Source: an optimization exercise on an open RTL-to-GDS flow (aim: a short achievable clock period and few clock cycles). Production flows keep margins and buffers that such runs may drop.
Function was checked by simulation only, so behaviour that the tests miss may differ from the original.
Some runs may be left out. An edit can pass the tests and still lose a function that they never use.

### design.v
module TourLogic(clk,rst_n,x_start,y_start,go,done,indx,move);
  input clk,rst_n;
  input [2:0] x_start, y_start;
  input logic go;
  input [4:0] indx;
  output logic done;
  output logic [7:0] move;
  logic        busy;           
  logic [24:0] vis;            
  logic [24:0] cur;            
  logic [4:0]  depth;          
  logic [7:0]  mask;           
  logic [7:0]  stk [0:23];     
  assign done = busy & (depth == 5'd24);
  assign move = stk[5'd23 - indx];
  wire [24:0] unv = ~vis;
  logic [24:0] f0, f1, f2;
  wire cz1 = ~(unv[7]) & ~(unv[11]);
  wire co1 = (~(unv[7]) & (unv[11])) | ((unv[7]) & ~(unv[11]));
  wire ct1 = (~(unv[7]) & 1'b0) | ((unv[7]) & (unv[11])) | (1'b0 & ~(unv[11]));
  assign f0[0] = cz1; assign f1[0] = co1; assign f2[0] = ct1;
  wire cz2 = ~(unv[8]) & ~(unv[10]);
  wire co2 = (~(unv[8]) & (unv[10])) | ((unv[8]) & ~(unv[10]));
  wire ct2 = (~(unv[8]) & 1'b0) | ((unv[8]) & (unv[10])) | (1'b0 & ~(unv[10]));
  wire cz3 = cz2 & ~(unv[12]);
  wire co3 = (cz2 & (unv[12])) | (co2 & ~(unv[12]));
  wire ct3 = (cz2 & 1'b0) | (co2 & (unv[12])) | (ct2 & ~(unv[12]));
  assign f0[1] = cz3; assign f1[1] = co3; assign f2[1] = ct3;
  wire cz4 = ~(unv[9]) & ~(unv[5]);
  wire co4 = (~(unv[9]) & (unv[5])) | ((unv[9]) & ~(unv[5]));
  wire ct4 = (~(unv[9]) & 1'b0) | ((unv[9]) & (unv[5])) | (1'b0 & ~(unv[5]));
  wire cz5 = ~(unv[11]) & ~(unv[13]);
  wire co5 = (~(unv[11]) & (unv[13])) | ((unv[11]) & ~(unv[13]));
  wire ct5 = (~(unv[11]) & 1'b0) | ((unv[11]) & (unv[13])) | (1'b0 & ~(unv[13]));
  wire cz6 = cz4 & cz5;
  wire co6 = (cz4 & co5) | (co4 & cz5);
  wire ct6 = (cz4 & ct5) | (co4 & co5) | (ct4 & cz5);
  assign f0[2] = cz6; assign f1[2] = co6; assign f2[2] = ct6;
  wire cz7 = ~(unv[6]) & ~(unv[12]);
  wire co7 = (~(unv[6]) & (unv[12])) | ((unv[6]) & ~(unv[12]));
  wire ct7 = (~(unv[6]) & 1'b0) | ((unv[6]) & (unv[12])) | (1'b0 & ~(unv[12]));
  wire cz8 = cz7 & ~(unv[14]);
  wire co8 = (cz7 & (unv[14])) | (co7 & ~(unv[14]));
  wire ct8 = (cz7 & 1'b0) | (co7 & (unv[14])) | (ct7 & ~(unv[14]));
  assign f0[3] = cz8; assign f1[3] = co8; assign f2[3] = ct8;
  wire cz9 = ~(unv[7]) & ~(unv[13]);
  wire co9 = (~(unv[7]) & (unv[13])) | ((unv[7]) & ~(unv[13]));
  wire ct9 = (~(unv[7]) & 1'b0) | ((unv[7]) & (unv[13])) | (1'b0 & ~(unv[13]));
  assign f0[4] = cz9; assign f1[4] = co9; assign f2[4] = ct9;
  wire cz10 = ~(unv[12]) & ~(unv[2]);
  wire co10 = (~(unv[12]) & (unv[2])) | ((unv[12]) & ~(unv[2]));
  wire ct10 = (~(unv[12]) & 1'b0) | ((unv[12]) & (unv[2])) | (1'b0 & ~(unv[2]));
  wire cz11 = cz10 & ~(unv[16]);
  wire co11 = (cz10 & (unv[16])) | (co10 & ~(unv[16]));
  wire ct11 = (cz10 & 1'b0) | (co10 & (unv[16])) | (ct10 & ~(unv[16]));
  assign f0[5] = cz11; assign f1[5] = co11; assign f2[5] = ct11;
  wire cz12 = ~(unv[13]) & ~(unv[3]);
  wire co12 = (~(unv[13]) & (unv[3])) | ((unv[13]) & ~(unv[3]));
  wire ct12 = (~(unv[13]) & 1'b0) | ((unv[13]) & (unv[3])) | (1'b0 & ~(unv[3]));
  wire cz13 = ~(unv[15]) & ~(unv[17]);
  wire co13 = (~(unv[15]) & (unv[17])) | ((unv[15]) & ~(unv[17]));
  wire ct13 = (~(unv[15]) & 1'b0) | ((unv[15]) & (unv[17])) | (1'b0 & ~(unv[17]));
  wire cz14 = cz12 & cz13;
  wire co14 = (cz12 & co13) | (co12 & cz13);
  wire ct14 = (cz12 & ct13) | (co12 & co13) | (ct12 & cz13);
  assign f0[6] = cz14; assign f1[6] = co14; assign f2[6] = ct14;
  wire cz15 = ~(unv[14]) & ~(unv[4]);
  wire co15 = (~(unv[14]) & (unv[4])) | ((unv[14]) & ~(unv[4]));
  wire ct15 = (~(unv[14]) & 1'b0) | ((unv[14]) & (unv[4])) | (1'b0 & ~(unv[4]));
  wire cz16 = ~(unv[0]) & ~(unv[10]);
  wire co16 = (~(unv[0]) & (unv[10])) | ((unv[0]) & ~(unv[10]));
  wire ct16 = (~(unv[0]) & 1'b0) | ((unv[0]) & (unv[10])) | (1'b0 & ~(unv[10]));
  wire cz17 = ~(unv[16]) & ~(unv[18]);
  wire co17 = (~(unv[16]) & (unv[18])) | ((unv[16]) & ~(unv[18]));
  wire ct17 = (~(unv[16]) & 1'b0) | ((unv[16]) & (unv[18])) | (1'b0 & ~(unv[18]));
  wire cz18 = cz15 & cz16;
  wire co18 = (cz15 & co16) | (co15 & cz16);
  wire ct18 = (cz15 & ct16) | (co15 & co16) | (ct15 & cz16);
  wire cz19 = cz18 & cz17;
  wire co19 = (cz18 & co17) | (co18 & cz17);
  wire ct19 = (cz18 & ct17) | (co18 & co17) | (ct18 & cz17);
  assign f0[7] = cz19; assign f1[7] = co19; assign f2[7] = ct19;
  wire cz20 = ~(unv[1]) & ~(unv[11]);
  wire co20 = (~(unv[1]) & (unv[11])) | ((unv[1]) & ~(unv[11]));
  wire ct20 = (~(unv[1]) & 1'b0) | ((unv[1]) & (unv[11])) | (1'b0 & ~(unv[11]));
  wire cz21 = ~(unv[17]) & ~(unv[19]);
  wire co21 = (~(unv[17]) & (unv[19])) | ((unv[17]) & ~(unv[19]));
  wire ct21 = (~(unv[17]) & 1'b0) | ((unv[17]) & (unv[19])) | (1'b0 & ~(unv[19]));
  wire cz22 = cz20 & cz21;
  wire co22 = (cz20 & co21) | (co20 & cz21);
  wire ct22 = (cz20 & ct21) | (co20 & co21) | (ct20 & cz21);
  assign f0[8] = cz22; assign f1[8] = co22; assign f2[8] = ct22;
  wire cz23 = ~(unv[2]) & ~(unv[12]);
  wire co23 = (~(unv[2]) & (unv[12])) | ((unv[2]) & ~(unv[12]));
  wire ct23 = (~(unv[2]) & 1'b0) | ((unv[2]) & (unv[12])) | (1'b0 & ~(unv[12]));
  wire cz24 = cz23 & ~(unv[18]);
  wire co24 = (cz23 & (unv[18])) | (co23 & ~(unv[18]));
  wire ct24 = (cz23 & 1'b0) | (co23 & (unv[18])) | (ct23 & ~(unv[18]));
  assign f0[9] = cz24; assign f1[9] = co24; assign f2[9] = ct24;
  wire cz25 = ~(unv[17]) & ~(unv[7]);
  wire co25 = (~(unv[17]) & (unv[7])) | ((unv[17]) & ~(unv[7]));
  wire ct25 = (~(unv[17]) & 1'b0) | ((unv[17]) & (unv[7])) | (1'b0 & ~(unv[7]));
  wire cz26 = ~(unv[1]) & ~(unv[21]);
  wire co26 = (~(unv[1]) & (unv[21])) | ((unv[1]) & ~(unv[21]));
  wire ct26 = (~(unv[1]) & 1'b0) | ((unv[1]) & (unv[21])) | (1'b0 & ~(unv[21]));
  wire cz27 = cz25 & cz26;
  wire co27 = (cz25 & co26) | (co25 & cz26);
  wire ct27 = (cz25 & ct26) | (co25 & co26) | (ct25 & cz26);
  assign f0[10] = cz27; assign f1[10] = co27; assign f2[10] = ct27;
  wire cz28 = ~(unv[18]) & ~(unv[8]);
  wire co28 = (~(unv[18]) & (unv[8])) | ((unv[18]) & ~(unv[8]));
  wire ct28 = (~(unv[18]) & 1'b0) | ((unv[18]) & (unv[8])) | (1'b0 & ~(unv[8]));
  wire cz29 = ~(unv[2]) & ~(unv[0]);
  wire co29 = (~(unv[2]) & (unv[0])) | ((unv[2]) & ~(unv[0]));
  wire ct29 = (~(unv[2]) & 1'b0) | ((unv[2]) & (unv[0])) | (1'b0 & ~(unv[0]));
  wire cz30 = ~(unv[20]) & ~(unv[22]);
  wire co30 = (~(unv[20]) & (unv[22])) | ((unv[20]) & ~(unv[22]));
  wire ct30 = (~(unv[20]) & 1'b0) | ((unv[20]) & (unv[22])) | (1'b0 & ~(unv[22]));
  wire cz31 = cz28 & cz29;
  wire co31 = (cz28 & co29) | (co28 & cz29);
  wire ct31 = (cz28 & ct29) | (co28 & co29) | (ct28 & cz29);
  wire cz32 = cz31 & cz30;
  wire co32 = (cz31 & co30) | (co31 & cz30);
  wire ct32 = (cz31 & ct30) | (co31 & co30) | (ct31 & cz30);
  assign f0[11] = cz32; assign f1[11] = co32; assign f2[11] = ct32;
  wire cz33 = ~(unv[19]) & ~(unv[9]);
  wire co33 = (~(unv[19]) & (unv[9])) | ((unv[19]) & ~(unv[9]));
  wire ct33 = (~(unv[19]) & 1'b0) | ((unv[19]) & (unv[9])) | (1'b0 & ~(unv[9]));
  wire cz34 = ~(unv[3]) & ~(unv[1]);
  wire co34 = (~(unv[3]) & (unv[1])) | ((unv[3]) & ~(unv[1]));
  wire ct34 = (~(unv[3]) & 1'b0) | ((unv[3]) & (unv[1])) | (1'b0 & ~(unv[1]));
  wire cz35 = ~(unv[5]) & ~(unv[15]);
  wire co35 = (~(unv[5]) & (unv[15])) | ((unv[5]) & ~(unv[15]));
  wire ct35 = (~(unv[5]) & 1'b0) | ((unv[5]) & (unv[15])) | (1'b0 & ~(unv[15]));
  wire cz36 = ~(unv[21]) & ~(unv[23]);
  wire co36 = (~(unv[21]) & (unv[23])) | ((unv[21]) & ~(unv[23]));
  wire ct36 = (~(unv[21]) & 1'b0) | ((unv[21]) & (unv[23])) | (1'b0 & ~(unv[23]));
  wire cz37 = cz33 & cz34;
  wire co37 = (cz33 & co34) | (co33 & cz34);
  wire ct37 = (cz33 & ct34) | (co33 & co34) | (ct33 & cz34);
  wire cz38 = cz35 & cz36;
  wire co38 = (cz35 & co36) | (co35 & cz36);
  wire ct38 = (cz35 & ct36) | (co35 & co36) | (ct35 & cz36);
  wire cz39 = cz37 & cz38;
  wire co39 = (cz37 & co38) | (co37 & cz38);
  wire ct39 = (cz37 & ct38) | (co37 & co38) | (ct37 & cz38);
  assign f0[12] = cz39; assign f1[12] = co39; assign f2[12] = ct39;
  wire cz40 = ~(unv[4]) & ~(unv[2]);
  wire co40 = (~(unv[4]) & (unv[2])) | ((unv[4]) & ~(unv[2]));
  wire ct40 = (~(unv[4]) & 1'b0) | ((unv[4]) & (unv[2])) | (1'b0 & ~(unv[2]));
  wire cz41 = ~(unv[6]) & ~(unv[16]);
  wire co41 = (~(unv[6]) & (unv[16])) | ((unv[6]) & ~(unv[16]));
  wire ct41 = (~(unv[6]) & 1'b0) | ((unv[6]) & (unv[16])) | (1'b0 & ~(unv[16]));
  wire cz42 = ~(unv[22]) & ~(unv[24]);
  wire co42 = (~(unv[22]) & (unv[24])) | ((unv[22]) & ~(unv[24]));
  wire ct42 = (~(unv[22]) & 1'b0) | ((unv[22]) & (unv[24])) | (1'b0 & ~(unv[24]));
  wire cz43 = cz40 & cz41;
  wire co43 = (cz40 & co41) | (co40 & cz41);
  wire ct43 = (cz40 & ct41) | (co40 & co41) | (ct40 & cz41);
  wire cz44 = cz43 & cz42;
  wire co44 = (cz43 & co42) | (co43 & cz42);
  wire ct44 = (cz43 & ct42) | (co43 & co42) | (ct43 & cz42);
  assign f0[13] = cz44; assign f1[13] = co44; assign f2[13] = ct44;
  wire cz45 = ~(unv[3]) & ~(unv[7]);
  wire co45 = (~(unv[3]) & (unv[7])) | ((unv[3]) & ~(unv[7]));
  wire ct45 = (~(unv[3]) & 1'b0) | ((unv[3]) & (unv[7])) | (1'b0 & ~(unv[7]));
  wire cz46 = ~(unv[17]) & ~(unv[23]);
  wire co46 = (~(unv[17]) & (unv[23])) | ((unv[17]) & ~(unv[23]));
  wire ct46 = (~(unv[17]) & 1'b0) | ((unv[17]) & (unv[23])) | (1'b0 & ~(unv[23]));
  wire cz47 = cz45 & cz46;
  wire co47 = (cz45 & co46) | (co45 & cz46);
  wire ct47 = (cz45 & ct46) | (co45 & co46) | (ct45 & cz46);
  assign f0[14] = cz47; assign f1[14] = co47; assign f2[14] = ct47;
  wire cz48 = ~(unv[22]) & ~(unv[12]);
  wire co48 = (~(unv[22]) & (unv[12])) | ((unv[22]) & ~(unv[12]));
  wire ct48 = (~(unv[22]) & 1'b0) | ((unv[22]) & (unv[12])) | (1'b0 & ~(unv[12]));
  wire cz49 = cz48 & ~(unv[6]);
  wire co49 = (cz48 & (unv[6])) | (co48 & ~(unv[6]));
  wire ct49 = (cz48 & 1'b0) | (co48 & (unv[6])) | (ct48 & ~(unv[6]));
  assign f0[15] = cz49; assign f1[15] = co49; assign f2[15] = ct49;
  wire cz50 = ~(unv[23]) & ~(unv[13]);
  wire co50 = (~(unv[23]) & (unv[13])) | ((unv[23]) & ~(unv[13]));
  wire ct50 = (~(unv[23]) & 1'b0) | ((unv[23]) & (unv[13])) | (1'b0 & ~(unv[13]));
  wire cz51 = ~(unv[7]) & ~(unv[5]);
  wire co51 = (~(unv[7]) & (unv[5])) | ((unv[7]) & ~(unv[5]));
  wire ct51 = (~(unv[7]) & 1'b0) | ((unv[7]) & (unv[5])) | (1'b0 & ~(unv[5]));
  wire cz52 = cz50 & cz51;
  wire co52 = (cz50 & co51) | (co50 & cz51);
  wire ct52 = (cz50 & ct51) | (co50 & co51) | (ct50 & cz51);
  assign f0[16] = cz52; assign f1[16] = co52; assign f2[16] = ct52;
  wire cz53 = ~(unv[24]) & ~(unv[14]);
  wire co53 = (~(unv[24]) & (unv[14])) | ((unv[24]) & ~(unv[14]));
  wire ct53 = (~(unv[24]) & 1'b0) | ((unv[24]) & (unv[14])) | (1'b0 & ~(unv[14]));
  wire cz54 = ~(unv[8]) & ~(unv[6]);
  wire co54 = (~(unv[8]) & (unv[6])) | ((unv[8]) & ~(unv[6]));
  wire ct54 = (~(unv[8]) & 1'b0) | ((unv[8]) & (unv[6])) | (1'b0 & ~(unv[6]));
  wire cz55 = ~(unv[10]) & ~(unv[20]);
  wire co55 = (~(unv[10]) & (unv[20])) | ((unv[10]) & ~(unv[20]));
  wire ct55 = (~(unv[10]) & 1'b0) | ((unv[10]) & (unv[20])) | (1'b0 & ~(unv[20]));
  wire cz56 = cz53 & cz54;
  wire co56 = (cz53 & co54) | (co53 & cz54);
  wire ct56 = (cz53 & ct54) | (co53 & co54) | (ct53 & cz54);
  wire cz57 = cz56 & cz55;
  wire co57 = (cz56 & co55) | (co56 & cz55);
  wire ct57 = (cz56 & ct55) | (co56 & co55) | (ct56 & cz55);
  assign f0[17] = cz57; assign f1[17] = co57; assign f2[17] = ct57;
  wire cz58 = ~(unv[9]) & ~(unv[7]);
  wire co58 = (~(unv[9]) & (unv[7])) | ((unv[9]) & ~(unv[7]));
  wire ct58 = (~(unv[9]) & 1'b0) | ((unv[9]) & (unv[7])) | (1'b0 & ~(unv[7]));
  wire cz59 = ~(unv[11]) & ~(unv[21]);
  wire co59 = (~(unv[11]) & (unv[21])) | ((unv[11]) & ~(unv[21]));
  wire ct59 = (~(unv[11]) & 1'b0) | ((unv[11]) & (unv[21])) | (1'b0 & ~(unv[21]));
  wire cz60 = cz58 & cz59;
  wire co60 = (cz58 & co59) | (co58 & cz59);
  wire ct60 = (cz58 & ct59) | (co58 & co59) | (ct58 & cz59);
  assign f0[18] = cz60; assign f1[18] = co60; assign f2[18] = ct60;
  wire cz61 = ~(unv[8]) & ~(unv[12]);
  wire co61 = (~(unv[8]) & (unv[12])) | ((unv[8]) & ~(unv[12]));
  wire ct61 = (~(unv[8]) & 1'b0) | ((unv[8]) & (unv[12])) | (1'b0 & ~(unv[12]));
  wire cz62 = cz61 & ~(unv[22]);
  wire co62 = (cz61 & (unv[22])) | (co61 & ~(unv[22]));
  wire ct62 = (cz61 & 1'b0) | (co61 & (unv[22])) | (ct61 & ~(unv[22]));
  assign f0[19] = cz62; assign f1[19] = co62; assign f2[19] = ct62;
  wire cz63 = ~(unv[17]) & ~(unv[11]);
  wire co63 = (~(unv[17]) & (unv[11])) | ((unv[17]) & ~(unv[11]));
  wire ct63 = (~(unv[17]) & 1'b0) | ((unv[17]) & (unv[11])) | (1'b0 & ~(unv[11]));
  assign f0[20] = cz63; assign f1[20] = co63; assign f2[20] = ct63;
  wire cz64 = ~(unv[18]) & ~(unv[12]);
  wire co64 = (~(unv[18]) & (unv[12])) | ((unv[18]) & ~(unv[12]));
  wire ct64 = (~(unv[18]) & 1'b0) | ((unv[18]) & (unv[12])) | (1'b0 & ~(unv[12]));
  wire cz65 = cz64 & ~(unv[10]);
  wire co65 = (cz64 & (unv[10])) | (co64 & ~(unv[10]));
  wire ct65 = (cz64 & 1'b0) | (co64 & (unv[10])) | (ct64 & ~(unv[10]));
  assign f0[21] = cz65; assign f1[21] = co65; assign f2[21] = ct65;
  wire cz66 = ~(unv[19]) & ~(unv[13]);
  wire co66 = (~(unv[19]) & (unv[13])) | ((unv[19]) & ~(unv[13]));
  wire ct66 = (~(unv[19]) & 1'b0) | ((unv[19]) & (unv[13])) | (1'b0 & ~(unv[13]));
  wire cz67 = ~(unv[11]) & ~(unv[15]);
  wire co67 = (~(unv[11]) & (unv[15])) | ((unv[11]) & ~(unv[15]));
  wire ct67 = (~(unv[11]) & 1'b0) | ((unv[11]) & (unv[15])) | (1'b0 & ~(unv[15]));
  wire cz68 = cz66 & cz67;
  wire co68 = (cz66 & co67) | (co66 & cz67);
  wire ct68 = (cz66 & ct67) | (co66 & co67) | (ct66 & cz67);
  assign f0[22] = cz68; assign f1[22] = co68; assign f2[22] = ct68;
  wire cz69 = ~(unv[14]) & ~(unv[12]);
  wire co69 = (~(unv[14]) & (unv[12])) | ((unv[14]) & ~(unv[12]));
  wire ct69 = (~(unv[14]) & 1'b0) | ((unv[14]) & (unv[12])) | (1'b0 & ~(unv[12]));
  wire cz70 = cz69 & ~(unv[16]);
  wire co70 = (cz69 & (unv[16])) | (co69 & ~(unv[16]));
  wire ct70 = (cz69 & 1'b0) | (co69 & (unv[16])) | (ct69 & ~(unv[16]));
  assign f0[23] = cz70; assign f1[23] = co70; assign f2[23] = ct70;
  wire cz71 = ~(unv[13]) & ~(unv[17]);
  wire co71 = (~(unv[13]) & (unv[17])) | ((unv[13]) & ~(unv[17]));
  wire ct71 = (~(unv[13]) & 1'b0) | ((unv[13]) & (unv[17])) | (1'b0 & ~(unv[17]));
  assign f0[24] = cz71; assign f1[24] = co71; assign f2[24] = ct71;
  wire [24:0] A  = unv & (f0 | f1);    
  wire [24:0] Zg = unv & f0;           
  wire [24:0] U1 = unv & f1;
  wire [24:0] U2 = unv & f2;
  wire cz72 = ~(A[0]) & ~(A[1]);
  wire co72 = (~(A[0]) & (A[1])) | ((A[0]) & ~(A[1]));
  wire ct72 = (~(A[0]) & 1'b0) | ((A[0]) & (A[1])) | (1'b0 & ~(A[1]));
  wire cz73 = ~(A[2]) & ~(A[3]);
  wire co73 = (~(A[2]) & (A[3])) | ((A[2]) & ~(A[3]));
  wire ct73 = (~(A[2]) & 1'b0) | ((A[2]) & (A[3])) | (1'b0 & ~(A[3]));
  wire cz74 = ~(A[4]) & ~(A[5]);
  wire co74 = (~(A[4]) & (A[5])) | ((A[4]) & ~(A[5]));
  wire ct74 = (~(A[4]) & 1'b0) | ((A[4]) & (A[5])) | (1'b0 & ~(A[5]));
  wire cz75 = ~(A[6]) & ~(A[7]);
  wire co75 = (~(A[6]) & (A[7])) | ((A[6]) & ~(A[7]));
  wire ct75 = (~(A[6]) & 1'b0) | ((A[6]) & (A[7])) | (1'b0 & ~(A[7]));
  wire cz76 = ~(A[8]) & ~(A[9]);
  wire co76 = (~(A[8]) & (A[9])) | ((A[8]) & ~(A[9]));
  wire ct76 = (~(A[8]) & 1'b0) | ((A[8]) & (A[9])) | (1'b0 & ~(A[9]));
  wire cz77 = ~(A[10]) & ~(A[11]);
  wire co77 = (~(A[10]) & (A[11])) | ((A[10]) & ~(A[11]));
  wire ct77 = (~(A[10]) & 1'b0) | ((A[10]) & (A[11])) | (1'b0 & ~(A[11]));
  wire cz78 = ~(A[12]) & ~(A[13]);
  wire co78 = (~(A[12]) & (A[13])) | ((A[12]) & ~(A[13]));
  wire ct78 = (~(A[12]) & 1'b0) | ((A[12]) & (A[13])) | (1'b0 & ~(A[13]));
  wire cz79 = ~(A[14]) & ~(A[15]);
  wire co79 = (~(A[14]) & (A[15])) | ((A[14]) & ~(A[15]));
  wire ct79 = (~(A[14]) & 1'b0) | ((A[14]) & (A[15])) | (1'b0 & ~(A[15]));
  wire cz80 = ~(A[16]) & ~(A[17]);
  wire co80 = (~(A[16]) & (A[17])) | ((A[16]) & ~(A[17]));
  wire ct80 = (~(A[16]) & 1'b0) | ((A[16]) & (A[17])) | (1'b0 & ~(A[17]));
  wire cz81 = ~(A[18]) & ~(A[19]);
  wire co81 = (~(A[18]) & (A[19])) | ((A[18]) & ~(A[19]));
  wire ct81 = (~(A[18]) & 1'b0) | ((A[18]) & (A[19])) | (1'b0 & ~(A[19]));
  wire cz82 = ~(A[20]) & ~(A[21]);
  wire co82 = (~(A[20]) & (A[21])) | ((A[20]) & ~(A[21]));
  wire ct82 = (~(A[20]) & 1'b0) | ((A[20]) & (A[21])) | (1'b0 & ~(A[21]));
  wire cz83 = ~(A[22]) & ~(A[23]);
  wire co83 = (~(A[22]) & (A[23])) | ((A[22]) & ~(A[23]));
  wire ct83 = (~(A[22]) & 1'b0) | ((A[22]) & (A[23])) | (1'b0 & ~(A[23]));
  wire cz84 = cz72 & cz73;
  wire co84 = (cz72 & co73) | (co72 & cz73);
  wire ct84 = (cz72 & ct73) | (co72 & co73) | (ct72 & cz73);
  wire cz85 = cz74 & cz75;
  wire co85 = (cz74 & co75) | (co74 & cz75);
  wire ct85 = (cz74 & ct75) | (co74 & co75) | (ct74 & cz75);
  wire cz86 = cz76 & cz77;
  wire co86 = (cz76 & co77) | (co76 & cz77);
  wire ct86 = (cz76 & ct77) | (co76 & co77) | (ct76 & cz77);
  wire cz87 = cz78 & cz79;
  wire co87 = (cz78 & co79) | (co78 & cz79);
  wire ct87 = (cz78 & ct79) | (co78 & co79) | (ct78 & cz79);
  wire cz88 = cz80 & cz81;
  wire co88 = (cz80 & co81) | (co80 & cz81);
  wire ct88 = (cz80 & ct81) | (co80 & co81) | (ct80 & cz81);
  wire cz89 = cz82 & cz83;
  wire co89 = (cz82 & co83) | (co82 & cz83);
  wire ct89 = (cz82 & ct83) | (co82 & co83) | (ct82 & cz83);
  wire cz90 = cz84 & cz85;
  wire co90 = (cz84 & co85) | (co84 & cz85);
  wire ct90 = (cz84 & ct85) | (co84 & co85) | (ct84 & cz85);
  wire cz91 = cz86 & cz87;
  wire co91 = (cz86 & co87) | (co86 & cz87);
  wire ct91 = (cz86 & ct87) | (co86 & co87) | (ct86 & cz87);
  wire cz92 = cz88 & cz89;
  wire co92 = (cz88 & co89) | (co88 & cz89);
  wire ct92 = (cz88 & ct89) | (co88 & co89) | (ct88 & cz89);
  wire cz93 = cz90 & cz91;
  wire co93 = (cz90 & co91) | (co90 & cz91);
  wire ct93 = (cz90 & ct91) | (co90 & co91) | (ct90 & cz91);
  wire cz94 = cz92 & ~(A[24]);
  wire co94 = (cz92 & (A[24])) | (co92 & ~(A[24]));
  wire ct94 = (cz92 & 1'b0) | (co92 & (A[24])) | (ct92 & ~(A[24]));
  wire cz95 = cz93 & cz94;
  wire co95 = (cz93 & co94) | (co93 & cz94);
  wire ct95 = (cz93 & ct94) | (co93 & co94) | (ct93 & cz94);
  wire cz96 = ~(Zg[0]) & ~(Zg[1]);
  wire co96 = (~(Zg[0]) & (Zg[1])) | ((Zg[0]) & ~(Zg[1]));
  wire ct96 = (~(Zg[0]) & 1'b0) | ((Zg[0]) & (Zg[1])) | (1'b0 & ~(Zg[1]));
  wire cz97 = ~(Zg[2]) & ~(Zg[3]);
  wire co97 = (~(Zg[2]) & (Zg[3])) | ((Zg[2]) & ~(Zg[3]));
  wire ct97 = (~(Zg[2]) & 1'b0) | ((Zg[2]) & (Zg[3])) | (1'b0 & ~(Zg[3]));
  wire cz98 = ~(Zg[4]) & ~(Zg[5]);
  wire co98 = (~(Zg[4]) & (Zg[5])) | ((Zg[4]) & ~(Zg[5]));
  wire ct98 = (~(Zg[4]) & 1'b0) | ((Zg[4]) & (Zg[5])) | (1'b0 & ~(Zg[5]));
  wire cz99 = ~(Zg[6]) & ~(Zg[7]);
  wire co99 = (~(Zg[6]) & (Zg[7])) | ((Zg[6]) & ~(Zg[7]));
  wire ct99 = (~(Zg[6]) & 1'b0) | ((Zg[6]) & (Zg[7])) | (1'b0 & ~(Zg[7]));
  wire cz100 = ~(Zg[8]) & ~(Zg[9]);
  wire co100 = (~(Zg[8]) & (Zg[9])) | ((Zg[8]) & ~(Zg[9]));
  wire ct100 = (~(Zg[8]) & 1'b0) | ((Zg[8]) & (Zg[9])) | (1'b0 & ~(Zg[9]));
  wire cz101 = ~(Zg[10]) & ~(Zg[11]);
  wire co101 = (~(Zg[10]) & (Zg[11])) | ((Zg[10]) & ~(Zg[11]));
  wire ct101 = (~(Zg[10]) & 1'b0) | ((Zg[10]) & (Zg[11])) | (1'b0 & ~(Zg[11]));
  wire cz102 = ~(Zg[12]) & ~(Zg[13]);
  wire co102 = (~(Zg[12]) & (Zg[13])) | ((Zg[12]) & ~(Zg[13]));
  wire ct102 = (~(Zg[12]) & 1'b0) | ((Zg[12]) & (Zg[13])) | (1'b0 & ~(Zg[13]));
  wire cz103 = ~(Zg[14]) & ~(Zg[15]);
  wire co103 = (~(Zg[14]) & (Zg[15])) | ((Zg[14]) & ~(Zg[15]));
  wire ct103 = (~(Zg[14]) & 1'b0) | ((Zg[14]) & (Zg[15])) | (1'b0 & ~(Zg[15]));
  wire cz104 = ~(Zg[16]) & ~(Zg[17]);
  wire co104 = (~(Zg[16]) & (Zg[17])) | ((Zg[16]) & ~(Zg[17]));
  wire ct104 = (~(Zg[16]) & 1'b0) | ((Zg[16]) & (Zg[17])) | (1'b0 & ~(Zg[17]));
  wire cz105 = ~(Zg[18]) & ~(Zg[19]);
  wire co105 = (~(Zg[18]) & (Zg[19])) | ((Zg[18]) & ~(Zg[19]));
  wire ct105 = (~(Zg[18]) & 1'b0) | ((Zg[18]) & (Zg[19])) | (1'b0 & ~(Zg[19]));
  wire cz106 = ~(Zg[20]) & ~(Zg[21]);
  wire co106 = (~(Zg[20]) & (Zg[21])) | ((Zg[20]) & ~(Zg[21]));
  wire ct106 = (~(Zg[20]) & 1'b0) | ((Zg[20]) & (Zg[21])) | (1'b0 & ~(Zg[21]));
  wire cz107 = ~(Zg[22]) & ~(Zg[23]);
  wire co107 = (~(Zg[22]) & (Zg[23])) | ((Zg[22]) & ~(Zg[23]));
  wire ct107 = (~(Zg[22]) & 1'b0) | ((Zg[22]) & (Zg[23])) | (1'b0 & ~(Zg[23]));
  wire cz108 = cz96 & cz97;
  wire co108 = (cz96 & co97) | (co96 & cz97);
  wire ct108 = (cz96 & ct97) | (co96 & co97) | (ct96 & cz97);
  wire cz109 = cz98 & cz99;
  wire co109 = (cz98 & co99) | (co98 & cz99);
  wire ct109 = (cz98 & ct99) | (co98 & co99) | (ct98 & cz99);
  wire cz110 = cz100 & cz101;
  wire co110 = (cz100 & co101) | (co100 & cz101);
  wire ct110 = (cz100 & ct101) | (co100 & co101) | (ct100 & cz101);
  wire cz111 = cz102 & cz103;
  wire co111 = (cz102 & co103) | (co102 & cz103);
  wire ct111 = (cz102 & ct103) | (co102 & co103) | (ct102 & cz103);
  wire cz112 = cz104 & cz105;
  wire co112 = (cz104 & co105) | (co104 & cz105);
  wire ct112 = (cz104 & ct105) | (co104 & co105) | (ct104 & cz105);
  wire cz113 = cz106 & cz107;
  wire co113 = (cz106 & co107) | (co106 & cz107);
  wire ct113 = (cz106 & ct107) | (co106 & co107) | (ct106 & cz107);
  wire cz114 = cz108 & cz109;
  wire co114 = (cz108 & co109) | (co108 & cz109);
  wire ct114 = (cz108 & ct109) | (co108 & co109) | (ct108 & cz109);
  wire cz115 = cz110 & cz111;
  wire co115 = (cz110 & co111) | (co110 & cz111);
  wire ct115 = (cz110 & ct111) | (co110 & co111) | (ct110 & cz111);
  wire cz116 = cz112 & cz113;
  wire co116 = (cz112 & co113) | (co112 & cz113);
  wire ct116 = (cz112 & ct113) | (co112 & co113) | (ct112 & cz113);
  wire cz117 = cz114 & cz115;
  wire co117 = (cz114 & co115) | (co114 & cz115);
  wire ct117 = (cz114 & ct115) | (co114 & co115) | (ct114 & cz115);
  wire cz118 = cz116 & ~(Zg[24]);
  wire co118 = (cz116 & (Zg[24])) | (co116 & ~(Zg[24]));
  wire ct118 = (cz116 & 1'b0) | (co116 & (Zg[24])) | (ct116 & ~(Zg[24]));
  wire cz119 = cz117 & cz118;
  wire co119 = (cz117 & co118) | (co117 & cz118);
  wire ct119 = (cz117 & ct118) | (co117 & co118) | (ct117 & cz118);
  wire a0 = cz95, a1 = co95, a2 = ct95;
  wire z0 = cz119, z1 = co119;
  wire rem0 = (depth == 5'd23);
  wire rem1 = (depth == 5'd22);
  logic [24:0] ok;
  wire cz120 = ~(U2[7]) & ~(U2[11]);
  wire co120 = (~(U2[7]) & (U2[11])) | ((U2[7]) & ~(U2[11]));
  wire ct120 = (~(U2[7]) & 1'b0) | ((U2[7]) & (U2[11])) | (1'b0 & ~(U2[11]));
  wire ble1_0 = cz120 | co120;
  wire ble2_0 = cz120 | co120 | ct120;
  wire zo0 = ~(z0 | (z1 & Zg[0]));
  wire an0_0 = a0 | (a1 & A[0]);
  wire an1_0 = (a1 & ~A[0]) | (a2 & A[0]);
  wire r2_0 = ~zo0 & ~(U1[7] | U1[11]) & ~f0[0] & ((an0_0 & ble2_0) | (an1_0 & ble1_0));
  assign ok[0] = unv[0] & (rem0 | (rem1 & ~zo0) | (~rem0 & ~rem1 & r2_0));
  wire cz121 = ~(U2[8]) & ~(U2[10]);
  wire co121 = (~(U2[8]) & (U2[10])) | ((U2[8]) & ~(U2[10]));
  wire ct121 = (~(U2[8]) & 1'b0) | ((U2[8]) & (U2[10])) | (1'b0 & ~(U2[10]));
  wire cz122 = cz121 & ~(U2[12]);
  wire co122 = (cz121 & (U2[12])) | (co121 & ~(U2[12]));
  wire ct122 = (cz121 & 1'b0) | (co121 & (U2[12])) | (ct121 & ~(U2[12]));
  wire ble1_1 = cz122 | co122;
  wire ble2_1 = cz122 | co122 | ct122;
  wire zo1 = ~(z0 | (z1 & Zg[1]));
  wire an0_1 = a0 | (a1 & A[1]);
  wire an1_1 = (a1 & ~A[1]) | (a2 & A[1]);
  wire r2_1 = ~zo1 & ~(U1[8] | U1[10] | U1[12]) & ~f0[1] & ((an0_1 & ble2_1) | (an1_1 & ble1_1));
  assign ok[1] = unv[1] & (rem0 | (rem1 & ~zo1) | (~rem0 & ~rem1 & r2_1));
  wire cz123 = ~(U2[9]) & ~(U2[5]);
  wire co123 = (~(U2[9]) & (U2[5])) | ((U2[9]) & ~(U2[5]));
  wire ct123 = (~(U2[9]) & 1'b0) | ((U2[9]) & (U2[5])) | (1'b0 & ~(U2[5]));
  wire cz124 = ~(U2[11]) & ~(U2[13]);
  wire co124 = (~(U2[11]) & (U2[13])) | ((U2[11]) & ~(U2[13]));
  wire ct124 = (~(U2[11]) & 1'b0) | ((U2[11]) & (U2[13])) | (1'b0 & ~(U2[13]));
  wire cz125 = cz123 & cz124;
  wire co125 = (cz123 & co124) | (co123 & cz124);
  wire ct125 = (cz123 & ct124) | (co123 & co124) | (ct123 & cz124);
  wire ble1_2 = cz125 | co125;
  wire ble2_2 = cz125 | co125 | ct125;
  wire zo2 = ~(z0 | (z1 & Zg[2]));
  wire an0_2 = a0 | (a1 & A[2]);
  wire an1_2 = (a1 & ~A[2]) | (a2 & A[2]);
  wire r2_2 = ~zo2 & ~(U1[9] | U1[5] | U1[11] | U1[13]) & ~f0[2] & ((an0_2 & ble2_2) | (an1_2 & ble1_2));
  assign ok[2] = unv[2] & (rem0 | (rem1 & ~zo2) | (~rem0 & ~rem1 & r2_2));
  wire cz126 = ~(U2[6]) & ~(U2[12]);
  wire co126 = (~(U2[6]) & (U2[12])) | ((U2[6]) & ~(U2[12]));
  wire ct126 = (~(U2[6]) & 1'b0) | ((U2[6]) & (U2[12])) | (1'b0 & ~(U2[12]));
  wire cz127 = cz126 & ~(U2[14]);
  wire co127 = (cz126 & (U2[14])) | (co126 & ~(U2[14]));
  wire ct127 = (cz126 & 1'b0) | (co126 & (U2[14])) | (ct126 & ~(U2[14]));
  wire ble1_3 = cz127 | co127;
  wire ble2_3 = cz127 | co127 | ct127;
  wire zo3 = ~(z0 | (z1 & Zg[3]));
  wire an0_3 = a0 | (a1 & A[3]);
  wire an1_3 = (a1 & ~A[3]) | (a2 & A[3]);
  wire r2_3 = ~zo3 & ~(U1[6] | U1[12] | U1[14]) & ~f0[3] & ((an0_3 & ble2_3) | (an1_3 & ble1_3));
  assign ok[3] = unv[3] & (rem0 | (rem1 & ~zo3) | (~rem0 & ~rem1 & r2_3));
  wire cz128 = ~(U2[7]) & ~(U2[13]);
  wire co128 = (~(U2[7]) & (U2[13])) | ((U2[7]) & ~(U2[13]));
  wire ct128 = (~(U2[7]) & 1'b0) | ((U2[7]) & (U2[13])) | (1'b0 & ~(U2[13]));
  wire ble1_4 = cz128 | co128;
  wire ble2_4 = cz128 | co128 | ct128;
  wire zo4 = ~(z0 | (z1 & Zg[4]));
  wire an0_4 = a0 | (a1 & A[4]);
  wire an1_4 = (a1 & ~A[4]) | (a2 & A[4]);
  wire r2_4 = ~zo4 & ~(U1[7] | U1[13]) & ~f0[4] & ((an0_4 & ble2_4) | (an1_4 & ble1_4));
  assign ok[4] = unv[4] & (rem0 | (rem1 & ~zo4) | (~rem0 & ~rem1 & r2_4));
  wire cz129 = ~(U2[12]) & ~(U2[2]);
  wire co129 = (~(U2[12]) & (U2[2])) | ((U2[12]) & ~(U2[2]));
  wire ct129 = (~(U2[12]) & 1'b0) | ((U2[12]) & (U2[2])) | (1'b0 & ~(U2[2]));
  wire cz130 = cz129 & ~(U2[16]);
  wire co130 = (cz129 & (U2[16])) | (co129 & ~(U2[16]));
  wire ct130 = (cz129 & 1'b0) | (co129 & (U2[16])) | (ct129 & ~(U2[16]));
  wire ble1_5 = cz130 | co130;
  wire ble2_5 = cz130 | co130 | ct130;
  wire zo5 = ~(z0 | (z1 & Zg[5]));
  wire an0_5 = a0 | (a1 & A[5]);
  wire an1_5 = (a1 & ~A[5]) | (a2 & A[5]);
  wire r2_5 = ~zo5 & ~(U1[12] | U1[2] | U1[16]) & ~f0[5] & ((an0_5 & ble2_5) | (an1_5 & ble1_5));
  assign ok[5] = unv[5] & (rem0 | (rem1 & ~zo5) | (~rem0 & ~rem1 & r2_5));
  wire cz131 = ~(U2[13]) & ~(U2[3]);
  wire co131 = (~(U2[13]) & (U2[3])) | ((U2[13]) & ~(U2[3]));
  wire ct131 = (~(U2[13]) & 1'b0) | ((U2[13]) & (U2[3])) | (1'b0 & ~(U2[3]));
  wire cz132 = ~(U2[15]) & ~(U2[17]);
  wire co132 = (~(U2[15]) & (U2[17])) | ((U2[15]) & ~(U2[17]));
  wire ct132 = (~(U2[15]) & 1'b0) | ((U2[15]) & (U2[17])) | (1'b0 & ~(U2[17]));
  wire cz133 = cz131 & cz132;
  wire co133 = (cz131 & co132) | (co131 & cz132);
  wire ct133 = (cz131 & ct132) | (co131 & co132) | (ct131 & cz132);
  wire ble1_6 = cz133 | co133;
  wire ble2_6 = cz133 | co133 | ct133;
  wire zo6 = ~(z0 | (z1 & Zg[6]));
  wire an0_6 = a0 | (a1 & A[6]);
  wire an1_6 = (a1 & ~A[6]) | (a2 & A[6]);
  wire r2_6 = ~zo6 & ~(U1[13] | U1[3] | U1[15] | U1[17]) & ~f0[6] & ((an0_6 & ble2_6) | (an1_6 & ble1_6));
  assign ok[6] = unv[6] & (rem0 | (rem1 & ~zo6) | (~rem0 & ~rem1 & r2_6));
  wire cz134 = ~(U2[14]) & ~(U2[4]);
  wire co134 = (~(U2[14]) & (U2[4])) | ((U2[14]) & ~(U2[4]));
  wire ct134 = (~(U2[14]) & 1'b0) | ((U2[14]) & (U2[4])) | (1'b0 & ~(U2[4]));
  wire cz135 = ~(U2[0]) & ~(U2[10]);
  wire co135 = (~(U2[0]) & (U2[10])) | ((U2[0]) & ~(U2[10]));
  wire ct135 = (~(U2[0]) & 1'b0) | ((U2[0]) & (U2[10])) | (1'b0 & ~(U2[10]));
  wire cz136 = ~(U2[16]) & ~(U2[18]);
  wire co136 = (~(U2[16]) & (U2[18])) | ((U2[16]) & ~(U2[18]));
  wire ct136 = (~(U2[16]) & 1'b0) | ((U2[16]) & (U2[18])) | (1'b0 & ~(U2[18]));
  wire cz137 = cz134 & cz135;
  wire co137 = (cz134 & co135) | (co134 & cz135);
  wire ct137 = (cz134 & ct135) | (co134 & co135) | (ct134 & cz135);
  wire cz138 = cz137 & cz136;
  wire co138 = (cz137 & co136) | (co137 & cz136);
  wire ct138 = (cz137 & ct136) | (co137 & co136) | (ct137 & cz136);
  wire ble1_7 = cz138 | co138;
  wire ble2_7 = cz138 | co138 | ct138;
  wire zo7 = ~(z0 | (z1 & Zg[7]));
  wire an0_7 = a0 | (a1 & A[7]);
  wire an1_7 = (a1 & ~A[7]) | (a2 & A[7]);
  wire r2_7 = ~zo7 & ~(U1[14] | U1[4] | U1[0] | U1[10] | U1[16] | U1[18]) & ~f0[7] & ((an0_7 & ble2_7) | (an1_7 & ble1_7));
  assign ok[7] = unv[7] & (rem0 | (rem1 & ~zo7) | (~rem0 & ~rem1 & r2_7));
  wire cz139 = ~(U2[1]) & ~(U2[11]);
  wire co139 = (~(U2[1]) & (U2[11])) | ((U2[1]) & ~(U2[11]));
  wire ct139 = (~(U2[1]) & 1'b0) | ((U2[1]) & (U2[11])) | (1'b0 & ~(U2[11]));
  wire cz140 = ~(U2[17]) & ~(U2[19]);
  wire co140 = (~(U2[17]) & (U2[19])) | ((U2[17]) & ~(U2[19]));
  wire ct140 = (~(U2[17]) & 1'b0) | ((U2[17]) & (U2[19])) | (1'b0 & ~(U2[19]));
  wire cz141 = cz139 & cz140;
  wire co141 = (cz139 & co140) | (co139 & cz140);
  wire ct141 = (cz139 & ct140) | (co139 & co140) | (ct139 & cz140);
  wire ble1_8 = cz141 | co141;
  wire ble2_8 = cz141 | co141 | ct141;
  wire zo8 = ~(z0 | (z1 & Zg[8]));
  wire an0_8 = a0 | (a1 & A[8]);
  wire an1_8 = (a1 & ~A[8]) | (a2 & A[8]);
  wire r2_8 = ~zo8 & ~(U1[1] | U1[11] | U1[17] | U1[19]) & ~f0[8] & ((an0_8 & ble2_8) | (an1_8 & ble1_8));
  assign ok[8] = unv[8] & (rem0 | (rem1 & ~zo8) | (~rem0 & ~rem1 & r2_8));
  wire cz142 = ~(U2[2]) & ~(U2[12]);
  wire co142 = (~(U2[2]) & (U2[12])) | ((U2[2]) & ~(U2[12]));
  wire ct142 = (~(U2[2]) & 1'b0) | ((U2[2]) & (U2[12])) | (1'b0 & ~(U2[12]));
  wire cz143 = cz142 & ~(U2[18]);
  wire co143 = (cz142 & (U2[18])) | (co142 & ~(U2[18]));
  wire ct143 = (cz142 & 1'b0) | (co142 & (U2[18])) | (ct142 & ~(U2[18]));
  wire ble1_9 = cz143 | co143;
  wire ble2_9 = cz143 | co143 | ct143;
  wire zo9 = ~(z0 | (z1 & Zg[9]));
  wire an0_9 = a0 | (a1 & A[9]);
  wire an1_9 = (a1 & ~A[9]) | (a2 & A[9]);
  wire r2_9 = ~zo9 & ~(U1[2] | U1[12] | U1[18]) & ~f0[9] & ((an0_9 & ble2_9) | (an1_9 & ble1_9));
  assign ok[9] = unv[9] & (rem0 | (rem1 & ~zo9) | (~rem0 & ~rem1 & r2_9));
  wire cz144 = ~(U2[17]) & ~(U2[7]);
  wire co144 = (~(U2[17]) & (U2[7])) | ((U2[17]) & ~(U2[7]));
  wire ct144 = (~(U2[17]) & 1'b0) | ((U2[17]) & (U2[7])) | (1'b0 & ~(U2[7]));
  wire cz145 = ~(U2[1]) & ~(U2[21]);
  wire co145 = (~(U2[1]) & (U2[21])) | ((U2[1]) & ~(U2[21]));
  wire ct145 = (~(U2[1]) & 1'b0) | ((U2[1]) & (U2[21])) | (1'b0 & ~(U2[21]));
  wire cz146 = cz144 & cz145;
  wire co146 = (cz144 & co145) | (co144 & cz145);
  wire ct146 = (cz144 & ct145) | (co144 & co145) | (ct144 & cz145);
  wire ble1_10 = cz146 | co146;
  wire ble2_10 = cz146 | co146 | ct146;
  wire zo10 = ~(z0 | (z1 & Zg[10]));
  wire an0_10 = a0 | (a1 & A[10]);
  wire an1_10 = (a1 & ~A[10]) | (a2 & A[10]);
  wire r2_10 = ~zo10 & ~(U1[17] | U1[7] | U1[1] | U1[21]) & ~f0[10] & ((an0_10 & ble2_10) | (an1_10 & ble1_10));
  assign ok[10] = unv[10] & (rem0 | (rem1 & ~zo10) | (~rem0 & ~rem1 & r2_10));
  wire cz147 = ~(U2[18]) & ~(U2[8]);
  wire co147 = (~(U2[18]) & (U2[8])) | ((U2[18]) & ~(U2[8]));
  wire ct147 = (~(U2[18]) & 1'b0) | ((U2[18]) & (U2[8])) | (1'b0 & ~(U2[8]));
  wire cz148 = ~(U2[2]) & ~(U2[0]);
  wire co148 = (~(U2[2]) & (U2[0])) | ((U2[2]) & ~(U2[0]));
  wire ct148 = (~(U2[2]) & 1'b0) | ((U2[2]) & (U2[0])) | (1'b0 & ~(U2[0]));
  wire cz149 = ~(U2[20]) & ~(U2[22]);
  wire co149 = (~(U2[20]) & (U2[22])) | ((U2[20]) & ~(U2[22]));
  wire ct149 = (~(U2[20]) & 1'b0) | ((U2[20]) & (U2[22])) | (1'b0 & ~(U2[22]));
  wire cz150 = cz147 & cz148;
  wire co150 = (cz147 & co148) | (co147 & cz148);
  wire ct150 = (cz147 & ct148) | (co147 & co148) | (ct147 & cz148);
  wire cz151 = cz150 & cz149;
  wire co151 = (cz150 & co149) | (co150 & cz149);
  wire ct151 = (cz150 & ct149) | (co150 & co149) | (ct150 & cz149);
  wire ble1_11 = cz151 | co151;
  wire ble2_11 = cz151 | co151 | ct151;
  wire zo11 = ~(z0 | (z1 & Zg[11]));
  wire an0_11 = a0 | (a1 & A[11]);
  wire an1_11 = (a1 & ~A[11]) | (a2 & A[11]);
  wire r2_11 = ~zo11 & ~(U1[18] | U1[8] | U1[2] | U1[0] | U1[20] | U1[22]) & ~f0[11] & ((an0_11 & ble2_11) | (an1_11 & ble1_11));
  assign ok[11] = unv[11] & (rem0 | (rem1 & ~zo11) | (~rem0 & ~rem1 & r2_11));
  wire cz152 = ~(U2[19]) & ~(U2[9]);
  wire co152 = (~(U2[19]) & (U2[9])) | ((U2[19]) & ~(U2[9]));
  wire ct152 = (~(U2[19]) & 1'b0) | ((U2[19]) & (U2[9])) | (1'b0 & ~(U2[9]));
  wire cz153 = ~(U2[3]) & ~(U2[1]);
  wire co153 = (~(U2[3]) & (U2[1])) | ((U2[3]) & ~(U2[1]));
  wire ct153 = (~(U2[3]) & 1'b0) | ((U2[3]) & (U2[1])) | (1'b0 & ~(U2[1]));
  wire cz154 = ~(U2[5]) & ~(U2[15]);
  wire co154 = (~(U2[5]) & (U2[15])) | ((U2[5]) & ~(U2[15]));
  wire ct154 = (~(U2[5]) & 1'b0) | ((U2[5]) & (U2[15])) | (1'b0 & ~(U2[15]));
  wire cz155 = ~(U2[21]) & ~(U2[23]);
  wire co155 = (~(U2[21]) & (U2[23])) | ((U2[21]) & ~(U2[23]));
  wire ct155 = (~(U2[21]) & 1'b0) | ((U2[21]) & (U2[23])) | (1'b0 & ~(U2[23]));
  wire cz156 = cz152 & cz153;
  wire co156 = (cz152 & co153) | (co152 & cz153);
  wire ct156 = (cz152 & ct153) | (co152 & co153) | (ct152 & cz153);
  wire cz157 = cz154 & cz155;
  wire co157 = (cz154 & co155) | (co154 & cz155);
  wire ct157 = (cz154 & ct155) | (co154 & co155) | (ct154 & cz155);
  wire cz158 = cz156 & cz157;
  wire co158 = (cz156 & co157) | (co156 & cz157);
  wire ct158 = (cz156 & ct157) | (co156 & co157) | (ct156 & cz157);
  wire ble1_12 = cz158 | co158;
  wire ble2_12 = cz158 | co158 | ct158;
  wire zo12 = ~(z0 | (z1 & Zg[12]));
  wire an0_12 = a0 | (a1 & A[12]);
  wire an1_12 = (a1 & ~A[12]) | (a2 & A[12]);
  wire r2_12 = ~zo12 & ~(U1[19] | U1[9] | U1[3] | U1[1] | U1[5] | U1[15] | U1[21] | U1[23]) & ~f0[12] & ((an0_12 & ble2_12) | (an1_12 & ble1_12));
  assign ok[12] = unv[12] & (rem0 | (rem1 & ~zo12) | (~rem0 & ~rem1 & r2_12));
  wire cz159 = ~(U2[4]) & ~(U2[2]);
  wire co159 = (~(U2[4]) & (U2[2])) | ((U2[4]) & ~(U2[2]));
  wire ct159 = (~(U2[4]) & 1'b0) | ((U2[4]) & (U2[2])) | (1'b0 & ~(U2[2]));
  wire cz160 = ~(U2[6]) & ~(U2[16]);
  wire co160 = (~(U2[6]) & (U2[16])) | ((U2[6]) & ~(U2[16]));
  wire ct160 = (~(U2[6]) & 1'b0) | ((U2[6]) & (U2[16])) | (1'b0 & ~(U2[16]));
  wire cz161 = ~(U2[22]) & ~(U2[24]);
  wire co161 = (~(U2[22]) & (U2[24])) | ((U2[22]) & ~(U2[24]));
  wire ct161 = (~(U2[22]) & 1'b0) | ((U2[22]) & (U2[24])) | (1'b0 & ~(U2[24]));
  wire cz162 = cz159 & cz160;
  wire co162 = (cz159 & co160) | (co159 & cz160);
  wire ct162 = (cz159 & ct160) | (co159 & co160) | (ct159 & cz160);
  wire cz163 = cz162 & cz161;
  wire co163 = (cz162 & co161) | (co162 & cz161);
  wire ct163 = (cz162 & ct161) | (co162 & co161) | (ct162 & cz161);
  wire ble1_13 = cz163 | co163;
  wire ble2_13 = cz163 | co163 | ct163;
  wire zo13 = ~(z0 | (z1 & Zg[13]));
  wire an0_13 = a0 | (a1 & A[13]);
  wire an1_13 = (a1 & ~A[13]) | (a2 & A[13]);
  wire r2_13 = ~zo13 & ~(U1[4] | U1[2] | U1[6] | U1[16] | U1[22] | U1[24]) & ~f0[13] & ((an0_13 & ble2_13) | (an1_13 & ble1_13));
  assign ok[13] = unv[13] & (rem0 | (rem1 & ~zo13) | (~rem0 & ~rem1 & r2_13));
  wire cz164 = ~(U2[3]) & ~(U2[7]);
  wire co164 = (~(U2[3]) & (U2[7])) | ((U2[3]) & ~(U2[7]));
  wire ct164 = (~(U2[3]) & 1'b0) | ((U2[3]) & (U2[7])) | (1'b0 & ~(U2[7]));
  wire cz165 = ~(U2[17]) & ~(U2[23]);
  wire co165 = (~(U2[17]) & (U2[23])) | ((U2[17]) & ~(U2[23]));
  wire ct165 = (~(U2[17]) & 1'b0) | ((U2[17]) & (U2[23])) | (1'b0 & ~(U2[23]));
  wire cz166 = cz164 & cz165;
  wire co166 = (cz164 & co165) | (co164 & cz165);
  wire ct166 = (cz164 & ct165) | (co164 & co165) | (ct164 & cz165);
  wire ble1_14 = cz166 | co166;
  wire ble2_14 = cz166 | co166 | ct166;
  wire zo14 = ~(z0 | (z1 & Zg[14]));
  wire an0_14 = a0 | (a1 & A[14]);
  wire an1_14 = (a1 & ~A[14]) | (a2 & A[14]);
  wire r2_14 = ~zo14 & ~(U1[3] | U1[7] | U1[17] | U1[23]) & ~f0[14] & ((an0_14 & ble2_14) | (an1_14 & ble1_14));
  assign ok[14] = unv[14] & (rem0 | (rem1 & ~zo14) | (~rem0 & ~rem1 & r2_14));
  wire cz167 = ~(U2[22]) & ~(U2[12]);
  wire co167 = (~(U2[22]) & (U2[12])) | ((U2[22]) & ~(U2[12]));
  wire ct167 = (~(U2[22]) & 1'b0) | ((U2[22]) & (U2[12])) | (1'b0 & ~(U2[12]));
  wire cz168 = cz167 & ~(U2[6]);
  wire co168 = (cz167 & (U2[6])) | (co167 & ~(U2[6]));
  wire ct168 = (cz167 & 1'b0) | (co167 & (U2[6])) | (ct167 & ~(U2[6]));
  wire ble1_15 = cz168 | co168;
  wire ble2_15 = cz168 | co168 | ct168;
  wire zo15 = ~(z0 | (z1 & Zg[15]));
  wire an0_15 = a0 | (a1 & A[15]);
  wire an1_15 = (a1 & ~A[15]) | (a2 & A[15]);
  wire r2_15 = ~zo15 & ~(U1[22] | U1[12] | U1[6]) & ~f0[15] & ((an0_15 & ble2_15) | (an1_15 & ble1_15));
  assign ok[15] = unv[15] & (rem0 | (rem1 & ~zo15) | (~rem0 & ~rem1 & r2_15));
  wire cz169 = ~(U2[23]) & ~(U2[13]);
  wire co169 = (~(U2[23]) & (U2[13])) | ((U2[23]) & ~(U2[13]));
  wire ct169 = (~(U2[23]) & 1'b0) | ((U2[23]) & (U2[13])) | (1'b0 & ~(U2[13]));
  wire cz170 = ~(U2[7]) & ~(U2[5]);
  wire co170 = (~(U2[7]) & (U2[5])) | ((U2[7]) & ~(U2[5]));
  wire ct170 = (~(U2[7]) & 1'b0) | ((U2[7]) & (U2[5])) | (1'b0 & ~(U2[5]));
  wire cz171 = cz169 & cz170;
  wire co171 = (cz169 & co170) | (co169 & cz170);
  wire ct171 = (cz169 & ct170) | (co169 & co170) | (ct169 & cz170);
  wire ble1_16 = cz171 | co171;
  wire ble2_16 = cz171 | co171 | ct171;
  wire zo16 = ~(z0 | (z1 & Zg[16]));
  wire an0_16 = a0 | (a1 & A[16]);
  wire an1_16 = (a1 & ~A[16]) | (a2 & A[16]);
  wire r2_16 = ~zo16 & ~(U1[23] | U1[13] | U1[7] | U1[5]) & ~f0[16] & ((an0_16 & ble2_16) | (an1_16 & ble1_16));
  assign ok[16] = unv[16] & (rem0 | (rem1 & ~zo16) | (~rem0 & ~rem1 & r2_16));
  wire cz172 = ~(U2[24]) & ~(U2[14]);
  wire co172 = (~(U2[24]) & (U2[14])) | ((U2[24]) & ~(U2[14]));
  wire ct172 = (~(U2[24]) & 1'b0) | ((U2[24]) & (U2[14])) | (1'b0 & ~(U2[14]));
  wire cz173 = ~(U2[8]) & ~(U2[6]);
  wire co173 = (~(U2[8]) & (U2[6])) | ((U2[8]) & ~(U2[6]));
  wire ct173 = (~(U2[8]) & 1'b0) | ((U2[8]) & (U2[6])) | (1'b0 & ~(U2[6]));
  wire cz174 = ~(U2[10]) & ~(U2[20]);
  wire co174 = (~(U2[10]) & (U2[20])) | ((U2[10]) & ~(U2[20]));
  wire ct174 = (~(U2[10]) & 1'b0) | ((U2[10]) & (U2[20])) | (1'b0 & ~(U2[20]));
  wire cz175 = cz172 & cz173;
  wire co175 = (cz172 & co173) | (co172 & cz173);
  wire ct175 = (cz172 & ct173) | (co172 & co173) | (ct172 & cz173);
  wire cz176 = cz175 & cz174;
  wire co176 = (cz175 & co174) | (co175 & cz174);
  wire ct176 = (cz175 & ct174) | (co175 & co174) | (ct175 & cz174);
  wire ble1_17 = cz176 | co176;
  wire ble2_17 = cz176 | co176 | ct176;
  wire zo17 = ~(z0 | (z1 & Zg[17]));
  wire an0_17 = a0 | (a1 & A[17]);
  wire an1_17 = (a1 & ~A[17]) | (a2 & A[17]);
  wire r2_17 = ~zo17 & ~(U1[24] | U1[14] | U1[8] | U1[6] | U1[10] | U1[20]) & ~f0[17] & ((an0_17 & ble2_17) | (an1_17 & ble1_17));
  assign ok[17] = unv[17] & (rem0 | (rem1 & ~zo17) | (~rem0 & ~rem1 & r2_17));
  wire cz177 = ~(U2[9]) & ~(U2[7]);
  wire co177 = (~(U2[9]) & (U2[7])) | ((U2[9]) & ~(U2[7]));
  wire ct177 = (~(U2[9]) & 1'b0) | ((U2[9]) & (U2[7])) | (1'b0 & ~(U2[7]));
  wire cz178 = ~(U2[11]) & ~(U2[21]);
  wire co178 = (~(U2[11]) & (U2[21])) | ((U2[11]) & ~(U2[21]));
  wire ct178 = (~(U2[11]) & 1'b0) | ((U2[11]) & (U2[21])) | (1'b0 & ~(U2[21]));
  wire cz179 = cz177 & cz178;
  wire co179 = (cz177 & co178) | (co177 & cz178);
  wire ct179 = (cz177 & ct178) | (co177 & co178) | (ct177 & cz178);
  wire ble1_18 = cz179 | co179;
  wire ble2_18 = cz179 | co179 | ct179;
  wire zo18 = ~(z0 | (z1 & Zg[18]));
  wire an0_18 = a0 | (a1 & A[18]);
  wire an1_18 = (a1 & ~A[18]) | (a2 & A[18]);
  wire r2_18 = ~zo18 & ~(U1[9] | U1[7] | U1[11] | U1[21]) & ~f0[18] & ((an0_18 & ble2_18) | (an1_18 & ble1_18));
  assign ok[18] = unv[18] & (rem0 | (rem1 & ~zo18) | (~rem0 & ~rem1 & r2_18));
  wire cz180 = ~(U2[8]) & ~(U2[12]);
  wire co180 = (~(U2[8]) & (U2[12])) | ((U2[8]) & ~(U2[12]));
  wire ct180 = (~(U2[8]) & 1'b0) | ((U2[8]) & (U2[12])) | (1'b0 & ~(U2[12]));
  wire cz181 = cz180 & ~(U2[22]);
  wire co181 = (cz180 & (U2[22])) | (co180 & ~(U2[22]));
  wire ct181 = (cz180 & 1'b0) | (co180 & (U2[22])) | (ct180 & ~(U2[22]));
  wire ble1_19 = cz181 | co181;
  wire ble2_19 = cz181 | co181 | ct181;
  wire zo19 = ~(z0 | (z1 & Zg[19]));
  wire an0_19 = a0 | (a1 & A[19]);
  wire an1_19 = (a1 & ~A[19]) | (a2 & A[19]);
  wire r2_19 = ~zo19 & ~(U1[8] | U1[12] | U1[22]) & ~f0[19] & ((an0_19 & ble2_19) | (an1_19 & ble1_19));
  assign ok[19] = unv[19] & (rem0 | (rem1 & ~zo19) | (~rem0 & ~rem1 & r2_19));
  wire cz182 = ~(U2[17]) & ~(U2[11]);
  wire co182 = (~(U2[17]) & (U2[11])) | ((U2[17]) & ~(U2[11]));
  wire ct182 = (~(U2[17]) & 1'b0) | ((U2[17]) & (U2[11])) | (1'b0 & ~(U2[11]));
  wire ble1_20 = cz182 | co182;
  wire ble2_20 = cz182 | co182 | ct182;
  wire zo20 = ~(z0 | (z1 & Zg[20]));
  wire an0_20 = a0 | (a1 & A[20]);
  wire an1_20 = (a1 & ~A[20]) | (a2 & A[20]);
  wire r2_20 = ~zo20 & ~(U1[17] | U1[11]) & ~f0[20] & ((an0_20 & ble2_20) | (an1_20 & ble1_20));
  assign ok[20] = unv[20] & (rem0 | (rem1 & ~zo20) | (~rem0 & ~rem1 & r2_20));
  wire cz183 = ~(U2[18]) & ~(U2[12]);
  wire co183 = (~(U2[18]) & (U2[12])) | ((U2[18]) & ~(U2[12]));
  wire ct183 = (~(U2[18]) & 1'b0) | ((U2[18]) & (U2[12])) | (1'b0 & ~(U2[12]));
  wire cz184 = cz183 & ~(U2[10]);
  wire co184 = (cz183 & (U2[10])) | (co183 & ~(U2[10]));
  wire ct184 = (cz183 & 1'b0) | (co183 & (U2[10])) | (ct183 & ~(U2[10]));
  wire ble1_21 = cz184 | co184;
  wire ble2_21 = cz184 | co184 | ct184;
  wire zo21 = ~(z0 | (z1 & Zg[21]));
  wire an0_21 = a0 | (a1 & A[21]);
  wire an1_21 = (a1 & ~A[21]) | (a2 & A[21]);
  wire r2_21 = ~zo21 & ~(U1[18] | U1[12] | U1[10]) & ~f0[21] & ((an0_21 & ble2_21) | (an1_21 & ble1_21));
  assign ok[21] = unv[21] & (rem0 | (rem1 & ~zo21) | (~rem0 & ~rem1 & r2_21));
  wire cz185 = ~(U2[19]) & ~(U2[13]);
  wire co185 = (~(U2[19]) & (U2[13])) | ((U2[19]) & ~(U2[13]));
  wire ct185 = (~(U2[19]) & 1'b0) | ((U2[19]) & (U2[13])) | (1'b0 & ~(U2[13]));
  wire cz186 = ~(U2[11]) & ~(U2[15]);
  wire co186 = (~(U2[11]) & (U2[15])) | ((U2[11]) & ~(U2[15]));
  wire ct186 = (~(U2[11]) & 1'b0) | ((U2[11]) & (U2[15])) | (1'b0 & ~(U2[15]));
  wire cz187 = cz185 & cz186;
  wire co187 = (cz185 & co186) | (co185 & cz186);
  wire ct187 = (cz185 & ct186) | (co185 & co186) | (ct185 & cz186);
  wire ble1_22 = cz187 | co187;
  wire ble2_22 = cz187 | co187 | ct187;
  wire zo22 = ~(z0 | (z1 & Zg[22]));
  wire an0_22 = a0 | (a1 & A[22]);
  wire an1_22 = (a1 & ~A[22]) | (a2 & A[22]);
  wire r2_22 = ~zo22 & ~(U1[19] | U1[13] | U1[11] | U1[15]) & ~f0[22] & ((an0_22 & ble2_22) | (an1_22 & ble1_22));
  assign ok[22] = unv[22] & (rem0 | (rem1 & ~zo22) | (~rem0 & ~rem1 & r2_22));
  wire cz188 = ~(U2[14]) & ~(U2[12]);
  wire co188 = (~(U2[14]) & (U2[12])) | ((U2[14]) & ~(U2[12]));
  wire ct188 = (~(U2[14]) & 1'b0) | ((U2[14]) & (U2[12])) | (1'b0 & ~(U2[12]));
  wire cz189 = cz188 & ~(U2[16]);
  wire co189 = (cz188 & (U2[16])) | (co188 & ~(U2[16]));
  wire ct189 = (cz188 & 1'b0) | (co188 & (U2[16])) | (ct188 & ~(U2[16]));
  wire ble1_23 = cz189 | co189;
  wire ble2_23 = cz189 | co189 | ct189;
  wire zo23 = ~(z0 | (z1 & Zg[23]));
  wire an0_23 = a0 | (a1 & A[23]);
  wire an1_23 = (a1 & ~A[23]) | (a2 & A[23]);
  wire r2_23 = ~zo23 & ~(U1[14] | U1[12] | U1[16]) & ~f0[23] & ((an0_23 & ble2_23) | (an1_23 & ble1_23));
  assign ok[23] = unv[23] & (rem0 | (rem1 & ~zo23) | (~rem0 & ~rem1 & r2_23));
  wire cz190 = ~(U2[13]) & ~(U2[17]);
  wire co190 = (~(U2[13]) & (U2[17])) | ((U2[13]) & ~(U2[17]));
  wire ct190 = (~(U2[13]) & 1'b0) | ((U2[13]) & (U2[17])) | (1'b0 & ~(U2[17]));
  wire ble1_24 = cz190 | co190;
  wire ble2_24 = cz190 | co190 | ct190;
  wire zo24 = ~(z0 | (z1 & Zg[24]));
  wire an0_24 = a0 | (a1 & A[24]);
  wire an1_24 = (a1 & ~A[24]) | (a2 & A[24]);
  wire r2_24 = ~zo24 & ~(U1[13] | U1[17]) & ~f0[24] & ((an0_24 & ble2_24) | (an1_24 & ble1_24));
  assign ok[24] = unv[24] & (rem0 | (rem1 & ~zo24) | (~rem0 & ~rem1 & r2_24));
  logic [7:0] valid;
  assign valid[0] = mask[0] & ((cur[0] & ok[7]) | (cur[1] & ok[8]) | (cur[2] & ok[9]) | (cur[5] & ok[12]) | (cur[6] & ok[13]) | (cur[7] & ok[14]) | (cur[10] & ok[17]) | (cur[11] & ok[18]) | (cur[12] & ok[19]) | (cur[15] & ok[22]) | (cur[16] & ok[23]) | (cur[17] & ok[24]));
  assign valid[1] = mask[1] & ((cur[5] & ok[2]) | (cur[6] & ok[3]) | (cur[7] & ok[4]) | (cur[10] & ok[7]) | (cur[11] & ok[8]) | (cur[12] & ok[9]) | (cur[15] & ok[12]) | (cur[16] & ok[13]) | (cur[17] & ok[14]) | (cur[20] & ok[17]) | (cur[21] & ok[18]) | (cur[22] & ok[19]));
  assign valid[2] = mask[2] & ((cur[10] & ok[1]) | (cur[11] & ok[2]) | (cur[12] & ok[3]) | (cur[13] & ok[4]) | (cur[15] & ok[6]) | (cur[16] & ok[7]) | (cur[17] & ok[8]) | (cur[18] & ok[9]) | (cur[20] & ok[11]) | (cur[21] & ok[12]) | (cur[22] & ok[13]) | (cur[23] & ok[14]));
  assign valid[3] = mask[3] & ((cur[11] & ok[0]) | (cur[12] & ok[1]) | (cur[13] & ok[2]) | (cur[14] & ok[3]) | (cur[16] & ok[5]) | (cur[17] & ok[6]) | (cur[18] & ok[7]) | (cur[19] & ok[8]) | (cur[21] & ok[10]) | (cur[22] & ok[11]) | (cur[23] & ok[12]) | (cur[24] & ok[13]));
  assign valid[4] = mask[4] & ((cur[7] & ok[0]) | (cur[8] & ok[1]) | (cur[9] & ok[2]) | (cur[12] & ok[5]) | (cur[13] & ok[6]) | (cur[14] & ok[7]) | (cur[17] & ok[10]) | (cur[18] & ok[11]) | (cur[19] & ok[12]) | (cur[22] & ok[15]) | (cur[23] & ok[16]) | (cur[24] & ok[17]));
  assign valid[5] = mask[5] & ((cur[2] & ok[5]) | (cur[3] & ok[6]) | (cur[4] & ok[7]) | (cur[7] & ok[10]) | (cur[8] & ok[11]) | (cur[9] & ok[12]) | (cur[12] & ok[15]) | (cur[13] & ok[16]) | (cur[14] & ok[17]) | (cur[17] & ok[20]) | (cur[18] & ok[21]) | (cur[19] & ok[22]));
  assign valid[6] = mask[6] & ((cur[1] & ok[10]) | (cur[2] & ok[11]) | (cur[3] & ok[12]) | (cur[4] & ok[13]) | (cur[6] & ok[15]) | (cur[7] & ok[16]) | (cur[8] & ok[17]) | (cur[9] & ok[18]) | (cur[11] & ok[20]) | (cur[12] & ok[21]) | (cur[13] & ok[22]) | (cur[14] & ok[23]));
  assign valid[7] = mask[7] & ((cur[0] & ok[11]) | (cur[1] & ok[12]) | (cur[2] & ok[13]) | (cur[3] & ok[14]) | (cur[5] & ok[16]) | (cur[6] & ok[17]) | (cur[7] & ok[18]) | (cur[8] & ok[19]) | (cur[10] & ok[21]) | (cur[11] & ok[22]) | (cur[12] & ok[23]) | (cur[13] & ok[24]));
  wire [7:0] sel = valid & ~(valid - 8'd1);    
  wire       adv = |valid;
  logic [24:0] ncur;    
  logic [24:0] par;     
  wire  [7:0] t = stk[0];
  assign ncur[0] = (cur[7] & sel[4]) | (cur[11] & sel[3]);
  assign ncur[1] = (cur[8] & sel[4]) | (cur[10] & sel[2]) | (cur[12] & sel[3]);
  assign ncur[2] = (cur[5] & sel[1]) | (cur[9] & sel[4]) | (cur[11] & sel[2]) | (cur[13] & sel[3]);
  assign ncur[3] = (cur[6] & sel[1]) | (cur[12] & sel[2]) | (cur[14] & sel[3]);
  assign ncur[4] = (cur[7] & sel[1]) | (cur[13] & sel[2]);
  assign ncur[5] = (cur[2] & sel[5]) | (cur[12] & sel[4]) | (cur[16] & sel[3]);
  assign ncur[6] = (cur[3] & sel[5]) | (cur[13] & sel[4]) | (cur[15] & sel[2]) | (cur[17] & sel[3]);
  assign ncur[7] = (cur[0] & sel[0]) | (cur[4] & sel[5]) | (cur[10] & sel[1]) | (cur[14] & sel[4]) | (cur[16] & sel[2]) | (cur[18] & sel[3]);
  assign ncur[8] = (cur[1] & sel[0]) | (cur[11] & sel[1]) | (cur[17] & sel[2]) | (cur[19] & sel[3]);
  assign ncur[9] = (cur[2] & sel[0]) | (cur[12] & sel[1]) | (cur[18] & sel[2]);
  assign ncur[10] = (cur[1] & sel[6]) | (cur[7] & sel[5]) | (cur[17] & sel[4]) | (cur[21] & sel[3]);
  assign ncur[11] = (cur[0] & sel[7]) | (cur[2] & sel[6]) | (cur[8] & sel[5]) | (cur[18] & sel[4]) | (cur[20] & sel[2]) | (cur[22] & sel[3]);
  assign ncur[12] = (cur[1] & sel[7]) | (cur[3] & sel[6]) | (cur[5] & sel[0]) | (cur[9] & sel[5]) | (cur[15] & sel[1]) | (cur[19] & sel[4]) | (cur[21] & sel[2]) | (cur[23] & sel[3]);
  assign ncur[13] = (cur[2] & sel[7]) | (cur[4] & sel[6]) | (cur[6] & sel[0]) | (cur[16] & sel[1]) | (cur[22] & sel[2]) | (cur[24] & sel[3]);
  assign ncur[14] = (cur[3] & sel[7]) | (cur[7] & sel[0]) | (cur[17] & sel[1]) | (cur[23] & sel[2]);
  assign ncur[15] = (cur[6] & sel[6]) | (cur[12] & sel[5]) | (cur[22] & sel[4]);
  assign ncur[16] = (cur[5] & sel[7]) | (cur[7] & sel[6]) | (cur[13] & sel[5]) | (cur[23] & sel[4]);
  assign ncur[17] = (cur[6] & sel[7]) | (cur[8] & sel[6]) | (cur[10] & sel[0]) | (cur[14] & sel[5]) | (cur[20] & sel[1]) | (cur[24] & sel[4]);
  assign ncur[18] = (cur[7] & sel[7]) | (cur[9] & sel[6]) | (cur[11] & sel[0]) | (cur[21] & sel[1]);
  assign ncur[19] = (cur[8] & sel[7]) | (cur[12] & sel[0]) | (cur[22] & sel[1]);
  assign ncur[20] = (cur[11] & sel[6]) | (cur[17] & sel[5]);
  assign ncur[21] = (cur[10] & sel[7]) | (cur[12] & sel[6]) | (cur[18] & sel[5]);
  assign ncur[22] = (cur[11] & sel[7]) | (cur[13] & sel[6]) | (cur[15] & sel[0]) | (cur[19] & sel[5]);
  assign ncur[23] = (cur[12] & sel[7]) | (cur[14] & sel[6]) | (cur[16] & sel[0]);
  assign ncur[24] = (cur[13] & sel[7]) | (cur[17] & sel[0]);
  assign par[0] = (t[0] & cur[7]) | (t[7] & cur[11]);
  assign par[1] = (t[0] & cur[8]) | (t[6] & cur[10]) | (t[7] & cur[12]);
  assign par[2] = (t[0] & cur[9]) | (t[5] & cur[5]) | (t[6] & cur[11]) | (t[7] & cur[13]);
  assign par[3] = (t[5] & cur[6]) | (t[6] & cur[12]) | (t[7] & cur[14]);
  assign par[4] = (t[5] & cur[7]) | (t[6] & cur[13]);
  assign par[5] = (t[0] & cur[12]) | (t[1] & cur[2]) | (t[7] & cur[16]);
  assign par[6] = (t[0] & cur[13]) | (t[1] & cur[3]) | (t[6] & cur[15]) | (t[7] & cur[17]);
  assign par[7] = (t[0] & cur[14]) | (t[1] & cur[4]) | (t[4] & cur[0]) | (t[5] & cur[10]) | (t[6] & cur[16]) | (t[7] & cur[18]);
  assign par[8] = (t[4] & cur[1]) | (t[5] & cur[11]) | (t[6] & cur[17]) | (t[7] & cur[19]);
  assign par[9] = (t[4] & cur[2]) | (t[5] & cur[12]) | (t[6] & cur[18]);
  assign par[10] = (t[0] & cur[17]) | (t[1] & cur[7]) | (t[2] & cur[1]) | (t[7] & cur[21]);
  assign par[11] = (t[0] & cur[18]) | (t[1] & cur[8]) | (t[2] & cur[2]) | (t[3] & cur[0]) | (t[6] & cur[20]) | (t[7] & cur[22]);
  assign par[12] = (t[0] & cur[19]) | (t[1] & cur[9]) | (t[2] & cur[3]) | (t[3] & cur[1]) | (t[4] & cur[5]) | (t[5] & cur[15]) | (t[6] & cur[21]) | (t[7] & cur[23]);
  assign par[13] = (t[2] & cur[4]) | (t[3] & cur[2]) | (t[4] & cur[6]) | (t[5] & cur[16]) | (t[6] & cur[22]) | (t[7] & cur[24]);
  assign par[14] = (t[3] & cur[3]) | (t[4] & cur[7]) | (t[5] & cur[17]) | (t[6] & cur[23]);
  assign par[15] = (t[0] & cur[22]) | (t[1] & cur[12]) | (t[2] & cur[6]);
  assign par[16] = (t[0] & cur[23]) | (t[1] & cur[13]) | (t[2] & cur[7]) | (t[3] & cur[5]);
  assign par[17] = (t[0] & cur[24]) | (t[1] & cur[14]) | (t[2] & cur[8]) | (t[3] & cur[6]) | (t[4] & cur[10]) | (t[5] & cur[20]);
  assign par[18] = (t[2] & cur[9]) | (t[3] & cur[7]) | (t[4] & cur[11]) | (t[5] & cur[21]);
  assign par[19] = (t[3] & cur[8]) | (t[4] & cur[12]) | (t[5] & cur[22]);
  assign par[20] = (t[1] & cur[17]) | (t[2] & cur[11]);
  assign par[21] = (t[1] & cur[18]) | (t[2] & cur[12]) | (t[3] & cur[10]);
  assign par[22] = (t[1] & cur[19]) | (t[2] & cur[13]) | (t[3] & cur[11]) | (t[4] & cur[15]);
  assign par[23] = (t[2] & cur[14]) | (t[3] & cur[12]) | (t[4] & cur[16]);
  assign par[24] = (t[3] & cur[13]) | (t[4] & cur[17]);
  wire [7:0] after = {|t[6:0], |t[5:0], |t[4:0], |t[3:0], |t[2:0], |t[1:0], t[0], 1'b0};
  wire [2:0] xs = x_start, ys = y_start;
  wire [4:0] sidx = xs * 3'd5 + ys;
  wire [24:0] s1h = 25'd1 << sidx;
  always_ff @(posedge clk, negedge rst_n)
    if (!rst_n) busy <= 1'b0;
    else if (!busy) busy <= go;
    else if (done) busy <= 1'b0;
  always_ff @(posedge clk) begin
    if (!busy) begin
      if (go) begin
        vis   <= s1h;
        cur   <= s1h;
        depth <= 5'd0;
        mask  <= 8'hff;
      end
    end else if (!done) begin
      if (adv) begin
        vis   <= vis | ncur;
        cur   <= ncur;
        depth <= depth + 5'd1;
        mask  <= 8'hff;
        stk[0] <= sel;
        for (int i = 1; i < 24; i++) stk[i] <= stk[i-1];
      end else begin
        vis   <= vis & ~cur;
        cur   <= par;
        depth <= depth - 5'd1;
        mask  <= after;
        for (int i = 0; i < 23; i++) stk[i] <= stk[i+1];
        stk[23] <= 8'h00;
      end
    end
  end
endmodule
### run.sh
#!/bin/bash
# synth_recipe.tcl (not shown) runs the flow's synth.tcl, then flattens the netlist and writes it again
# the make line also repeats each setting of config.mk as NAME=value (left out here)
make -C /OpenROAD-flow-scripts/flow DESIGN_CONFIG=/design/flow/config.mk WORK_HOME=/design/flow/orfs CLKGATE_MAP_FILE= SYNTH_SCRIPT=/design/flow/synth_recipe.tcl finish
### config.mk
export PLATFORM = sky130hd
export DESIGN_NAME = TourLogic
export DESIGN_NICKNAME = TourLogic
export VERILOG_FILES = /design/flow/design.v
export SDC_FILE = /design/flow/constraint.sdc
export NUM_CORES = 4
export LEC_CHECK = 0
export ABC_CLOCK_PERIOD_IN_PS = 4000
export CAP_MARGIN = 20
export CORE_MARGIN = 2
export CORE_UTILIZATION = 40
export SETUP_SLACK_MARGIN = 5
export SLEW_MARGIN = 20
### constraint.sdc
create_clock -name core_clock -period 10.0 [get_ports {clk}]
set_input_delay 2.0000 -clock core_clock [delete_from_list [all_inputs] [get_ports {clk}]]
set_output_delay 2.0000 -clock core_clock [all_outputs]
set_load 0.01 [all_outputs]
==> qor.csv, run 1 <==
metric;value;unit
Largest regs;stk (192), cur (25), vis (25);
max-cap violations;0;
Top Metal Used;met5;
hold-fix buffers at CTS;0;
clk root buf;clkbuf_16;
Non-clock buffers;438;
post-synthesis register bit count;256;
Final period util;0.651;
Avg Synthesized Cell Area;9.82;sq um
Inverters;124;
total CTS buffers;27;
Seq/total area;0.251;
Ys Warns;2;
clock buffers;33;
via density per instance;7.10;
Starting DRT DRC Count;4062;
routed length on met1;44600;um
via count;24100;
drt drc;0;
status;timing/DRC/antenna clean;
WHS Path Cells;1;
Final Hold Viols;0;
layout net count;2853;
area added between synthesis and finish;37.5;%
tap cell count;748;
Max-area cell class;multi-input combinational cells;
Synth area leader;edfxtp_1;
TritonCTS clock tree;yes;
CP Class;reg2reg;
post-layout instance area;30700;sq um
WP buf/inv;12;
Multi-input comb cells;1775;
Sink Count;256;
Top Family by Delay on Critical Path;compound AO/OA/AOI/OAI gates;
Die X;240;um
Worst Setup SP;vis[21];
vias in the first global route;22700;
max incr delay on CP;0.44;ns
clock skew;0.0162;ns
Max-slew headroom;0.218;
layout cells sized above 1;0.363;
crit path max-delay cell type;a21oi_4;
I/O pin cnt;23;
largest net degree at the start of global routing;193;
Post-DRT Antenna Nets;0;
Final Setup Violations;0;
die area;57700;sq um
wire length on met2;48700;um
Hold Crit Start;stk[23][4];
Area contributors post-synth;edfxtp_1, ha_1, mux2_1;
clock transition time at the flip-flop clock pins of the worst setup and hold paths;0.07;ns
CP endpoint kind;register;
dpl cell area;24100;sq um
H-tree lvl count;1;
max FFs per register;192;
worst r2r src;vis[21];
number of sequential cells;256;
most frequent cells in the layout;buf_4, edfxtp_1, ha_1, nand2_1, nor2_1;
Biggest register;stk;
ys flop type;edfxtp_1;
Slew @ Worst Pin;1.16;ns
CP Launch Type;register;
Initial Util;0.405;
DR WL met3;13800;um
WP data required;10.29;ns
Reg2Reg Capture Point;vis[22];
most common cell after layout, fill and taps aside;buf_4;
Post-Place Cells;2981;
Cells after Synth;2271;
deepest clock path buffer count;3;
ant diodes;1;
Clock Latency Late Sink;0.58;ns
first-pass GRT wire length;158000;um
Post-synth EDFFs;255;
Testbench counts for the RTL of run 1, summed over its fixed seeds: cycles 3,993.
run 1: repair_timing:
item,CTS,global route
setup buffers,279,55
pin swaps,159,63
gates cloned,9,17
gates resized for setup,494,78
endpoints found under the hold margin,0,0
endpoints found under the setup margin,262,262
run 1: kinds of logic (layout without fill, tap and decap cells):
group / Yosys count / in the layout / synth area share
muxes: 194 / 194 / 0.0970
xor gates and xnor gates: 7 / 7 / 0.00275
and+or+nand+nor: 600 / 603 / 0.134
DFF: 256 / 256 / 0.344
buffers and inverters: 243 / 612 / 0.0448
other: 0 / 1 / 0
AOI/OAI and AO/OA: 753 / 753 / 0.254
adders and majority gates: 218 / 218 / 0.123
run 1: through the flow:
stage	utilization	hold WS, ns	setup slack (ns)
6_report	0.556	0.581	3.49
4_1_cts	0.536	0.583	3.72
2_1_floorplan	-	0.541	4.07
3_5_place_dp	0.437	0.568	1.51
3_3_place_gp	0.437	0.561	1.46
5_1_grt	0.556	0.615	3.40
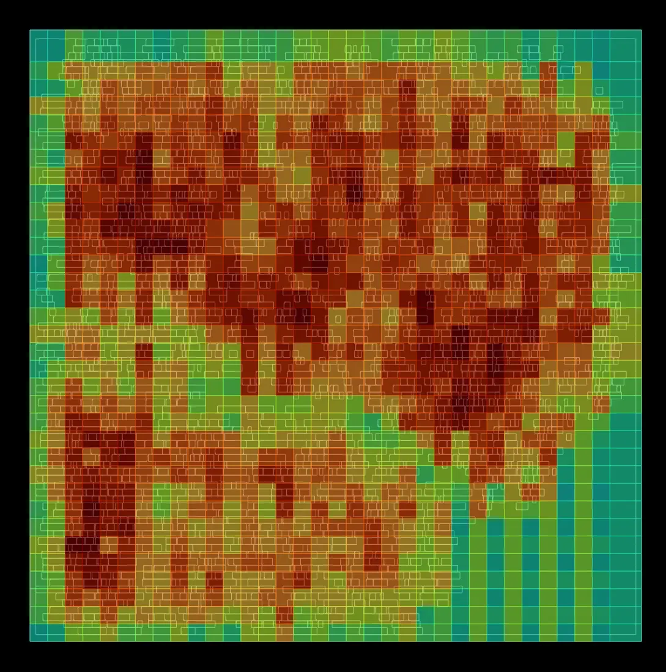
Figure 1: run 1, routing congestion.
met3 usage: 0.0860
GR Util met1: 0.508
M2 GR Usage: 0.559
GR peak layer: met2

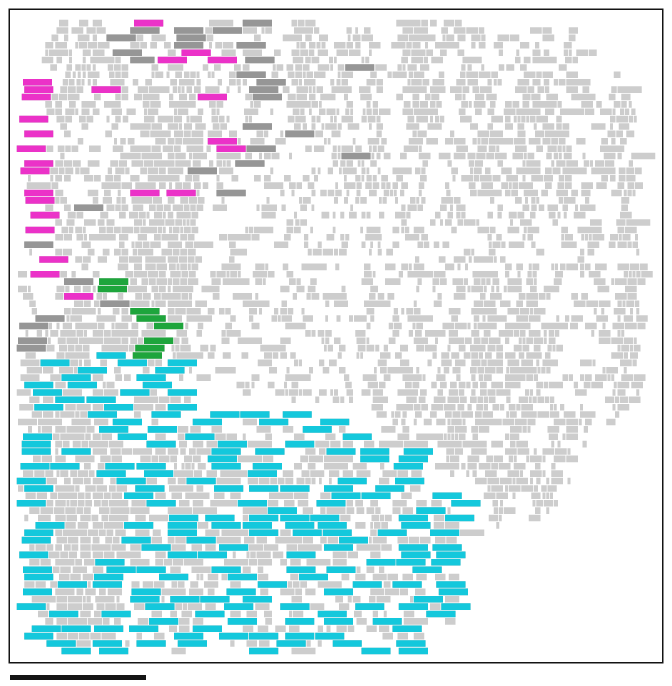
Figure 2: run 1, sequential cells colored by netlist name.
Bar = 50 um. Other sequential cells in the stronger gray, the rest of the logic in the fainter gray.
color	signal	sequential cells
green	mask	8
magenta	cur	25
cyan	stk	192

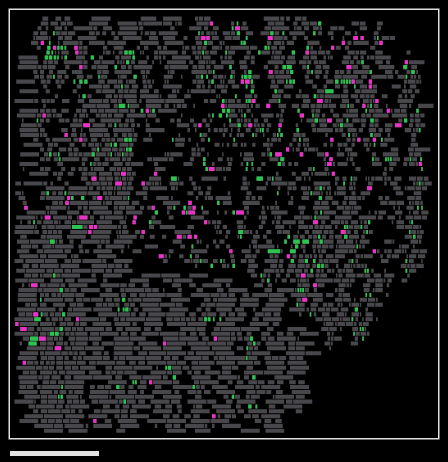
Figure 3: run 1, selected gate families.
Bar = 50 um.
color	family	cells	where
green	NAND gates	282	all over the die
magenta	AND and OR gates	104	all over the die
fraction of area in multi-input gates: 0.529
fin cells: 3,392

==> run 2: changes to the inputs <==
--- a/config.mk
+++ b/config.mk
@@ -7,3 +7,2 @@
 export LEC_CHECK = 0
-export ABC_CLOCK_PERIOD_IN_PS = 4000
 export CAP_MARGIN = 20
@@ -11,3 +10,2 @@
 export CORE_UTILIZATION = 40
-export SETUP_SLACK_MARGIN = 5
 export SLEW_MARGIN = 20
==> run 2 against run 1 <==
Net effect:
- still clean on timing, DRC and antenna
- largest cell class unchanged
- global-route usage decreased by 4.2 points
- clock-buffer cell count decreased by 4
- synthesized area unchanged
- register-to-register slack got worse by 2.4 ns
==> qor.csv, run 2 <==
metric;value;unit
status;timing/DRC/antenna clean;
Largest regs;stk (192), cur (25), vis (25);
Die X;240;um
largest net degree at the start of global routing;207;
RSZ-0062 raised after global routing;no;
die area;57700;sq um
crit path max-delay cell type;a221oi_1;
Final Hold Viols;0;
Clock Latency Late Sink;0.58;ns
most frequent cells in the layout;edfxtp_1, ha_1, nand2_1, nor2_1, inv_1;
Final period util;0.893;
Final Setup Violations;0;
fin cells;3039;
layout net count;2502;
Post-DRT Antenna Nets;0;
Achievable Freq;112;MHz
Sink Count;256;
Biggest register;stk;
via count;21600;
area added between synthesis and finish;9.40;%
WP data required;10.30;ns
gr ovfl total;0;
dpl cell area;23500;sq um
Top Family by Delay on Critical Path;compound AO/OA/AOI/OAI gates;
hold-fix buffers at CTS;0;
WP buf/inv;6;
max FFs per register;192;
via density per instance;7.11;
ant diodes;0;
DP Worst Slack;1.56;ns
Cells after Synth;2271;
layout cells sized above 1;0.109;
Max-slew headroom;0.113;
I/O pin cnt;23;
setup ws final;1.07;ns
Avg Synthesized Cell Area;9.82;sq um
TritonCTS clock tree;yes;
Most Frequent Cell on Critical Path;nor2_1;
Synth area leader;edfxtp_1;
first-pass GRT wire length;141000;um
CP Launch Type;register;
Min Hold Slack;0.579;ns
commonest cells in the netlist;edfxtp_1, ha_1, nand2_1;
Area contributors post-synth;edfxtp_1, ha_1, mux2_1;
r2r setup slk;1.07;ns
max-cap violations;0;
post-CTS setup buffer count;0;
post-synthesis register bit count;256;
drt drc;0;
ys flop type;edfxtp_1;
post-cts sizing count;0;
Mapped Area;22300;sq um
fin util;0.443;
Post-Place Cells;2989;
vias in the first global route;20400;
Post-synth EDFFs;255;
Starting DRT DRC Count;3367;
most common cell after layout, fill and taps aside;edfxtp_1;
CP endpoint kind;register;
max incr delay on CP;1.00;ns
post-layout instance area;24400;sq um
clock transition time at the flip-flop clock pins of the worst setup and hold paths;0.07;ns
Ys Warns;2;
clock skew;0.0302;ns
CP Class;reg2reg;
routed wire length;98700;um
H-tree lvl count;1;
Hold/Removal Path Class;reg2reg;
Initial Util;0.405;
HPWL Detailed;72600;um
total CTS buffers;26;
deepest clock path buffer count;3;
clk root buf;clkbuf_16;
Slew @ Worst Pin;1.33;ns
-- run 2: cell counts after synthesis --
Identical to the previous run, type by type.
-- run 2: path summary, 6_finish.rpt --
kind,startpoint,end,depth (start not counted)
max in group asynchronous,rst_n,busy,1
max,vis[2],depth[4],28
min in group asynchronous,rst_n,busy,1
max reg2reg,vis[2],depth[4],28
min reg2reg,stk[23][5],stk[22][5],1
min,stk[23][5],stk[22][5],1
-- run 2: layout make-up --
cell class                      count  area (sq um)
Inverter                          124           465
Tap cell                          748           936
Sequential cell                   256          7680
Fill cell                        5345         30700
Clock inverter                     19           200
Timing Repair Buffer               91           767
Clock buffer                       29           662
Multi-Input combinational cell   1772         13700
-- run 2: logic make-up after synthesis --
group,synth area share
and+or+nand+nor,0.134
xor gates and xnor gates,0.00275
DFF,0.344
buffers and inverters,0.0448
AOI/OAI and AO/OA,0.254
muxes,0.0970
adders and majority gates,0.123
-- run 2: per-layer routing --
layer | part of all wire | GRT usage | up-vias
met3 | 0.11 | 0.0680 | 355
met1 | 0.41 | 0.463 | 10700
met4 | 0.054 | 0.157 | 0
met5 | 0 | 0 | -
met2 | 0.43 | 0.498 | 1543
li1 | - | - | 9057
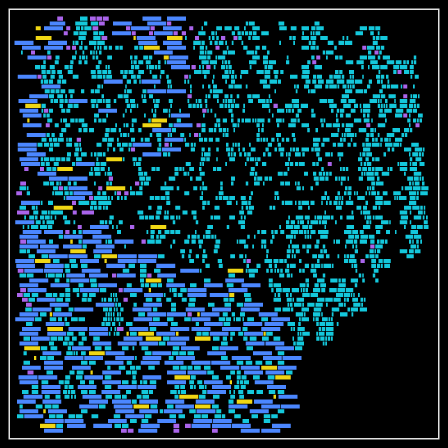
Figure 4: run 2, cells colored by class.
color	class	cells	share of their area
yellow	clock drivers and dummy loads	48	3.7%
cyan	combinational and other logic	1,896	60%
purple	other buffers and delay cells	91	3.3%
blue	flops	256	33%

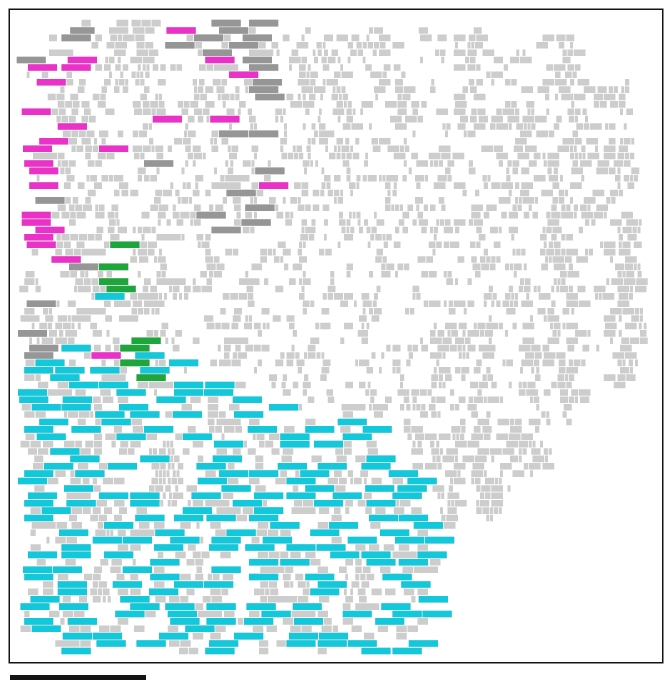
Figure 5: run 2, sequential cells colored by netlist name.
Bar = 50 um. Other sequential cells in the stronger gray, the rest of the logic in the fainter gray.
color	signal	sequential cells
magenta	cur	25
green	mask	8
cyan	stk	192
not colored	31

--- run 3 (changed files replaced; the others as in run 2) ---
==> design.v <==
module TourLogic(clk,rst_n,x_start,y_start,go,done,indx,move);
  input clk,rst_n;
  input [2:0] x_start, y_start;
  input logic go;
  input [4:0] indx;
  output logic done;
  output logic [7:0] move;
  logic        busy;           
  logic [24:0] vis;            
  logic [24:0] cur;            
  logic [4:0]  depth;          
  logic [7:0]  mask;           
  logic [7:0]  stk [0:23];     
  logic [2:0]  acls;           
  logic [2:0]  acstk [0:23];   
  logic [2:0] nc0;    
  logic [3:0] nc1;    
  logic [4:0] nc2;    
  logic [3:0] nc3;    
  logic [2:0] nc4;    
  logic [3:0] nc5;    
  logic [4:0] nc6;    
  logic [6:0] nc7;    
  logic [4:0] nc8;    
  logic [3:0] nc9;    
  logic [4:0] nc10;    
  logic [6:0] nc11;    
  logic [8:0] nc12;    
  logic [6:0] nc13;    
  logic [4:0] nc14;    
  logic [3:0] nc15;    
  logic [4:0] nc16;    
  logic [6:0] nc17;    
  logic [4:0] nc18;    
  logic [3:0] nc19;    
  logic [2:0] nc20;    
  logic [3:0] nc21;    
  logic [4:0] nc22;    
  logic [3:0] nc23;    
  logic [2:0] nc24;    
  assign done = busy & (depth == 5'd24);
  assign move = stk[indx];
  wire [24:0] unv = ~vis;
  logic [24:0] A, U2, U3;    
  assign A[0] = unv[0] & nc0[1]; assign U2[0] = unv[0] & nc0[2]; assign U3[0] = 1'b0;
  assign A[1] = unv[1] & nc1[1]; assign U2[1] = unv[1] & nc1[2]; assign U3[1] = unv[1] & nc1[3];
  assign A[2] = unv[2] & nc2[1]; assign U2[2] = unv[2] & nc2[2]; assign U3[2] = unv[2] & nc2[3];
  assign A[3] = unv[3] & nc3[1]; assign U2[3] = unv[3] & nc3[2]; assign U3[3] = unv[3] & nc3[3];
  assign A[4] = unv[4] & nc4[1]; assign U2[4] = unv[4] & nc4[2]; assign U3[4] = 1'b0;
  assign A[5] = unv[5] & nc5[1]; assign U2[5] = unv[5] & nc5[2]; assign U3[5] = unv[5] & nc5[3];
  assign A[6] = unv[6] & nc6[1]; assign U2[6] = unv[6] & nc6[2]; assign U3[6] = unv[6] & nc6[3];
  assign A[7] = unv[7] & nc7[1]; assign U2[7] = unv[7] & nc7[2]; assign U3[7] = unv[7] & nc7[3];
  assign A[8] = unv[8] & nc8[1]; assign U2[8] = unv[8] & nc8[2]; assign U3[8] = unv[8] & nc8[3];
  assign A[9] = unv[9] & nc9[1]; assign U2[9] = unv[9] & nc9[2]; assign U3[9] = unv[9] & nc9[3];
  assign A[10] = unv[10] & nc10[1]; assign U2[10] = unv[10] & nc10[2]; assign U3[10] = unv[10] & nc10[3];
  assign A[11] = unv[11] & nc11[1]; assign U2[11] = unv[11] & nc11[2]; assign U3[11] = unv[11] & nc11[3];
  assign A[12] = unv[12] & nc12[1]; assign U2[12] = unv[12] & nc12[2]; assign U3[12] = unv[12] & nc12[3];
  assign A[13] = unv[13] & nc13[1]; assign U2[13] = unv[13] & nc13[2]; assign U3[13] = unv[13] & nc13[3];
  assign A[14] = unv[14] & nc14[1]; assign U2[14] = unv[14] & nc14[2]; assign U3[14] = unv[14] & nc14[3];
  assign A[15] = unv[15] & nc15[1]; assign U2[15] = unv[15] & nc15[2]; assign U3[15] = unv[15] & nc15[3];
  assign A[16] = unv[16] & nc16[1]; assign U2[16] = unv[16] & nc16[2]; assign U3[16] = unv[16] & nc16[3];
  assign A[17] = unv[17] & nc17[1]; assign U2[17] = unv[17] & nc17[2]; assign U3[17] = unv[17] & nc17[3];
  assign A[18] = unv[18] & nc18[1]; assign U2[18] = unv[18] & nc18[2]; assign U3[18] = unv[18] & nc18[3];
  assign A[19] = unv[19] & nc19[1]; assign U2[19] = unv[19] & nc19[2]; assign U3[19] = unv[19] & nc19[3];
  assign A[20] = unv[20] & nc20[1]; assign U2[20] = unv[20] & nc20[2]; assign U3[20] = 1'b0;
  assign A[21] = unv[21] & nc21[1]; assign U2[21] = unv[21] & nc21[2]; assign U3[21] = unv[21] & nc21[3];
  assign A[22] = unv[22] & nc22[1]; assign U2[22] = unv[22] & nc22[2]; assign U3[22] = unv[22] & nc22[3];
  assign A[23] = unv[23] & nc23[1]; assign U2[23] = unv[23] & nc23[2]; assign U3[23] = unv[23] & nc23[3];
  assign A[24] = unv[24] & nc24[1]; assign U2[24] = unv[24] & nc24[2]; assign U3[24] = 1'b0;
  wire a0 = acls[0], a1 = acls[1], a2 = acls[2];
  wire d_lt21 = (depth < 5'd21);    
  wire d_lt22 = (depth < 5'd22);    
  logic [24:0] ok1, G;
  logic [24:0] c0, c1, c2;          
  wire cz1 = ~U2[7] & ~U2[11];
  wire co1 = (~U2[7] & U2[11]) | (U2[7] & ~U2[11]);
  wire ct1 = (~U2[7] & 1'b0) | (U2[7] & U2[11]) | (1'b0 & ~U2[11]);
  wire an0_0 = a0 | (a1 & A[0]);
  wire an1_0 = (a1 & ~A[0]) | (a2 & A[0]);
  wire an2_0 = a2 & ~A[0];
  wire r1_0 = ~(A[7] | A[11]) & ((an0_0 & (cz1 | co1 | ct1)) | (an1_0 & (cz1 | co1)));
  assign ok1[0] = unv[0] & (~d_lt22 | r1_0);
  assign c0[0] = an0_0 & cz1;
  assign c1[0] = (an0_0 & co1) | (an1_0 & cz1);
  assign c2[0] = (an0_0 & ct1) | (an1_0 & co1) | (an2_0 & cz1);
  wire cz2 = ~U2[8] & ~U2[10];
  wire co2 = (~U2[8] & U2[10]) | (U2[8] & ~U2[10]);
  wire ct2 = (~U2[8] & 1'b0) | (U2[8] & U2[10]) | (1'b0 & ~U2[10]);
  wire cz3 = cz2 & ~U2[12];
  wire co3 = (cz2 & U2[12]) | (co2 & ~U2[12]);
  wire ct3 = (cz2 & 1'b0) | (co2 & U2[12]) | (ct2 & ~U2[12]);
  wire an0_1 = a0 | (a1 & A[1]);
  wire an1_1 = (a1 & ~A[1]) | (a2 & A[1]);
  wire an2_1 = a2 & ~A[1];
  wire r1_1 = ~(A[8] | A[10] | A[12]) & ((an0_1 & (cz3 | co3 | ct3)) | (an1_1 & (cz3 | co3)));
  assign ok1[1] = unv[1] & (~d_lt22 | r1_1);
  assign c0[1] = an0_1 & cz3;
  assign c1[1] = (an0_1 & co3) | (an1_1 & cz3);
  assign c2[1] = (an0_1 & ct3) | (an1_1 & co3) | (an2_1 & cz3);
  wire cz4 = ~U2[9] & ~U2[5];
  wire co4 = (~U2[9] & U2[5]) | (U2[9] & ~U2[5]);
  wire ct4 = (~U2[9] & 1'b0) | (U2[9] & U2[5]) | (1'b0 & ~U2[5]);
  wire cz5 = ~U2[11] & ~U2[13];
  wire co5 = (~U2[11] & U2[13]) | (U2[11] & ~U2[13]);
  wire ct5 = (~U2[11] & 1'b0) | (U2[11] & U2[13]) | (1'b0 & ~U2[13]);
  wire cz6 = cz4 & cz5;
  wire co6 = (cz4 & co5) | (co4 & cz5);
  wire ct6 = (cz4 & ct5) | (co4 & co5) | (ct4 & cz5);
  wire an0_2 = a0 | (a1 & A[2]);
  wire an1_2 = (a1 & ~A[2]) | (a2 & A[2]);
  wire an2_2 = a2 & ~A[2];
  wire r1_2 = ~(A[9] | A[5] | A[11] | A[13]) & ((an0_2 & (cz6 | co6 | ct6)) | (an1_2 & (cz6 | co6)));
  assign ok1[2] = unv[2] & (~d_lt22 | r1_2);
  assign c0[2] = an0_2 & cz6;
  assign c1[2] = (an0_2 & co6) | (an1_2 & cz6);
  assign c2[2] = (an0_2 & ct6) | (an1_2 & co6) | (an2_2 & cz6);
  wire cz7 = ~U2[6] & ~U2[12];
  wire co7 = (~U2[6] & U2[12]) | (U2[6] & ~U2[12]);
  wire ct7 = (~U2[6] & 1'b0) | (U2[6] & U2[12]) | (1'b0 & ~U2[12]);
  wire cz8 = cz7 & ~U2[14];
  wire co8 = (cz7 & U2[14]) | (co7 & ~U2[14]);
  wire ct8 = (cz7 & 1'b0) | (co7 & U2[14]) | (ct7 & ~U2[14]);
  wire an0_3 = a0 | (a1 & A[3]);
  wire an1_3 = (a1 & ~A[3]) | (a2 & A[3]);
  wire an2_3 = a2 & ~A[3];
  wire r1_3 = ~(A[6] | A[12] | A[14]) & ((an0_3 & (cz8 | co8 | ct8)) | (an1_3 & (cz8 | co8)));
  assign ok1[3] = unv[3] & (~d_lt22 | r1_3);
  assign c0[3] = an0_3 & cz8;
  assign c1[3] = (an0_3 & co8) | (an1_3 & cz8);
  assign c2[3] = (an0_3 & ct8) | (an1_3 & co8) | (an2_3 & cz8);
  wire cz9 = ~U2[7] & ~U2[13];
  wire co9 = (~U2[7] & U2[13]) | (U2[7] & ~U2[13]);
  wire ct9 = (~U2[7] & 1'b0) | (U2[7] & U2[13]) | (1'b0 & ~U2[13]);
  wire an0_4 = a0 | (a1 & A[4]);
  wire an1_4 = (a1 & ~A[4]) | (a2 & A[4]);
  wire an2_4 = a2 & ~A[4];
  wire r1_4 = ~(A[7] | A[13]) & ((an0_4 & (cz9 | co9 | ct9)) | (an1_4 & (cz9 | co9)));
  assign ok1[4] = unv[4] & (~d_lt22 | r1_4);
  assign c0[4] = an0_4 & cz9;
  assign c1[4] = (an0_4 & co9) | (an1_4 & cz9);
  assign c2[4] = (an0_4 & ct9) | (an1_4 & co9) | (an2_4 & cz9);
  wire cz10 = ~U2[12] & ~U2[2];
  wire co10 = (~U2[12] & U2[2]) | (U2[12] & ~U2[2]);
  wire ct10 = (~U2[12] & 1'b0) | (U2[12] & U2[2]) | (1'b0 & ~U2[2]);
  wire cz11 = cz10 & ~U2[16];
  wire co11 = (cz10 & U2[16]) | (co10 & ~U2[16]);
  wire ct11 = (cz10 & 1'b0) | (co10 & U2[16]) | (ct10 & ~U2[16]);
  wire an0_5 = a0 | (a1 & A[5]);
  wire an1_5 = (a1 & ~A[5]) | (a2 & A[5]);
  wire an2_5 = a2 & ~A[5];
  wire r1_5 = ~(A[12] | A[2] | A[16]) & ((an0_5 & (cz11 | co11 | ct11)) | (an1_5 & (cz11 | co11)));
  assign ok1[5] = unv[5] & (~d_lt22 | r1_5);
  assign c0[5] = an0_5 & cz11;
  assign c1[5] = (an0_5 & co11) | (an1_5 & cz11);
  assign c2[5] = (an0_5 & ct11) | (an1_5 & co11) | (an2_5 & cz11);
  wire cz12 = ~U2[13] & ~U2[3];
  wire co12 = (~U2[13] & U2[3]) | (U2[13] & ~U2[3]);
  wire ct12 = (~U2[13] & 1'b0) | (U2[13] & U2[3]) | (1'b0 & ~U2[3]);
  wire cz13 = ~U2[15] & ~U2[17];
  wire co13 = (~U2[15] & U2[17]) | (U2[15] & ~U2[17]);
  wire ct13 = (~U2[15] & 1'b0) | (U2[15] & U2[17]) | (1'b0 & ~U2[17]);
  wire cz14 = cz12 & cz13;
  wire co14 = (cz12 & co13) | (co12 & cz13);
  wire ct14 = (cz12 & ct13) | (co12 & co13) | (ct12 & cz13);
  wire an0_6 = a0 | (a1 & A[6]);
  wire an1_6 = (a1 & ~A[6]) | (a2 & A[6]);
  wire an2_6 = a2 & ~A[6];
  wire r1_6 = ~(A[13] | A[3] | A[15] | A[17]) & ((an0_6 & (cz14 | co14 | ct14)) | (an1_6 & (cz14 | co14)));
  assign ok1[6] = unv[6] & (~d_lt22 | r1_6);
  assign c0[6] = an0_6 & cz14;
  assign c1[6] = (an0_6 & co14) | (an1_6 & cz14);
  assign c2[6] = (an0_6 & ct14) | (an1_6 & co14) | (an2_6 & cz14);
  wire cz15 = ~U2[14] & ~U2[4];
  wire co15 = (~U2[14] & U2[4]) | (U2[14] & ~U2[4]);
  wire ct15 = (~U2[14] & 1'b0) | (U2[14] & U2[4]) | (1'b0 & ~U2[4]);
  wire cz16 = ~U2[0] & ~U2[10];
  wire co16 = (~U2[0] & U2[10]) | (U2[0] & ~U2[10]);
  wire ct16 = (~U2[0] & 1'b0) | (U2[0] & U2[10]) | (1'b0 & ~U2[10]);
  wire cz17 = ~U2[16] & ~U2[18];
  wire co17 = (~U2[16] & U2[18]) | (U2[16] & ~U2[18]);
  wire ct17 = (~U2[16] & 1'b0) | (U2[16] & U2[18]) | (1'b0 & ~U2[18]);
  wire cz18 = cz15 & cz16;
  wire co18 = (cz15 & co16) | (co15 & cz16);
  wire ct18 = (cz15 & ct16) | (co15 & co16) | (ct15 & cz16);
  wire cz19 = cz18 & cz17;
  wire co19 = (cz18 & co17) | (co18 & cz17);
  wire ct19 = (cz18 & ct17) | (co18 & co17) | (ct18 & cz17);
  wire an0_7 = a0 | (a1 & A[7]);
  wire an1_7 = (a1 & ~A[7]) | (a2 & A[7]);
  wire an2_7 = a2 & ~A[7];
  wire r1_7 = ~(A[14] | A[4] | A[0] | A[10] | A[16] | A[18]) & ((an0_7 & (cz19 | co19 | ct19)) | (an1_7 & (cz19 | co19)));
  assign ok1[7] = unv[7] & (~d_lt22 | r1_7);
  assign c0[7] = an0_7 & cz19;
  assign c1[7] = (an0_7 & co19) | (an1_7 & cz19);
  assign c2[7] = (an0_7 & ct19) | (an1_7 & co19) | (an2_7 & cz19);
  wire cz20 = ~U2[1] & ~U2[11];
  wire co20 = (~U2[1] & U2[11]) | (U2[1] & ~U2[11]);
  wire ct20 = (~U2[1] & 1'b0) | (U2[1] & U2[11]) | (1'b0 & ~U2[11]);
  wire cz21 = ~U2[17] & ~U2[19];
  wire co21 = (~U2[17] & U2[19]) | (U2[17] & ~U2[19]);
  wire ct21 = (~U2[17] & 1'b0) | (U2[17] & U2[19]) | (1'b0 & ~U2[19]);
  wire cz22 = cz20 & cz21;
  wire co22 = (cz20 & co21) | (co20 & cz21);
  wire ct22 = (cz20 & ct21) | (co20 & co21) | (ct20 & cz21);
  wire an0_8 = a0 | (a1 & A[8]);
  wire an1_8 = (a1 & ~A[8]) | (a2 & A[8]);
  wire an2_8 = a2 & ~A[8];
  wire r1_8 = ~(A[1] | A[11] | A[17] | A[19]) & ((an0_8 & (cz22 | co22 | ct22)) | (an1_8 & (cz22 | co22)));
  assign ok1[8] = unv[8] & (~d_lt22 | r1_8);
  assign c0[8] = an0_8 & cz22;
  assign c1[8] = (an0_8 & co22) | (an1_8 & cz22);
  assign c2[8] = (an0_8 & ct22) | (an1_8 & co22) | (an2_8 & cz22);
  wire cz23 = ~U2[2] & ~U2[12];
  wire co23 = (~U2[2] & U2[12]) | (U2[2] & ~U2[12]);
  wire ct23 = (~U2[2] & 1'b0) | (U2[2] & U2[12]) | (1'b0 & ~U2[12]);
  wire cz24 = cz23 & ~U2[18];
  wire co24 = (cz23 & U2[18]) | (co23 & ~U2[18]);
  wire ct24 = (cz23 & 1'b0) | (co23 & U2[18]) | (ct23 & ~U2[18]);
  wire an0_9 = a0 | (a1 & A[9]);
  wire an1_9 = (a1 & ~A[9]) | (a2 & A[9]);
  wire an2_9 = a2 & ~A[9];
  wire r1_9 = ~(A[2] | A[12] | A[18]) & ((an0_9 & (cz24 | co24 | ct24)) | (an1_9 & (cz24 | co24)));
  assign ok1[9] = unv[9] & (~d_lt22 | r1_9);
  assign c0[9] = an0_9 & cz24;
  assign c1[9] = (an0_9 & co24) | (an1_9 & cz24);
  assign c2[9] = (an0_9 & ct24) | (an1_9 & co24) | (an2_9 & cz24);
  wire cz25 = ~U2[17] & ~U2[7];
  wire co25 = (~U2[17] & U2[7]) | (U2[17] & ~U2[7]);
  wire ct25 = (~U2[17] & 1'b0) | (U2[17] & U2[7]) | (1'b0 & ~U2[7]);
  wire cz26 = ~U2[1] & ~U2[21];
  wire co26 = (~U2[1] & U2[21]) | (U2[1] & ~U2[21]);
  wire ct26 = (~U2[1] & 1'b0) | (U2[1] & U2[21]) | (1'b0 & ~U2[21]);
  wire cz27 = cz25 & cz26;
  wire co27 = (cz25 & co26) | (co25 & cz26);
  wire ct27 = (cz25 & ct26) | (co25 & co26) | (ct25 & cz26);
  wire an0_10 = a0 | (a1 & A[10]);
  wire an1_10 = (a1 & ~A[10]) | (a2 & A[10]);
  wire an2_10 = a2 & ~A[10];
  wire r1_10 = ~(A[17] | A[7] | A[1] | A[21]) & ((an0_10 & (cz27 | co27 | ct27)) | (an1_10 & (cz27 | co27)));
  assign ok1[10] = unv[10] & (~d_lt22 | r1_10);
  assign c0[10] = an0_10 & cz27;
  assign c1[10] = (an0_10 & co27) | (an1_10 & cz27);
  assign c2[10] = (an0_10 & ct27) | (an1_10 & co27) | (an2_10 & cz27);
  wire cz28 = ~U2[18] & ~U2[8];
  wire co28 = (~U2[18] & U2[8]) | (U2[18] & ~U2[8]);
  wire ct28 = (~U2[18] & 1'b0) | (U2[18] & U2[8]) | (1'b0 & ~U2[8]);
  wire cz29 = ~U2[2] & ~U2[0];
  wire co29 = (~U2[2] & U2[0]) | (U2[2] & ~U2[0]);
  wire ct29 = (~U2[2] & 1'b0) | (U2[2] & U2[0]) | (1'b0 & ~U2[0]);
  wire cz30 = ~U2[20] & ~U2[22];
  wire co30 = (~U2[20] & U2[22]) | (U2[20] & ~U2[22]);
  wire ct30 = (~U2[20] & 1'b0) | (U2[20] & U2[22]) | (1'b0 & ~U2[22]);
  wire cz31 = cz28 & cz29;
  wire co31 = (cz28 & co29) | (co28 & cz29);
  wire ct31 = (cz28 & ct29) | (co28 & co29) | (ct28 & cz29);
  wire cz32 = cz31 & cz30;
  wire co32 = (cz31 & co30) | (co31 & cz30);
  wire ct32 = (cz31 & ct30) | (co31 & co30) | (ct31 & cz30);
  wire an0_11 = a0 | (a1 & A[11]);
  wire an1_11 = (a1 & ~A[11]) | (a2 & A[11]);
  wire an2_11 = a2 & ~A[11];
  wire r1_11 = ~(A[18] | A[8] | A[2] | A[0] | A[20] | A[22]) & ((an0_11 & (cz32 | co32 | ct32)) | (an1_11 & (cz32 | co32)));
  assign ok1[11] = unv[11] & (~d_lt22 | r1_11);
  assign c0[11] = an0_11 & cz32;
  assign c1[11] = (an0_11 & co32) | (an1_11 & cz32);
  assign c2[11] = (an0_11 & ct32) | (an1_11 & co32) | (an2_11 & cz32);
  wire cz33 = ~U2[19] & ~U2[9];
  wire co33 = (~U2[19] & U2[9]) | (U2[19] & ~U2[9]);
  wire ct33 = (~U2[19] & 1'b0) | (U2[19] & U2[9]) | (1'b0 & ~U2[9]);
  wire cz34 = ~U2[3] & ~U2[1];
  wire co34 = (~U2[3] & U2[1]) | (U2[3] & ~U2[1]);
  wire ct34 = (~U2[3] & 1'b0) | (U2[3] & U2[1]) | (1'b0 & ~U2[1]);
  wire cz35 = ~U2[5] & ~U2[15];
  wire co35 = (~U2[5] & U2[15]) | (U2[5] & ~U2[15]);
  wire ct35 = (~U2[5] & 1'b0) | (U2[5] & U2[15]) | (1'b0 & ~U2[15]);
  wire cz36 = ~U2[21] & ~U2[23];
  wire co36 = (~U2[21] & U2[23]) | (U2[21] & ~U2[23]);
  wire ct36 = (~U2[21] & 1'b0) | (U2[21] & U2[23]) | (1'b0 & ~U2[23]);
  wire cz37 = cz33 & cz34;
  wire co37 = (cz33 & co34) | (co33 & cz34);
  wire ct37 = (cz33 & ct34) | (co33 & co34) | (ct33 & cz34);
  wire cz38 = cz35 & cz36;
  wire co38 = (cz35 & co36) | (co35 & cz36);
  wire ct38 = (cz35 & ct36) | (co35 & co36) | (ct35 & cz36);
  wire cz39 = cz37 & cz38;
  wire co39 = (cz37 & co38) | (co37 & cz38);
  wire ct39 = (cz37 & ct38) | (co37 & co38) | (ct37 & cz38);
  wire an0_12 = a0 | (a1 & A[12]);
  wire an1_12 = (a1 & ~A[12]) | (a2 & A[12]);
  wire an2_12 = a2 & ~A[12];
  wire r1_12 = ~(A[19] | A[9] | A[3] | A[1] | A[5] | A[15] | A[21] | A[23]) & ((an0_12 & (cz39 | co39 | ct39)) | (an1_12 & (cz39 | co39)));
  assign ok1[12] = unv[12] & (~d_lt22 | r1_12);
  assign c0[12] = an0_12 & cz39;
  assign c1[12] = (an0_12 & co39) | (an1_12 & cz39);
  assign c2[12] = (an0_12 & ct39) | (an1_12 & co39) | (an2_12 & cz39);
  wire cz40 = ~U2[4] & ~U2[2];
  wire co40 = (~U2[4] & U2[2]) | (U2[4] & ~U2[2]);
  wire ct40 = (~U2[4] & 1'b0) | (U2[4] & U2[2]) | (1'b0 & ~U2[2]);
  wire cz41 = ~U2[6] & ~U2[16];
  wire co41 = (~U2[6] & U2[16]) | (U2[6] & ~U2[16]);
  wire ct41 = (~U2[6] & 1'b0) | (U2[6] & U2[16]) | (1'b0 & ~U2[16]);
  wire cz42 = ~U2[22] & ~U2[24];
  wire co42 = (~U2[22] & U2[24]) | (U2[22] & ~U2[24]);
  wire ct42 = (~U2[22] & 1'b0) | (U2[22] & U2[24]) | (1'b0 & ~U2[24]);
  wire cz43 = cz40 & cz41;
  wire co43 = (cz40 & co41) | (co40 & cz41);
  wire ct43 = (cz40 & ct41) | (co40 & co41) | (ct40 & cz41);
  wire cz44 = cz43 & cz42;
  wire co44 = (cz43 & co42) | (co43 & cz42);
  wire ct44 = (cz43 & ct42) | (co43 & co42) | (ct43 & cz42);
  wire an0_13 = a0 | (a1 & A[13]);
  wire an1_13 = (a1 & ~A[13]) | (a2 & A[13]);
  wire an2_13 = a2 & ~A[13];
  wire r1_13 = ~(A[4] | A[2] | A[6] | A[16] | A[22] | A[24]) & ((an0_13 & (cz44 | co44 | ct44)) | (an1_13 & (cz44 | co44)));
  assign ok1[13] = unv[13] & (~d_lt22 | r1_13);
  assign c0[13] = an0_13 & cz44;
  assign c1[13] = (an0_13 & co44) | (an1_13 & cz44);
  assign c2[13] = (an0_13 & ct44) | (an1_13 & co44) | (an2_13 & cz44);
  wire cz45 = ~U2[3] & ~U2[7];
  wire co45 = (~U2[3] & U2[7]) | (U2[3] & ~U2[7]);
  wire ct45 = (~U2[3] & 1'b0) | (U2[3] & U2[7]) | (1'b0 & ~U2[7]);
  wire cz46 = ~U2[17] & ~U2[23];
  wire co46 = (~U2[17] & U2[23]) | (U2[17] & ~U2[23]);
  wire ct46 = (~U2[17] & 1'b0) | (U2[17] & U2[23]) | (1'b0 & ~U2[23]);
  wire cz47 = cz45 & cz46;
  wire co47 = (cz45 & co46) | (co45 & cz46);
  wire ct47 = (cz45 & ct46) | (co45 & co46) | (ct45 & cz46);
  wire an0_14 = a0 | (a1 & A[14]);
  wire an1_14 = (a1 & ~A[14]) | (a2 & A[14]);
  wire an2_14 = a2 & ~A[14];
  wire r1_14 = ~(A[3] | A[7] | A[17] | A[23]) & ((an0_14 & (cz47 | co47 | ct47)) | (an1_14 & (cz47 | co47)));
  assign ok1[14] = unv[14] & (~d_lt22 | r1_14);
  assign c0[14] = an0_14 & cz47;
  assign c1[14] = (an0_14 & co47) | (an1_14 & cz47);
  assign c2[14] = (an0_14 & ct47) | (an1_14 & co47) | (an2_14 & cz47);
  wire cz48 = ~U2[22] & ~U2[12];
  wire co48 = (~U2[22] & U2[12]) | (U2[22] & ~U2[12]);
  wire ct48 = (~U2[22] & 1'b0) | (U2[22] & U2[12]) | (1'b0 & ~U2[12]);
  wire cz49 = cz48 & ~U2[6];
  wire co49 = (cz48 & U2[6]) | (co48 & ~U2[6]);
  wire ct49 = (cz48 & 1'b0) | (co48 & U2[6]) | (ct48 & ~U2[6]);
  wire an0_15 = a0 | (a1 & A[15]);
  wire an1_15 = (a1 & ~A[15]) | (a2 & A[15]);
  wire an2_15 = a2 & ~A[15];
  wire r1_15 = ~(A[22] | A[12] | A[6]) & ((an0_15 & (cz49 | co49 | ct49)) | (an1_15 & (cz49 | co49)));
  assign ok1[15] = unv[15] & (~d_lt22 | r1_15);
  assign c0[15] = an0_15 & cz49;
  assign c1[15] = (an0_15 & co49) | (an1_15 & cz49);
  assign c2[15] = (an0_15 & ct49) | (an1_15 & co49) | (an2_15 & cz49);
  wire cz50 = ~U2[23] & ~U2[13];
  wire co50 = (~U2[23] & U2[13]) | (U2[23] & ~U2[13]);
  wire ct50 = (~U2[23] & 1'b0) | (U2[23] & U2[13]) | (1'b0 & ~U2[13]);
  wire cz51 = ~U2[7] & ~U2[5];
  wire co51 = (~U2[7] & U2[5]) | (U2[7] & ~U2[5]);
  wire ct51 = (~U2[7] & 1'b0) | (U2[7] & U2[5]) | (1'b0 & ~U2[5]);
  wire cz52 = cz50 & cz51;
  wire co52 = (cz50 & co51) | (co50 & cz51);
  wire ct52 = (cz50 & ct51) | (co50 & co51) | (ct50 & cz51);
  wire an0_16 = a0 | (a1 & A[16]);
  wire an1_16 = (a1 & ~A[16]) | (a2 & A[16]);
  wire an2_16 = a2 & ~A[16];
  wire r1_16 = ~(A[23] | A[13] | A[7] | A[5]) & ((an0_16 & (cz52 | co52 | ct52)) | (an1_16 & (cz52 | co52)));
  assign ok1[16] = unv[16] & (~d_lt22 | r1_16);
  assign c0[16] = an0_16 & cz52;
  assign c1[16] = (an0_16 & co52) | (an1_16 & cz52);
  assign c2[16] = (an0_16 & ct52) | (an1_16 & co52) | (an2_16 & cz52);
  wire cz53 = ~U2[24] & ~U2[14];
  wire co53 = (~U2[24] & U2[14]) | (U2[24] & ~U2[14]);
  wire ct53 = (~U2[24] & 1'b0) | (U2[24] & U2[14]) | (1'b0 & ~U2[14]);
  wire cz54 = ~U2[8] & ~U2[6];
  wire co54 = (~U2[8] & U2[6]) | (U2[8] & ~U2[6]);
  wire ct54 = (~U2[8] & 1'b0) | (U2[8] & U2[6]) | (1'b0 & ~U2[6]);
  wire cz55 = ~U2[10] & ~U2[20];
  wire co55 = (~U2[10] & U2[20]) | (U2[10] & ~U2[20]);
  wire ct55 = (~U2[10] & 1'b0) | (U2[10] & U2[20]) | (1'b0 & ~U2[20]);
  wire cz56 = cz53 & cz54;
  wire co56 = (cz53 & co54) | (co53 & cz54);
  wire ct56 = (cz53 & ct54) | (co53 & co54) | (ct53 & cz54);
  wire cz57 = cz56 & cz55;
  wire co57 = (cz56 & co55) | (co56 & cz55);
  wire ct57 = (cz56 & ct55) | (co56 & co55) | (ct56 & cz55);
  wire an0_17 = a0 | (a1 & A[17]);
  wire an1_17 = (a1 & ~A[17]) | (a2 & A[17]);
  wire an2_17 = a2 & ~A[17];
  wire r1_17 = ~(A[24] | A[14] | A[8] | A[6] | A[10] | A[20]) & ((an0_17 & (cz57 | co57 | ct57)) | (an1_17 & (cz57 | co57)));
  assign ok1[17] = unv[17] & (~d_lt22 | r1_17);
  assign c0[17] = an0_17 & cz57;
  assign c1[17] = (an0_17 & co57) | (an1_17 & cz57);
  assign c2[17] = (an0_17 & ct57) | (an1_17 & co57) | (an2_17 & cz57);
  wire cz58 = ~U2[9] & ~U2[7];
  wire co58 = (~U2[9] & U2[7]) | (U2[9] & ~U2[7]);
  wire ct58 = (~U2[9] & 1'b0) | (U2[9] & U2[7]) | (1'b0 & ~U2[7]);
  wire cz59 = ~U2[11] & ~U2[21];
  wire co59 = (~U2[11] & U2[21]) | (U2[11] & ~U2[21]);
  wire ct59 = (~U2[11] & 1'b0) | (U2[11] & U2[21]) | (1'b0 & ~U2[21]);
  wire cz60 = cz58 & cz59;
  wire co60 = (cz58 & co59) | (co58 & cz59);
  wire ct60 = (cz58 & ct59) | (co58 & co59) | (ct58 & cz59);
  wire an0_18 = a0 | (a1 & A[18]);
  wire an1_18 = (a1 & ~A[18]) | (a2 & A[18]);
  wire an2_18 = a2 & ~A[18];
  wire r1_18 = ~(A[9] | A[7] | A[11] | A[21]) & ((an0_18 & (cz60 | co60 | ct60)) | (an1_18 & (cz60 | co60)));
  assign ok1[18] = unv[18] & (~d_lt22 | r1_18);
  assign c0[18] = an0_18 & cz60;
  assign c1[18] = (an0_18 & co60) | (an1_18 & cz60);
  assign c2[18] = (an0_18 & ct60) | (an1_18 & co60) | (an2_18 & cz60);
  wire cz61 = ~U2[8] & ~U2[12];
  wire co61 = (~U2[8] & U2[12]) | (U2[8] & ~U2[12]);
  wire ct61 = (~U2[8] & 1'b0) | (U2[8] & U2[12]) | (1'b0 & ~U2[12]);
  wire cz62 = cz61 & ~U2[22];
  wire co62 = (cz61 & U2[22]) | (co61 & ~U2[22]);
  wire ct62 = (cz61 & 1'b0) | (co61 & U2[22]) | (ct61 & ~U2[22]);
  wire an0_19 = a0 | (a1 & A[19]);
  wire an1_19 = (a1 & ~A[19]) | (a2 & A[19]);
  wire an2_19 = a2 & ~A[19];
  wire r1_19 = ~(A[8] | A[12] | A[22]) & ((an0_19 & (cz62 | co62 | ct62)) | (an1_19 & (cz62 | co62)));
  assign ok1[19] = unv[19] & (~d_lt22 | r1_19);
  assign c0[19] = an0_19 & cz62;
  assign c1[19] = (an0_19 & co62) | (an1_19 & cz62);
  assign c2[19] = (an0_19 & ct62) | (an1_19 & co62) | (an2_19 & cz62);
  wire cz63 = ~U2[17] & ~U2[11];
  wire co63 = (~U2[17] & U2[11]) | (U2[17] & ~U2[11]);
  wire ct63 = (~U2[17] & 1'b0) | (U2[17] & U2[11]) | (1'b0 & ~U2[11]);
  wire an0_20 = a0 | (a1 & A[20]);
  wire an1_20 = (a1 & ~A[20]) | (a2 & A[20]);
  wire an2_20 = a2 & ~A[20];
  wire r1_20 = ~(A[17] | A[11]) & ((an0_20 & (cz63 | co63 | ct63)) | (an1_20 & (cz63 | co63)));
  assign ok1[20] = unv[20] & (~d_lt22 | r1_20);
  assign c0[20] = an0_20 & cz63;
  assign c1[20] = (an0_20 & co63) | (an1_20 & cz63);
  assign c2[20] = (an0_20 & ct63) | (an1_20 & co63) | (an2_20 & cz63);
  wire cz64 = ~U2[18] & ~U2[12];
  wire co64 = (~U2[18] & U2[12]) | (U2[18] & ~U2[12]);
  wire ct64 = (~U2[18] & 1'b0) | (U2[18] & U2[12]) | (1'b0 & ~U2[12]);
  wire cz65 = cz64 & ~U2[10];
  wire co65 = (cz64 & U2[10]) | (co64 & ~U2[10]);
  wire ct65 = (cz64 & 1'b0) | (co64 & U2[10]) | (ct64 & ~U2[10]);
  wire an0_21 = a0 | (a1 & A[21]);
  wire an1_21 = (a1 & ~A[21]) | (a2 & A[21]);
  wire an2_21 = a2 & ~A[21];
  wire r1_21 = ~(A[18] | A[12] | A[10]) & ((an0_21 & (cz65 | co65 | ct65)) | (an1_21 & (cz65 | co65)));
  assign ok1[21] = unv[21] & (~d_lt22 | r1_21);
  assign c0[21] = an0_21 & cz65;
  assign c1[21] = (an0_21 & co65) | (an1_21 & cz65);
  assign c2[21] = (an0_21 & ct65) | (an1_21 & co65) | (an2_21 & cz65);
  wire cz66 = ~U2[19] & ~U2[13];
  wire co66 = (~U2[19] & U2[13]) | (U2[19] & ~U2[13]);
  wire ct66 = (~U2[19] & 1'b0) | (U2[19] & U2[13]) | (1'b0 & ~U2[13]);
  wire cz67 = ~U2[11] & ~U2[15];
  wire co67 = (~U2[11] & U2[15]) | (U2[11] & ~U2[15]);
  wire ct67 = (~U2[11] & 1'b0) | (U2[11] & U2[15]) | (1'b0 & ~U2[15]);
  wire cz68 = cz66 & cz67;
  wire co68 = (cz66 & co67) | (co66 & cz67);
  wire ct68 = (cz66 & ct67) | (co66 & co67) | (ct66 & cz67);
  wire an0_22 = a0 | (a1 & A[22]);
  wire an1_22 = (a1 & ~A[22]) | (a2 & A[22]);
  wire an2_22 = a2 & ~A[22];
  wire r1_22 = ~(A[19] | A[13] | A[11] | A[15]) & ((an0_22 & (cz68 | co68 | ct68)) | (an1_22 & (cz68 | co68)));
  assign ok1[22] = unv[22] & (~d_lt22 | r1_22);
  assign c0[22] = an0_22 & cz68;
  assign c1[22] = (an0_22 & co68) | (an1_22 & cz68);
  assign c2[22] = (an0_22 & ct68) | (an1_22 & co68) | (an2_22 & cz68);
  wire cz69 = ~U2[14] & ~U2[12];
  wire co69 = (~U2[14] & U2[12]) | (U2[14] & ~U2[12]);
  wire ct69 = (~U2[14] & 1'b0) | (U2[14] & U2[12]) | (1'b0 & ~U2[12]);
  wire cz70 = cz69 & ~U2[16];
  wire co70 = (cz69 & U2[16]) | (co69 & ~U2[16]);
  wire ct70 = (cz69 & 1'b0) | (co69 & U2[16]) | (ct69 & ~U2[16]);
  wire an0_23 = a0 | (a1 & A[23]);
  wire an1_23 = (a1 & ~A[23]) | (a2 & A[23]);
  wire an2_23 = a2 & ~A[23];
  wire r1_23 = ~(A[14] | A[12] | A[16]) & ((an0_23 & (cz70 | co70 | ct70)) | (an1_23 & (cz70 | co70)));
  assign ok1[23] = unv[23] & (~d_lt22 | r1_23);
  assign c0[23] = an0_23 & cz70;
  assign c1[23] = (an0_23 & co70) | (an1_23 & cz70);
  assign c2[23] = (an0_23 & ct70) | (an1_23 & co70) | (an2_23 & cz70);
  wire cz71 = ~U2[13] & ~U2[17];
  wire co71 = (~U2[13] & U2[17]) | (U2[13] & ~U2[17]);
  wire ct71 = (~U2[13] & 1'b0) | (U2[13] & U2[17]) | (1'b0 & ~U2[17]);
  wire an0_24 = a0 | (a1 & A[24]);
  wire an1_24 = (a1 & ~A[24]) | (a2 & A[24]);
  wire an2_24 = a2 & ~A[24];
  wire r1_24 = ~(A[13] | A[17]) & ((an0_24 & (cz71 | co71 | ct71)) | (an1_24 & (cz71 | co71)));
  assign ok1[24] = unv[24] & (~d_lt22 | r1_24);
  assign c0[24] = an0_24 & cz71;
  assign c1[24] = (an0_24 & co71) | (an1_24 & cz71);
  assign c2[24] = (an0_24 & ct71) | (an1_24 & co71) | (an2_24 & cz71);
  assign G = ok1;
  logic [7:0] valid, sel;
  assign valid[0] = mask[0] & ((cur[0] & G[7]) | (cur[1] & G[8]) | (cur[2] & G[9]) | (cur[5] & G[12]) | (cur[6] & G[13]) | (cur[7] & G[14]) | (cur[10] & G[17]) | (cur[11] & G[18]) | (cur[12] & G[19]) | (cur[15] & G[22]) | (cur[16] & G[23]) | (cur[17] & G[24]));
  assign valid[1] = mask[1] & ((cur[5] & G[2]) | (cur[6] & G[3]) | (cur[7] & G[4]) | (cur[10] & G[7]) | (cur[11] & G[8]) | (cur[12] & G[9]) | (cur[15] & G[12]) | (cur[16] & G[13]) | (cur[17] & G[14]) | (cur[20] & G[17]) | (cur[21] & G[18]) | (cur[22] & G[19]));
  assign valid[2] = mask[2] & ((cur[10] & G[1]) | (cur[11] & G[2]) | (cur[12] & G[3]) | (cur[13] & G[4]) | (cur[15] & G[6]) | (cur[16] & G[7]) | (cur[17] & G[8]) | (cur[18] & G[9]) | (cur[20] & G[11]) | (cur[21] & G[12]) | (cur[22] & G[13]) | (cur[23] & G[14]));
  assign valid[3] = mask[3] & ((cur[11] & G[0]) | (cur[12] & G[1]) | (cur[13] & G[2]) | (cur[14] & G[3]) | (cur[16] & G[5]) | (cur[17] & G[6]) | (cur[18] & G[7]) | (cur[19] & G[8]) | (cur[21] & G[10]) | (cur[22] & G[11]) | (cur[23] & G[12]) | (cur[24] & G[13]));
  assign valid[4] = mask[4] & ((cur[7] & G[0]) | (cur[8] & G[1]) | (cur[9] & G[2]) | (cur[12] & G[5]) | (cur[13] & G[6]) | (cur[14] & G[7]) | (cur[17] & G[10]) | (cur[18] & G[11]) | (cur[19] & G[12]) | (cur[22] & G[15]) | (cur[23] & G[16]) | (cur[24] & G[17]));
  assign valid[5] = mask[5] & ((cur[2] & G[5]) | (cur[3] & G[6]) | (cur[4] & G[7]) | (cur[7] & G[10]) | (cur[8] & G[11]) | (cur[9] & G[12]) | (cur[12] & G[15]) | (cur[13] & G[16]) | (cur[14] & G[17]) | (cur[17] & G[20]) | (cur[18] & G[21]) | (cur[19] & G[22]));
  assign valid[6] = mask[6] & ((cur[1] & G[10]) | (cur[2] & G[11]) | (cur[3] & G[12]) | (cur[4] & G[13]) | (cur[6] & G[15]) | (cur[7] & G[16]) | (cur[8] & G[17]) | (cur[9] & G[18]) | (cur[11] & G[20]) | (cur[12] & G[21]) | (cur[13] & G[22]) | (cur[14] & G[23]));
  assign valid[7] = mask[7] & ((cur[0] & G[11]) | (cur[1] & G[12]) | (cur[2] & G[13]) | (cur[3] & G[14]) | (cur[5] & G[16]) | (cur[6] & G[17]) | (cur[7] & G[18]) | (cur[8] & G[19]) | (cur[10] & G[21]) | (cur[11] & G[22]) | (cur[12] & G[23]) | (cur[13] & G[24]));
  assign sel[0] = valid[0];
  assign sel[1] = valid[1] & ~valid[0];
  assign sel[2] = valid[2] & ~valid[0] & ~valid[1];
  assign sel[3] = valid[3] & ~valid[0] & ~valid[1] & ~valid[2];
  assign sel[4] = valid[4] & ~valid[0] & ~valid[1] & ~valid[2] & ~valid[3];
  assign sel[5] = valid[5] & ~valid[0] & ~valid[1] & ~valid[2] & ~valid[3] & ~valid[4];
  assign sel[6] = valid[6] & ~valid[0] & ~valid[1] & ~valid[2] & ~valid[3] & ~valid[4] & ~valid[5];
  assign sel[7] = valid[7] & ~valid[0] & ~valid[1] & ~valid[2] & ~valid[3] & ~valid[4] & ~valid[5] & ~valid[6];
  wire adv = |valid;
  logic [24:0] n1h, d1;
  assign n1h[0] = ((cur[7] & sel[4]) | (cur[11] & sel[3]));
  assign n1h[1] = ((cur[8] & sel[4]) | (cur[10] & sel[2]) | (cur[12] & sel[3]));
  assign n1h[2] = ((cur[5] & sel[1]) | (cur[9] & sel[4]) | (cur[11] & sel[2]) | (cur[13] & sel[3]));
  assign n1h[3] = ((cur[6] & sel[1]) | (cur[12] & sel[2]) | (cur[14] & sel[3]));
  assign n1h[4] = ((cur[7] & sel[1]) | (cur[13] & sel[2]));
  assign n1h[5] = ((cur[2] & sel[5]) | (cur[12] & sel[4]) | (cur[16] & sel[3]));
  assign n1h[6] = ((cur[3] & sel[5]) | (cur[13] & sel[4]) | (cur[15] & sel[2]) | (cur[17] & sel[3]));
  assign n1h[7] = ((cur[0] & sel[0]) | (cur[4] & sel[5]) | (cur[10] & sel[1]) | (cur[14] & sel[4]) | (cur[16] & sel[2]) | (cur[18] & sel[3]));
  assign n1h[8] = ((cur[1] & sel[0]) | (cur[11] & sel[1]) | (cur[17] & sel[2]) | (cur[19] & sel[3]));
  assign n1h[9] = ((cur[2] & sel[0]) | (cur[12] & sel[1]) | (cur[18] & sel[2]));
  assign n1h[10] = ((cur[1] & sel[6]) | (cur[7] & sel[5]) | (cur[17] & sel[4]) | (cur[21] & sel[3]));
  assign n1h[11] = ((cur[0] & sel[7]) | (cur[2] & sel[6]) | (cur[8] & sel[5]) | (cur[18] & sel[4]) | (cur[20] & sel[2]) | (cur[22] & sel[3]));
  assign n1h[12] = ((cur[1] & sel[7]) | (cur[3] & sel[6]) | (cur[5] & sel[0]) | (cur[9] & sel[5]) | (cur[15] & sel[1]) | (cur[19] & sel[4]) | (cur[21] & sel[2]) | (cur[23] & sel[3]));
  assign n1h[13] = ((cur[2] & sel[7]) | (cur[4] & sel[6]) | (cur[6] & sel[0]) | (cur[16] & sel[1]) | (cur[22] & sel[2]) | (cur[24] & sel[3]));
  assign n1h[14] = ((cur[3] & sel[7]) | (cur[7] & sel[0]) | (cur[17] & sel[1]) | (cur[23] & sel[2]));
  assign n1h[15] = ((cur[6] & sel[6]) | (cur[12] & sel[5]) | (cur[22] & sel[4]));
  assign n1h[16] = ((cur[5] & sel[7]) | (cur[7] & sel[6]) | (cur[13] & sel[5]) | (cur[23] & sel[4]));
  assign n1h[17] = ((cur[6] & sel[7]) | (cur[8] & sel[6]) | (cur[10] & sel[0]) | (cur[14] & sel[5]) | (cur[20] & sel[1]) | (cur[24] & sel[4]));
  assign n1h[18] = ((cur[7] & sel[7]) | (cur[9] & sel[6]) | (cur[11] & sel[0]) | (cur[21] & sel[1]));
  assign n1h[19] = ((cur[8] & sel[7]) | (cur[12] & sel[0]) | (cur[22] & sel[1]));
  assign n1h[20] = ((cur[11] & sel[6]) | (cur[17] & sel[5]));
  assign n1h[21] = ((cur[10] & sel[7]) | (cur[12] & sel[6]) | (cur[18] & sel[5]));
  assign n1h[22] = ((cur[11] & sel[7]) | (cur[13] & sel[6]) | (cur[15] & sel[0]) | (cur[19] & sel[5]));
  assign n1h[23] = ((cur[12] & sel[7]) | (cur[14] & sel[6]) | (cur[16] & sel[0]));
  assign n1h[24] = ((cur[13] & sel[7]) | (cur[17] & sel[0]));
  assign d1[0] = (n1h[7] | n1h[11]);
  assign d1[1] = (n1h[8] | n1h[10] | n1h[12]);
  assign d1[2] = (n1h[9] | n1h[5] | n1h[11] | n1h[13]);
  assign d1[3] = (n1h[6] | n1h[12] | n1h[14]);
  assign d1[4] = (n1h[7] | n1h[13]);
  assign d1[5] = (n1h[12] | n1h[2] | n1h[16]);
  assign d1[6] = (n1h[13] | n1h[3] | n1h[15] | n1h[17]);
  assign d1[7] = (n1h[14] | n1h[4] | n1h[0] | n1h[10] | n1h[16] | n1h[18]);
  assign d1[8] = (n1h[1] | n1h[11] | n1h[17] | n1h[19]);
  assign d1[9] = (n1h[2] | n1h[12] | n1h[18]);
  assign d1[10] = (n1h[17] | n1h[7] | n1h[1] | n1h[21]);
  assign d1[11] = (n1h[18] | n1h[8] | n1h[2] | n1h[0] | n1h[20] | n1h[22]);
  assign d1[12] = (n1h[19] | n1h[9] | n1h[3] | n1h[1] | n1h[5] | n1h[15] | n1h[21] | n1h[23]);
  assign d1[13] = (n1h[4] | n1h[2] | n1h[6] | n1h[16] | n1h[22] | n1h[24]);
  assign d1[14] = (n1h[3] | n1h[7] | n1h[17] | n1h[23]);
  assign d1[15] = (n1h[22] | n1h[12] | n1h[6]);
  assign d1[16] = (n1h[23] | n1h[13] | n1h[7] | n1h[5]);
  assign d1[17] = (n1h[24] | n1h[14] | n1h[8] | n1h[6] | n1h[10] | n1h[20]);
  assign d1[18] = (n1h[9] | n1h[7] | n1h[11] | n1h[21]);
  assign d1[19] = (n1h[8] | n1h[12] | n1h[22]);
  assign d1[20] = (n1h[17] | n1h[11]);
  assign d1[21] = (n1h[18] | n1h[12] | n1h[10]);
  assign d1[22] = (n1h[19] | n1h[13] | n1h[11] | n1h[15]);
  assign d1[23] = (n1h[14] | n1h[12] | n1h[16]);
  assign d1[24] = (n1h[13] | n1h[17]);
  wire [2:0] ac1 = ({3{n1h[0]}} & {c2[0], c1[0], c0[0]}) | ({3{n1h[1]}} & {c2[1], c1[1], c0[1]}) | ({3{n1h[2]}} & {c2[2], c1[2], c0[2]}) | ({3{n1h[3]}} & {c2[3], c1[3], c0[3]}) | ({3{n1h[4]}} & {c2[4], c1[4], c0[4]}) | ({3{n1h[5]}} & {c2[5], c1[5], c0[5]}) | ({3{n1h[6]}} & {c2[6], c1[6], c0[6]}) | ({3{n1h[7]}} & {c2[7], c1[7], c0[7]}) | ({3{n1h[8]}} & {c2[8], c1[8], c0[8]}) | ({3{n1h[9]}} & {c2[9], c1[9], c0[9]}) | ({3{n1h[10]}} & {c2[10], c1[10], c0[10]}) | ({3{n1h[11]}} & {c2[11], c1[11], c0[11]}) | ({3{n1h[12]}} & {c2[12], c1[12], c0[12]}) | ({3{n1h[13]}} & {c2[13], c1[13], c0[13]}) | ({3{n1h[14]}} & {c2[14], c1[14], c0[14]}) | ({3{n1h[15]}} & {c2[15], c1[15], c0[15]}) | ({3{n1h[16]}} & {c2[16], c1[16], c0[16]}) | ({3{n1h[17]}} & {c2[17], c1[17], c0[17]}) | ({3{n1h[18]}} & {c2[18], c1[18], c0[18]}) | ({3{n1h[19]}} & {c2[19], c1[19], c0[19]}) | ({3{n1h[20]}} & {c2[20], c1[20], c0[20]}) | ({3{n1h[21]}} & {c2[21], c1[21], c0[21]}) | ({3{n1h[22]}} & {c2[22], c1[22], c0[22]}) | ({3{n1h[23]}} & {c2[23], c1[23], c0[23]}) | ({3{n1h[24]}} & {c2[24], c1[24], c0[24]});
  wire [4:0] dm1 = depth - 5'd1;
  wire [7:0] t = stk[dm1];
  logic [24:0] par, up;
  assign par[0] = ((t[0] & cur[7]) | (t[7] & cur[11]));
  assign up[0] = (cur[7] | cur[11]);
  assign par[1] = ((t[0] & cur[8]) | (t[6] & cur[10]) | (t[7] & cur[12]));
  assign up[1] = (cur[8] | cur[10] | cur[12]);
  assign par[2] = ((t[0] & cur[9]) | (t[5] & cur[5]) | (t[6] & cur[11]) | (t[7] & cur[13]));
  assign up[2] = (cur[9] | cur[5] | cur[11] | cur[13]);
  assign par[3] = ((t[5] & cur[6]) | (t[6] & cur[12]) | (t[7] & cur[14]));
  assign up[3] = (cur[6] | cur[12] | cur[14]);
  assign par[4] = ((t[5] & cur[7]) | (t[6] & cur[13]));
  assign up[4] = (cur[7] | cur[13]);
  assign par[5] = ((t[0] & cur[12]) | (t[1] & cur[2]) | (t[7] & cur[16]));
  assign up[5] = (cur[12] | cur[2] | cur[16]);
  assign par[6] = ((t[0] & cur[13]) | (t[1] & cur[3]) | (t[6] & cur[15]) | (t[7] & cur[17]));
  assign up[6] = (cur[13] | cur[3] | cur[15] | cur[17]);
  assign par[7] = ((t[0] & cur[14]) | (t[1] & cur[4]) | (t[4] & cur[0]) | (t[5] & cur[10]) | (t[6] & cur[16]) | (t[7] & cur[18]));
  assign up[7] = (cur[14] | cur[4] | cur[0] | cur[10] | cur[16] | cur[18]);
  assign par[8] = ((t[4] & cur[1]) | (t[5] & cur[11]) | (t[6] & cur[17]) | (t[7] & cur[19]));
  assign up[8] = (cur[1] | cur[11] | cur[17] | cur[19]);
  assign par[9] = ((t[4] & cur[2]) | (t[5] & cur[12]) | (t[6] & cur[18]));
  assign up[9] = (cur[2] | cur[12] | cur[18]);
  assign par[10] = ((t[0] & cur[17]) | (t[1] & cur[7]) | (t[2] & cur[1]) | (t[7] & cur[21]));
  assign up[10] = (cur[17] | cur[7] | cur[1] | cur[21]);
  assign par[11] = ((t[0] & cur[18]) | (t[1] & cur[8]) | (t[2] & cur[2]) | (t[3] & cur[0]) | (t[6] & cur[20]) | (t[7] & cur[22]));
  assign up[11] = (cur[18] | cur[8] | cur[2] | cur[0] | cur[20] | cur[22]);
  assign par[12] = ((t[0] & cur[19]) | (t[1] & cur[9]) | (t[2] & cur[3]) | (t[3] & cur[1]) | (t[4] & cur[5]) | (t[5] & cur[15]) | (t[6] & cur[21]) | (t[7] & cur[23]));
  assign up[12] = (cur[19] | cur[9] | cur[3] | cur[1] | cur[5] | cur[15] | cur[21] | cur[23]);
  assign par[13] = ((t[2] & cur[4]) | (t[3] & cur[2]) | (t[4] & cur[6]) | (t[5] & cur[16]) | (t[6] & cur[22]) | (t[7] & cur[24]));
  assign up[13] = (cur[4] | cur[2] | cur[6] | cur[16] | cur[22] | cur[24]);
  assign par[14] = ((t[3] & cur[3]) | (t[4] & cur[7]) | (t[5] & cur[17]) | (t[6] & cur[23]));
  assign up[14] = (cur[3] | cur[7] | cur[17] | cur[23]);
  assign par[15] = ((t[0] & cur[22]) | (t[1] & cur[12]) | (t[2] & cur[6]));
  assign up[15] = (cur[22] | cur[12] | cur[6]);
  assign par[16] = ((t[0] & cur[23]) | (t[1] & cur[13]) | (t[2] & cur[7]) | (t[3] & cur[5]));
  assign up[16] = (cur[23] | cur[13] | cur[7] | cur[5]);
  assign par[17] = ((t[0] & cur[24]) | (t[1] & cur[14]) | (t[2] & cur[8]) | (t[3] & cur[6]) | (t[4] & cur[10]) | (t[5] & cur[20]));
  assign up[17] = (cur[24] | cur[14] | cur[8] | cur[6] | cur[10] | cur[20]);
  assign par[18] = ((t[2] & cur[9]) | (t[3] & cur[7]) | (t[4] & cur[11]) | (t[5] & cur[21]));
  assign up[18] = (cur[9] | cur[7] | cur[11] | cur[21]);
  assign par[19] = ((t[3] & cur[8]) | (t[4] & cur[12]) | (t[5] & cur[22]));
  assign up[19] = (cur[8] | cur[12] | cur[22]);
  assign par[20] = ((t[1] & cur[17]) | (t[2] & cur[11]));
  assign up[20] = (cur[17] | cur[11]);
  assign par[21] = ((t[1] & cur[18]) | (t[2] & cur[12]) | (t[3] & cur[10]));
  assign up[21] = (cur[18] | cur[12] | cur[10]);
  assign par[22] = ((t[1] & cur[19]) | (t[2] & cur[13]) | (t[3] & cur[11]) | (t[4] & cur[15]));
  assign up[22] = (cur[19] | cur[13] | cur[11] | cur[15]);
  assign par[23] = ((t[2] & cur[14]) | (t[3] & cur[12]) | (t[4] & cur[16]));
  assign up[23] = (cur[14] | cur[12] | cur[16]);
  assign par[24] = ((t[3] & cur[13]) | (t[4] & cur[17]));
  assign up[24] = (cur[13] | cur[17]);
  wire [7:0] after = {|t[6:0], |t[5:0], |t[4:0], |t[3:0], |t[2:0], |t[1:0], t[0], 1'b0};
  logic [24:0] s1h, s1n;    
  always_comb
    for (int i = 0; i < 5; i++)
      for (int j = 0; j < 5; j++)
        s1h[i*5+j] = (x_start == i) && (y_start == j);
  assign s1n[0] = (s1h[7] | s1h[11]);
  assign s1n[1] = (s1h[8] | s1h[10] | s1h[12]);
  assign s1n[2] = (s1h[9] | s1h[5] | s1h[11] | s1h[13]);
  assign s1n[3] = (s1h[6] | s1h[12] | s1h[14]);
  assign s1n[4] = (s1h[7] | s1h[13]);
  assign s1n[5] = (s1h[12] | s1h[2] | s1h[16]);
  assign s1n[6] = (s1h[13] | s1h[3] | s1h[15] | s1h[17]);
  assign s1n[7] = (s1h[14] | s1h[4] | s1h[0] | s1h[10] | s1h[16] | s1h[18]);
  assign s1n[8] = (s1h[1] | s1h[11] | s1h[17] | s1h[19]);
  assign s1n[9] = (s1h[2] | s1h[12] | s1h[18]);
  assign s1n[10] = (s1h[17] | s1h[7] | s1h[1] | s1h[21]);
  assign s1n[11] = (s1h[18] | s1h[8] | s1h[2] | s1h[0] | s1h[20] | s1h[22]);
  assign s1n[12] = (s1h[19] | s1h[9] | s1h[3] | s1h[1] | s1h[5] | s1h[15] | s1h[21] | s1h[23]);
  assign s1n[13] = (s1h[4] | s1h[2] | s1h[6] | s1h[16] | s1h[22] | s1h[24]);
  assign s1n[14] = (s1h[3] | s1h[7] | s1h[17] | s1h[23]);
  assign s1n[15] = (s1h[22] | s1h[12] | s1h[6]);
  assign s1n[16] = (s1h[23] | s1h[13] | s1h[7] | s1h[5]);
  assign s1n[17] = (s1h[24] | s1h[14] | s1h[8] | s1h[6] | s1h[10] | s1h[20]);
  assign s1n[18] = (s1h[9] | s1h[7] | s1h[11] | s1h[21]);
  assign s1n[19] = (s1h[8] | s1h[12] | s1h[22]);
  assign s1n[20] = (s1h[17] | s1h[11]);
  assign s1n[21] = (s1h[18] | s1h[12] | s1h[10]);
  assign s1n[22] = (s1h[19] | s1h[13] | s1h[11] | s1h[15]);
  assign s1n[23] = (s1h[14] | s1h[12] | s1h[16]);
  assign s1n[24] = (s1h[13] | s1h[17]);
  wire cz72 = ~s1n[0] & ~s1n[4];
  wire co72 = (~s1n[0] & s1n[4]) | (s1n[0] & ~s1n[4]);
  wire ct72 = (~s1n[0] & 1'b0) | (s1n[0] & s1n[4]) | (1'b0 & ~s1n[4]);
  wire cz73 = ~s1n[20] & ~s1n[24];
  wire co73 = (~s1n[20] & s1n[24]) | (s1n[20] & ~s1n[24]);
  wire ct73 = (~s1n[20] & 1'b0) | (s1n[20] & s1n[24]) | (1'b0 & ~s1n[24]);
  wire cz74 = cz72 & cz73;
  wire co74 = (cz72 & co73) | (co72 & cz73);
  wire ct74 = (cz72 & ct73) | (co72 & co73) | (ct72 & cz73);
  wire [2:0] acl0 = {ct74, co74, cz74};
  always_ff @(posedge clk, negedge rst_n)
    if (!rst_n) busy <= 1'b0;
    else if (!busy) busy <= go;
    else if (done) busy <= 1'b0;
  wire init = !busy & go;
  wire step = busy & !done;
  always_ff @(posedge clk) begin
    if (init) begin
      vis   <= s1h;
      cur   <= s1h;
      depth <= 5'd0;
      mask  <= 8'hff;
      acls  <= acl0;
    end else if (step) begin
      if (adv) begin
        mask <= 8'hff;
        vis   <= vis | n1h;
        cur   <= n1h;
        depth <= depth + 5'd1;
        acls  <= ac1;
        stk[depth] <= sel;
        acstk[depth] <= acls;
      end else begin
        vis   <= vis & ~cur;
        cur   <= par;
        depth <= dm1;
        mask  <= after;
        acls  <= acstk[dm1];
      end
    end
  end
  always_ff @(posedge clk) begin
    if (init) begin
      nc0 <= s1n[0] ? 3'd2 : 3'd4;
      nc1 <= s1n[1] ? 4'd4 : 4'd8;
      nc2 <= s1n[2] ? 5'd8 : 5'd16;
      nc3 <= s1n[3] ? 4'd4 : 4'd8;
      nc4 <= s1n[4] ? 3'd2 : 3'd4;
      nc5 <= s1n[5] ? 4'd4 : 4'd8;
      nc6 <= s1n[6] ? 5'd8 : 5'd16;
      nc7 <= s1n[7] ? 7'd32 : 7'd64;
      nc8 <= s1n[8] ? 5'd8 : 5'd16;
      nc9 <= s1n[9] ? 4'd4 : 4'd8;
      nc10 <= s1n[10] ? 5'd8 : 5'd16;
      nc11 <= s1n[11] ? 7'd32 : 7'd64;
      nc12 <= s1n[12] ? 9'd128 : 9'd256;
      nc13 <= s1n[13] ? 7'd32 : 7'd64;
      nc14 <= s1n[14] ? 5'd8 : 5'd16;
      nc15 <= s1n[15] ? 4'd4 : 4'd8;
      nc16 <= s1n[16] ? 5'd8 : 5'd16;
      nc17 <= s1n[17] ? 7'd32 : 7'd64;
      nc18 <= s1n[18] ? 5'd8 : 5'd16;
      nc19 <= s1n[19] ? 4'd4 : 4'd8;
      nc20 <= s1n[20] ? 3'd2 : 3'd4;
      nc21 <= s1n[21] ? 4'd4 : 4'd8;
      nc22 <= s1n[22] ? 5'd8 : 5'd16;
      nc23 <= s1n[23] ? 4'd4 : 4'd8;
      nc24 <= s1n[24] ? 3'd2 : 3'd4;
    end else if (step) begin
      if (adv) begin
        if (d1[0]) nc0 <= nc0 >> 1;
        if (d1[1]) nc1 <= nc1 >> 1;
        if (d1[2]) nc2 <= nc2 >> 1;
        if (d1[3]) nc3 <= nc3 >> 1;
        if (d1[4]) nc4 <= nc4 >> 1;
        if (d1[5]) nc5 <= nc5 >> 1;
        if (d1[6]) nc6 <= nc6 >> 1;
        if (d1[7]) nc7 <= nc7 >> 1;
        if (d1[8]) nc8 <= nc8 >> 1;
        if (d1[9]) nc9 <= nc9 >> 1;
        if (d1[10]) nc10 <= nc10 >> 1;
        if (d1[11]) nc11 <= nc11 >> 1;
        if (d1[12]) nc12 <= nc12 >> 1;
        if (d1[13]) nc13 <= nc13 >> 1;
        if (d1[14]) nc14 <= nc14 >> 1;
        if (d1[15]) nc15 <= nc15 >> 1;
        if (d1[16]) nc16 <= nc16 >> 1;
        if (d1[17]) nc17 <= nc17 >> 1;
        if (d1[18]) nc18 <= nc18 >> 1;
        if (d1[19]) nc19 <= nc19 >> 1;
        if (d1[20]) nc20 <= nc20 >> 1;
        if (d1[21]) nc21 <= nc21 >> 1;
        if (d1[22]) nc22 <= nc22 >> 1;
        if (d1[23]) nc23 <= nc23 >> 1;
        if (d1[24]) nc24 <= nc24 >> 1;
      end else begin
        if (up[0]) nc0 <= nc0 << 1;
        if (up[1]) nc1 <= nc1 << 1;
        if (up[2]) nc2 <= nc2 << 1;
        if (up[3]) nc3 <= nc3 << 1;
        if (up[4]) nc4 <= nc4 << 1;
        if (up[5]) nc5 <= nc5 << 1;
        if (up[6]) nc6 <= nc6 << 1;
        if (up[7]) nc7 <= nc7 << 1;
        if (up[8]) nc8 <= nc8 << 1;
        if (up[9]) nc9 <= nc9 << 1;
        if (up[10]) nc10 <= nc10 << 1;
        if (up[11]) nc11 <= nc11 << 1;
        if (up[12]) nc12 <= nc12 << 1;
        if (up[13]) nc13 <= nc13 << 1;
        if (up[14]) nc14 <= nc14 << 1;
        if (up[15]) nc15 <= nc15 << 1;
        if (up[16]) nc16 <= nc16 << 1;
        if (up[17]) nc17 <= nc17 << 1;
        if (up[18]) nc18 <= nc18 << 1;
        if (up[19]) nc19 <= nc19 << 1;
        if (up[20]) nc20 <= nc20 << 1;
        if (up[21]) nc21 <= nc21 << 1;
        if (up[22]) nc22 <= nc22 << 1;
        if (up[23]) nc23 <= nc23 << 1;
        if (up[24]) nc24 <= nc24 << 1;
      end
    end
  end
endmodule
==> config.mk <==
export PLATFORM = sky130hd
export DESIGN_NAME = TourLogic
export DESIGN_NICKNAME = TourLogic
export VERILOG_FILES = /design/flow/design.v
export SDC_FILE = /design/flow/constraint.sdc
export NUM_CORES = 4
export LEC_CHECK = 0
export ABC_CLOCK_PERIOD_IN_PS = 4000
export CAP_MARGIN = 20
export CORE_MARGIN = 2
export CORE_UTILIZATION = 35
export SETUP_SLACK_MARGIN = 5
export SLEW_MARGIN = 20
==> run 3 against run 2 <==
Net effect:
- still clean on timing, DRC and antenna
- clock-buffer cell count is 26 higher
- final cell count grew 32%
- first-iteration DRC count rose by 22%
- sequential cell count increased by 196
- routed wire length rose by 43%
- sequential share of layout area grew 5.4 points
- critical path type unchanged
- largest cell class unchanged
- highest routed layer is now met5
==> qor.csv, run 3 <==
metric;value;unit
Biggest register;stk;
I/O pin cnt;23;
CP Launch Type;register;
Synth area leader;edfxtp_1;
Initial Util;0.352;
post-CTS setup buffer count;181;
DP Worst Slack;2.36;ns
CP Class;reg2reg;
Largest regs;stk (192), acstk (72);
max FFs per register;192;
area added between synthesis and finish;26.3;%
max-cap violations;0;
Ys Warns;1;
RSZ-0062 raised after global routing;yes;
initial antenna violation count;4;
deepest clock path buffer count;3;
Die H;291;um
Final period util;0.584;
commonest cells in the netlist;edfxtp_1, nand2_1, a21oi_1;
routed wire length;141000;um
Die X;291;um
post-layout instance area;36400;sq um
Total GRT Usage;0.320;
layout net count;2989;
die area;84700;sq um
Mapped Area;28800;sq um
post-synthesis register bit count;452;
Final min period;5.84;ns
Post-Place Cells;3649;
GR peak layer;met2;
routed length on met1;54900;um
Post-DRT Antenna Nets;0;
Synth cell types;112;
Max-slew headroom;0.202;
Hold/Removal Path Class;reg2reg;
Most Frequent Cell on Critical Path;buf_6;
num rows;105;
Async SR Flop Fraction;0.00221;
Final Hold Viols;0;
vias in the first global route;25100;
gr ovfl total;0;
Post-Synth Adder-Cell Area;0.0325;
Cells after Synth;2675;
H-tree lvl count;2;
WP data required;10.44;ns
layout cells sized above 1;0.298;
Port-buffer cells;22;
HPWL Detailed;93500;um
most common cell after layout, fill and taps aside;edfxtp_1;
via count;27200;
status;timing/DRC/antenna clean;
Top Metal Used;met5;
Simple-Gate Fraction of Synth Area;0.149;
clock transition time at the flip-flop clock pins of the worst setup and hold paths;0.06;ns
largest net degree at the start of global routing;78;
TritonCTS clock tree;yes;
Final Setup Violations;0;
Top Family by Delay on Critical Path;buffers and inverters;
drt drc;0;
Final Slew Violations;0;
largest family of logic cells by synthesized area;compound AO/OA/AOI/OAI gates;
CP endpoint kind;register;
Multi-input gate area;15900;sq um
fin cells;4012;
wire length on met2;58700;um
via density per instance;6.78;
Slew @ Worst Pin;1.19;ns
post-synthesis compound-gate area fraction;0.185;
Sink Count;452;
xor/xnor cell area share of the yosys netlist;0.00365;
Area contributors post-synth;edfxtp_1, mux4_2, nand2_1;
Layout fillers;7413;
most frequent cells in the layout;edfxtp_1, nand2_1, buf_4, a21oi_1, mux4_2;
TNS Setup;0;ns
total CTS buffers;47;
crit path DAT;6.28;ns
clk root buf;clkbuf_16;
hold-fix buffers at CTS;0;
Post-synth EDFFs;438;
post-synthesis mux area share;0.123;
max incr delay on CP;0.51;ns
post-cts sizing count;332;
dpl cell area;30400;sq um
Core ar.;81800;sq um
setup ws final;4.16;ns
DR WL met3;18300;um
Avg Synthesized Cell Area;10.8;sq um
ys flop type;edfxtp_1;
first-pass GRT wire length;193000;um
WP buf/inv;34;
Min Hold Slack;0.553;ns
Clock Latency Late Sink;0.64;ns
crit path max-delay cell type;edfxtp_1;
Achievable Freq;171;MHz
clock skew;0.0494;ns
Starting DRT DRC Count;4099;
Testbench counts for the RTL of run 3, summed over its fixed seeds: cycles 3,993.
-- run 3: cell type report --
cell class / instances / share of cell area
inverters: 67 / 0.00821
diodes: 2 / 0.000137
flip-flops and latches: 452 / 0.369
well taps: 1070 / 0.0368
repair buffers: 382 / 0.106
repair inverters: 1 / 0.000241
multi-input cells: 1950 / 0.436
clock buffers: 55 / 0.0337
clock inverters: 33 / 0.00931
-- run 3: path summary, 6_finish.rpt --
kind	end	depth (start not counted)	startpoint	slack, ns
worst min register to register	nc13[6]	1	nc13[5]	0.55
worst max register to register	acls[2]	42	nc17[2]	4.16
worst max-delay path	acls[2]	42	nc17[2]	4.16
worst min-delay path	nc13[6]	1	nc13[5]	0.55
min in group asynchronous	busy	1	rst_n	1.60
max in group asynchronous	busy	1	rst_n	8.23
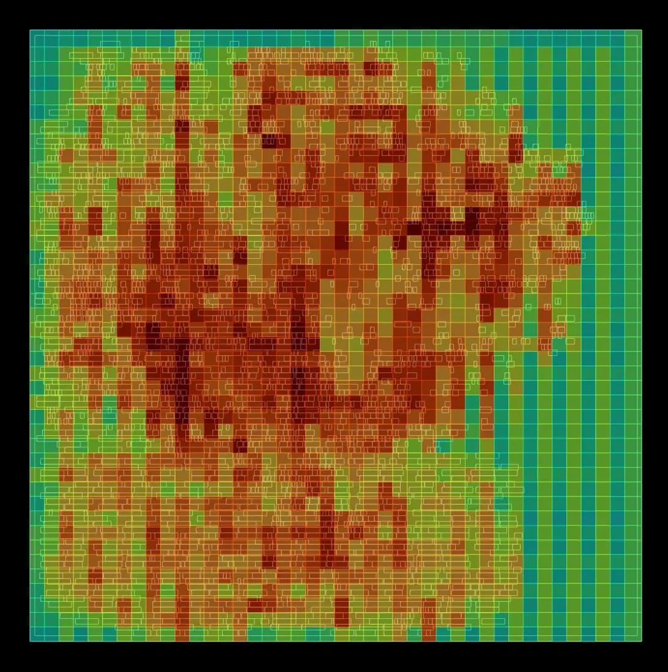
Figure 6: run 3, routing congestion.
M2 GR Usage: 0.461
fin util: 0.445
WL/cell: 35.2 um
GR Util met1: 0.439
met3 usage: 0.0870

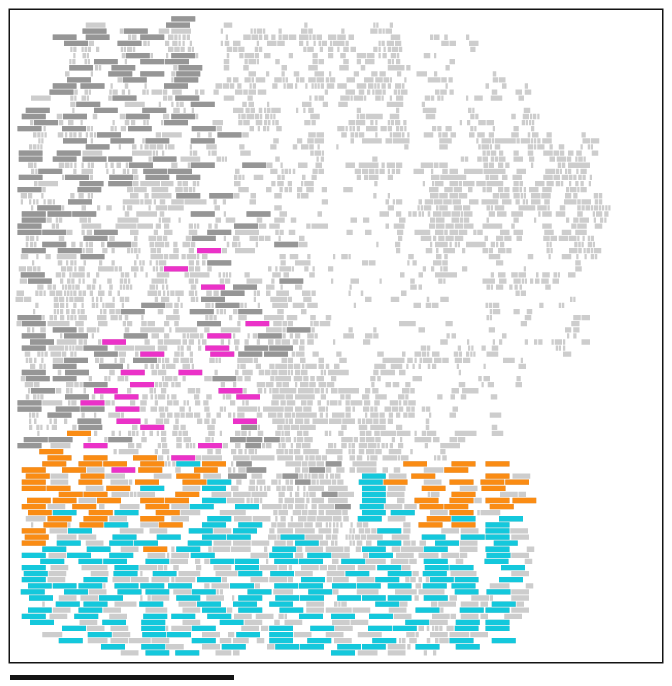
Figure 7: run 3, sequential cells colored by netlist name.
Bar = 100 um. Other sequential cells in the stronger gray, the rest of the logic in the fainter gray.
color	signal	sequential cells
orange	acstk	72
cyan	stk	192
magenta	cur	25
storage element area: 13,400 sq um
Seq/total area: 0.369

--- run 4: outline of the changes from run 3 ---
design.v: 767 -> 1141 lines; modules unchanged: 0
  TourLogic: edited, 767 -> 1141 lines
==> run 4 against run 3 <==
Net effect:
- still clean
- clock-buffer cell count decreased by 9
- final cell count up 14%
- clock skew fell by 0.021 ns
- worst hold slack got worse by 0.0044 ns
- sequential share of layout area down 4.3 points
- via count grew 21%
==> qor.csv, run 4 <==
metric;value;unit
non-clk buf share;0.132;
CP endpoint kind;output pin;
largest family of logic cells by synthesized area;compound AO/OA/AOI/OAI gates;
Final min period;5.60;ns
CP Depth;7;
layout net count;3432;
via density per instance;7.21;
Worst Reg-to-Reg Cells;17;
layout cells sized above 1;0.321;
Cells after Synth;3074;
Core ar.;88500;sq um
Post-DRT Antenna Nets;0;
Inverters;85;
max FFs per register;192;
Ys Warns;1;
total CTS buffers;44;
Worst Setup EP;move[0];
Non-clock buffers;508;
dpl cell area;32900;sq um
drt drc;0;
Max-slew headroom;0.182;
Die X;303;um
Detailed Routing Iterations Pass 1;17;
Post-synth EDFFs;438;
Final Setup Violations;0;
most numerous cell in the Yosys netlist;edfxtp_1;
initial antenna violation count;10;
ys flop type;edfxtp_1;
clk root buf;clkbuf_16;
Mapped Area;31300;sq um
number of sequential cells;452;
Largest regs;stk (192), acstk (72);
Final Slew Violations;0;
WL/cell;35.9;um
vias in the first global route;29000;
crit path max-delay cell type;mux4_2;
commonest cells in the netlist;edfxtp_1, nand2_1, a21oi_1;
Hold Path End;mask[7];
first-pass GRT wire length;218000;um
Seq/total area;0.326;
Max-area cell class;multi-input combinational cells;
clk tree area frac;0.0375;
xor/xnor cell area share of the yosys netlist;0.00496;
gr ovfl total;0;
Layout fillers;7813;
status;timing/DRC/antenna clean;
Multi-input gate area;18900;sq um
setup ws final;4.40;ns
Starting DRT DRC Count;6775;
Area contributors post-synth;edfxtp_1, mux4_2, nand2_1;
clock skew;0.0285;ns
Achievable Freq;179;MHz
via count;32900;
tap cell count;1165;
WP buf/inv;3;
post-synthesis sequential area ratio;0.429;
crit path DAT;3.60;ns
r2r setup slk;4.42;ns
Synth cell types;107;
Biggest register;stk;
Synth area leader;edfxtp_1;
Simple-Gate Fraction of Synth Area;0.162;
num rows;109;
Hold/Removal Path Class;reg2reg;
share of the synthesized area in the top cell type;0.420;
routed wire length;164000;um
HPWL Detailed;99600;um
Avg Synthesized Cell Area;10.2;sq um
WHS Path Cells;2;
Worst Setup SP;indx[0];
worst r2r src;vis[24];
Most Frequent Cell on Critical Path;mux4_2;
routability cong.;1.12;
Total GRT Usage;0.331;
post-synthesis mux area share;0.112;
Post-Place Cells;4102;
Max FO, Critical Path;5;
Clock Latency Late Sink;0.62;ns
post-synthesis register bit count;452;
Multi-input comb cells;2270;
die area;91900;sq um
Reg2Reg Capture Point;cur[12];
Slew @ Worst Pin;1.22;ns
RSZ-0062 raised after global routing;yes;
max incr delay on CP;0.50;ns
CP Cell Sequence;buf_12 > bufbuf_16 > mux4_2 > mux4_2 > nor2_1 > a21oi_2 > buf_2;
largest net degree at the start of global routing;95;
deepest clock path buffer count;3;
max-cap violations;0;
TNS Setup;0;ns
Top Family by Delay on Critical Path;multiplexers;
clock transition time at the flip-flop clock pins of the worst setup and hold paths;0.06;ns
Hold Crit Start;mask[7];
clock buffers;46;
CP Launch Type;input pin;
Initial Util;0.354;
Die H;303;um
Post-Synth Adder-Cell Area;0.0228;
WP data required;8.00;ns
post-layout instance area;41200;sq um
ant diodes;6;
area added between synthesis and finish;31.5;%
Min Hold Slack;0.549;ns
Final Hold Viols;0;
CP Class;in2out;
TritonCTS clock tree;yes;
fin util;0.465;
most frequent cells in the layout;edfxtp_1, nand2_1, buf_4, a21oi_1, nor2_1;
Final period util;0.560;
Async SR Flop Fraction;0.00221;
post-synthesis compound-gate area fraction;0.221;
Port-buffer cells;22;
DP Worst Slack;2.06;ns
I/O pin cnt;23;
storage element area;13400;sq um
Testbench counts for the RTL of run 4, summed over its fixed seeds: cycles 3,993.
[run 4: cell types whose count changed after synthesis, sizes merged, moves of 20 or more]
cell | previous run | this run
nor2 | 162 | 197
nand4 | 24 | 48
buf | 68 | 93
nand3 | 60 | 84
clkbuf | 146 | 181
a22oi | 52 | 72
a22o | 22 | 42
a221oi | 24 | 61
[run 4: routing by layer]
| metal | GRT usage | wire (um) | up-vias |
|---|---|---|---|
| met5 | 0 | 314 | - |
| met4 | 0.194 | 14400 | 12 |
| met3 | 0.138 | 26000 | 894 |
| met2 | 0.454 | 64500 | 3265 |
| met1 | 0.433 | 58600 | 15900 |
| li1 | - | - | 12800 |
[run 4: repair_timing]
item / in CTS / in global routing
setup endpoints to repair: 771 / 569
hold buffers: 0 / 0
resized for setup: 333 / 385
setup buffers: 190 / 138
cloned: 18 / 31
pin swaps: 68 / 130
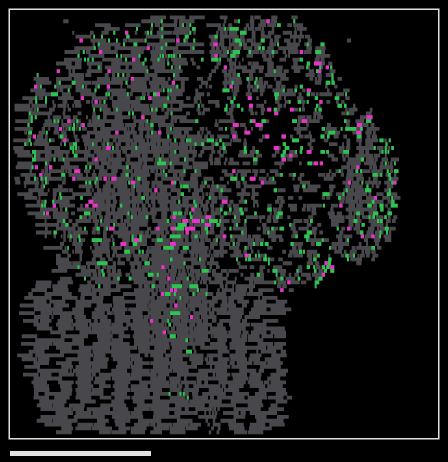
Figure 8: run 4, selected gate families.
Bar = 100 um.
color	family	cells
green	NAND gates	566
magenta	AND and OR gates	120
fraction of area in multi-input gates: 0.459
most common cell after layout, fill and taps aside: edfxtp_1
fin cells: 4,568

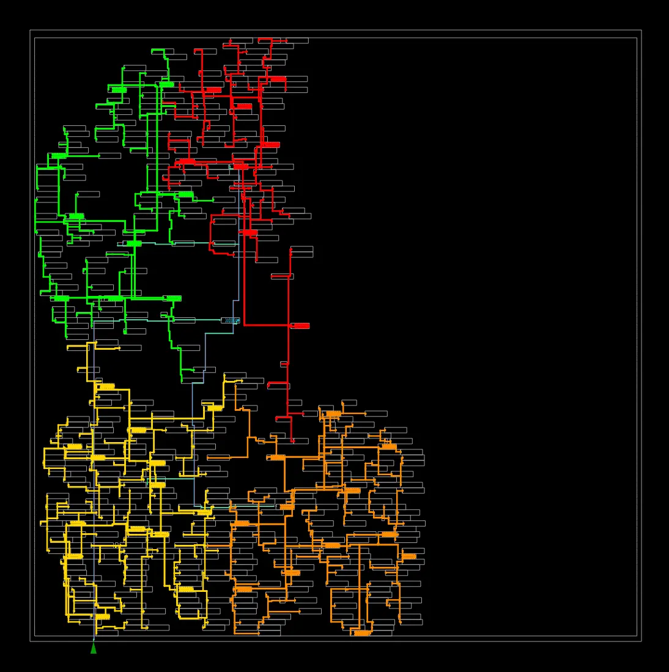
Figure 9: run 4, CTS result over the die.
Sink Count: 452
H-tree lvl count: 2

## Run 5: large edit since run 4, in outline
design.v: 1141 -> 2271 lines; modules unchanged: 0
  TourLogic: edited, 1141 -> 2271 lines
--- a/config.mk
+++ b/config.mk
@@ -9,5 +9,6 @@
 export CAP_MARGIN = 20
 export CORE_MARGIN = 2
-export CORE_UTILIZATION = 35
+export CORE_UTILIZATION = 25
+export PLACE_DENSITY = 0.45
 export SETUP_SLACK_MARGIN = 5
 export SLEW_MARGIN = 20
==> run 5 against run 4 <==
Net effect:
- still clean
- highest routed layer unchanged
- die area is 76% higher
- sequential cell count unchanged
- synthesized area grew 26%
==> qor.csv, run 5 <==
metric;value;unit
status;timing/DRC/antenna clean;
CP endpoint kind;register;
Cells after Synth;4421;
Largest regs;stk (192), acstk (72);
HPWL Detailed;182000;um
commonest cells in the netlist;nand2_1, edfxtp_1, a21oi_1;
crit path DAT;6.51;ns
Post-Place Cells;6291;
GR peak layer;met2;
Post-synth EDFFs;438;
drt drc;0;
wire length on met2;111000;um
Multi-input gate area;29500;sq um
Port-buffer cells;22;
Initial Util;0.252;
Final Slew Violations;0;
total CTS buffers;44;
Final min period;6.15;ns
Die H;402;um
Clock Latency Late Sink;0.64;ns
worst r2r src;acls[0];
Hold/Removal Path Class;reg2reg;
first-pass GRT wire length;371000;um
CP Cell Sequence;buf_12 > or2_4 > a21oi_1 > o221ai_4 > o31ai_4 > nand4_1 > a2111oi_4 > buf_4 > nor3b_4 > a221oi_2 > nand4_1 > buf_6 > o41ai_4 > nor2_4 > nand3_4 > buf_6 > o21ai_4 > a2111oi_4 > a21oi_2 > buf_6;
largest net degree at the start of global routing;71;
vias in the first global route;43900;
ys flop type;edfxtp_1;
via density per instance;6.89;
Synth area leader;edfxtp_1;
DP Worst Slack;1.56;ns
max-cap violations;0;
M2 GR Usage;0.455;
Post-DRT Antenna Nets;0;
Hold Crit Start;depth[0];
Worst Setup EP;nc7[5];
post-synthesis sequential area ratio;0.340;
routed wire length;280000;um
Layout fillers;15400;
Worst Setup SP;acls[0];
clock transition time at the flip-flop clock pins of the worst setup and hold paths;0.06;ns
Mapped Area;39500;sq um
GR Util met1;0.405;
routed length on met1;102000;um
via count;48000;
WL/cell;40.3;um
Async SR Flop Fraction;0.00221;
WHS Path Cells;2;
most numerous cell in the Yosys netlist;nand2_1;
most common cell after layout, fill and taps aside;buf_4;
Ys Warns;1;
Area contributors post-synth;edfxtp_1, mux4_2, a21oi_1;
hold-fix buffers at CTS;0;
WP data required;10.36;ns
post-synthesis register bit count;452;
Final period util;0.615;
Final Hold Viols;0;
most frequent cells in the layout;buf_4, edfxtp_1, nand2_1, nor2_1, a21oi_1;
Max-slew headroom;0.103;
Worst Reg-to-Reg Cells;20;
die area;161000;sq um
I/O pin cnt;23;
Reg2Reg Capture Point;nc7[5];
share of the synthesized area in the top cell type;0.333;
layout cells sized above 1;0.388;
Biggest register;stk;
Sink Count;452;
dpl cell area;43100;sq um
deepest clock path buffer count;3;
CP Class;reg2reg;
clk root buf;clkbuf_16;
r2r setup slk;3.85;ns
DR WL met3;41600;um
Testbench counts for the RTL of run 5, summed over its fixed seeds: cycles 3,615.
## run 5: what timing repair did
item                       4_1_cts  5_1_grt
pin swaps                      325      194
gates cloned                    64       14
setup endpoints to repair      771      747
setup buffers                  387      114
gates resized for setup       1105      431
## run 5: cells by family (layout without fill, tap and decap cells)
| group | Yosys count | count (layout) | share of synthesized area |
|---|---|---|---|
| other cells | 0 | 11 | 0 |
| xor+xnor | 18 | 18 | 0.00399 |
| simple gates | 1432 | 1435 | 0.177 |
| mux | 197 | 197 | 0.0922 |
| flops | 452 | 452 | 0.340 |
| compound gates | 1657 | 1657 | 0.295 |
| fa+ha+maj | 112 | 112 | 0.0346 |
| buf+inv | 553 | 1019 | 0.0575 |
## run 5: final cells by class
type                            instances  area share
Antenna cell                           11    0.000481
Clock inverter                         25     0.00532
Sequential cell                       452       0.235
Inverter                              120      0.0107
Clock buffer                           53      0.0198
Timing Repair inverter                  2    0.000306
Tap cell                             2058      0.0450
Multi-Input combinational cell       3419       0.515
Timing Repair Buffer                  819       0.168
## run 5: critical path, delay by kind of cell (launching register included)
family                 cells  cell delay (ns)
buffers and inverters      5             0.90
AO/OA/AOI/OAI              9             3.01
AND/OR/NAND/NOR            6             1.25
flip-flops                 1             0.45
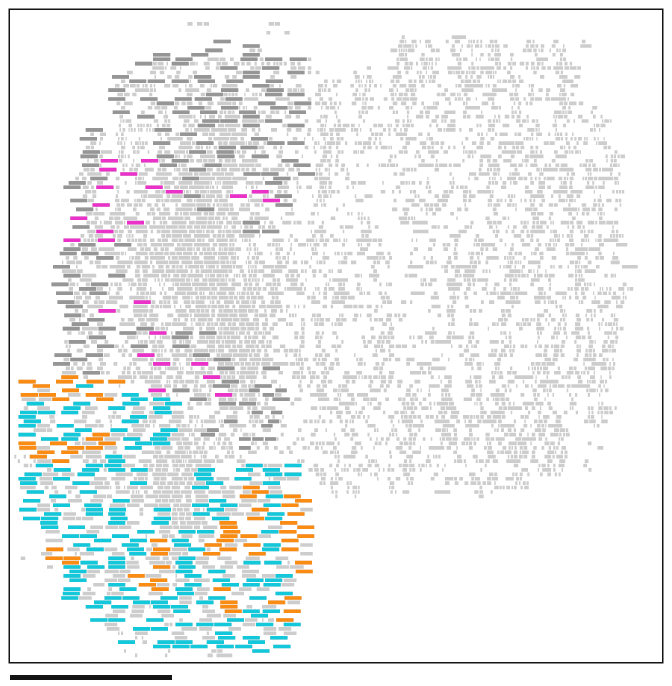
Figure 10: run 5, sequential cells colored by netlist name.
Bar = 100 um. Other sequential cells in the stronger gray, the rest of the logic in the fainter gray.
storage element area: 13,400 sq um
fin util: 0.365
Seq/total area: 0.235

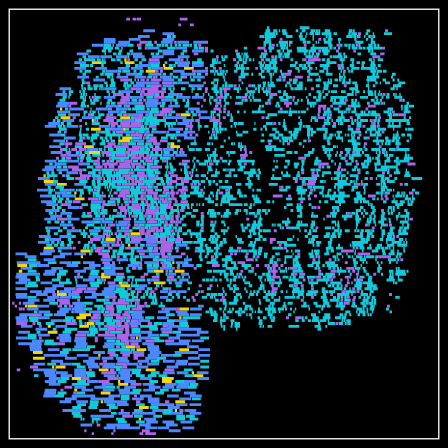
Figure 11: run 5, cells colored by class.
num rows: 145
post-layout instance area: 57,200 sq um
Core ar.: 157,000 sq um

==> run 6: changes to the inputs <==
--- a/config.mk
+++ b/config.mk
@@ -10,4 +10,4 @@
 export CORE_MARGIN = 2
-export CORE_UTILIZATION = 25
-export PLACE_DENSITY = 0.45
+export CORE_UTILIZATION = 22
+export PLACE_DENSITY = 0.4
 export SETUP_SLACK_MARGIN = 5
==> run 6 against run 5 <==
Net effect:
- clock-buffer cell count shrank 5
- first-iteration DRC count down 15%
- global-route usage fell by 2.3 points
- critical path depth down 3
- largest cell class unchanged
- utilization is 3.6 points lower
- still clean on timing, DRC and antenna
- critical path type unchanged
- sequential cell count unchanged
- maximum frequency up 1.5%
- clock skew grew 0.00087 ns
- die area grew 13%
==> qor.csv, run 6 <==
metric;value;unit
Starting DRT DRC Count;7948;
CP endpoint kind;register;
WP data required;10.37;ns
hold-fix buffers at CTS;0;
most frequent cells in the layout;buf_4, edfxtp_1, nand2_1, nor2_1, a21oi_1;
dpl cell area;43600;sq um
num rows;155;
CP Cell Sequence;buf_4 > o21bai_1 > nor3_1 > or4_4 > a2111oi_4 > a311oi_4 > buf_12 > buf_4 > and2_1 > o41ai_4 > buf_4 > nand4_4 > a2111o_1 > nand3_4 > nor3_1 > a221oi_4 > buf_12;
worst r2r src;nc1[2];
layout net count;5049;
CP Class;reg2reg;
Min Hold Slack;0.569;ns
vias in the first global route;43900;
RSZ-0062 raised after global routing;yes;
clock skew;0.0487;ns
Top Family by Delay on Critical Path;compound AO/OA/AOI/OAI gates;
die area;183000;sq um
most common cell after layout, fill and taps aside;buf_4;
Synth cell types;117;
Total GRT Usage;0.302;
post-cts sizing count;1129;
Mapped Area;39500;sq um
Post-DRT Antenna Nets;0;
TNS Setup;0;ns
Port-buffer cells;22;
crit path DAT;6.43;ns
Max-slew headroom;0.108;
I/O pin cnt;23;
Synth area leader;edfxtp_1;
post-CTS setup buffer count;456;
Post-Place Cells;6602;
Slew @ Worst Pin;1.34;ns
clock transition time at the flip-flop clock pins of the worst setup and hold paths;0.07;ns
Sink Count;452;
initial antenna violation count;20;
Hold/Removal Path Class;reg2reg;
first-pass GRT wire length;388000;um
max-cap violations;0;
status;timing/DRC/antenna clean;
Core ar.;178000;sq um
routability cong.;1.10;
Ys Warns;1;
H-tree lvl count;2;
Async SR Flop Fraction;0.00221;
Initial Util;0.221;
total CTS buffers;43;
WL/cell;40.1;um
setup ws final;3.94;ns
CP Depth;17;
layout cells sized above 1;0.399;
commonest cells in the netlist;nand2_1, edfxtp_1, a21oi_1;
WHS Path Cells;1;
Hold Crit Start;nc8[3];
Worst Setup EP;nc2[1];
Most Frequent Cell on Critical Path;buf_4;
Detailed Routing Iterations Pass 1;13;
share of the synthesized area in the top cell type;0.333;
max incr delay on CP;1.02;ns
area added between synthesis and finish;48.5;%
WP buf/inv;5;
via density per instance;6.52;
Final min period;6.06;ns
ys flop type;edfxtp_1;
crit path max-delay cell type;o21bai_1;
Biggest register;stk;
Area contributors post-synth;edfxtp_1, mux4_2, a21oi_1;
Final Hold Viols;0;
r2r setup slk;3.94;ns
gr ovfl total;0;
HPWL Detailed;195000;um
Max FO, Critical Path;6;
Clock Latency Late Sink;0.65;ns
Avg Synthesized Cell Area;8.94;sq um
Largest regs;stk (192), acstk (72);
clk root buf;clkbuf_16;
Final Setup Violations;0;
via count;47900;
Worst Setup SP;nc1[2];
Post-synth EDFFs;438;
most numerous cell in the Yosys netlist;nand2_1;
Die H;428;um
fin cells;7339;
drt drc;0;
Achievable Freq;165;MHz
==> run 6: cell counts after synthesis <==
No cell type changed its count.
==> run 6: per-layer routing <==
metal / share of wire / GRT usage / wire length, um / vias up
met5: 0.00085 / 0 / 250 / -
met4: 0.085 / 0.196 / 24900 / 14
met3: 0.14 / 0.114 / 40000 / 1125
met2: 0.40 / 0.427 / 118000 / 3930
met1: 0.38 / 0.382 / 111000 / 24000
li1: - / - / - / 18700
==> run 6: cells by family (layout without fill, tap and decap cells) <==
kind of cell	Yosys count	after routing	synth area share
compound gates	1657	1659	0.295
fa+ha+maj	112	112	0.0346
flops	452	452	0.340
xor+xnor	18	18	0.00399
simple gates	1432	1435	0.177
other cells	0	14	0
mux	197	197	0.0922
buf+inv	553	1097	0.0575
==> run 6: layout make-up <==
cell class,instances,area [sq um]
Multi-Input combinational cell,3421,29400
Clock inverter,29,390
Antenna cell,14,35.0
Timing Repair inverter,1,7.51
Tap cell,2355,2950
Clock buffer,48,1090
Inverter,120,599
Fill cell,18100,120000
Sequential cell,452,13400
Timing Repair Buffer,899,10700
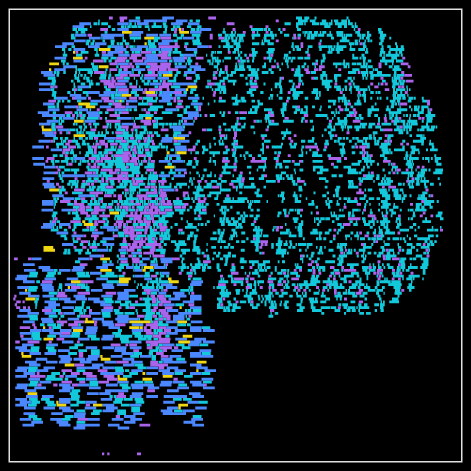
Figure 12: run 6, cells colored by class.
color	class	cells	share of their area
blue	flops	452	24%
cyan	combinational and other logic	3,542	54%
yellow	clock drivers and dummy loads	77	2.7%
purple	other buffers and delay cells	899	19%

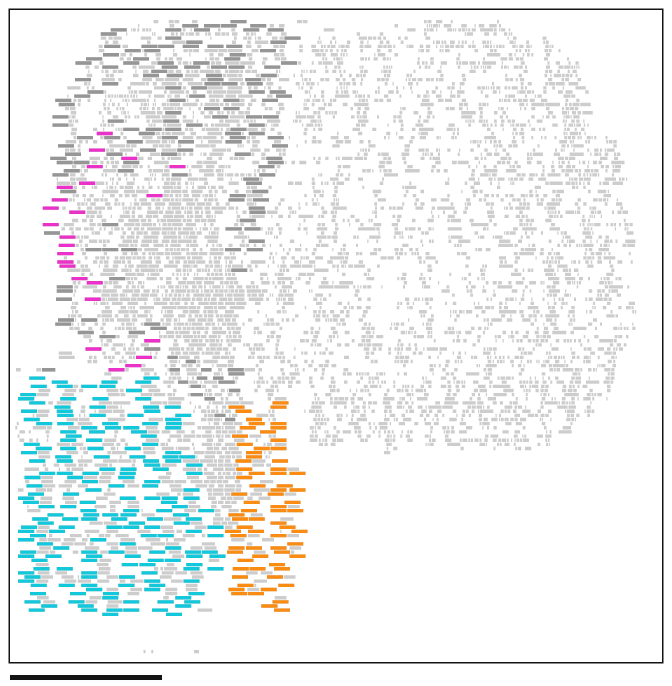
Figure 13: run 6, sequential cells colored by netlist name.
Bar = 100 um. Other sequential cells in the stronger gray, the rest of the logic in the fainter gray.
color	signal	sequential cells
magenta	cur	25
orange	acstk	72
cyan	stk	192
not colored	163
storage element area: 13,400 sq um
fin util: 0.329
Seq/total area: 0.229

==> run 7: changes to the inputs <==
--- a/design.v
+++ b/design.v
@@ -41,30 +41,39 @@
   assign done = busy & (depth == 5'd24);
-  assign move = stk[indx];
+  logic [3:0] rlo;
+  logic [5:0] rhi;
+  always_comb begin
+    for (int l = 0; l < 4; l++) rlo[l] = (indx[1:0] == l);
+    for (int h = 0; h < 6; h++) rhi[h] = (indx[4:2] == h);
+    move = 8'h00;
+    for (int h = 0; h < 6; h++)
+      move = move | ({8{rhi[h]}} & (({8{rlo[0]}} & stk[4*h]) | ({8{rlo[1]}} & stk[4*h+1]) |
+                                    ({8{rlo[2]}} & stk[4*h+2]) | ({8{rlo[3]}} & stk[4*h+3])));
+  end
   wire [24:0] unv = ~vis;
   logic [24:0] A, U2, U3;    
-  assign A[0] = unv[0] & nc0[1]; assign U2[0] = unv[0] & nc0[2]; assign U3[0] = 1'b0;
-  assign A[1] = unv[1] & nc1[1]; assign U2[1] = unv[1] & nc1[2]; assign U3[1] = unv[1] & nc1[3];
-  assign A[2] = unv[2] & nc2[1]; assign U2[2] = unv[2] & nc2[2]; assign U3[2] = unv[2] & nc2[3];
-  assign A[3] = unv[3] & nc3[1]; assign U2[3] = unv[3] & nc3[2]; assign U3[3] = unv[3] & nc3[3];
-  assign A[4] = unv[4] & nc4[1]; assign U2[4] = unv[4] & nc4[2]; assign U3[4] = 1'b0;
-  assign A[5] = unv[5] & nc5[1]; assign U2[5] = unv[5] & nc5[2]; assign U3[5] = unv[5] & nc5[3];
-  assign A[6] = unv[6] & nc6[1]; assign U2[6] = unv[6] & nc6[2]; assign U3[6] = unv[6] & nc6[3];
-  assign A[7] = unv[7] & nc7[1]; assign U2[7] = unv[7] & nc7[2]; assign U3[7] = unv[7] & nc7[3];
-  assign A[8] = unv[8] & nc8[1]; assign U2[8] = unv[8] & nc8[2]; assign U3[8] = unv[8] & nc8[3];
-  assign A[9] = unv[9] & nc9[1]; assign U2[9] = unv[9] & nc9[2]; assign U3[9] = unv[9] & nc9[3];
-  assign A[10] = unv[10] & nc10[1]; assign U2[10] = unv[10] & nc10[2]; assign U3[10] = unv[10] & nc10[3];
-  assign A[11] = unv[11] & nc11[1]; assign U2[11] = unv[11] & nc11[2]; assign U3[11] = unv[11] & nc11[3];
-  assign A[12] = unv[12] & nc12[1]; assign U2[12] = unv[12] & nc12[2]; assign U3[12] = unv[12] & nc12[3];
-  assign A[13] = unv[13] & nc13[1]; assign U2[13] = unv[13] & nc13[2]; assign U3[13] = unv[13] & nc13[3];
-  assign A[14] = unv[14] & nc14[1]; assign U2[14] = unv[14] & nc14[2]; assign U3[14] = unv[14] & nc14[3];
-  assign A[15] = unv[15] & nc15[1]; assign U2[15] = unv[15] & nc15[2]; assign U3[15] = unv[15] & nc15[3];
-  assign A[16] = unv[16] & nc16[1]; assign U2[16] = unv[16] & nc16[2]; assign U3[16] = unv[16] & nc16[3];
-  assign A[17] = unv[17] & nc17[1]; assign U2[17] = unv[17] & nc17[2]; assign U3[17] = unv[17] & nc17[3];
-  assign A[18] = unv[18] & nc18[1]; assign U2[18] = unv[18] & nc18[2]; assign U3[18] = unv[18] & nc18[3];
-  assign A[19] = unv[19] & nc19[1]; assign U2[19] = unv[19] & nc19[2]; assign U3[19] = unv[19] & nc19[3];
-  assign A[20] = unv[20] & nc20[1]; assign U2[20] = unv[20] & nc20[2]; assign U3[20] = 1'b0;
-  assign A[21] = unv[21] & nc21[1]; assign U2[21] = unv[21] & nc21[2]; assign U3[21] = unv[21] & nc21[3];
-  assign A[22] = unv[22] & nc22[1]; assign U2[22] = unv[22] & nc22[2]; assign U3[22] = unv[22] & nc22[3];
-  assign A[23] = unv[23] & nc23[1]; assign U2[23] = unv[23] & nc23[2]; assign U3[23] = unv[23] & nc23[3];
-  assign A[24] = unv[24] & nc24[1]; assign U2[24] = unv[24] & nc24[2]; assign U3[24] = 1'b0;
+  assign A[0] = nc0[1]; assign U2[0] = nc0[2]; assign U3[0] = 1'b0;
+  assign A[1] = nc1[1]; assign U2[1] = nc1[2]; assign U3[1] = nc1[3];
+  assign A[2] = nc2[1]; assign U2[2] = nc2[2]; assign U3[2] = nc2[3];
+  assign A[3] = nc3[1]; assign U2[3] = nc3[2]; assign U3[3] = nc3[3];
+  assign A[4] = nc4[1]; assign U2[4] = nc4[2]; assign U3[4] = 1'b0;
+  assign A[5] = nc5[1]; assign U2[5] = nc5[2]; assign U3[5] = nc5[3];
+  assign A[6] = nc6[1]; assign U2[6] = nc6[2]; assign U3[6] = nc6[3];
+  assign A[7] = nc7[1]; assign U2[7] = nc7[2]; assign U3[7] = nc7[3];
+  assign A[8] = nc8[1]; assign U2[8] = nc8[2]; assign U3[8] = nc8[3];
+  assign A[9] = nc9[1]; assign U2[9] = nc9[2]; assign U3[9] = nc9[3];
+  assign A[10] = nc10[1]; assign U2[10] = nc10[2]; assign U3[10] = nc10[3];
+  assign A[11] = nc11[1]; assign U2[11] = nc11[2]; assign U3[11] = nc11[3];
+  assign A[12] = nc12[1]; assign U2[12] = nc12[2]; assign U3[12] = nc12[3];
+  assign A[13] = nc13[1]; assign U2[13] = nc13[2]; assign U3[13] = nc13[3];
+  assign A[14] = nc14[1]; assign U2[14] = nc14[2]; assign U3[14] = nc14[3];
+  assign A[15] = nc15[1]; assign U2[15] = nc15[2]; assign U3[15] = nc15[3];
+  assign A[16] = nc16[1]; assign U2[16] = nc16[2]; assign U3[16] = nc16[3];
+  assign A[17] = nc17[1]; assign U2[17] = nc17[2]; assign U3[17] = nc17[3];
+  assign A[18] = nc18[1]; assign U2[18] = nc18[2]; assign U3[18] = nc18[3];
+  assign A[19] = nc19[1]; assign U2[19] = nc19[2]; assign U3[19] = nc19[3];
+  assign A[20] = nc20[1]; assign U2[20] = nc20[2]; assign U3[20] = 1'b0;
+  assign A[21] = nc21[1]; assign U2[21] = nc21[2]; assign U3[21] = nc21[3];
+  assign A[22] = nc22[1]; assign U2[22] = nc22[2]; assign U3[22] = nc22[3];
+  assign A[23] = nc23[1]; assign U2[23] = nc23[2]; assign U3[23] = nc23[3];
+  assign A[24] = nc24[1]; assign U2[24] = nc24[2]; assign U3[24] = 1'b0;
   wire a0 = acls[0], a1 = acls[1], a2 = acls[2];
@@ -2187,82 +2196,132 @@
   end
+  wire [3:0] fs0 = {3'd0, unv[7]} + {3'd0, unv[11]};
+  wire [2:0] fc0 = 3'd1 << fs0;    
+  wire [3:0] fs1 = {3'd0, unv[8]} + {3'd0, unv[10]} + {3'd0, unv[12]};
+  wire [3:0] fc1 = 4'd1 << fs1;    
+  wire [3:0] fs2 = {3'd0, unv[9]} + {3'd0, unv[5]} + {3'd0, unv[11]} + {3'd0, unv[13]};
+  wire [4:0] fc2 = 5'd1 << fs2;    
+  wire [3:0] fs3 = {3'd0, unv[6]} + {3'd0, unv[12]} + {3'd0, unv[14]};
+  wire [3:0] fc3 = 4'd1 << fs3;    
+  wire [3:0] fs4 = {3'd0, unv[7]} + {3'd0, unv[13]};
+  wire [2:0] fc4 = 3'd1 << fs4;    
+  wire [3:0] fs5 = {3'd0, unv[12]} + {3'd0, unv[2]} + {3'd0, unv[16]};
+  wire [3:0] fc5 = 4'd1 << fs5;    
+  wire [3:0] fs6 = {3'd0, unv[13]} + {3'd0, unv[3]} + {3'd0, unv[15]} + {3'd0, unv[17]};
+  wire [4:0] fc6 = 5'd1 << fs6;    
+  wire [3:0] fs7 = {3'd0, unv[14]} + {3'd0, unv[4]} + {3'd0, unv[0]} + {3'd0, unv[10]} + {3'd0, unv[16]} + {3'd0, unv[18]};
+  wire [6:0] fc7 = 7'd1 << fs7;    
+  wire [3:0] fs8 = {3'd0, unv[1]} + {3'd0, unv[11]} + {3'd0, unv[17]} + {3'd0, unv[19]};
+  wire [4:0] fc8 = 5'd1 << fs8;    
+  wire [3:0] fs9 = {3'd0, unv[2]} + {3'd0, unv[12]} + {3'd0, unv[18]};
+  wire [3:0] fc9 = 4'd1 << fs9;    
+  wire [3:0] fs10 = {3'd0, unv[17]} + {3'd0, unv[7]} + {3'd0, unv[1]} + {3'd0, unv[21]};
+  wire [4:0] fc10 = 5'd1 << fs10;    
+  wire [3:0] fs11 = {3'd0, unv[18]} + {3'd0, unv[8]} + {3'd0, unv[2]} + {3'd0, unv[0]} + {3'd0, unv[20]} + {3'd0, unv[22]};
+  wire [6:0] fc11 = 7'd1 << fs11;    
+  wire [3:0] fs12 = {3'd0, unv[19]} + {3'd0, unv[9]} + {3'd0, unv[3]} + {3'd0, unv[1]} + {3'd0, unv[5]} + {3'd0, unv[15]} + {3'd0, unv[21]} + {3'd0, unv[23]};
+  wire [8:0] fc12 = 9'd1 << fs12;    
+  wire [3:0] fs13 = {3'd0, unv[4]} + {3'd0, unv[2]} + {3'd0, unv[6]} + {3'd0, unv[16]} + {3'd0, unv[22]} + {3'd0, unv[24]};
+  wire [6:0] fc13 = 7'd1 << fs13;    
+  wire [3:0] fs14 = {3'd0, unv[3]} + {3'd0, unv[7]} + {3'd0, unv[17]} + {3'd0, unv[23]};
+  wire [4:0] fc14 = 5'd1 << fs14;    
+  wire [3:0] fs15 = {3'd0, unv[22]} + {3'd0, unv[12]} + {3'd0, unv[6]};
+  wire [3:0] fc15 = 4'd1 << fs15;    
+  wire [3:0] fs16 = {3'd0, unv[23]} + {3'd0, unv[13]} + {3'd0, unv[7]} + {3'd0, unv[5]};
+  wire [4:0] fc16 = 5'd1 << fs16;    
+  wire [3:0] fs17 = {3'd0, unv[24]} + {3'd0, unv[14]} + {3'd0, unv[8]} + {3'd0, unv[6]} + {3'd0, unv[10]} + {3'd0, unv[20]};
+  wire [6:0] fc17 = 7'd1 << fs17;    
+  wire [3:0] fs18 = {3'd0, unv[9]} + {3'd0, unv[7]} + {3'd0, unv[11]} + {3'd0, unv[21]};
+  wire [4:0] fc18 = 5'd1 << fs18;    
+  wire [3:0] fs19 = {3'd0, unv[8]} + {3'd0, unv[12]} + {3'd0, unv[22]};
+  wire [3:0] fc19 = 4'd1 << fs19;    
+  wire [3:0] fs20 = {3'd0, unv[17]} + {3'd0, unv[11]};
+  wire [2:0] fc20 = 3'd1 << fs20;    
+  wire [3:0] fs21 = {3'd0, unv[18]} + {3'd0, unv[12]} + {3'd0, unv[10]};
+  wire [3:0] fc21 = 4'd1 << fs21;    
+  wire [3:0] fs22 = {3'd0, unv[19]} + {3'd0, unv[13]} + {3'd0, unv[11]} + {3'd0, unv[15]};
+  wire [4:0] fc22 = 5'd1 << fs22;    
+  wire [3:0] fs23 = {3'd0, unv[14]} + {3'd0, unv[12]} + {3'd0, unv[16]};
+  wire [3:0] fc23 = 4'd1 << fs23;    
+  wire [3:0] fs24 = {3'd0, unv[13]} + {3'd0, unv[17]};
+  wire [2:0] fc24 = 3'd1 << fs24;    
   always_ff @(posedge clk) begin
     if (init) begin
-      nc0 <= s1n[0] ? 3'd2 : 3'd4;
-      nc1 <= s1n[1] ? 4'd4 : 4'd8;
-      nc2 <= s1n[2] ? 5'd8 : 5'd16;
-      nc3 <= s1n[3] ? 4'd4 : 4'd8;
-      nc4 <= s1n[4] ? 3'd2 : 3'd4;
-      nc5 <= s1n[5] ? 4'd4 : 4'd8;
-      nc6 <= s1n[6] ? 5'd8 : 5'd16;
-      nc7 <= s1n[7] ? 7'd32 : 7'd64;
-      nc8 <= s1n[8] ? 5'd8 : 5'd16;
-      nc9 <= s1n[9] ? 4'd4 : 4'd8;
-      nc10 <= s1n[10] ? 5'd8 : 5'd16;
-      nc11 <= s1n[11] ? 7'd32 : 7'd64;
-      nc12 <= s1n[12] ? 9'd128 : 9'd256;
-      nc13 <= s1n[13] ? 7'd32 : 7'd64;
-      nc14 <= s1n[14] ? 5'd8 : 5'd16;
-      nc15 <= s1n[15] ? 4'd4 : 4'd8;
-      nc16 <= s1n[16] ? 5'd8 : 5'd16;
-      nc17 <= s1n[17] ? 7'd32 : 7'd64;
-      nc18 <= s1n[18] ? 5'd8 : 5'd16;
-      nc19 <= s1n[19] ? 4'd4 : 4'd8;
-      nc20 <= s1n[20] ? 3'd2 : 3'd4;
-      nc21 <= s1n[21] ? 4'd4 : 4'd8;
-      nc22 <= s1n[22] ? 5'd8 : 5'd16;
-      nc23 <= s1n[23] ? 4'd4 : 4'd8;
-      nc24 <= s1n[24] ? 3'd2 : 3'd4;
+      nc0 <= s1h[0] ? 3'd0 : s1n[0] ? 3'd2 : 3'd4;
+      nc1 <= s1h[1] ? 4'd0 : s1n[1] ? 4'd4 : 4'd8;
+      nc2 <= s1h[2] ? 5'd0 : s1n[2] ? 5'd8 : 5'd16;
+      nc3 <= s1h[3] ? 4'd0 : s1n[3] ? 4'd4 : 4'd8;
+      nc4 <= s1h[4] ? 3'd0 : s1n[4] ? 3'd2 : 3'd4;
+      nc5 <= s1h[5] ? 4'd0 : s1n[5] ? 4'd4 : 4'd8;
+      nc6 <= s1h[6] ? 5'd0 : s1n[6] ? 5'd8 : 5'd16;
+      nc7 <= s1h[7] ? 7'd0 : s1n[7] ? 7'd32 : 7'd64;
+      nc8 <= s1h[8] ? 5'd0 : s1n[8] ? 5'd8 : 5'd16;
+      nc9 <= s1h[9] ? 4'd0 : s1n[9] ? 4'd4 : 4'd8;
+      nc10 <= s1h[10] ? 5'd0 : s1n[10] ? 5'd8 : 5'd16;
+      nc11 <= s1h[11] ? 7'd0 : s1n[11] ? 7'd32 : 7'd64;
+      nc12 <= s1h[12] ? 9'd0 : s1n[12] ? 9'd128 : 9'd256;
+      nc13 <= s1h[13] ? 7'd0 : s1n[13] ? 7'd32 : 7'd64;
+      nc14 <= s1h[14] ? 5'd0 : s1n[14] ? 5'd8 : 5'd16;
+      nc15 <= s1h[15] ? 4'd0 : s1n[15] ? 4'd4 : 4'd8;
+      nc16 <= s1h[16] ? 5'd0 : s1n[16] ? 5'd8 : 5'd16;
+      nc17 <= s1h[17] ? 7'd0 : s1n[17] ? 7'd32 : 7'd64;
+      nc18 <= s1h[18] ? 5'd0 : s1n[18] ? 5'd8 : 5'd16;
+      nc19 <= s1h[19] ? 4'd0 : s1n[19] ? 4'd4 : 4'd8;
+      nc20 <= s1h[20] ? 3'd0 : s1n[20] ? 3'd2 : 3'd4;
+      nc21 <= s1h[21] ? 4'd0 : s1n[21] ? 4'd4 : 4'd8;
+      nc22 <= s1h[22] ? 5'd0 : s1n[22] ? 5'd8 : 5'd16;
+      nc23 <= s1h[23] ? 4'd0 : s1n[23] ? 4'd4 : 4'd8;
+      nc24 <= s1h[24] ? 3'd0 : s1n[24] ? 3'd2 : 3'd4;
     end else if (step) begin
       if (adv) begin
-        if (d1[0]) nc0 <= nc0 >> 1;
-        if (d1[1]) nc1 <= nc1 >> 1;
-        if (d1[2]) nc2 <= nc2 >> 1;
-        if (d1[3]) nc3 <= nc3 >> 1;
-        if (d1[4]) nc4 <= nc4 >> 1;
-        if (d1[5]) nc5 <= nc5 >> 1;
-        if (d1[6]) nc6 <= nc6 >> 1;
-        if (d1[7]) nc7 <= nc7 >> 1;
-        if (d1[8]) nc8 <= nc8 >> 1;
-        if (d1[9]) nc9 <= nc9 >> 1;
-        if (d1[10]) nc10 <= nc10 >> 1;
-        if (d1[11]) nc11 <= nc11 >> 1;
-        if (d1[12]) nc12 <= nc12 >> 1;
-        if (d1[13]) nc13 <= nc13 >> 1;
-        if (d1[14]) nc14 <= nc14 >> 1;
-        if (d1[15]) nc15 <= nc15 >> 1;
-        if (d1[16]) nc16 <= nc16 >> 1;
-        if (d1[17]) nc17 <= nc17 >> 1;
-        if (d1[18]) nc18 <= nc18 >> 1;
-        if (d1[19]) nc19 <= nc19 >> 1;
-        if (d1[20]) nc20 <= nc20 >> 1;
-        if (d1[21]) nc21 <= nc21 >> 1;
-        if (d1[22]) nc22 <= nc22 >> 1;
-        if (d1[23]) nc23 <= nc23 >> 1;
-        if (d1[24]) nc24 <= nc24 >> 1;
+        if (n1h[0]) nc0 <= 3'd0; else if (d1[0]) nc0 <= nc0 >> 1;
+        if (n1h[1]) nc1 <= 4'd0; else if (d1[1]) nc1 <= nc1 >> 1;
+        if (n1h[2]) nc2 <= 5'd0; else if (d1[2]) nc2 <= nc2 >> 1;
+        if (n1h[3]) nc3 <= 4'd0; else if (d1[3]) nc3 <= nc3 >> 1;
+        if (n1h[4]) nc4 <= 3'd0; else if (d1[4]) nc4 <= nc4 >> 1;
+        if (n1h[5]) nc5 <= 4'd0; else if (d1[5]) nc5 <= nc5 >> 1;
+        if (n1h[6]) nc6 <= 5'd0; else if (d1[6]) nc6 <= nc6 >> 1;
+        if (n1h[7]) nc7 <= 7'd0; else if (d1[7]) nc7 <= nc7 >> 1;
+        if (n1h[8]) nc8 <= 5'd0; else if (d1[8]) nc8 <= nc8 >> 1;
+        if (n1h[9]) nc9 <= 4'd0; else if (d1[9]) nc9 <= nc9 >> 1;
+        if (n1h[10]) nc10 <= 5'd0; else if (d1[10]) nc10 <= nc10 >> 1;
+        if (n1h[11]) nc11 <= 7'd0; else if (d1[11]) nc11 <= nc11 >> 1;
+        if (n1h[12]) nc12 <= 9'd0; else if (d1[12]) nc12 <= nc12 >> 1;
+        if (n1h[13]) nc13 <= 7'd0; else if (d1[13]) nc13 <= nc13 >> 1;
+        if (n1h[14]) nc14 <= 5'd0; else if (d1[14]) nc14 <= nc14 >> 1;
+        if (n1h[15]) nc15 <= 4'd0; else if (d1[15]) nc15 <= nc15 >> 1;
+        if (n1h[16]) nc16 <= 5'd0; else if (d1[16]) nc16 <= nc16 >> 1;
+        if (n1h[17]) nc17 <= 7'd0; else if (d1[17]) nc17 <= nc17 >> 1;
+        if (n1h[18]) nc18 <= 5'd0; else if (d1[18]) nc18 <= nc18 >> 1;
+        if (n1h[19]) nc19 <= 4'd0; else if (d1[19]) nc19 <= nc19 >> 1;
+        if (n1h[20]) nc20 <= 3'd0; else if (d1[20]) nc20 <= nc20 >> 1;
+        if (n1h[21]) nc21 <= 4'd0; else if (d1[21]) nc21 <= nc21 >> 1;
+        if (n1h[22]) nc22 <= 5'd0; else if (d1[22]) nc22 <= nc22 >> 1;
+        if (n1h[23]) nc23 <= 4'd0; else if (d1[23]) nc23 <= nc23 >> 1;
+        if (n1h[24]) nc24 <= 3'd0; else if (d1[24]) nc24 <= nc24 >> 1;
       end else begin
-        if (up[0]) nc0 <= nc0 << 1;
-        if (up[1]) nc1 <= nc1 << 1;
-        if (up[2]) nc2 <= nc2 << 1;
-        if (up[3]) nc3 <= nc3 << 1;
-        if (up[4]) nc4 <= nc4 << 1;
-        if (up[5]) nc5 <= nc5 << 1;
-        if (up[6]) nc6 <= nc6 << 1;
-        if (up[7]) nc7 <= nc7 << 1;
-        if (up[8]) nc8 <= nc8 << 1;
-        if (up[9]) nc9 <= nc9 << 1;
-        if (up[10]) nc10 <= nc10 << 1;
-        if (up[11]) nc11 <= nc11 << 1;
-        if (up[12]) nc12 <= nc12 << 1;
-        if (up[13]) nc13 <= nc13 << 1;
-        if (up[14]) nc14 <= nc14 << 1;
-        if (up[15]) nc15 <= nc15 << 1;
-        if (up[16]) nc16 <= nc16 << 1;
-        if (up[17]) nc17 <= nc17 << 1;
-        if (up[18]) nc18 <= nc18 << 1;
-        if (up[19]) nc19 <= nc19 << 1;
-        if (up[20]) nc20 <= nc20 << 1;
-        if (up[21]) nc21 <= nc21 << 1;
-        if (up[22]) nc22 <= nc22 << 1;
-        if (up[23]) nc23 <= nc23 << 1;
-        if (up[24]) nc24 <= nc24 << 1;
+        if (cur[0]) nc0 <= fc0; else if (up[0]) nc0 <= nc0 << 1;
+        if (cur[1]) nc1 <= fc1; else if (up[1]) nc1 <= nc1 << 1;
+        if (cur[2]) nc2 <= fc2; else if (up[2]) nc2 <= nc2 << 1;
+        if (cur[3]) nc3 <= fc3; else if (up[3]) nc3 <= nc3 << 1;
+        if (cur[4]) nc4 <= fc4; else if (up[4]) nc4 <= nc4 << 1;
+        if (cur[5]) nc5 <= fc5; else if (up[5]) nc5 <= nc5 << 1;
+        if (cur[6]) nc6 <= fc6; else if (up[6]) nc6 <= nc6 << 1;
+        if (cur[7]) nc7 <= fc7; else if (up[7]) nc7 <= nc7 << 1;
+        if (cur[8]) nc8 <= fc8; else if (up[8]) nc8 <= nc8 << 1;
+        if (cur[9]) nc9 <= fc9; else if (up[9]) nc9 <= nc9 << 1;
+        if (cur[10]) nc10 <= fc10; else if (up[10]) nc10 <= nc10 << 1;
+        if (cur[11]) nc11 <= fc11; else if (up[11]) nc11 <= nc11 << 1;
+        if (cur[12]) nc12 <= fc12; else if (up[12]) nc12 <= nc12 << 1;
+        if (cur[13]) nc13 <= fc13; else if (up[13]) nc13 <= nc13 << 1;
+        if (cur[14]) nc14 <= fc14; else if (up[14]) nc14 <= nc14 << 1;
+        if (cur[15]) nc15 <= fc15; else if (up[15]) nc15 <= nc15 << 1;
+        if (cur[16]) nc16 <= fc16; else if (up[16]) nc16 <= nc16 << 1;
+        if (cur[17]) nc17 <= fc17; else if (up[17]) nc17 <= nc17 << 1;
+        if (cur[18]) nc18 <= fc18; else if (up[18]) nc18 <= nc18 << 1;
+        if (cur[19]) nc19 <= fc19; else if (up[19]) nc19 <= nc19 << 1;
+        if (cur[20]) nc20 <= fc20; else if (up[20]) nc20 <= nc20 << 1;
+        if (cur[21]) nc21 <= fc21; else if (up[21]) nc21 <= nc21 << 1;
+        if (cur[22]) nc22 <= fc22; else if (up[22]) nc22 <= nc22 << 1;
+        if (cur[23]) nc23 <= fc23; else if (up[23]) nc23 <= nc23 << 1;
+        if (cur[24]) nc24 <= fc24; else if (up[24]) nc24 <= nc24 << 1;
       end
--- a/config.mk
+++ b/config.mk
@@ -10,4 +10,4 @@
 export CORE_MARGIN = 2
-export CORE_UTILIZATION = 22
-export PLACE_DENSITY = 0.4
+export CORE_UTILIZATION = 25
+export PLACE_DENSITY = 0.45
 export SETUP_SLACK_MARGIN = 5
==> run 7 against run 6 <==
Net effect:
- still clean on timing, DRC and antenna
- register-to-register slack better by 0.04 ns
- sequential share of layout area increased by 0.83 points
- clock skew grew 0.027 ns
==> qor.csv, run 7 <==
metric;value;unit
CP endpoint kind;register;
RSZ-0062 raised after global routing;yes;
Most Frequent Cell on Critical Path;buf_4;
Mapped Area;43800;sq um
Multi-input comb cells;3556;
DP Worst Slack;1.43;ns
Max-area cell class;multi-input combinational cells;
initial antenna violation count;35;
post-synthesis sequential area ratio;0.350;
largest net degree at the start of global routing;49;
Final Slew Violations;0;
max FFs per register;256;
post-layout instance area;64700;sq um
Max FO, Critical Path;6;
fin util;0.372;
Clock Latency Late Sink;0.73;ns
ant diodes;20;
drt drc;0;
clk tree area frac;0.0305;
HPWL Detailed;219000;um
Initial Util;0.252;
vias in the first global route;47500;
Post-Place Cells;6814;
fin cells;7630;
Non-clock buffers;963;
most common cell after layout, fill and taps aside;buf_4;
post-synthesis mux area share;0.0986;
wire length on met2;132000;um
Final min period;6.02;ns
post-synthesis register bit count;516;
fraction of area in multi-input gates;0.497;
Max-slew headroom;0.159;
non-clk buf share;0.177;
commonest cells in the netlist;edfxtp_1, nor2_1, a21oi_1, clkbuf_1, nand2_1;
GR peak layer;met2;
Post-synth EDFFs;502;
M2 GR Usage;0.492;
Async SR Flop Fraction;0.00194;
largest family of logic cells by synthesized area;compound AO/OA/AOI/OAI gates;
Post-DRT Antenna Nets;0;
xor/xnor cell area share of the yosys netlist;0.00120;
layout cells sized above 1;0.388;
Multi-input gate area;32200;sq um
via density per instance;6.76;
Avg Synthesized Cell Area;9.52;sq um
routed length on met1;123000;um
hold-fix buffers at CTS;0;
Simple-Gate Fraction of Synth Area;0.154;
clk root buf;clkbuf_16;
most frequent cells in the layout;buf_4, edfxtp_1, nor2_1, nand2_1, a21oi_1;
clock skew;0.0761;ns
Seq/total area;0.237;
Hold/Removal Path Class;reg2reg;
Total GRT Usage;0.353;
Biggest register;stk;
layout net count;5478;
WP data required;10.59;ns
Starting DRT DRC Count;9273;
deepest clock path buffer count;3;
status;timing/DRC/antenna clean;
H-tree lvl count;2;
Ys Warns;1;
post-cts sizing count;1112;
Die H;423;um
post-CTS setup buffer count;478;
DR WL met3;45100;um
Achievable Freq;166;MHz
first-pass GRT wire length;434000;um
Area contributors post-synth;edfxtp_1, mux4_2, ha_1;
Slew @ Worst Pin;1.26;ns
Post-Synth Adder-Cell Area;0.0702;
Layout fillers;16900;
Final Setup Violations;0;
gr ovfl total;0;
Core ar.;174000;sq um
Top Metal Used;met5;
Die X;423;um
Synth area leader;edfxtp_1;
TritonCTS clock tree;yes;
num rows;153;
clock transition time at the flip-flop clock pins of the worst setup and hold paths;0.06;ns
ys flop type;edfxtp_1;
max-cap violations;0;
area added between synthesis and finish;47.6;%
most numerous cell in the Yosys netlist;edfxtp_1;
I/O pin cnt;23;
TNS Setup;0;ns
Inverters;141;
share of the synthesized area in the top cell type;0.344;
tap cell count;2325;
Largest regs;stk (256), acstk (72);
Cells after Synth;4604;
via count;51600;
die area;179000;sq um
Final Hold Viols;0;
post-synthesis compound-gate area fraction;0.278;
CP Class;reg2reg;
Testbench counts for the RTL of run 7, summed over its fixed seeds: cycles 3,615.
==> run 7: cell count changes in the layout (fill, tap and decap cells not counted), sizes merged, moves of 31 or more <==
cell and change:
nor2 +48, and2 -31, a22oi +34, ha +97, o22ai +36, fa +32
edfxtp +64, nand3 -31, nand2 -130, a211oi +31, buf +75
==> run 7: path summary, 6_finish.rpt <==
| path | start | endpoint | slack, ns | cells after the start |
|---|---|---|---|---|
| worst max-delay path | nc7[2] | cur[7] | 3.98 | 27 |
| worst min-delay path | mask[7] | mask[7] | 0.52 | 1 |
| worst max register to register | nc7[2] | cur[7] | 3.98 | 27 |
| worst min register to register | mask[7] | mask[7] | 0.52 | 1 |
| max in group asynchronous | rst_n | busy | 8.28 | 1 |
| min in group asynchronous | rst_n | busy | 1.54 | 1 |
==> run 7: metrics by stage <==
step	hold WS [ns]
after detailed placement	0.476
after global routing	0.532
after floorplan	0.440
after CTS	0.520
after global placement	0.485
final	0.516
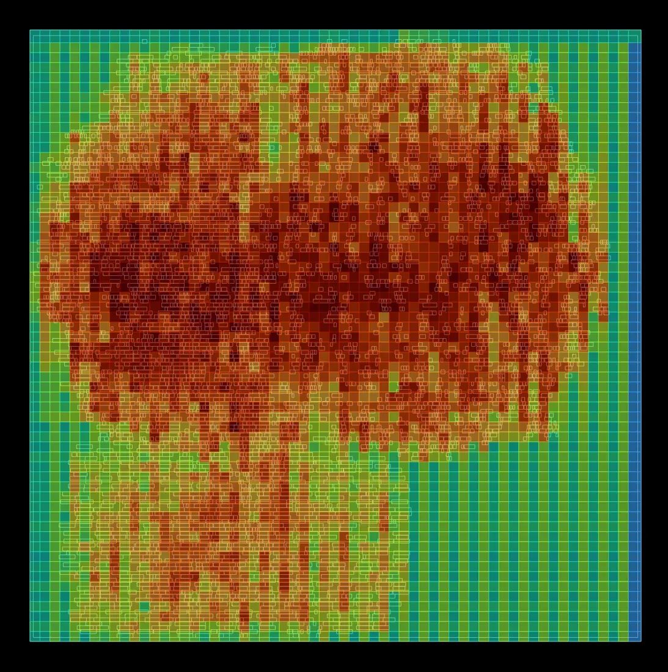
Figure 14: run 7, routing congestion.
met3 usage: 0.134
WL/cell: 43.3 um
GR Util met1: 0.439

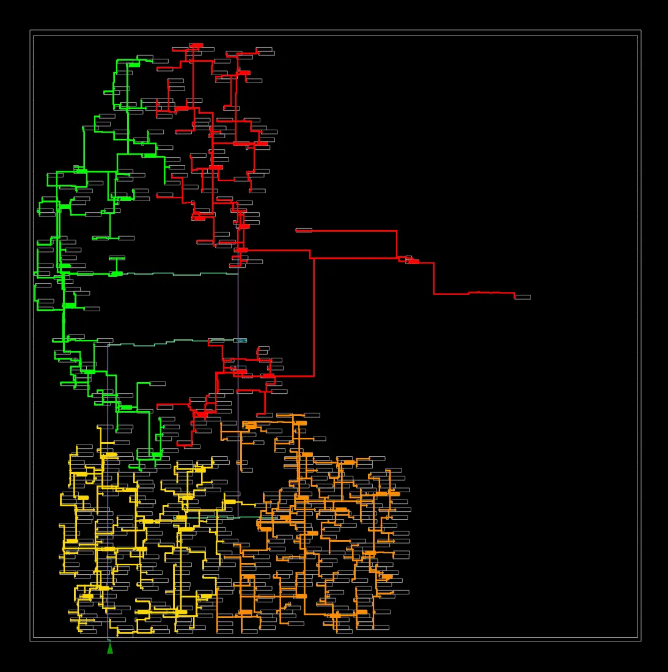
Figure 15: run 7, CTS result over the die.
Sink Count: 516
number of sequential cells: 516
total CTS buffers: 60

==> run 8: changes to the inputs <==
--- a/config.mk
+++ b/config.mk
@@ -10,4 +10,4 @@
 export CORE_MARGIN = 2
-export CORE_UTILIZATION = 25
-export PLACE_DENSITY = 0.45
+export CORE_UTILIZATION = 22
+export PLACE_DENSITY = 0.4
 export SETUP_SLACK_MARGIN = 5
==> run 8 against run 7 <==
Net effect:
- still clean
- sequential cell count unchanged
- non-clock buffer count down 92
- register-to-register slack better by 0.09 ns
- synthesized area unchanged
- critical endpoint is now nc6[3]
- highest routed layer unchanged
==> qor.csv, run 8 <==
metric;value;unit
Core ar.;198000;sq um
most frequent cells in the layout;edfxtp_1, buf_4, nand2_1, nor2_1, a21oi_1;
Die H;450;um
Final Slew Violations;0;
deepest clock path buffer count;3;
number of sequential cells;516;
Multi-input comb cells;3555;
Max FO, Critical Path;7;
H-tree lvl count;2;
Layout fillers;20000;
routed wire length;313000;um
hold-fix buffers at CTS;0;
layout cells sized above 1;0.365;
clk root buf;clkbuf_16;
tap cell count;2640;
routability cong.;1.07;
WP data required;10.35;ns
Min Hold Slack;0.549;ns
status;timing/DRC/antenna clean;
worst r2r src;nc20[2];
WHS Path Cells;1;
non-clk buf share;0.166;
ant diodes;18;
most numerous cell in the Yosys netlist;edfxtp_1;
WL/cell;39.9;um
Hold Crit Start;mask[7];
Synth cell types;101;
Final period util;0.593;
most common cell after layout, fill and taps aside;edfxtp_1;
Post-synth EDFFs;502;
storage element area;15400;sq um
xor/xnor cell area share of the yosys netlist;0.00120;
clock transition time at the flip-flop clock pins of the worst setup and hold paths;0.07;ns
largest net degree at the start of global routing;51;
vias in the first global route;46200;
post-synthesis register bit count;516;
fraction of area in multi-input gates;0.497;
Worst Reg-to-Reg Cells;26;
post-synthesis sequential area ratio;0.350;
Cells after Synth;4604;
Post-DRT Antenna Nets;0;
post-synthesis mux area share;0.0986;
Sink Count;516;
crit path DAT;6.28;ns
Mapped Area;43800;sq um
Synth area leader;edfxtp_1;
Non-clock buffers;871;
setup ws final;4.07;ns
initial antenna violation count;24;
clock buffers;64;
first-pass GRT wire length;414000;um
Biggest register;stk;
drt drc;0;
Post-Place Cells;7091;
crit path max-delay cell type;edfxtp_1;
fin cells;7839;
Hold/Removal Path Class;reg2reg;
Top Family by Delay on Critical Path;compound AO/OA/AOI/OAI gates;
Final Setup Violations;0;
Largest regs;stk (256), acstk (72);
CP Depth;26;
Simple-Gate Fraction of Synth Area;0.154;
Die X;450;um
Total GRT Usage;0.292;
Multi-input gate area;31500;sq um
TritonCTS clock tree;yes;
I/O pin cnt;23;
Starting DRT DRC Count;7712;
Final min period;5.93;ns
max-cap violations;0;
Port-buffer cells;22;
Async SR Flop Fraction;0.00194;
area added between synthesis and finish;44.3;%
Ys Warns;1;
share of the synthesized area in the top cell type;0.344;
num rows;163;
commonest cells in the netlist;edfxtp_1, nor2_1, a21oi_1, clkbuf_1, nand2_1;
max incr delay on CP;0.51;ns
Final Hold Viols;0;
die area;203000;sq um
Clock Latency Late Sink;0.68;ns
layout net count;5376;
Post-Synth Adder-Cell Area;0.0702;
ys flop type;edfxtp_1;
clock skew;0.0475;ns
Max-slew headroom;0.151;
Detailed Routing Iterations Pass 1;12;
Slew @ Worst Pin;1.27;ns
CP endpoint kind;register;
Initial Util;0.222;
dpl cell area;48600;sq um
RSZ-0062 raised after global routing;yes;
CP Class;reg2reg;
post-synthesis compound-gate area fraction;0.278;
Avg Synthesized Cell Area;9.52;sq um
CP Launch Type;register;
DP Worst Slack;1.77;ns
via count;50300;
Achievable Freq;169;MHz
WP buf/inv;11;
total CTS buffers;53;
clk tree area frac;0.0285;
post-layout instance area;63300;sq um
largest family of logic cells by synthesized area;compound AO/OA/AOI/OAI gates;
gr ovfl total;0;
via density per instance;6.42;
HPWL Detailed;207000;um
TNS Setup;0;ns
Max-area cell class;multi-input combinational cells;
max FFs per register;256;
Inverters;139;
Area contributors post-synth;edfxtp_1, mux4_2, ha_1;
Worst Setup SP;nc20[2];
-- run 8: cell counts after synthesis --
Identical to the previous run, type by type.
-- run 8: path summary, 6_finish.rpt --
| kind | end | slack, ns |
|---|---|---|
| hold reg to reg | mask[7] | 0.55 |
| hold / removal | mask[7] | 0.55 |
| min in group asynchronous | busy | 1.54 |
| setup reg to reg | nc6[3] | 4.07 |
| setup / recovery | nc6[3] | 4.07 |
| max in group asynchronous | busy | 8.27 |
-- run 8: layer usage --
| layer | wire length, um | track usage | vias to the layer above |
|---|---|---|---|
| li1 | - | - | 19700 |
| met1 | 120000 | 0.374 | 25400 |
| met2 | 125000 | 0.409 | 4041 |
| met3 | 40900 | 0.108 | 1211 |
| met4 | 26900 | 0.190 | 14 |
| met5 | 185 | 0.000237 | - |
-- run 8: timing repair --
item                                    CTS  global route
resized for setup                       963           358
endpoints found under the setup margin  892           859
hold endpoints to repair                  0             0
buffers inserted                        420           135
pin swaps                               244           197
gates cloned                             58            16
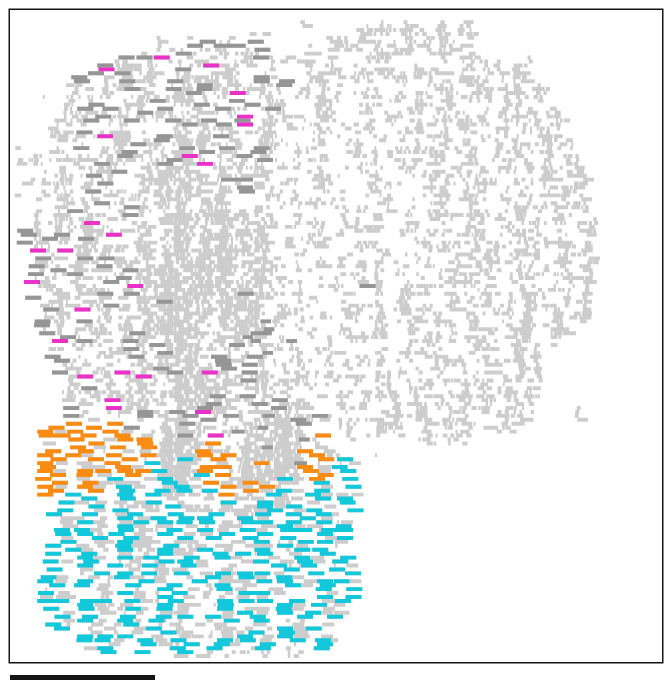
Figure 16: run 8, sequential cells colored by netlist name.
Bar = 100 um. Other sequential cells in the stronger gray, the rest of the logic in the fainter gray.
fin util: 0.320
Seq/total area: 0.243

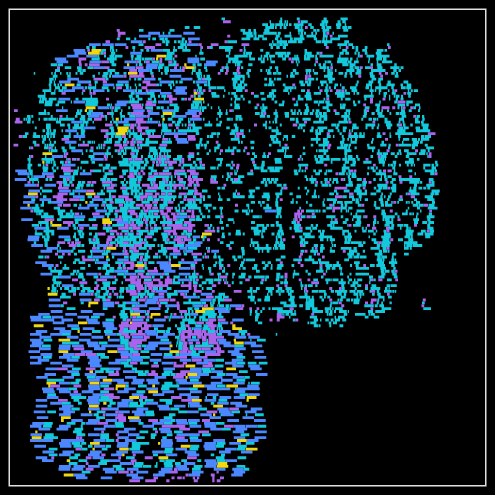
Figure 17: run 8, cells colored by class.
color	class	cells	share of their area
blue	flops	516	26%
purple	other buffers and delay cells	871	18%
cyan	combinational and other logic	3,694	54%
yellow	clock drivers and dummy loads	100	3.0%


==> notes/layouts.md <==
Pictures saved along the way, in no particular order.

Cells colored by class.
panel A
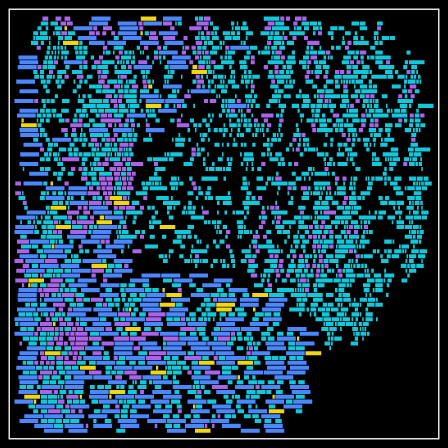
panel B
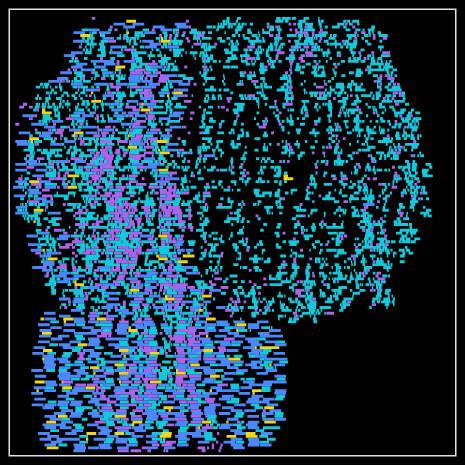
panel C
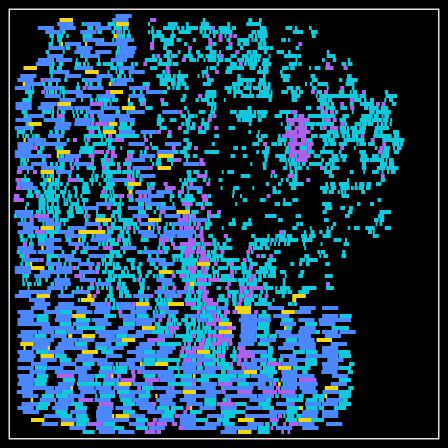
run 3 -> panel C
run 7 -> panel B
run 1 -> panel A


==> screenshots <==
Routing congestion.
(a)
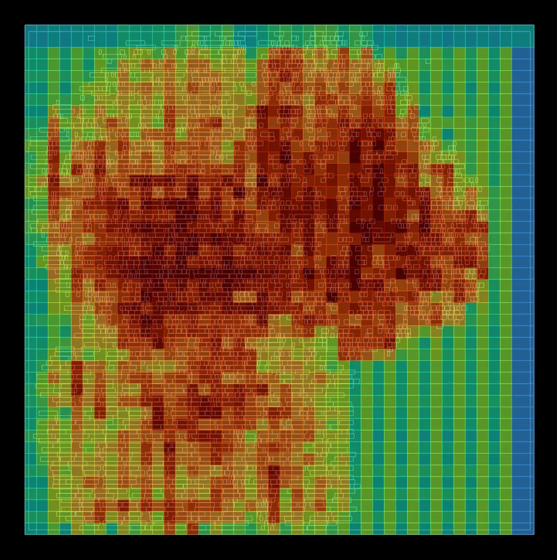
(b)
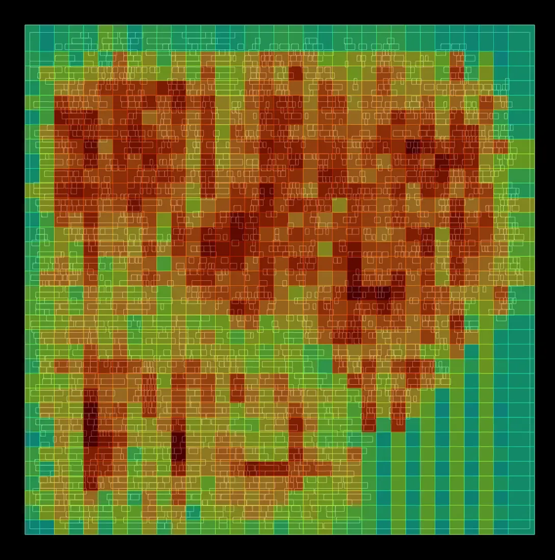
(c)
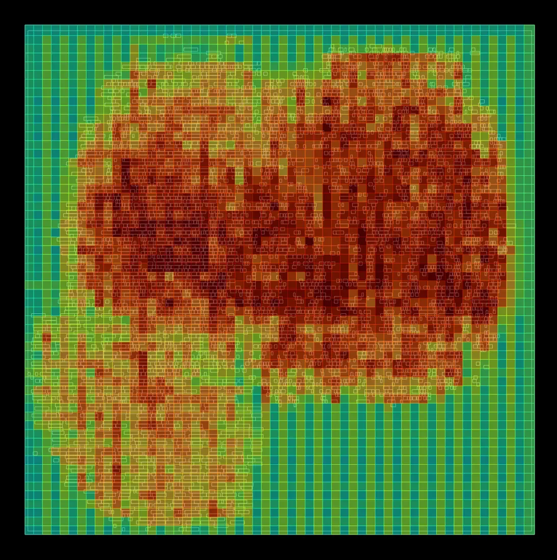
(b): run 2
(a): run 4
(c): run 5

## static timing again, ports no longer ideal
The results above use ideal ports. As a check the final layouts listed here were re-extracted and re-timed, cells and wires unchanged. Step 1 assumes that a clkbuf_16 drives the clock port and a buf_2 every other input. Step 2 times the ports against the registers' clock, not the clock port: input delays grow and output delays shrink by t, the midpoint of the rising clock arrivals with the driver on. Three values: no drivers, after step 1, after step 2; two values: the first two.
run | t, ns | slack for setup (ns) | worst setup path after step 2
run 1 | 0.626 | 3.492 / 3.492 / 3.492 | register to register
run 2 | 0.619 | 1.072 / 1.072 / 1.072 | register to register
run 3 | 0.677 | 4.163 / 3.915 / 3.915 | input to output
run 4 | 0.669 | 4.398 / 3.981 / 3.981 | input to output
run 5 | 0.669 | 3.848 / 3.848 / 3.848 | register to register
run 6 | 0.685 | 3.941 / 3.941 / 3.905 | input to register
run 7 | 0.769 | 3.981 / 3.981 / 3.690 | input to register
run 8 | 0.728 | 4.074 / 4.074 / 3.908 | input to register
After both steps every run listed still meets setup and hold. The setup slack of run 4, which loses most, moves by -0.417 ns with the drivers and by -0.417 ns with both steps.
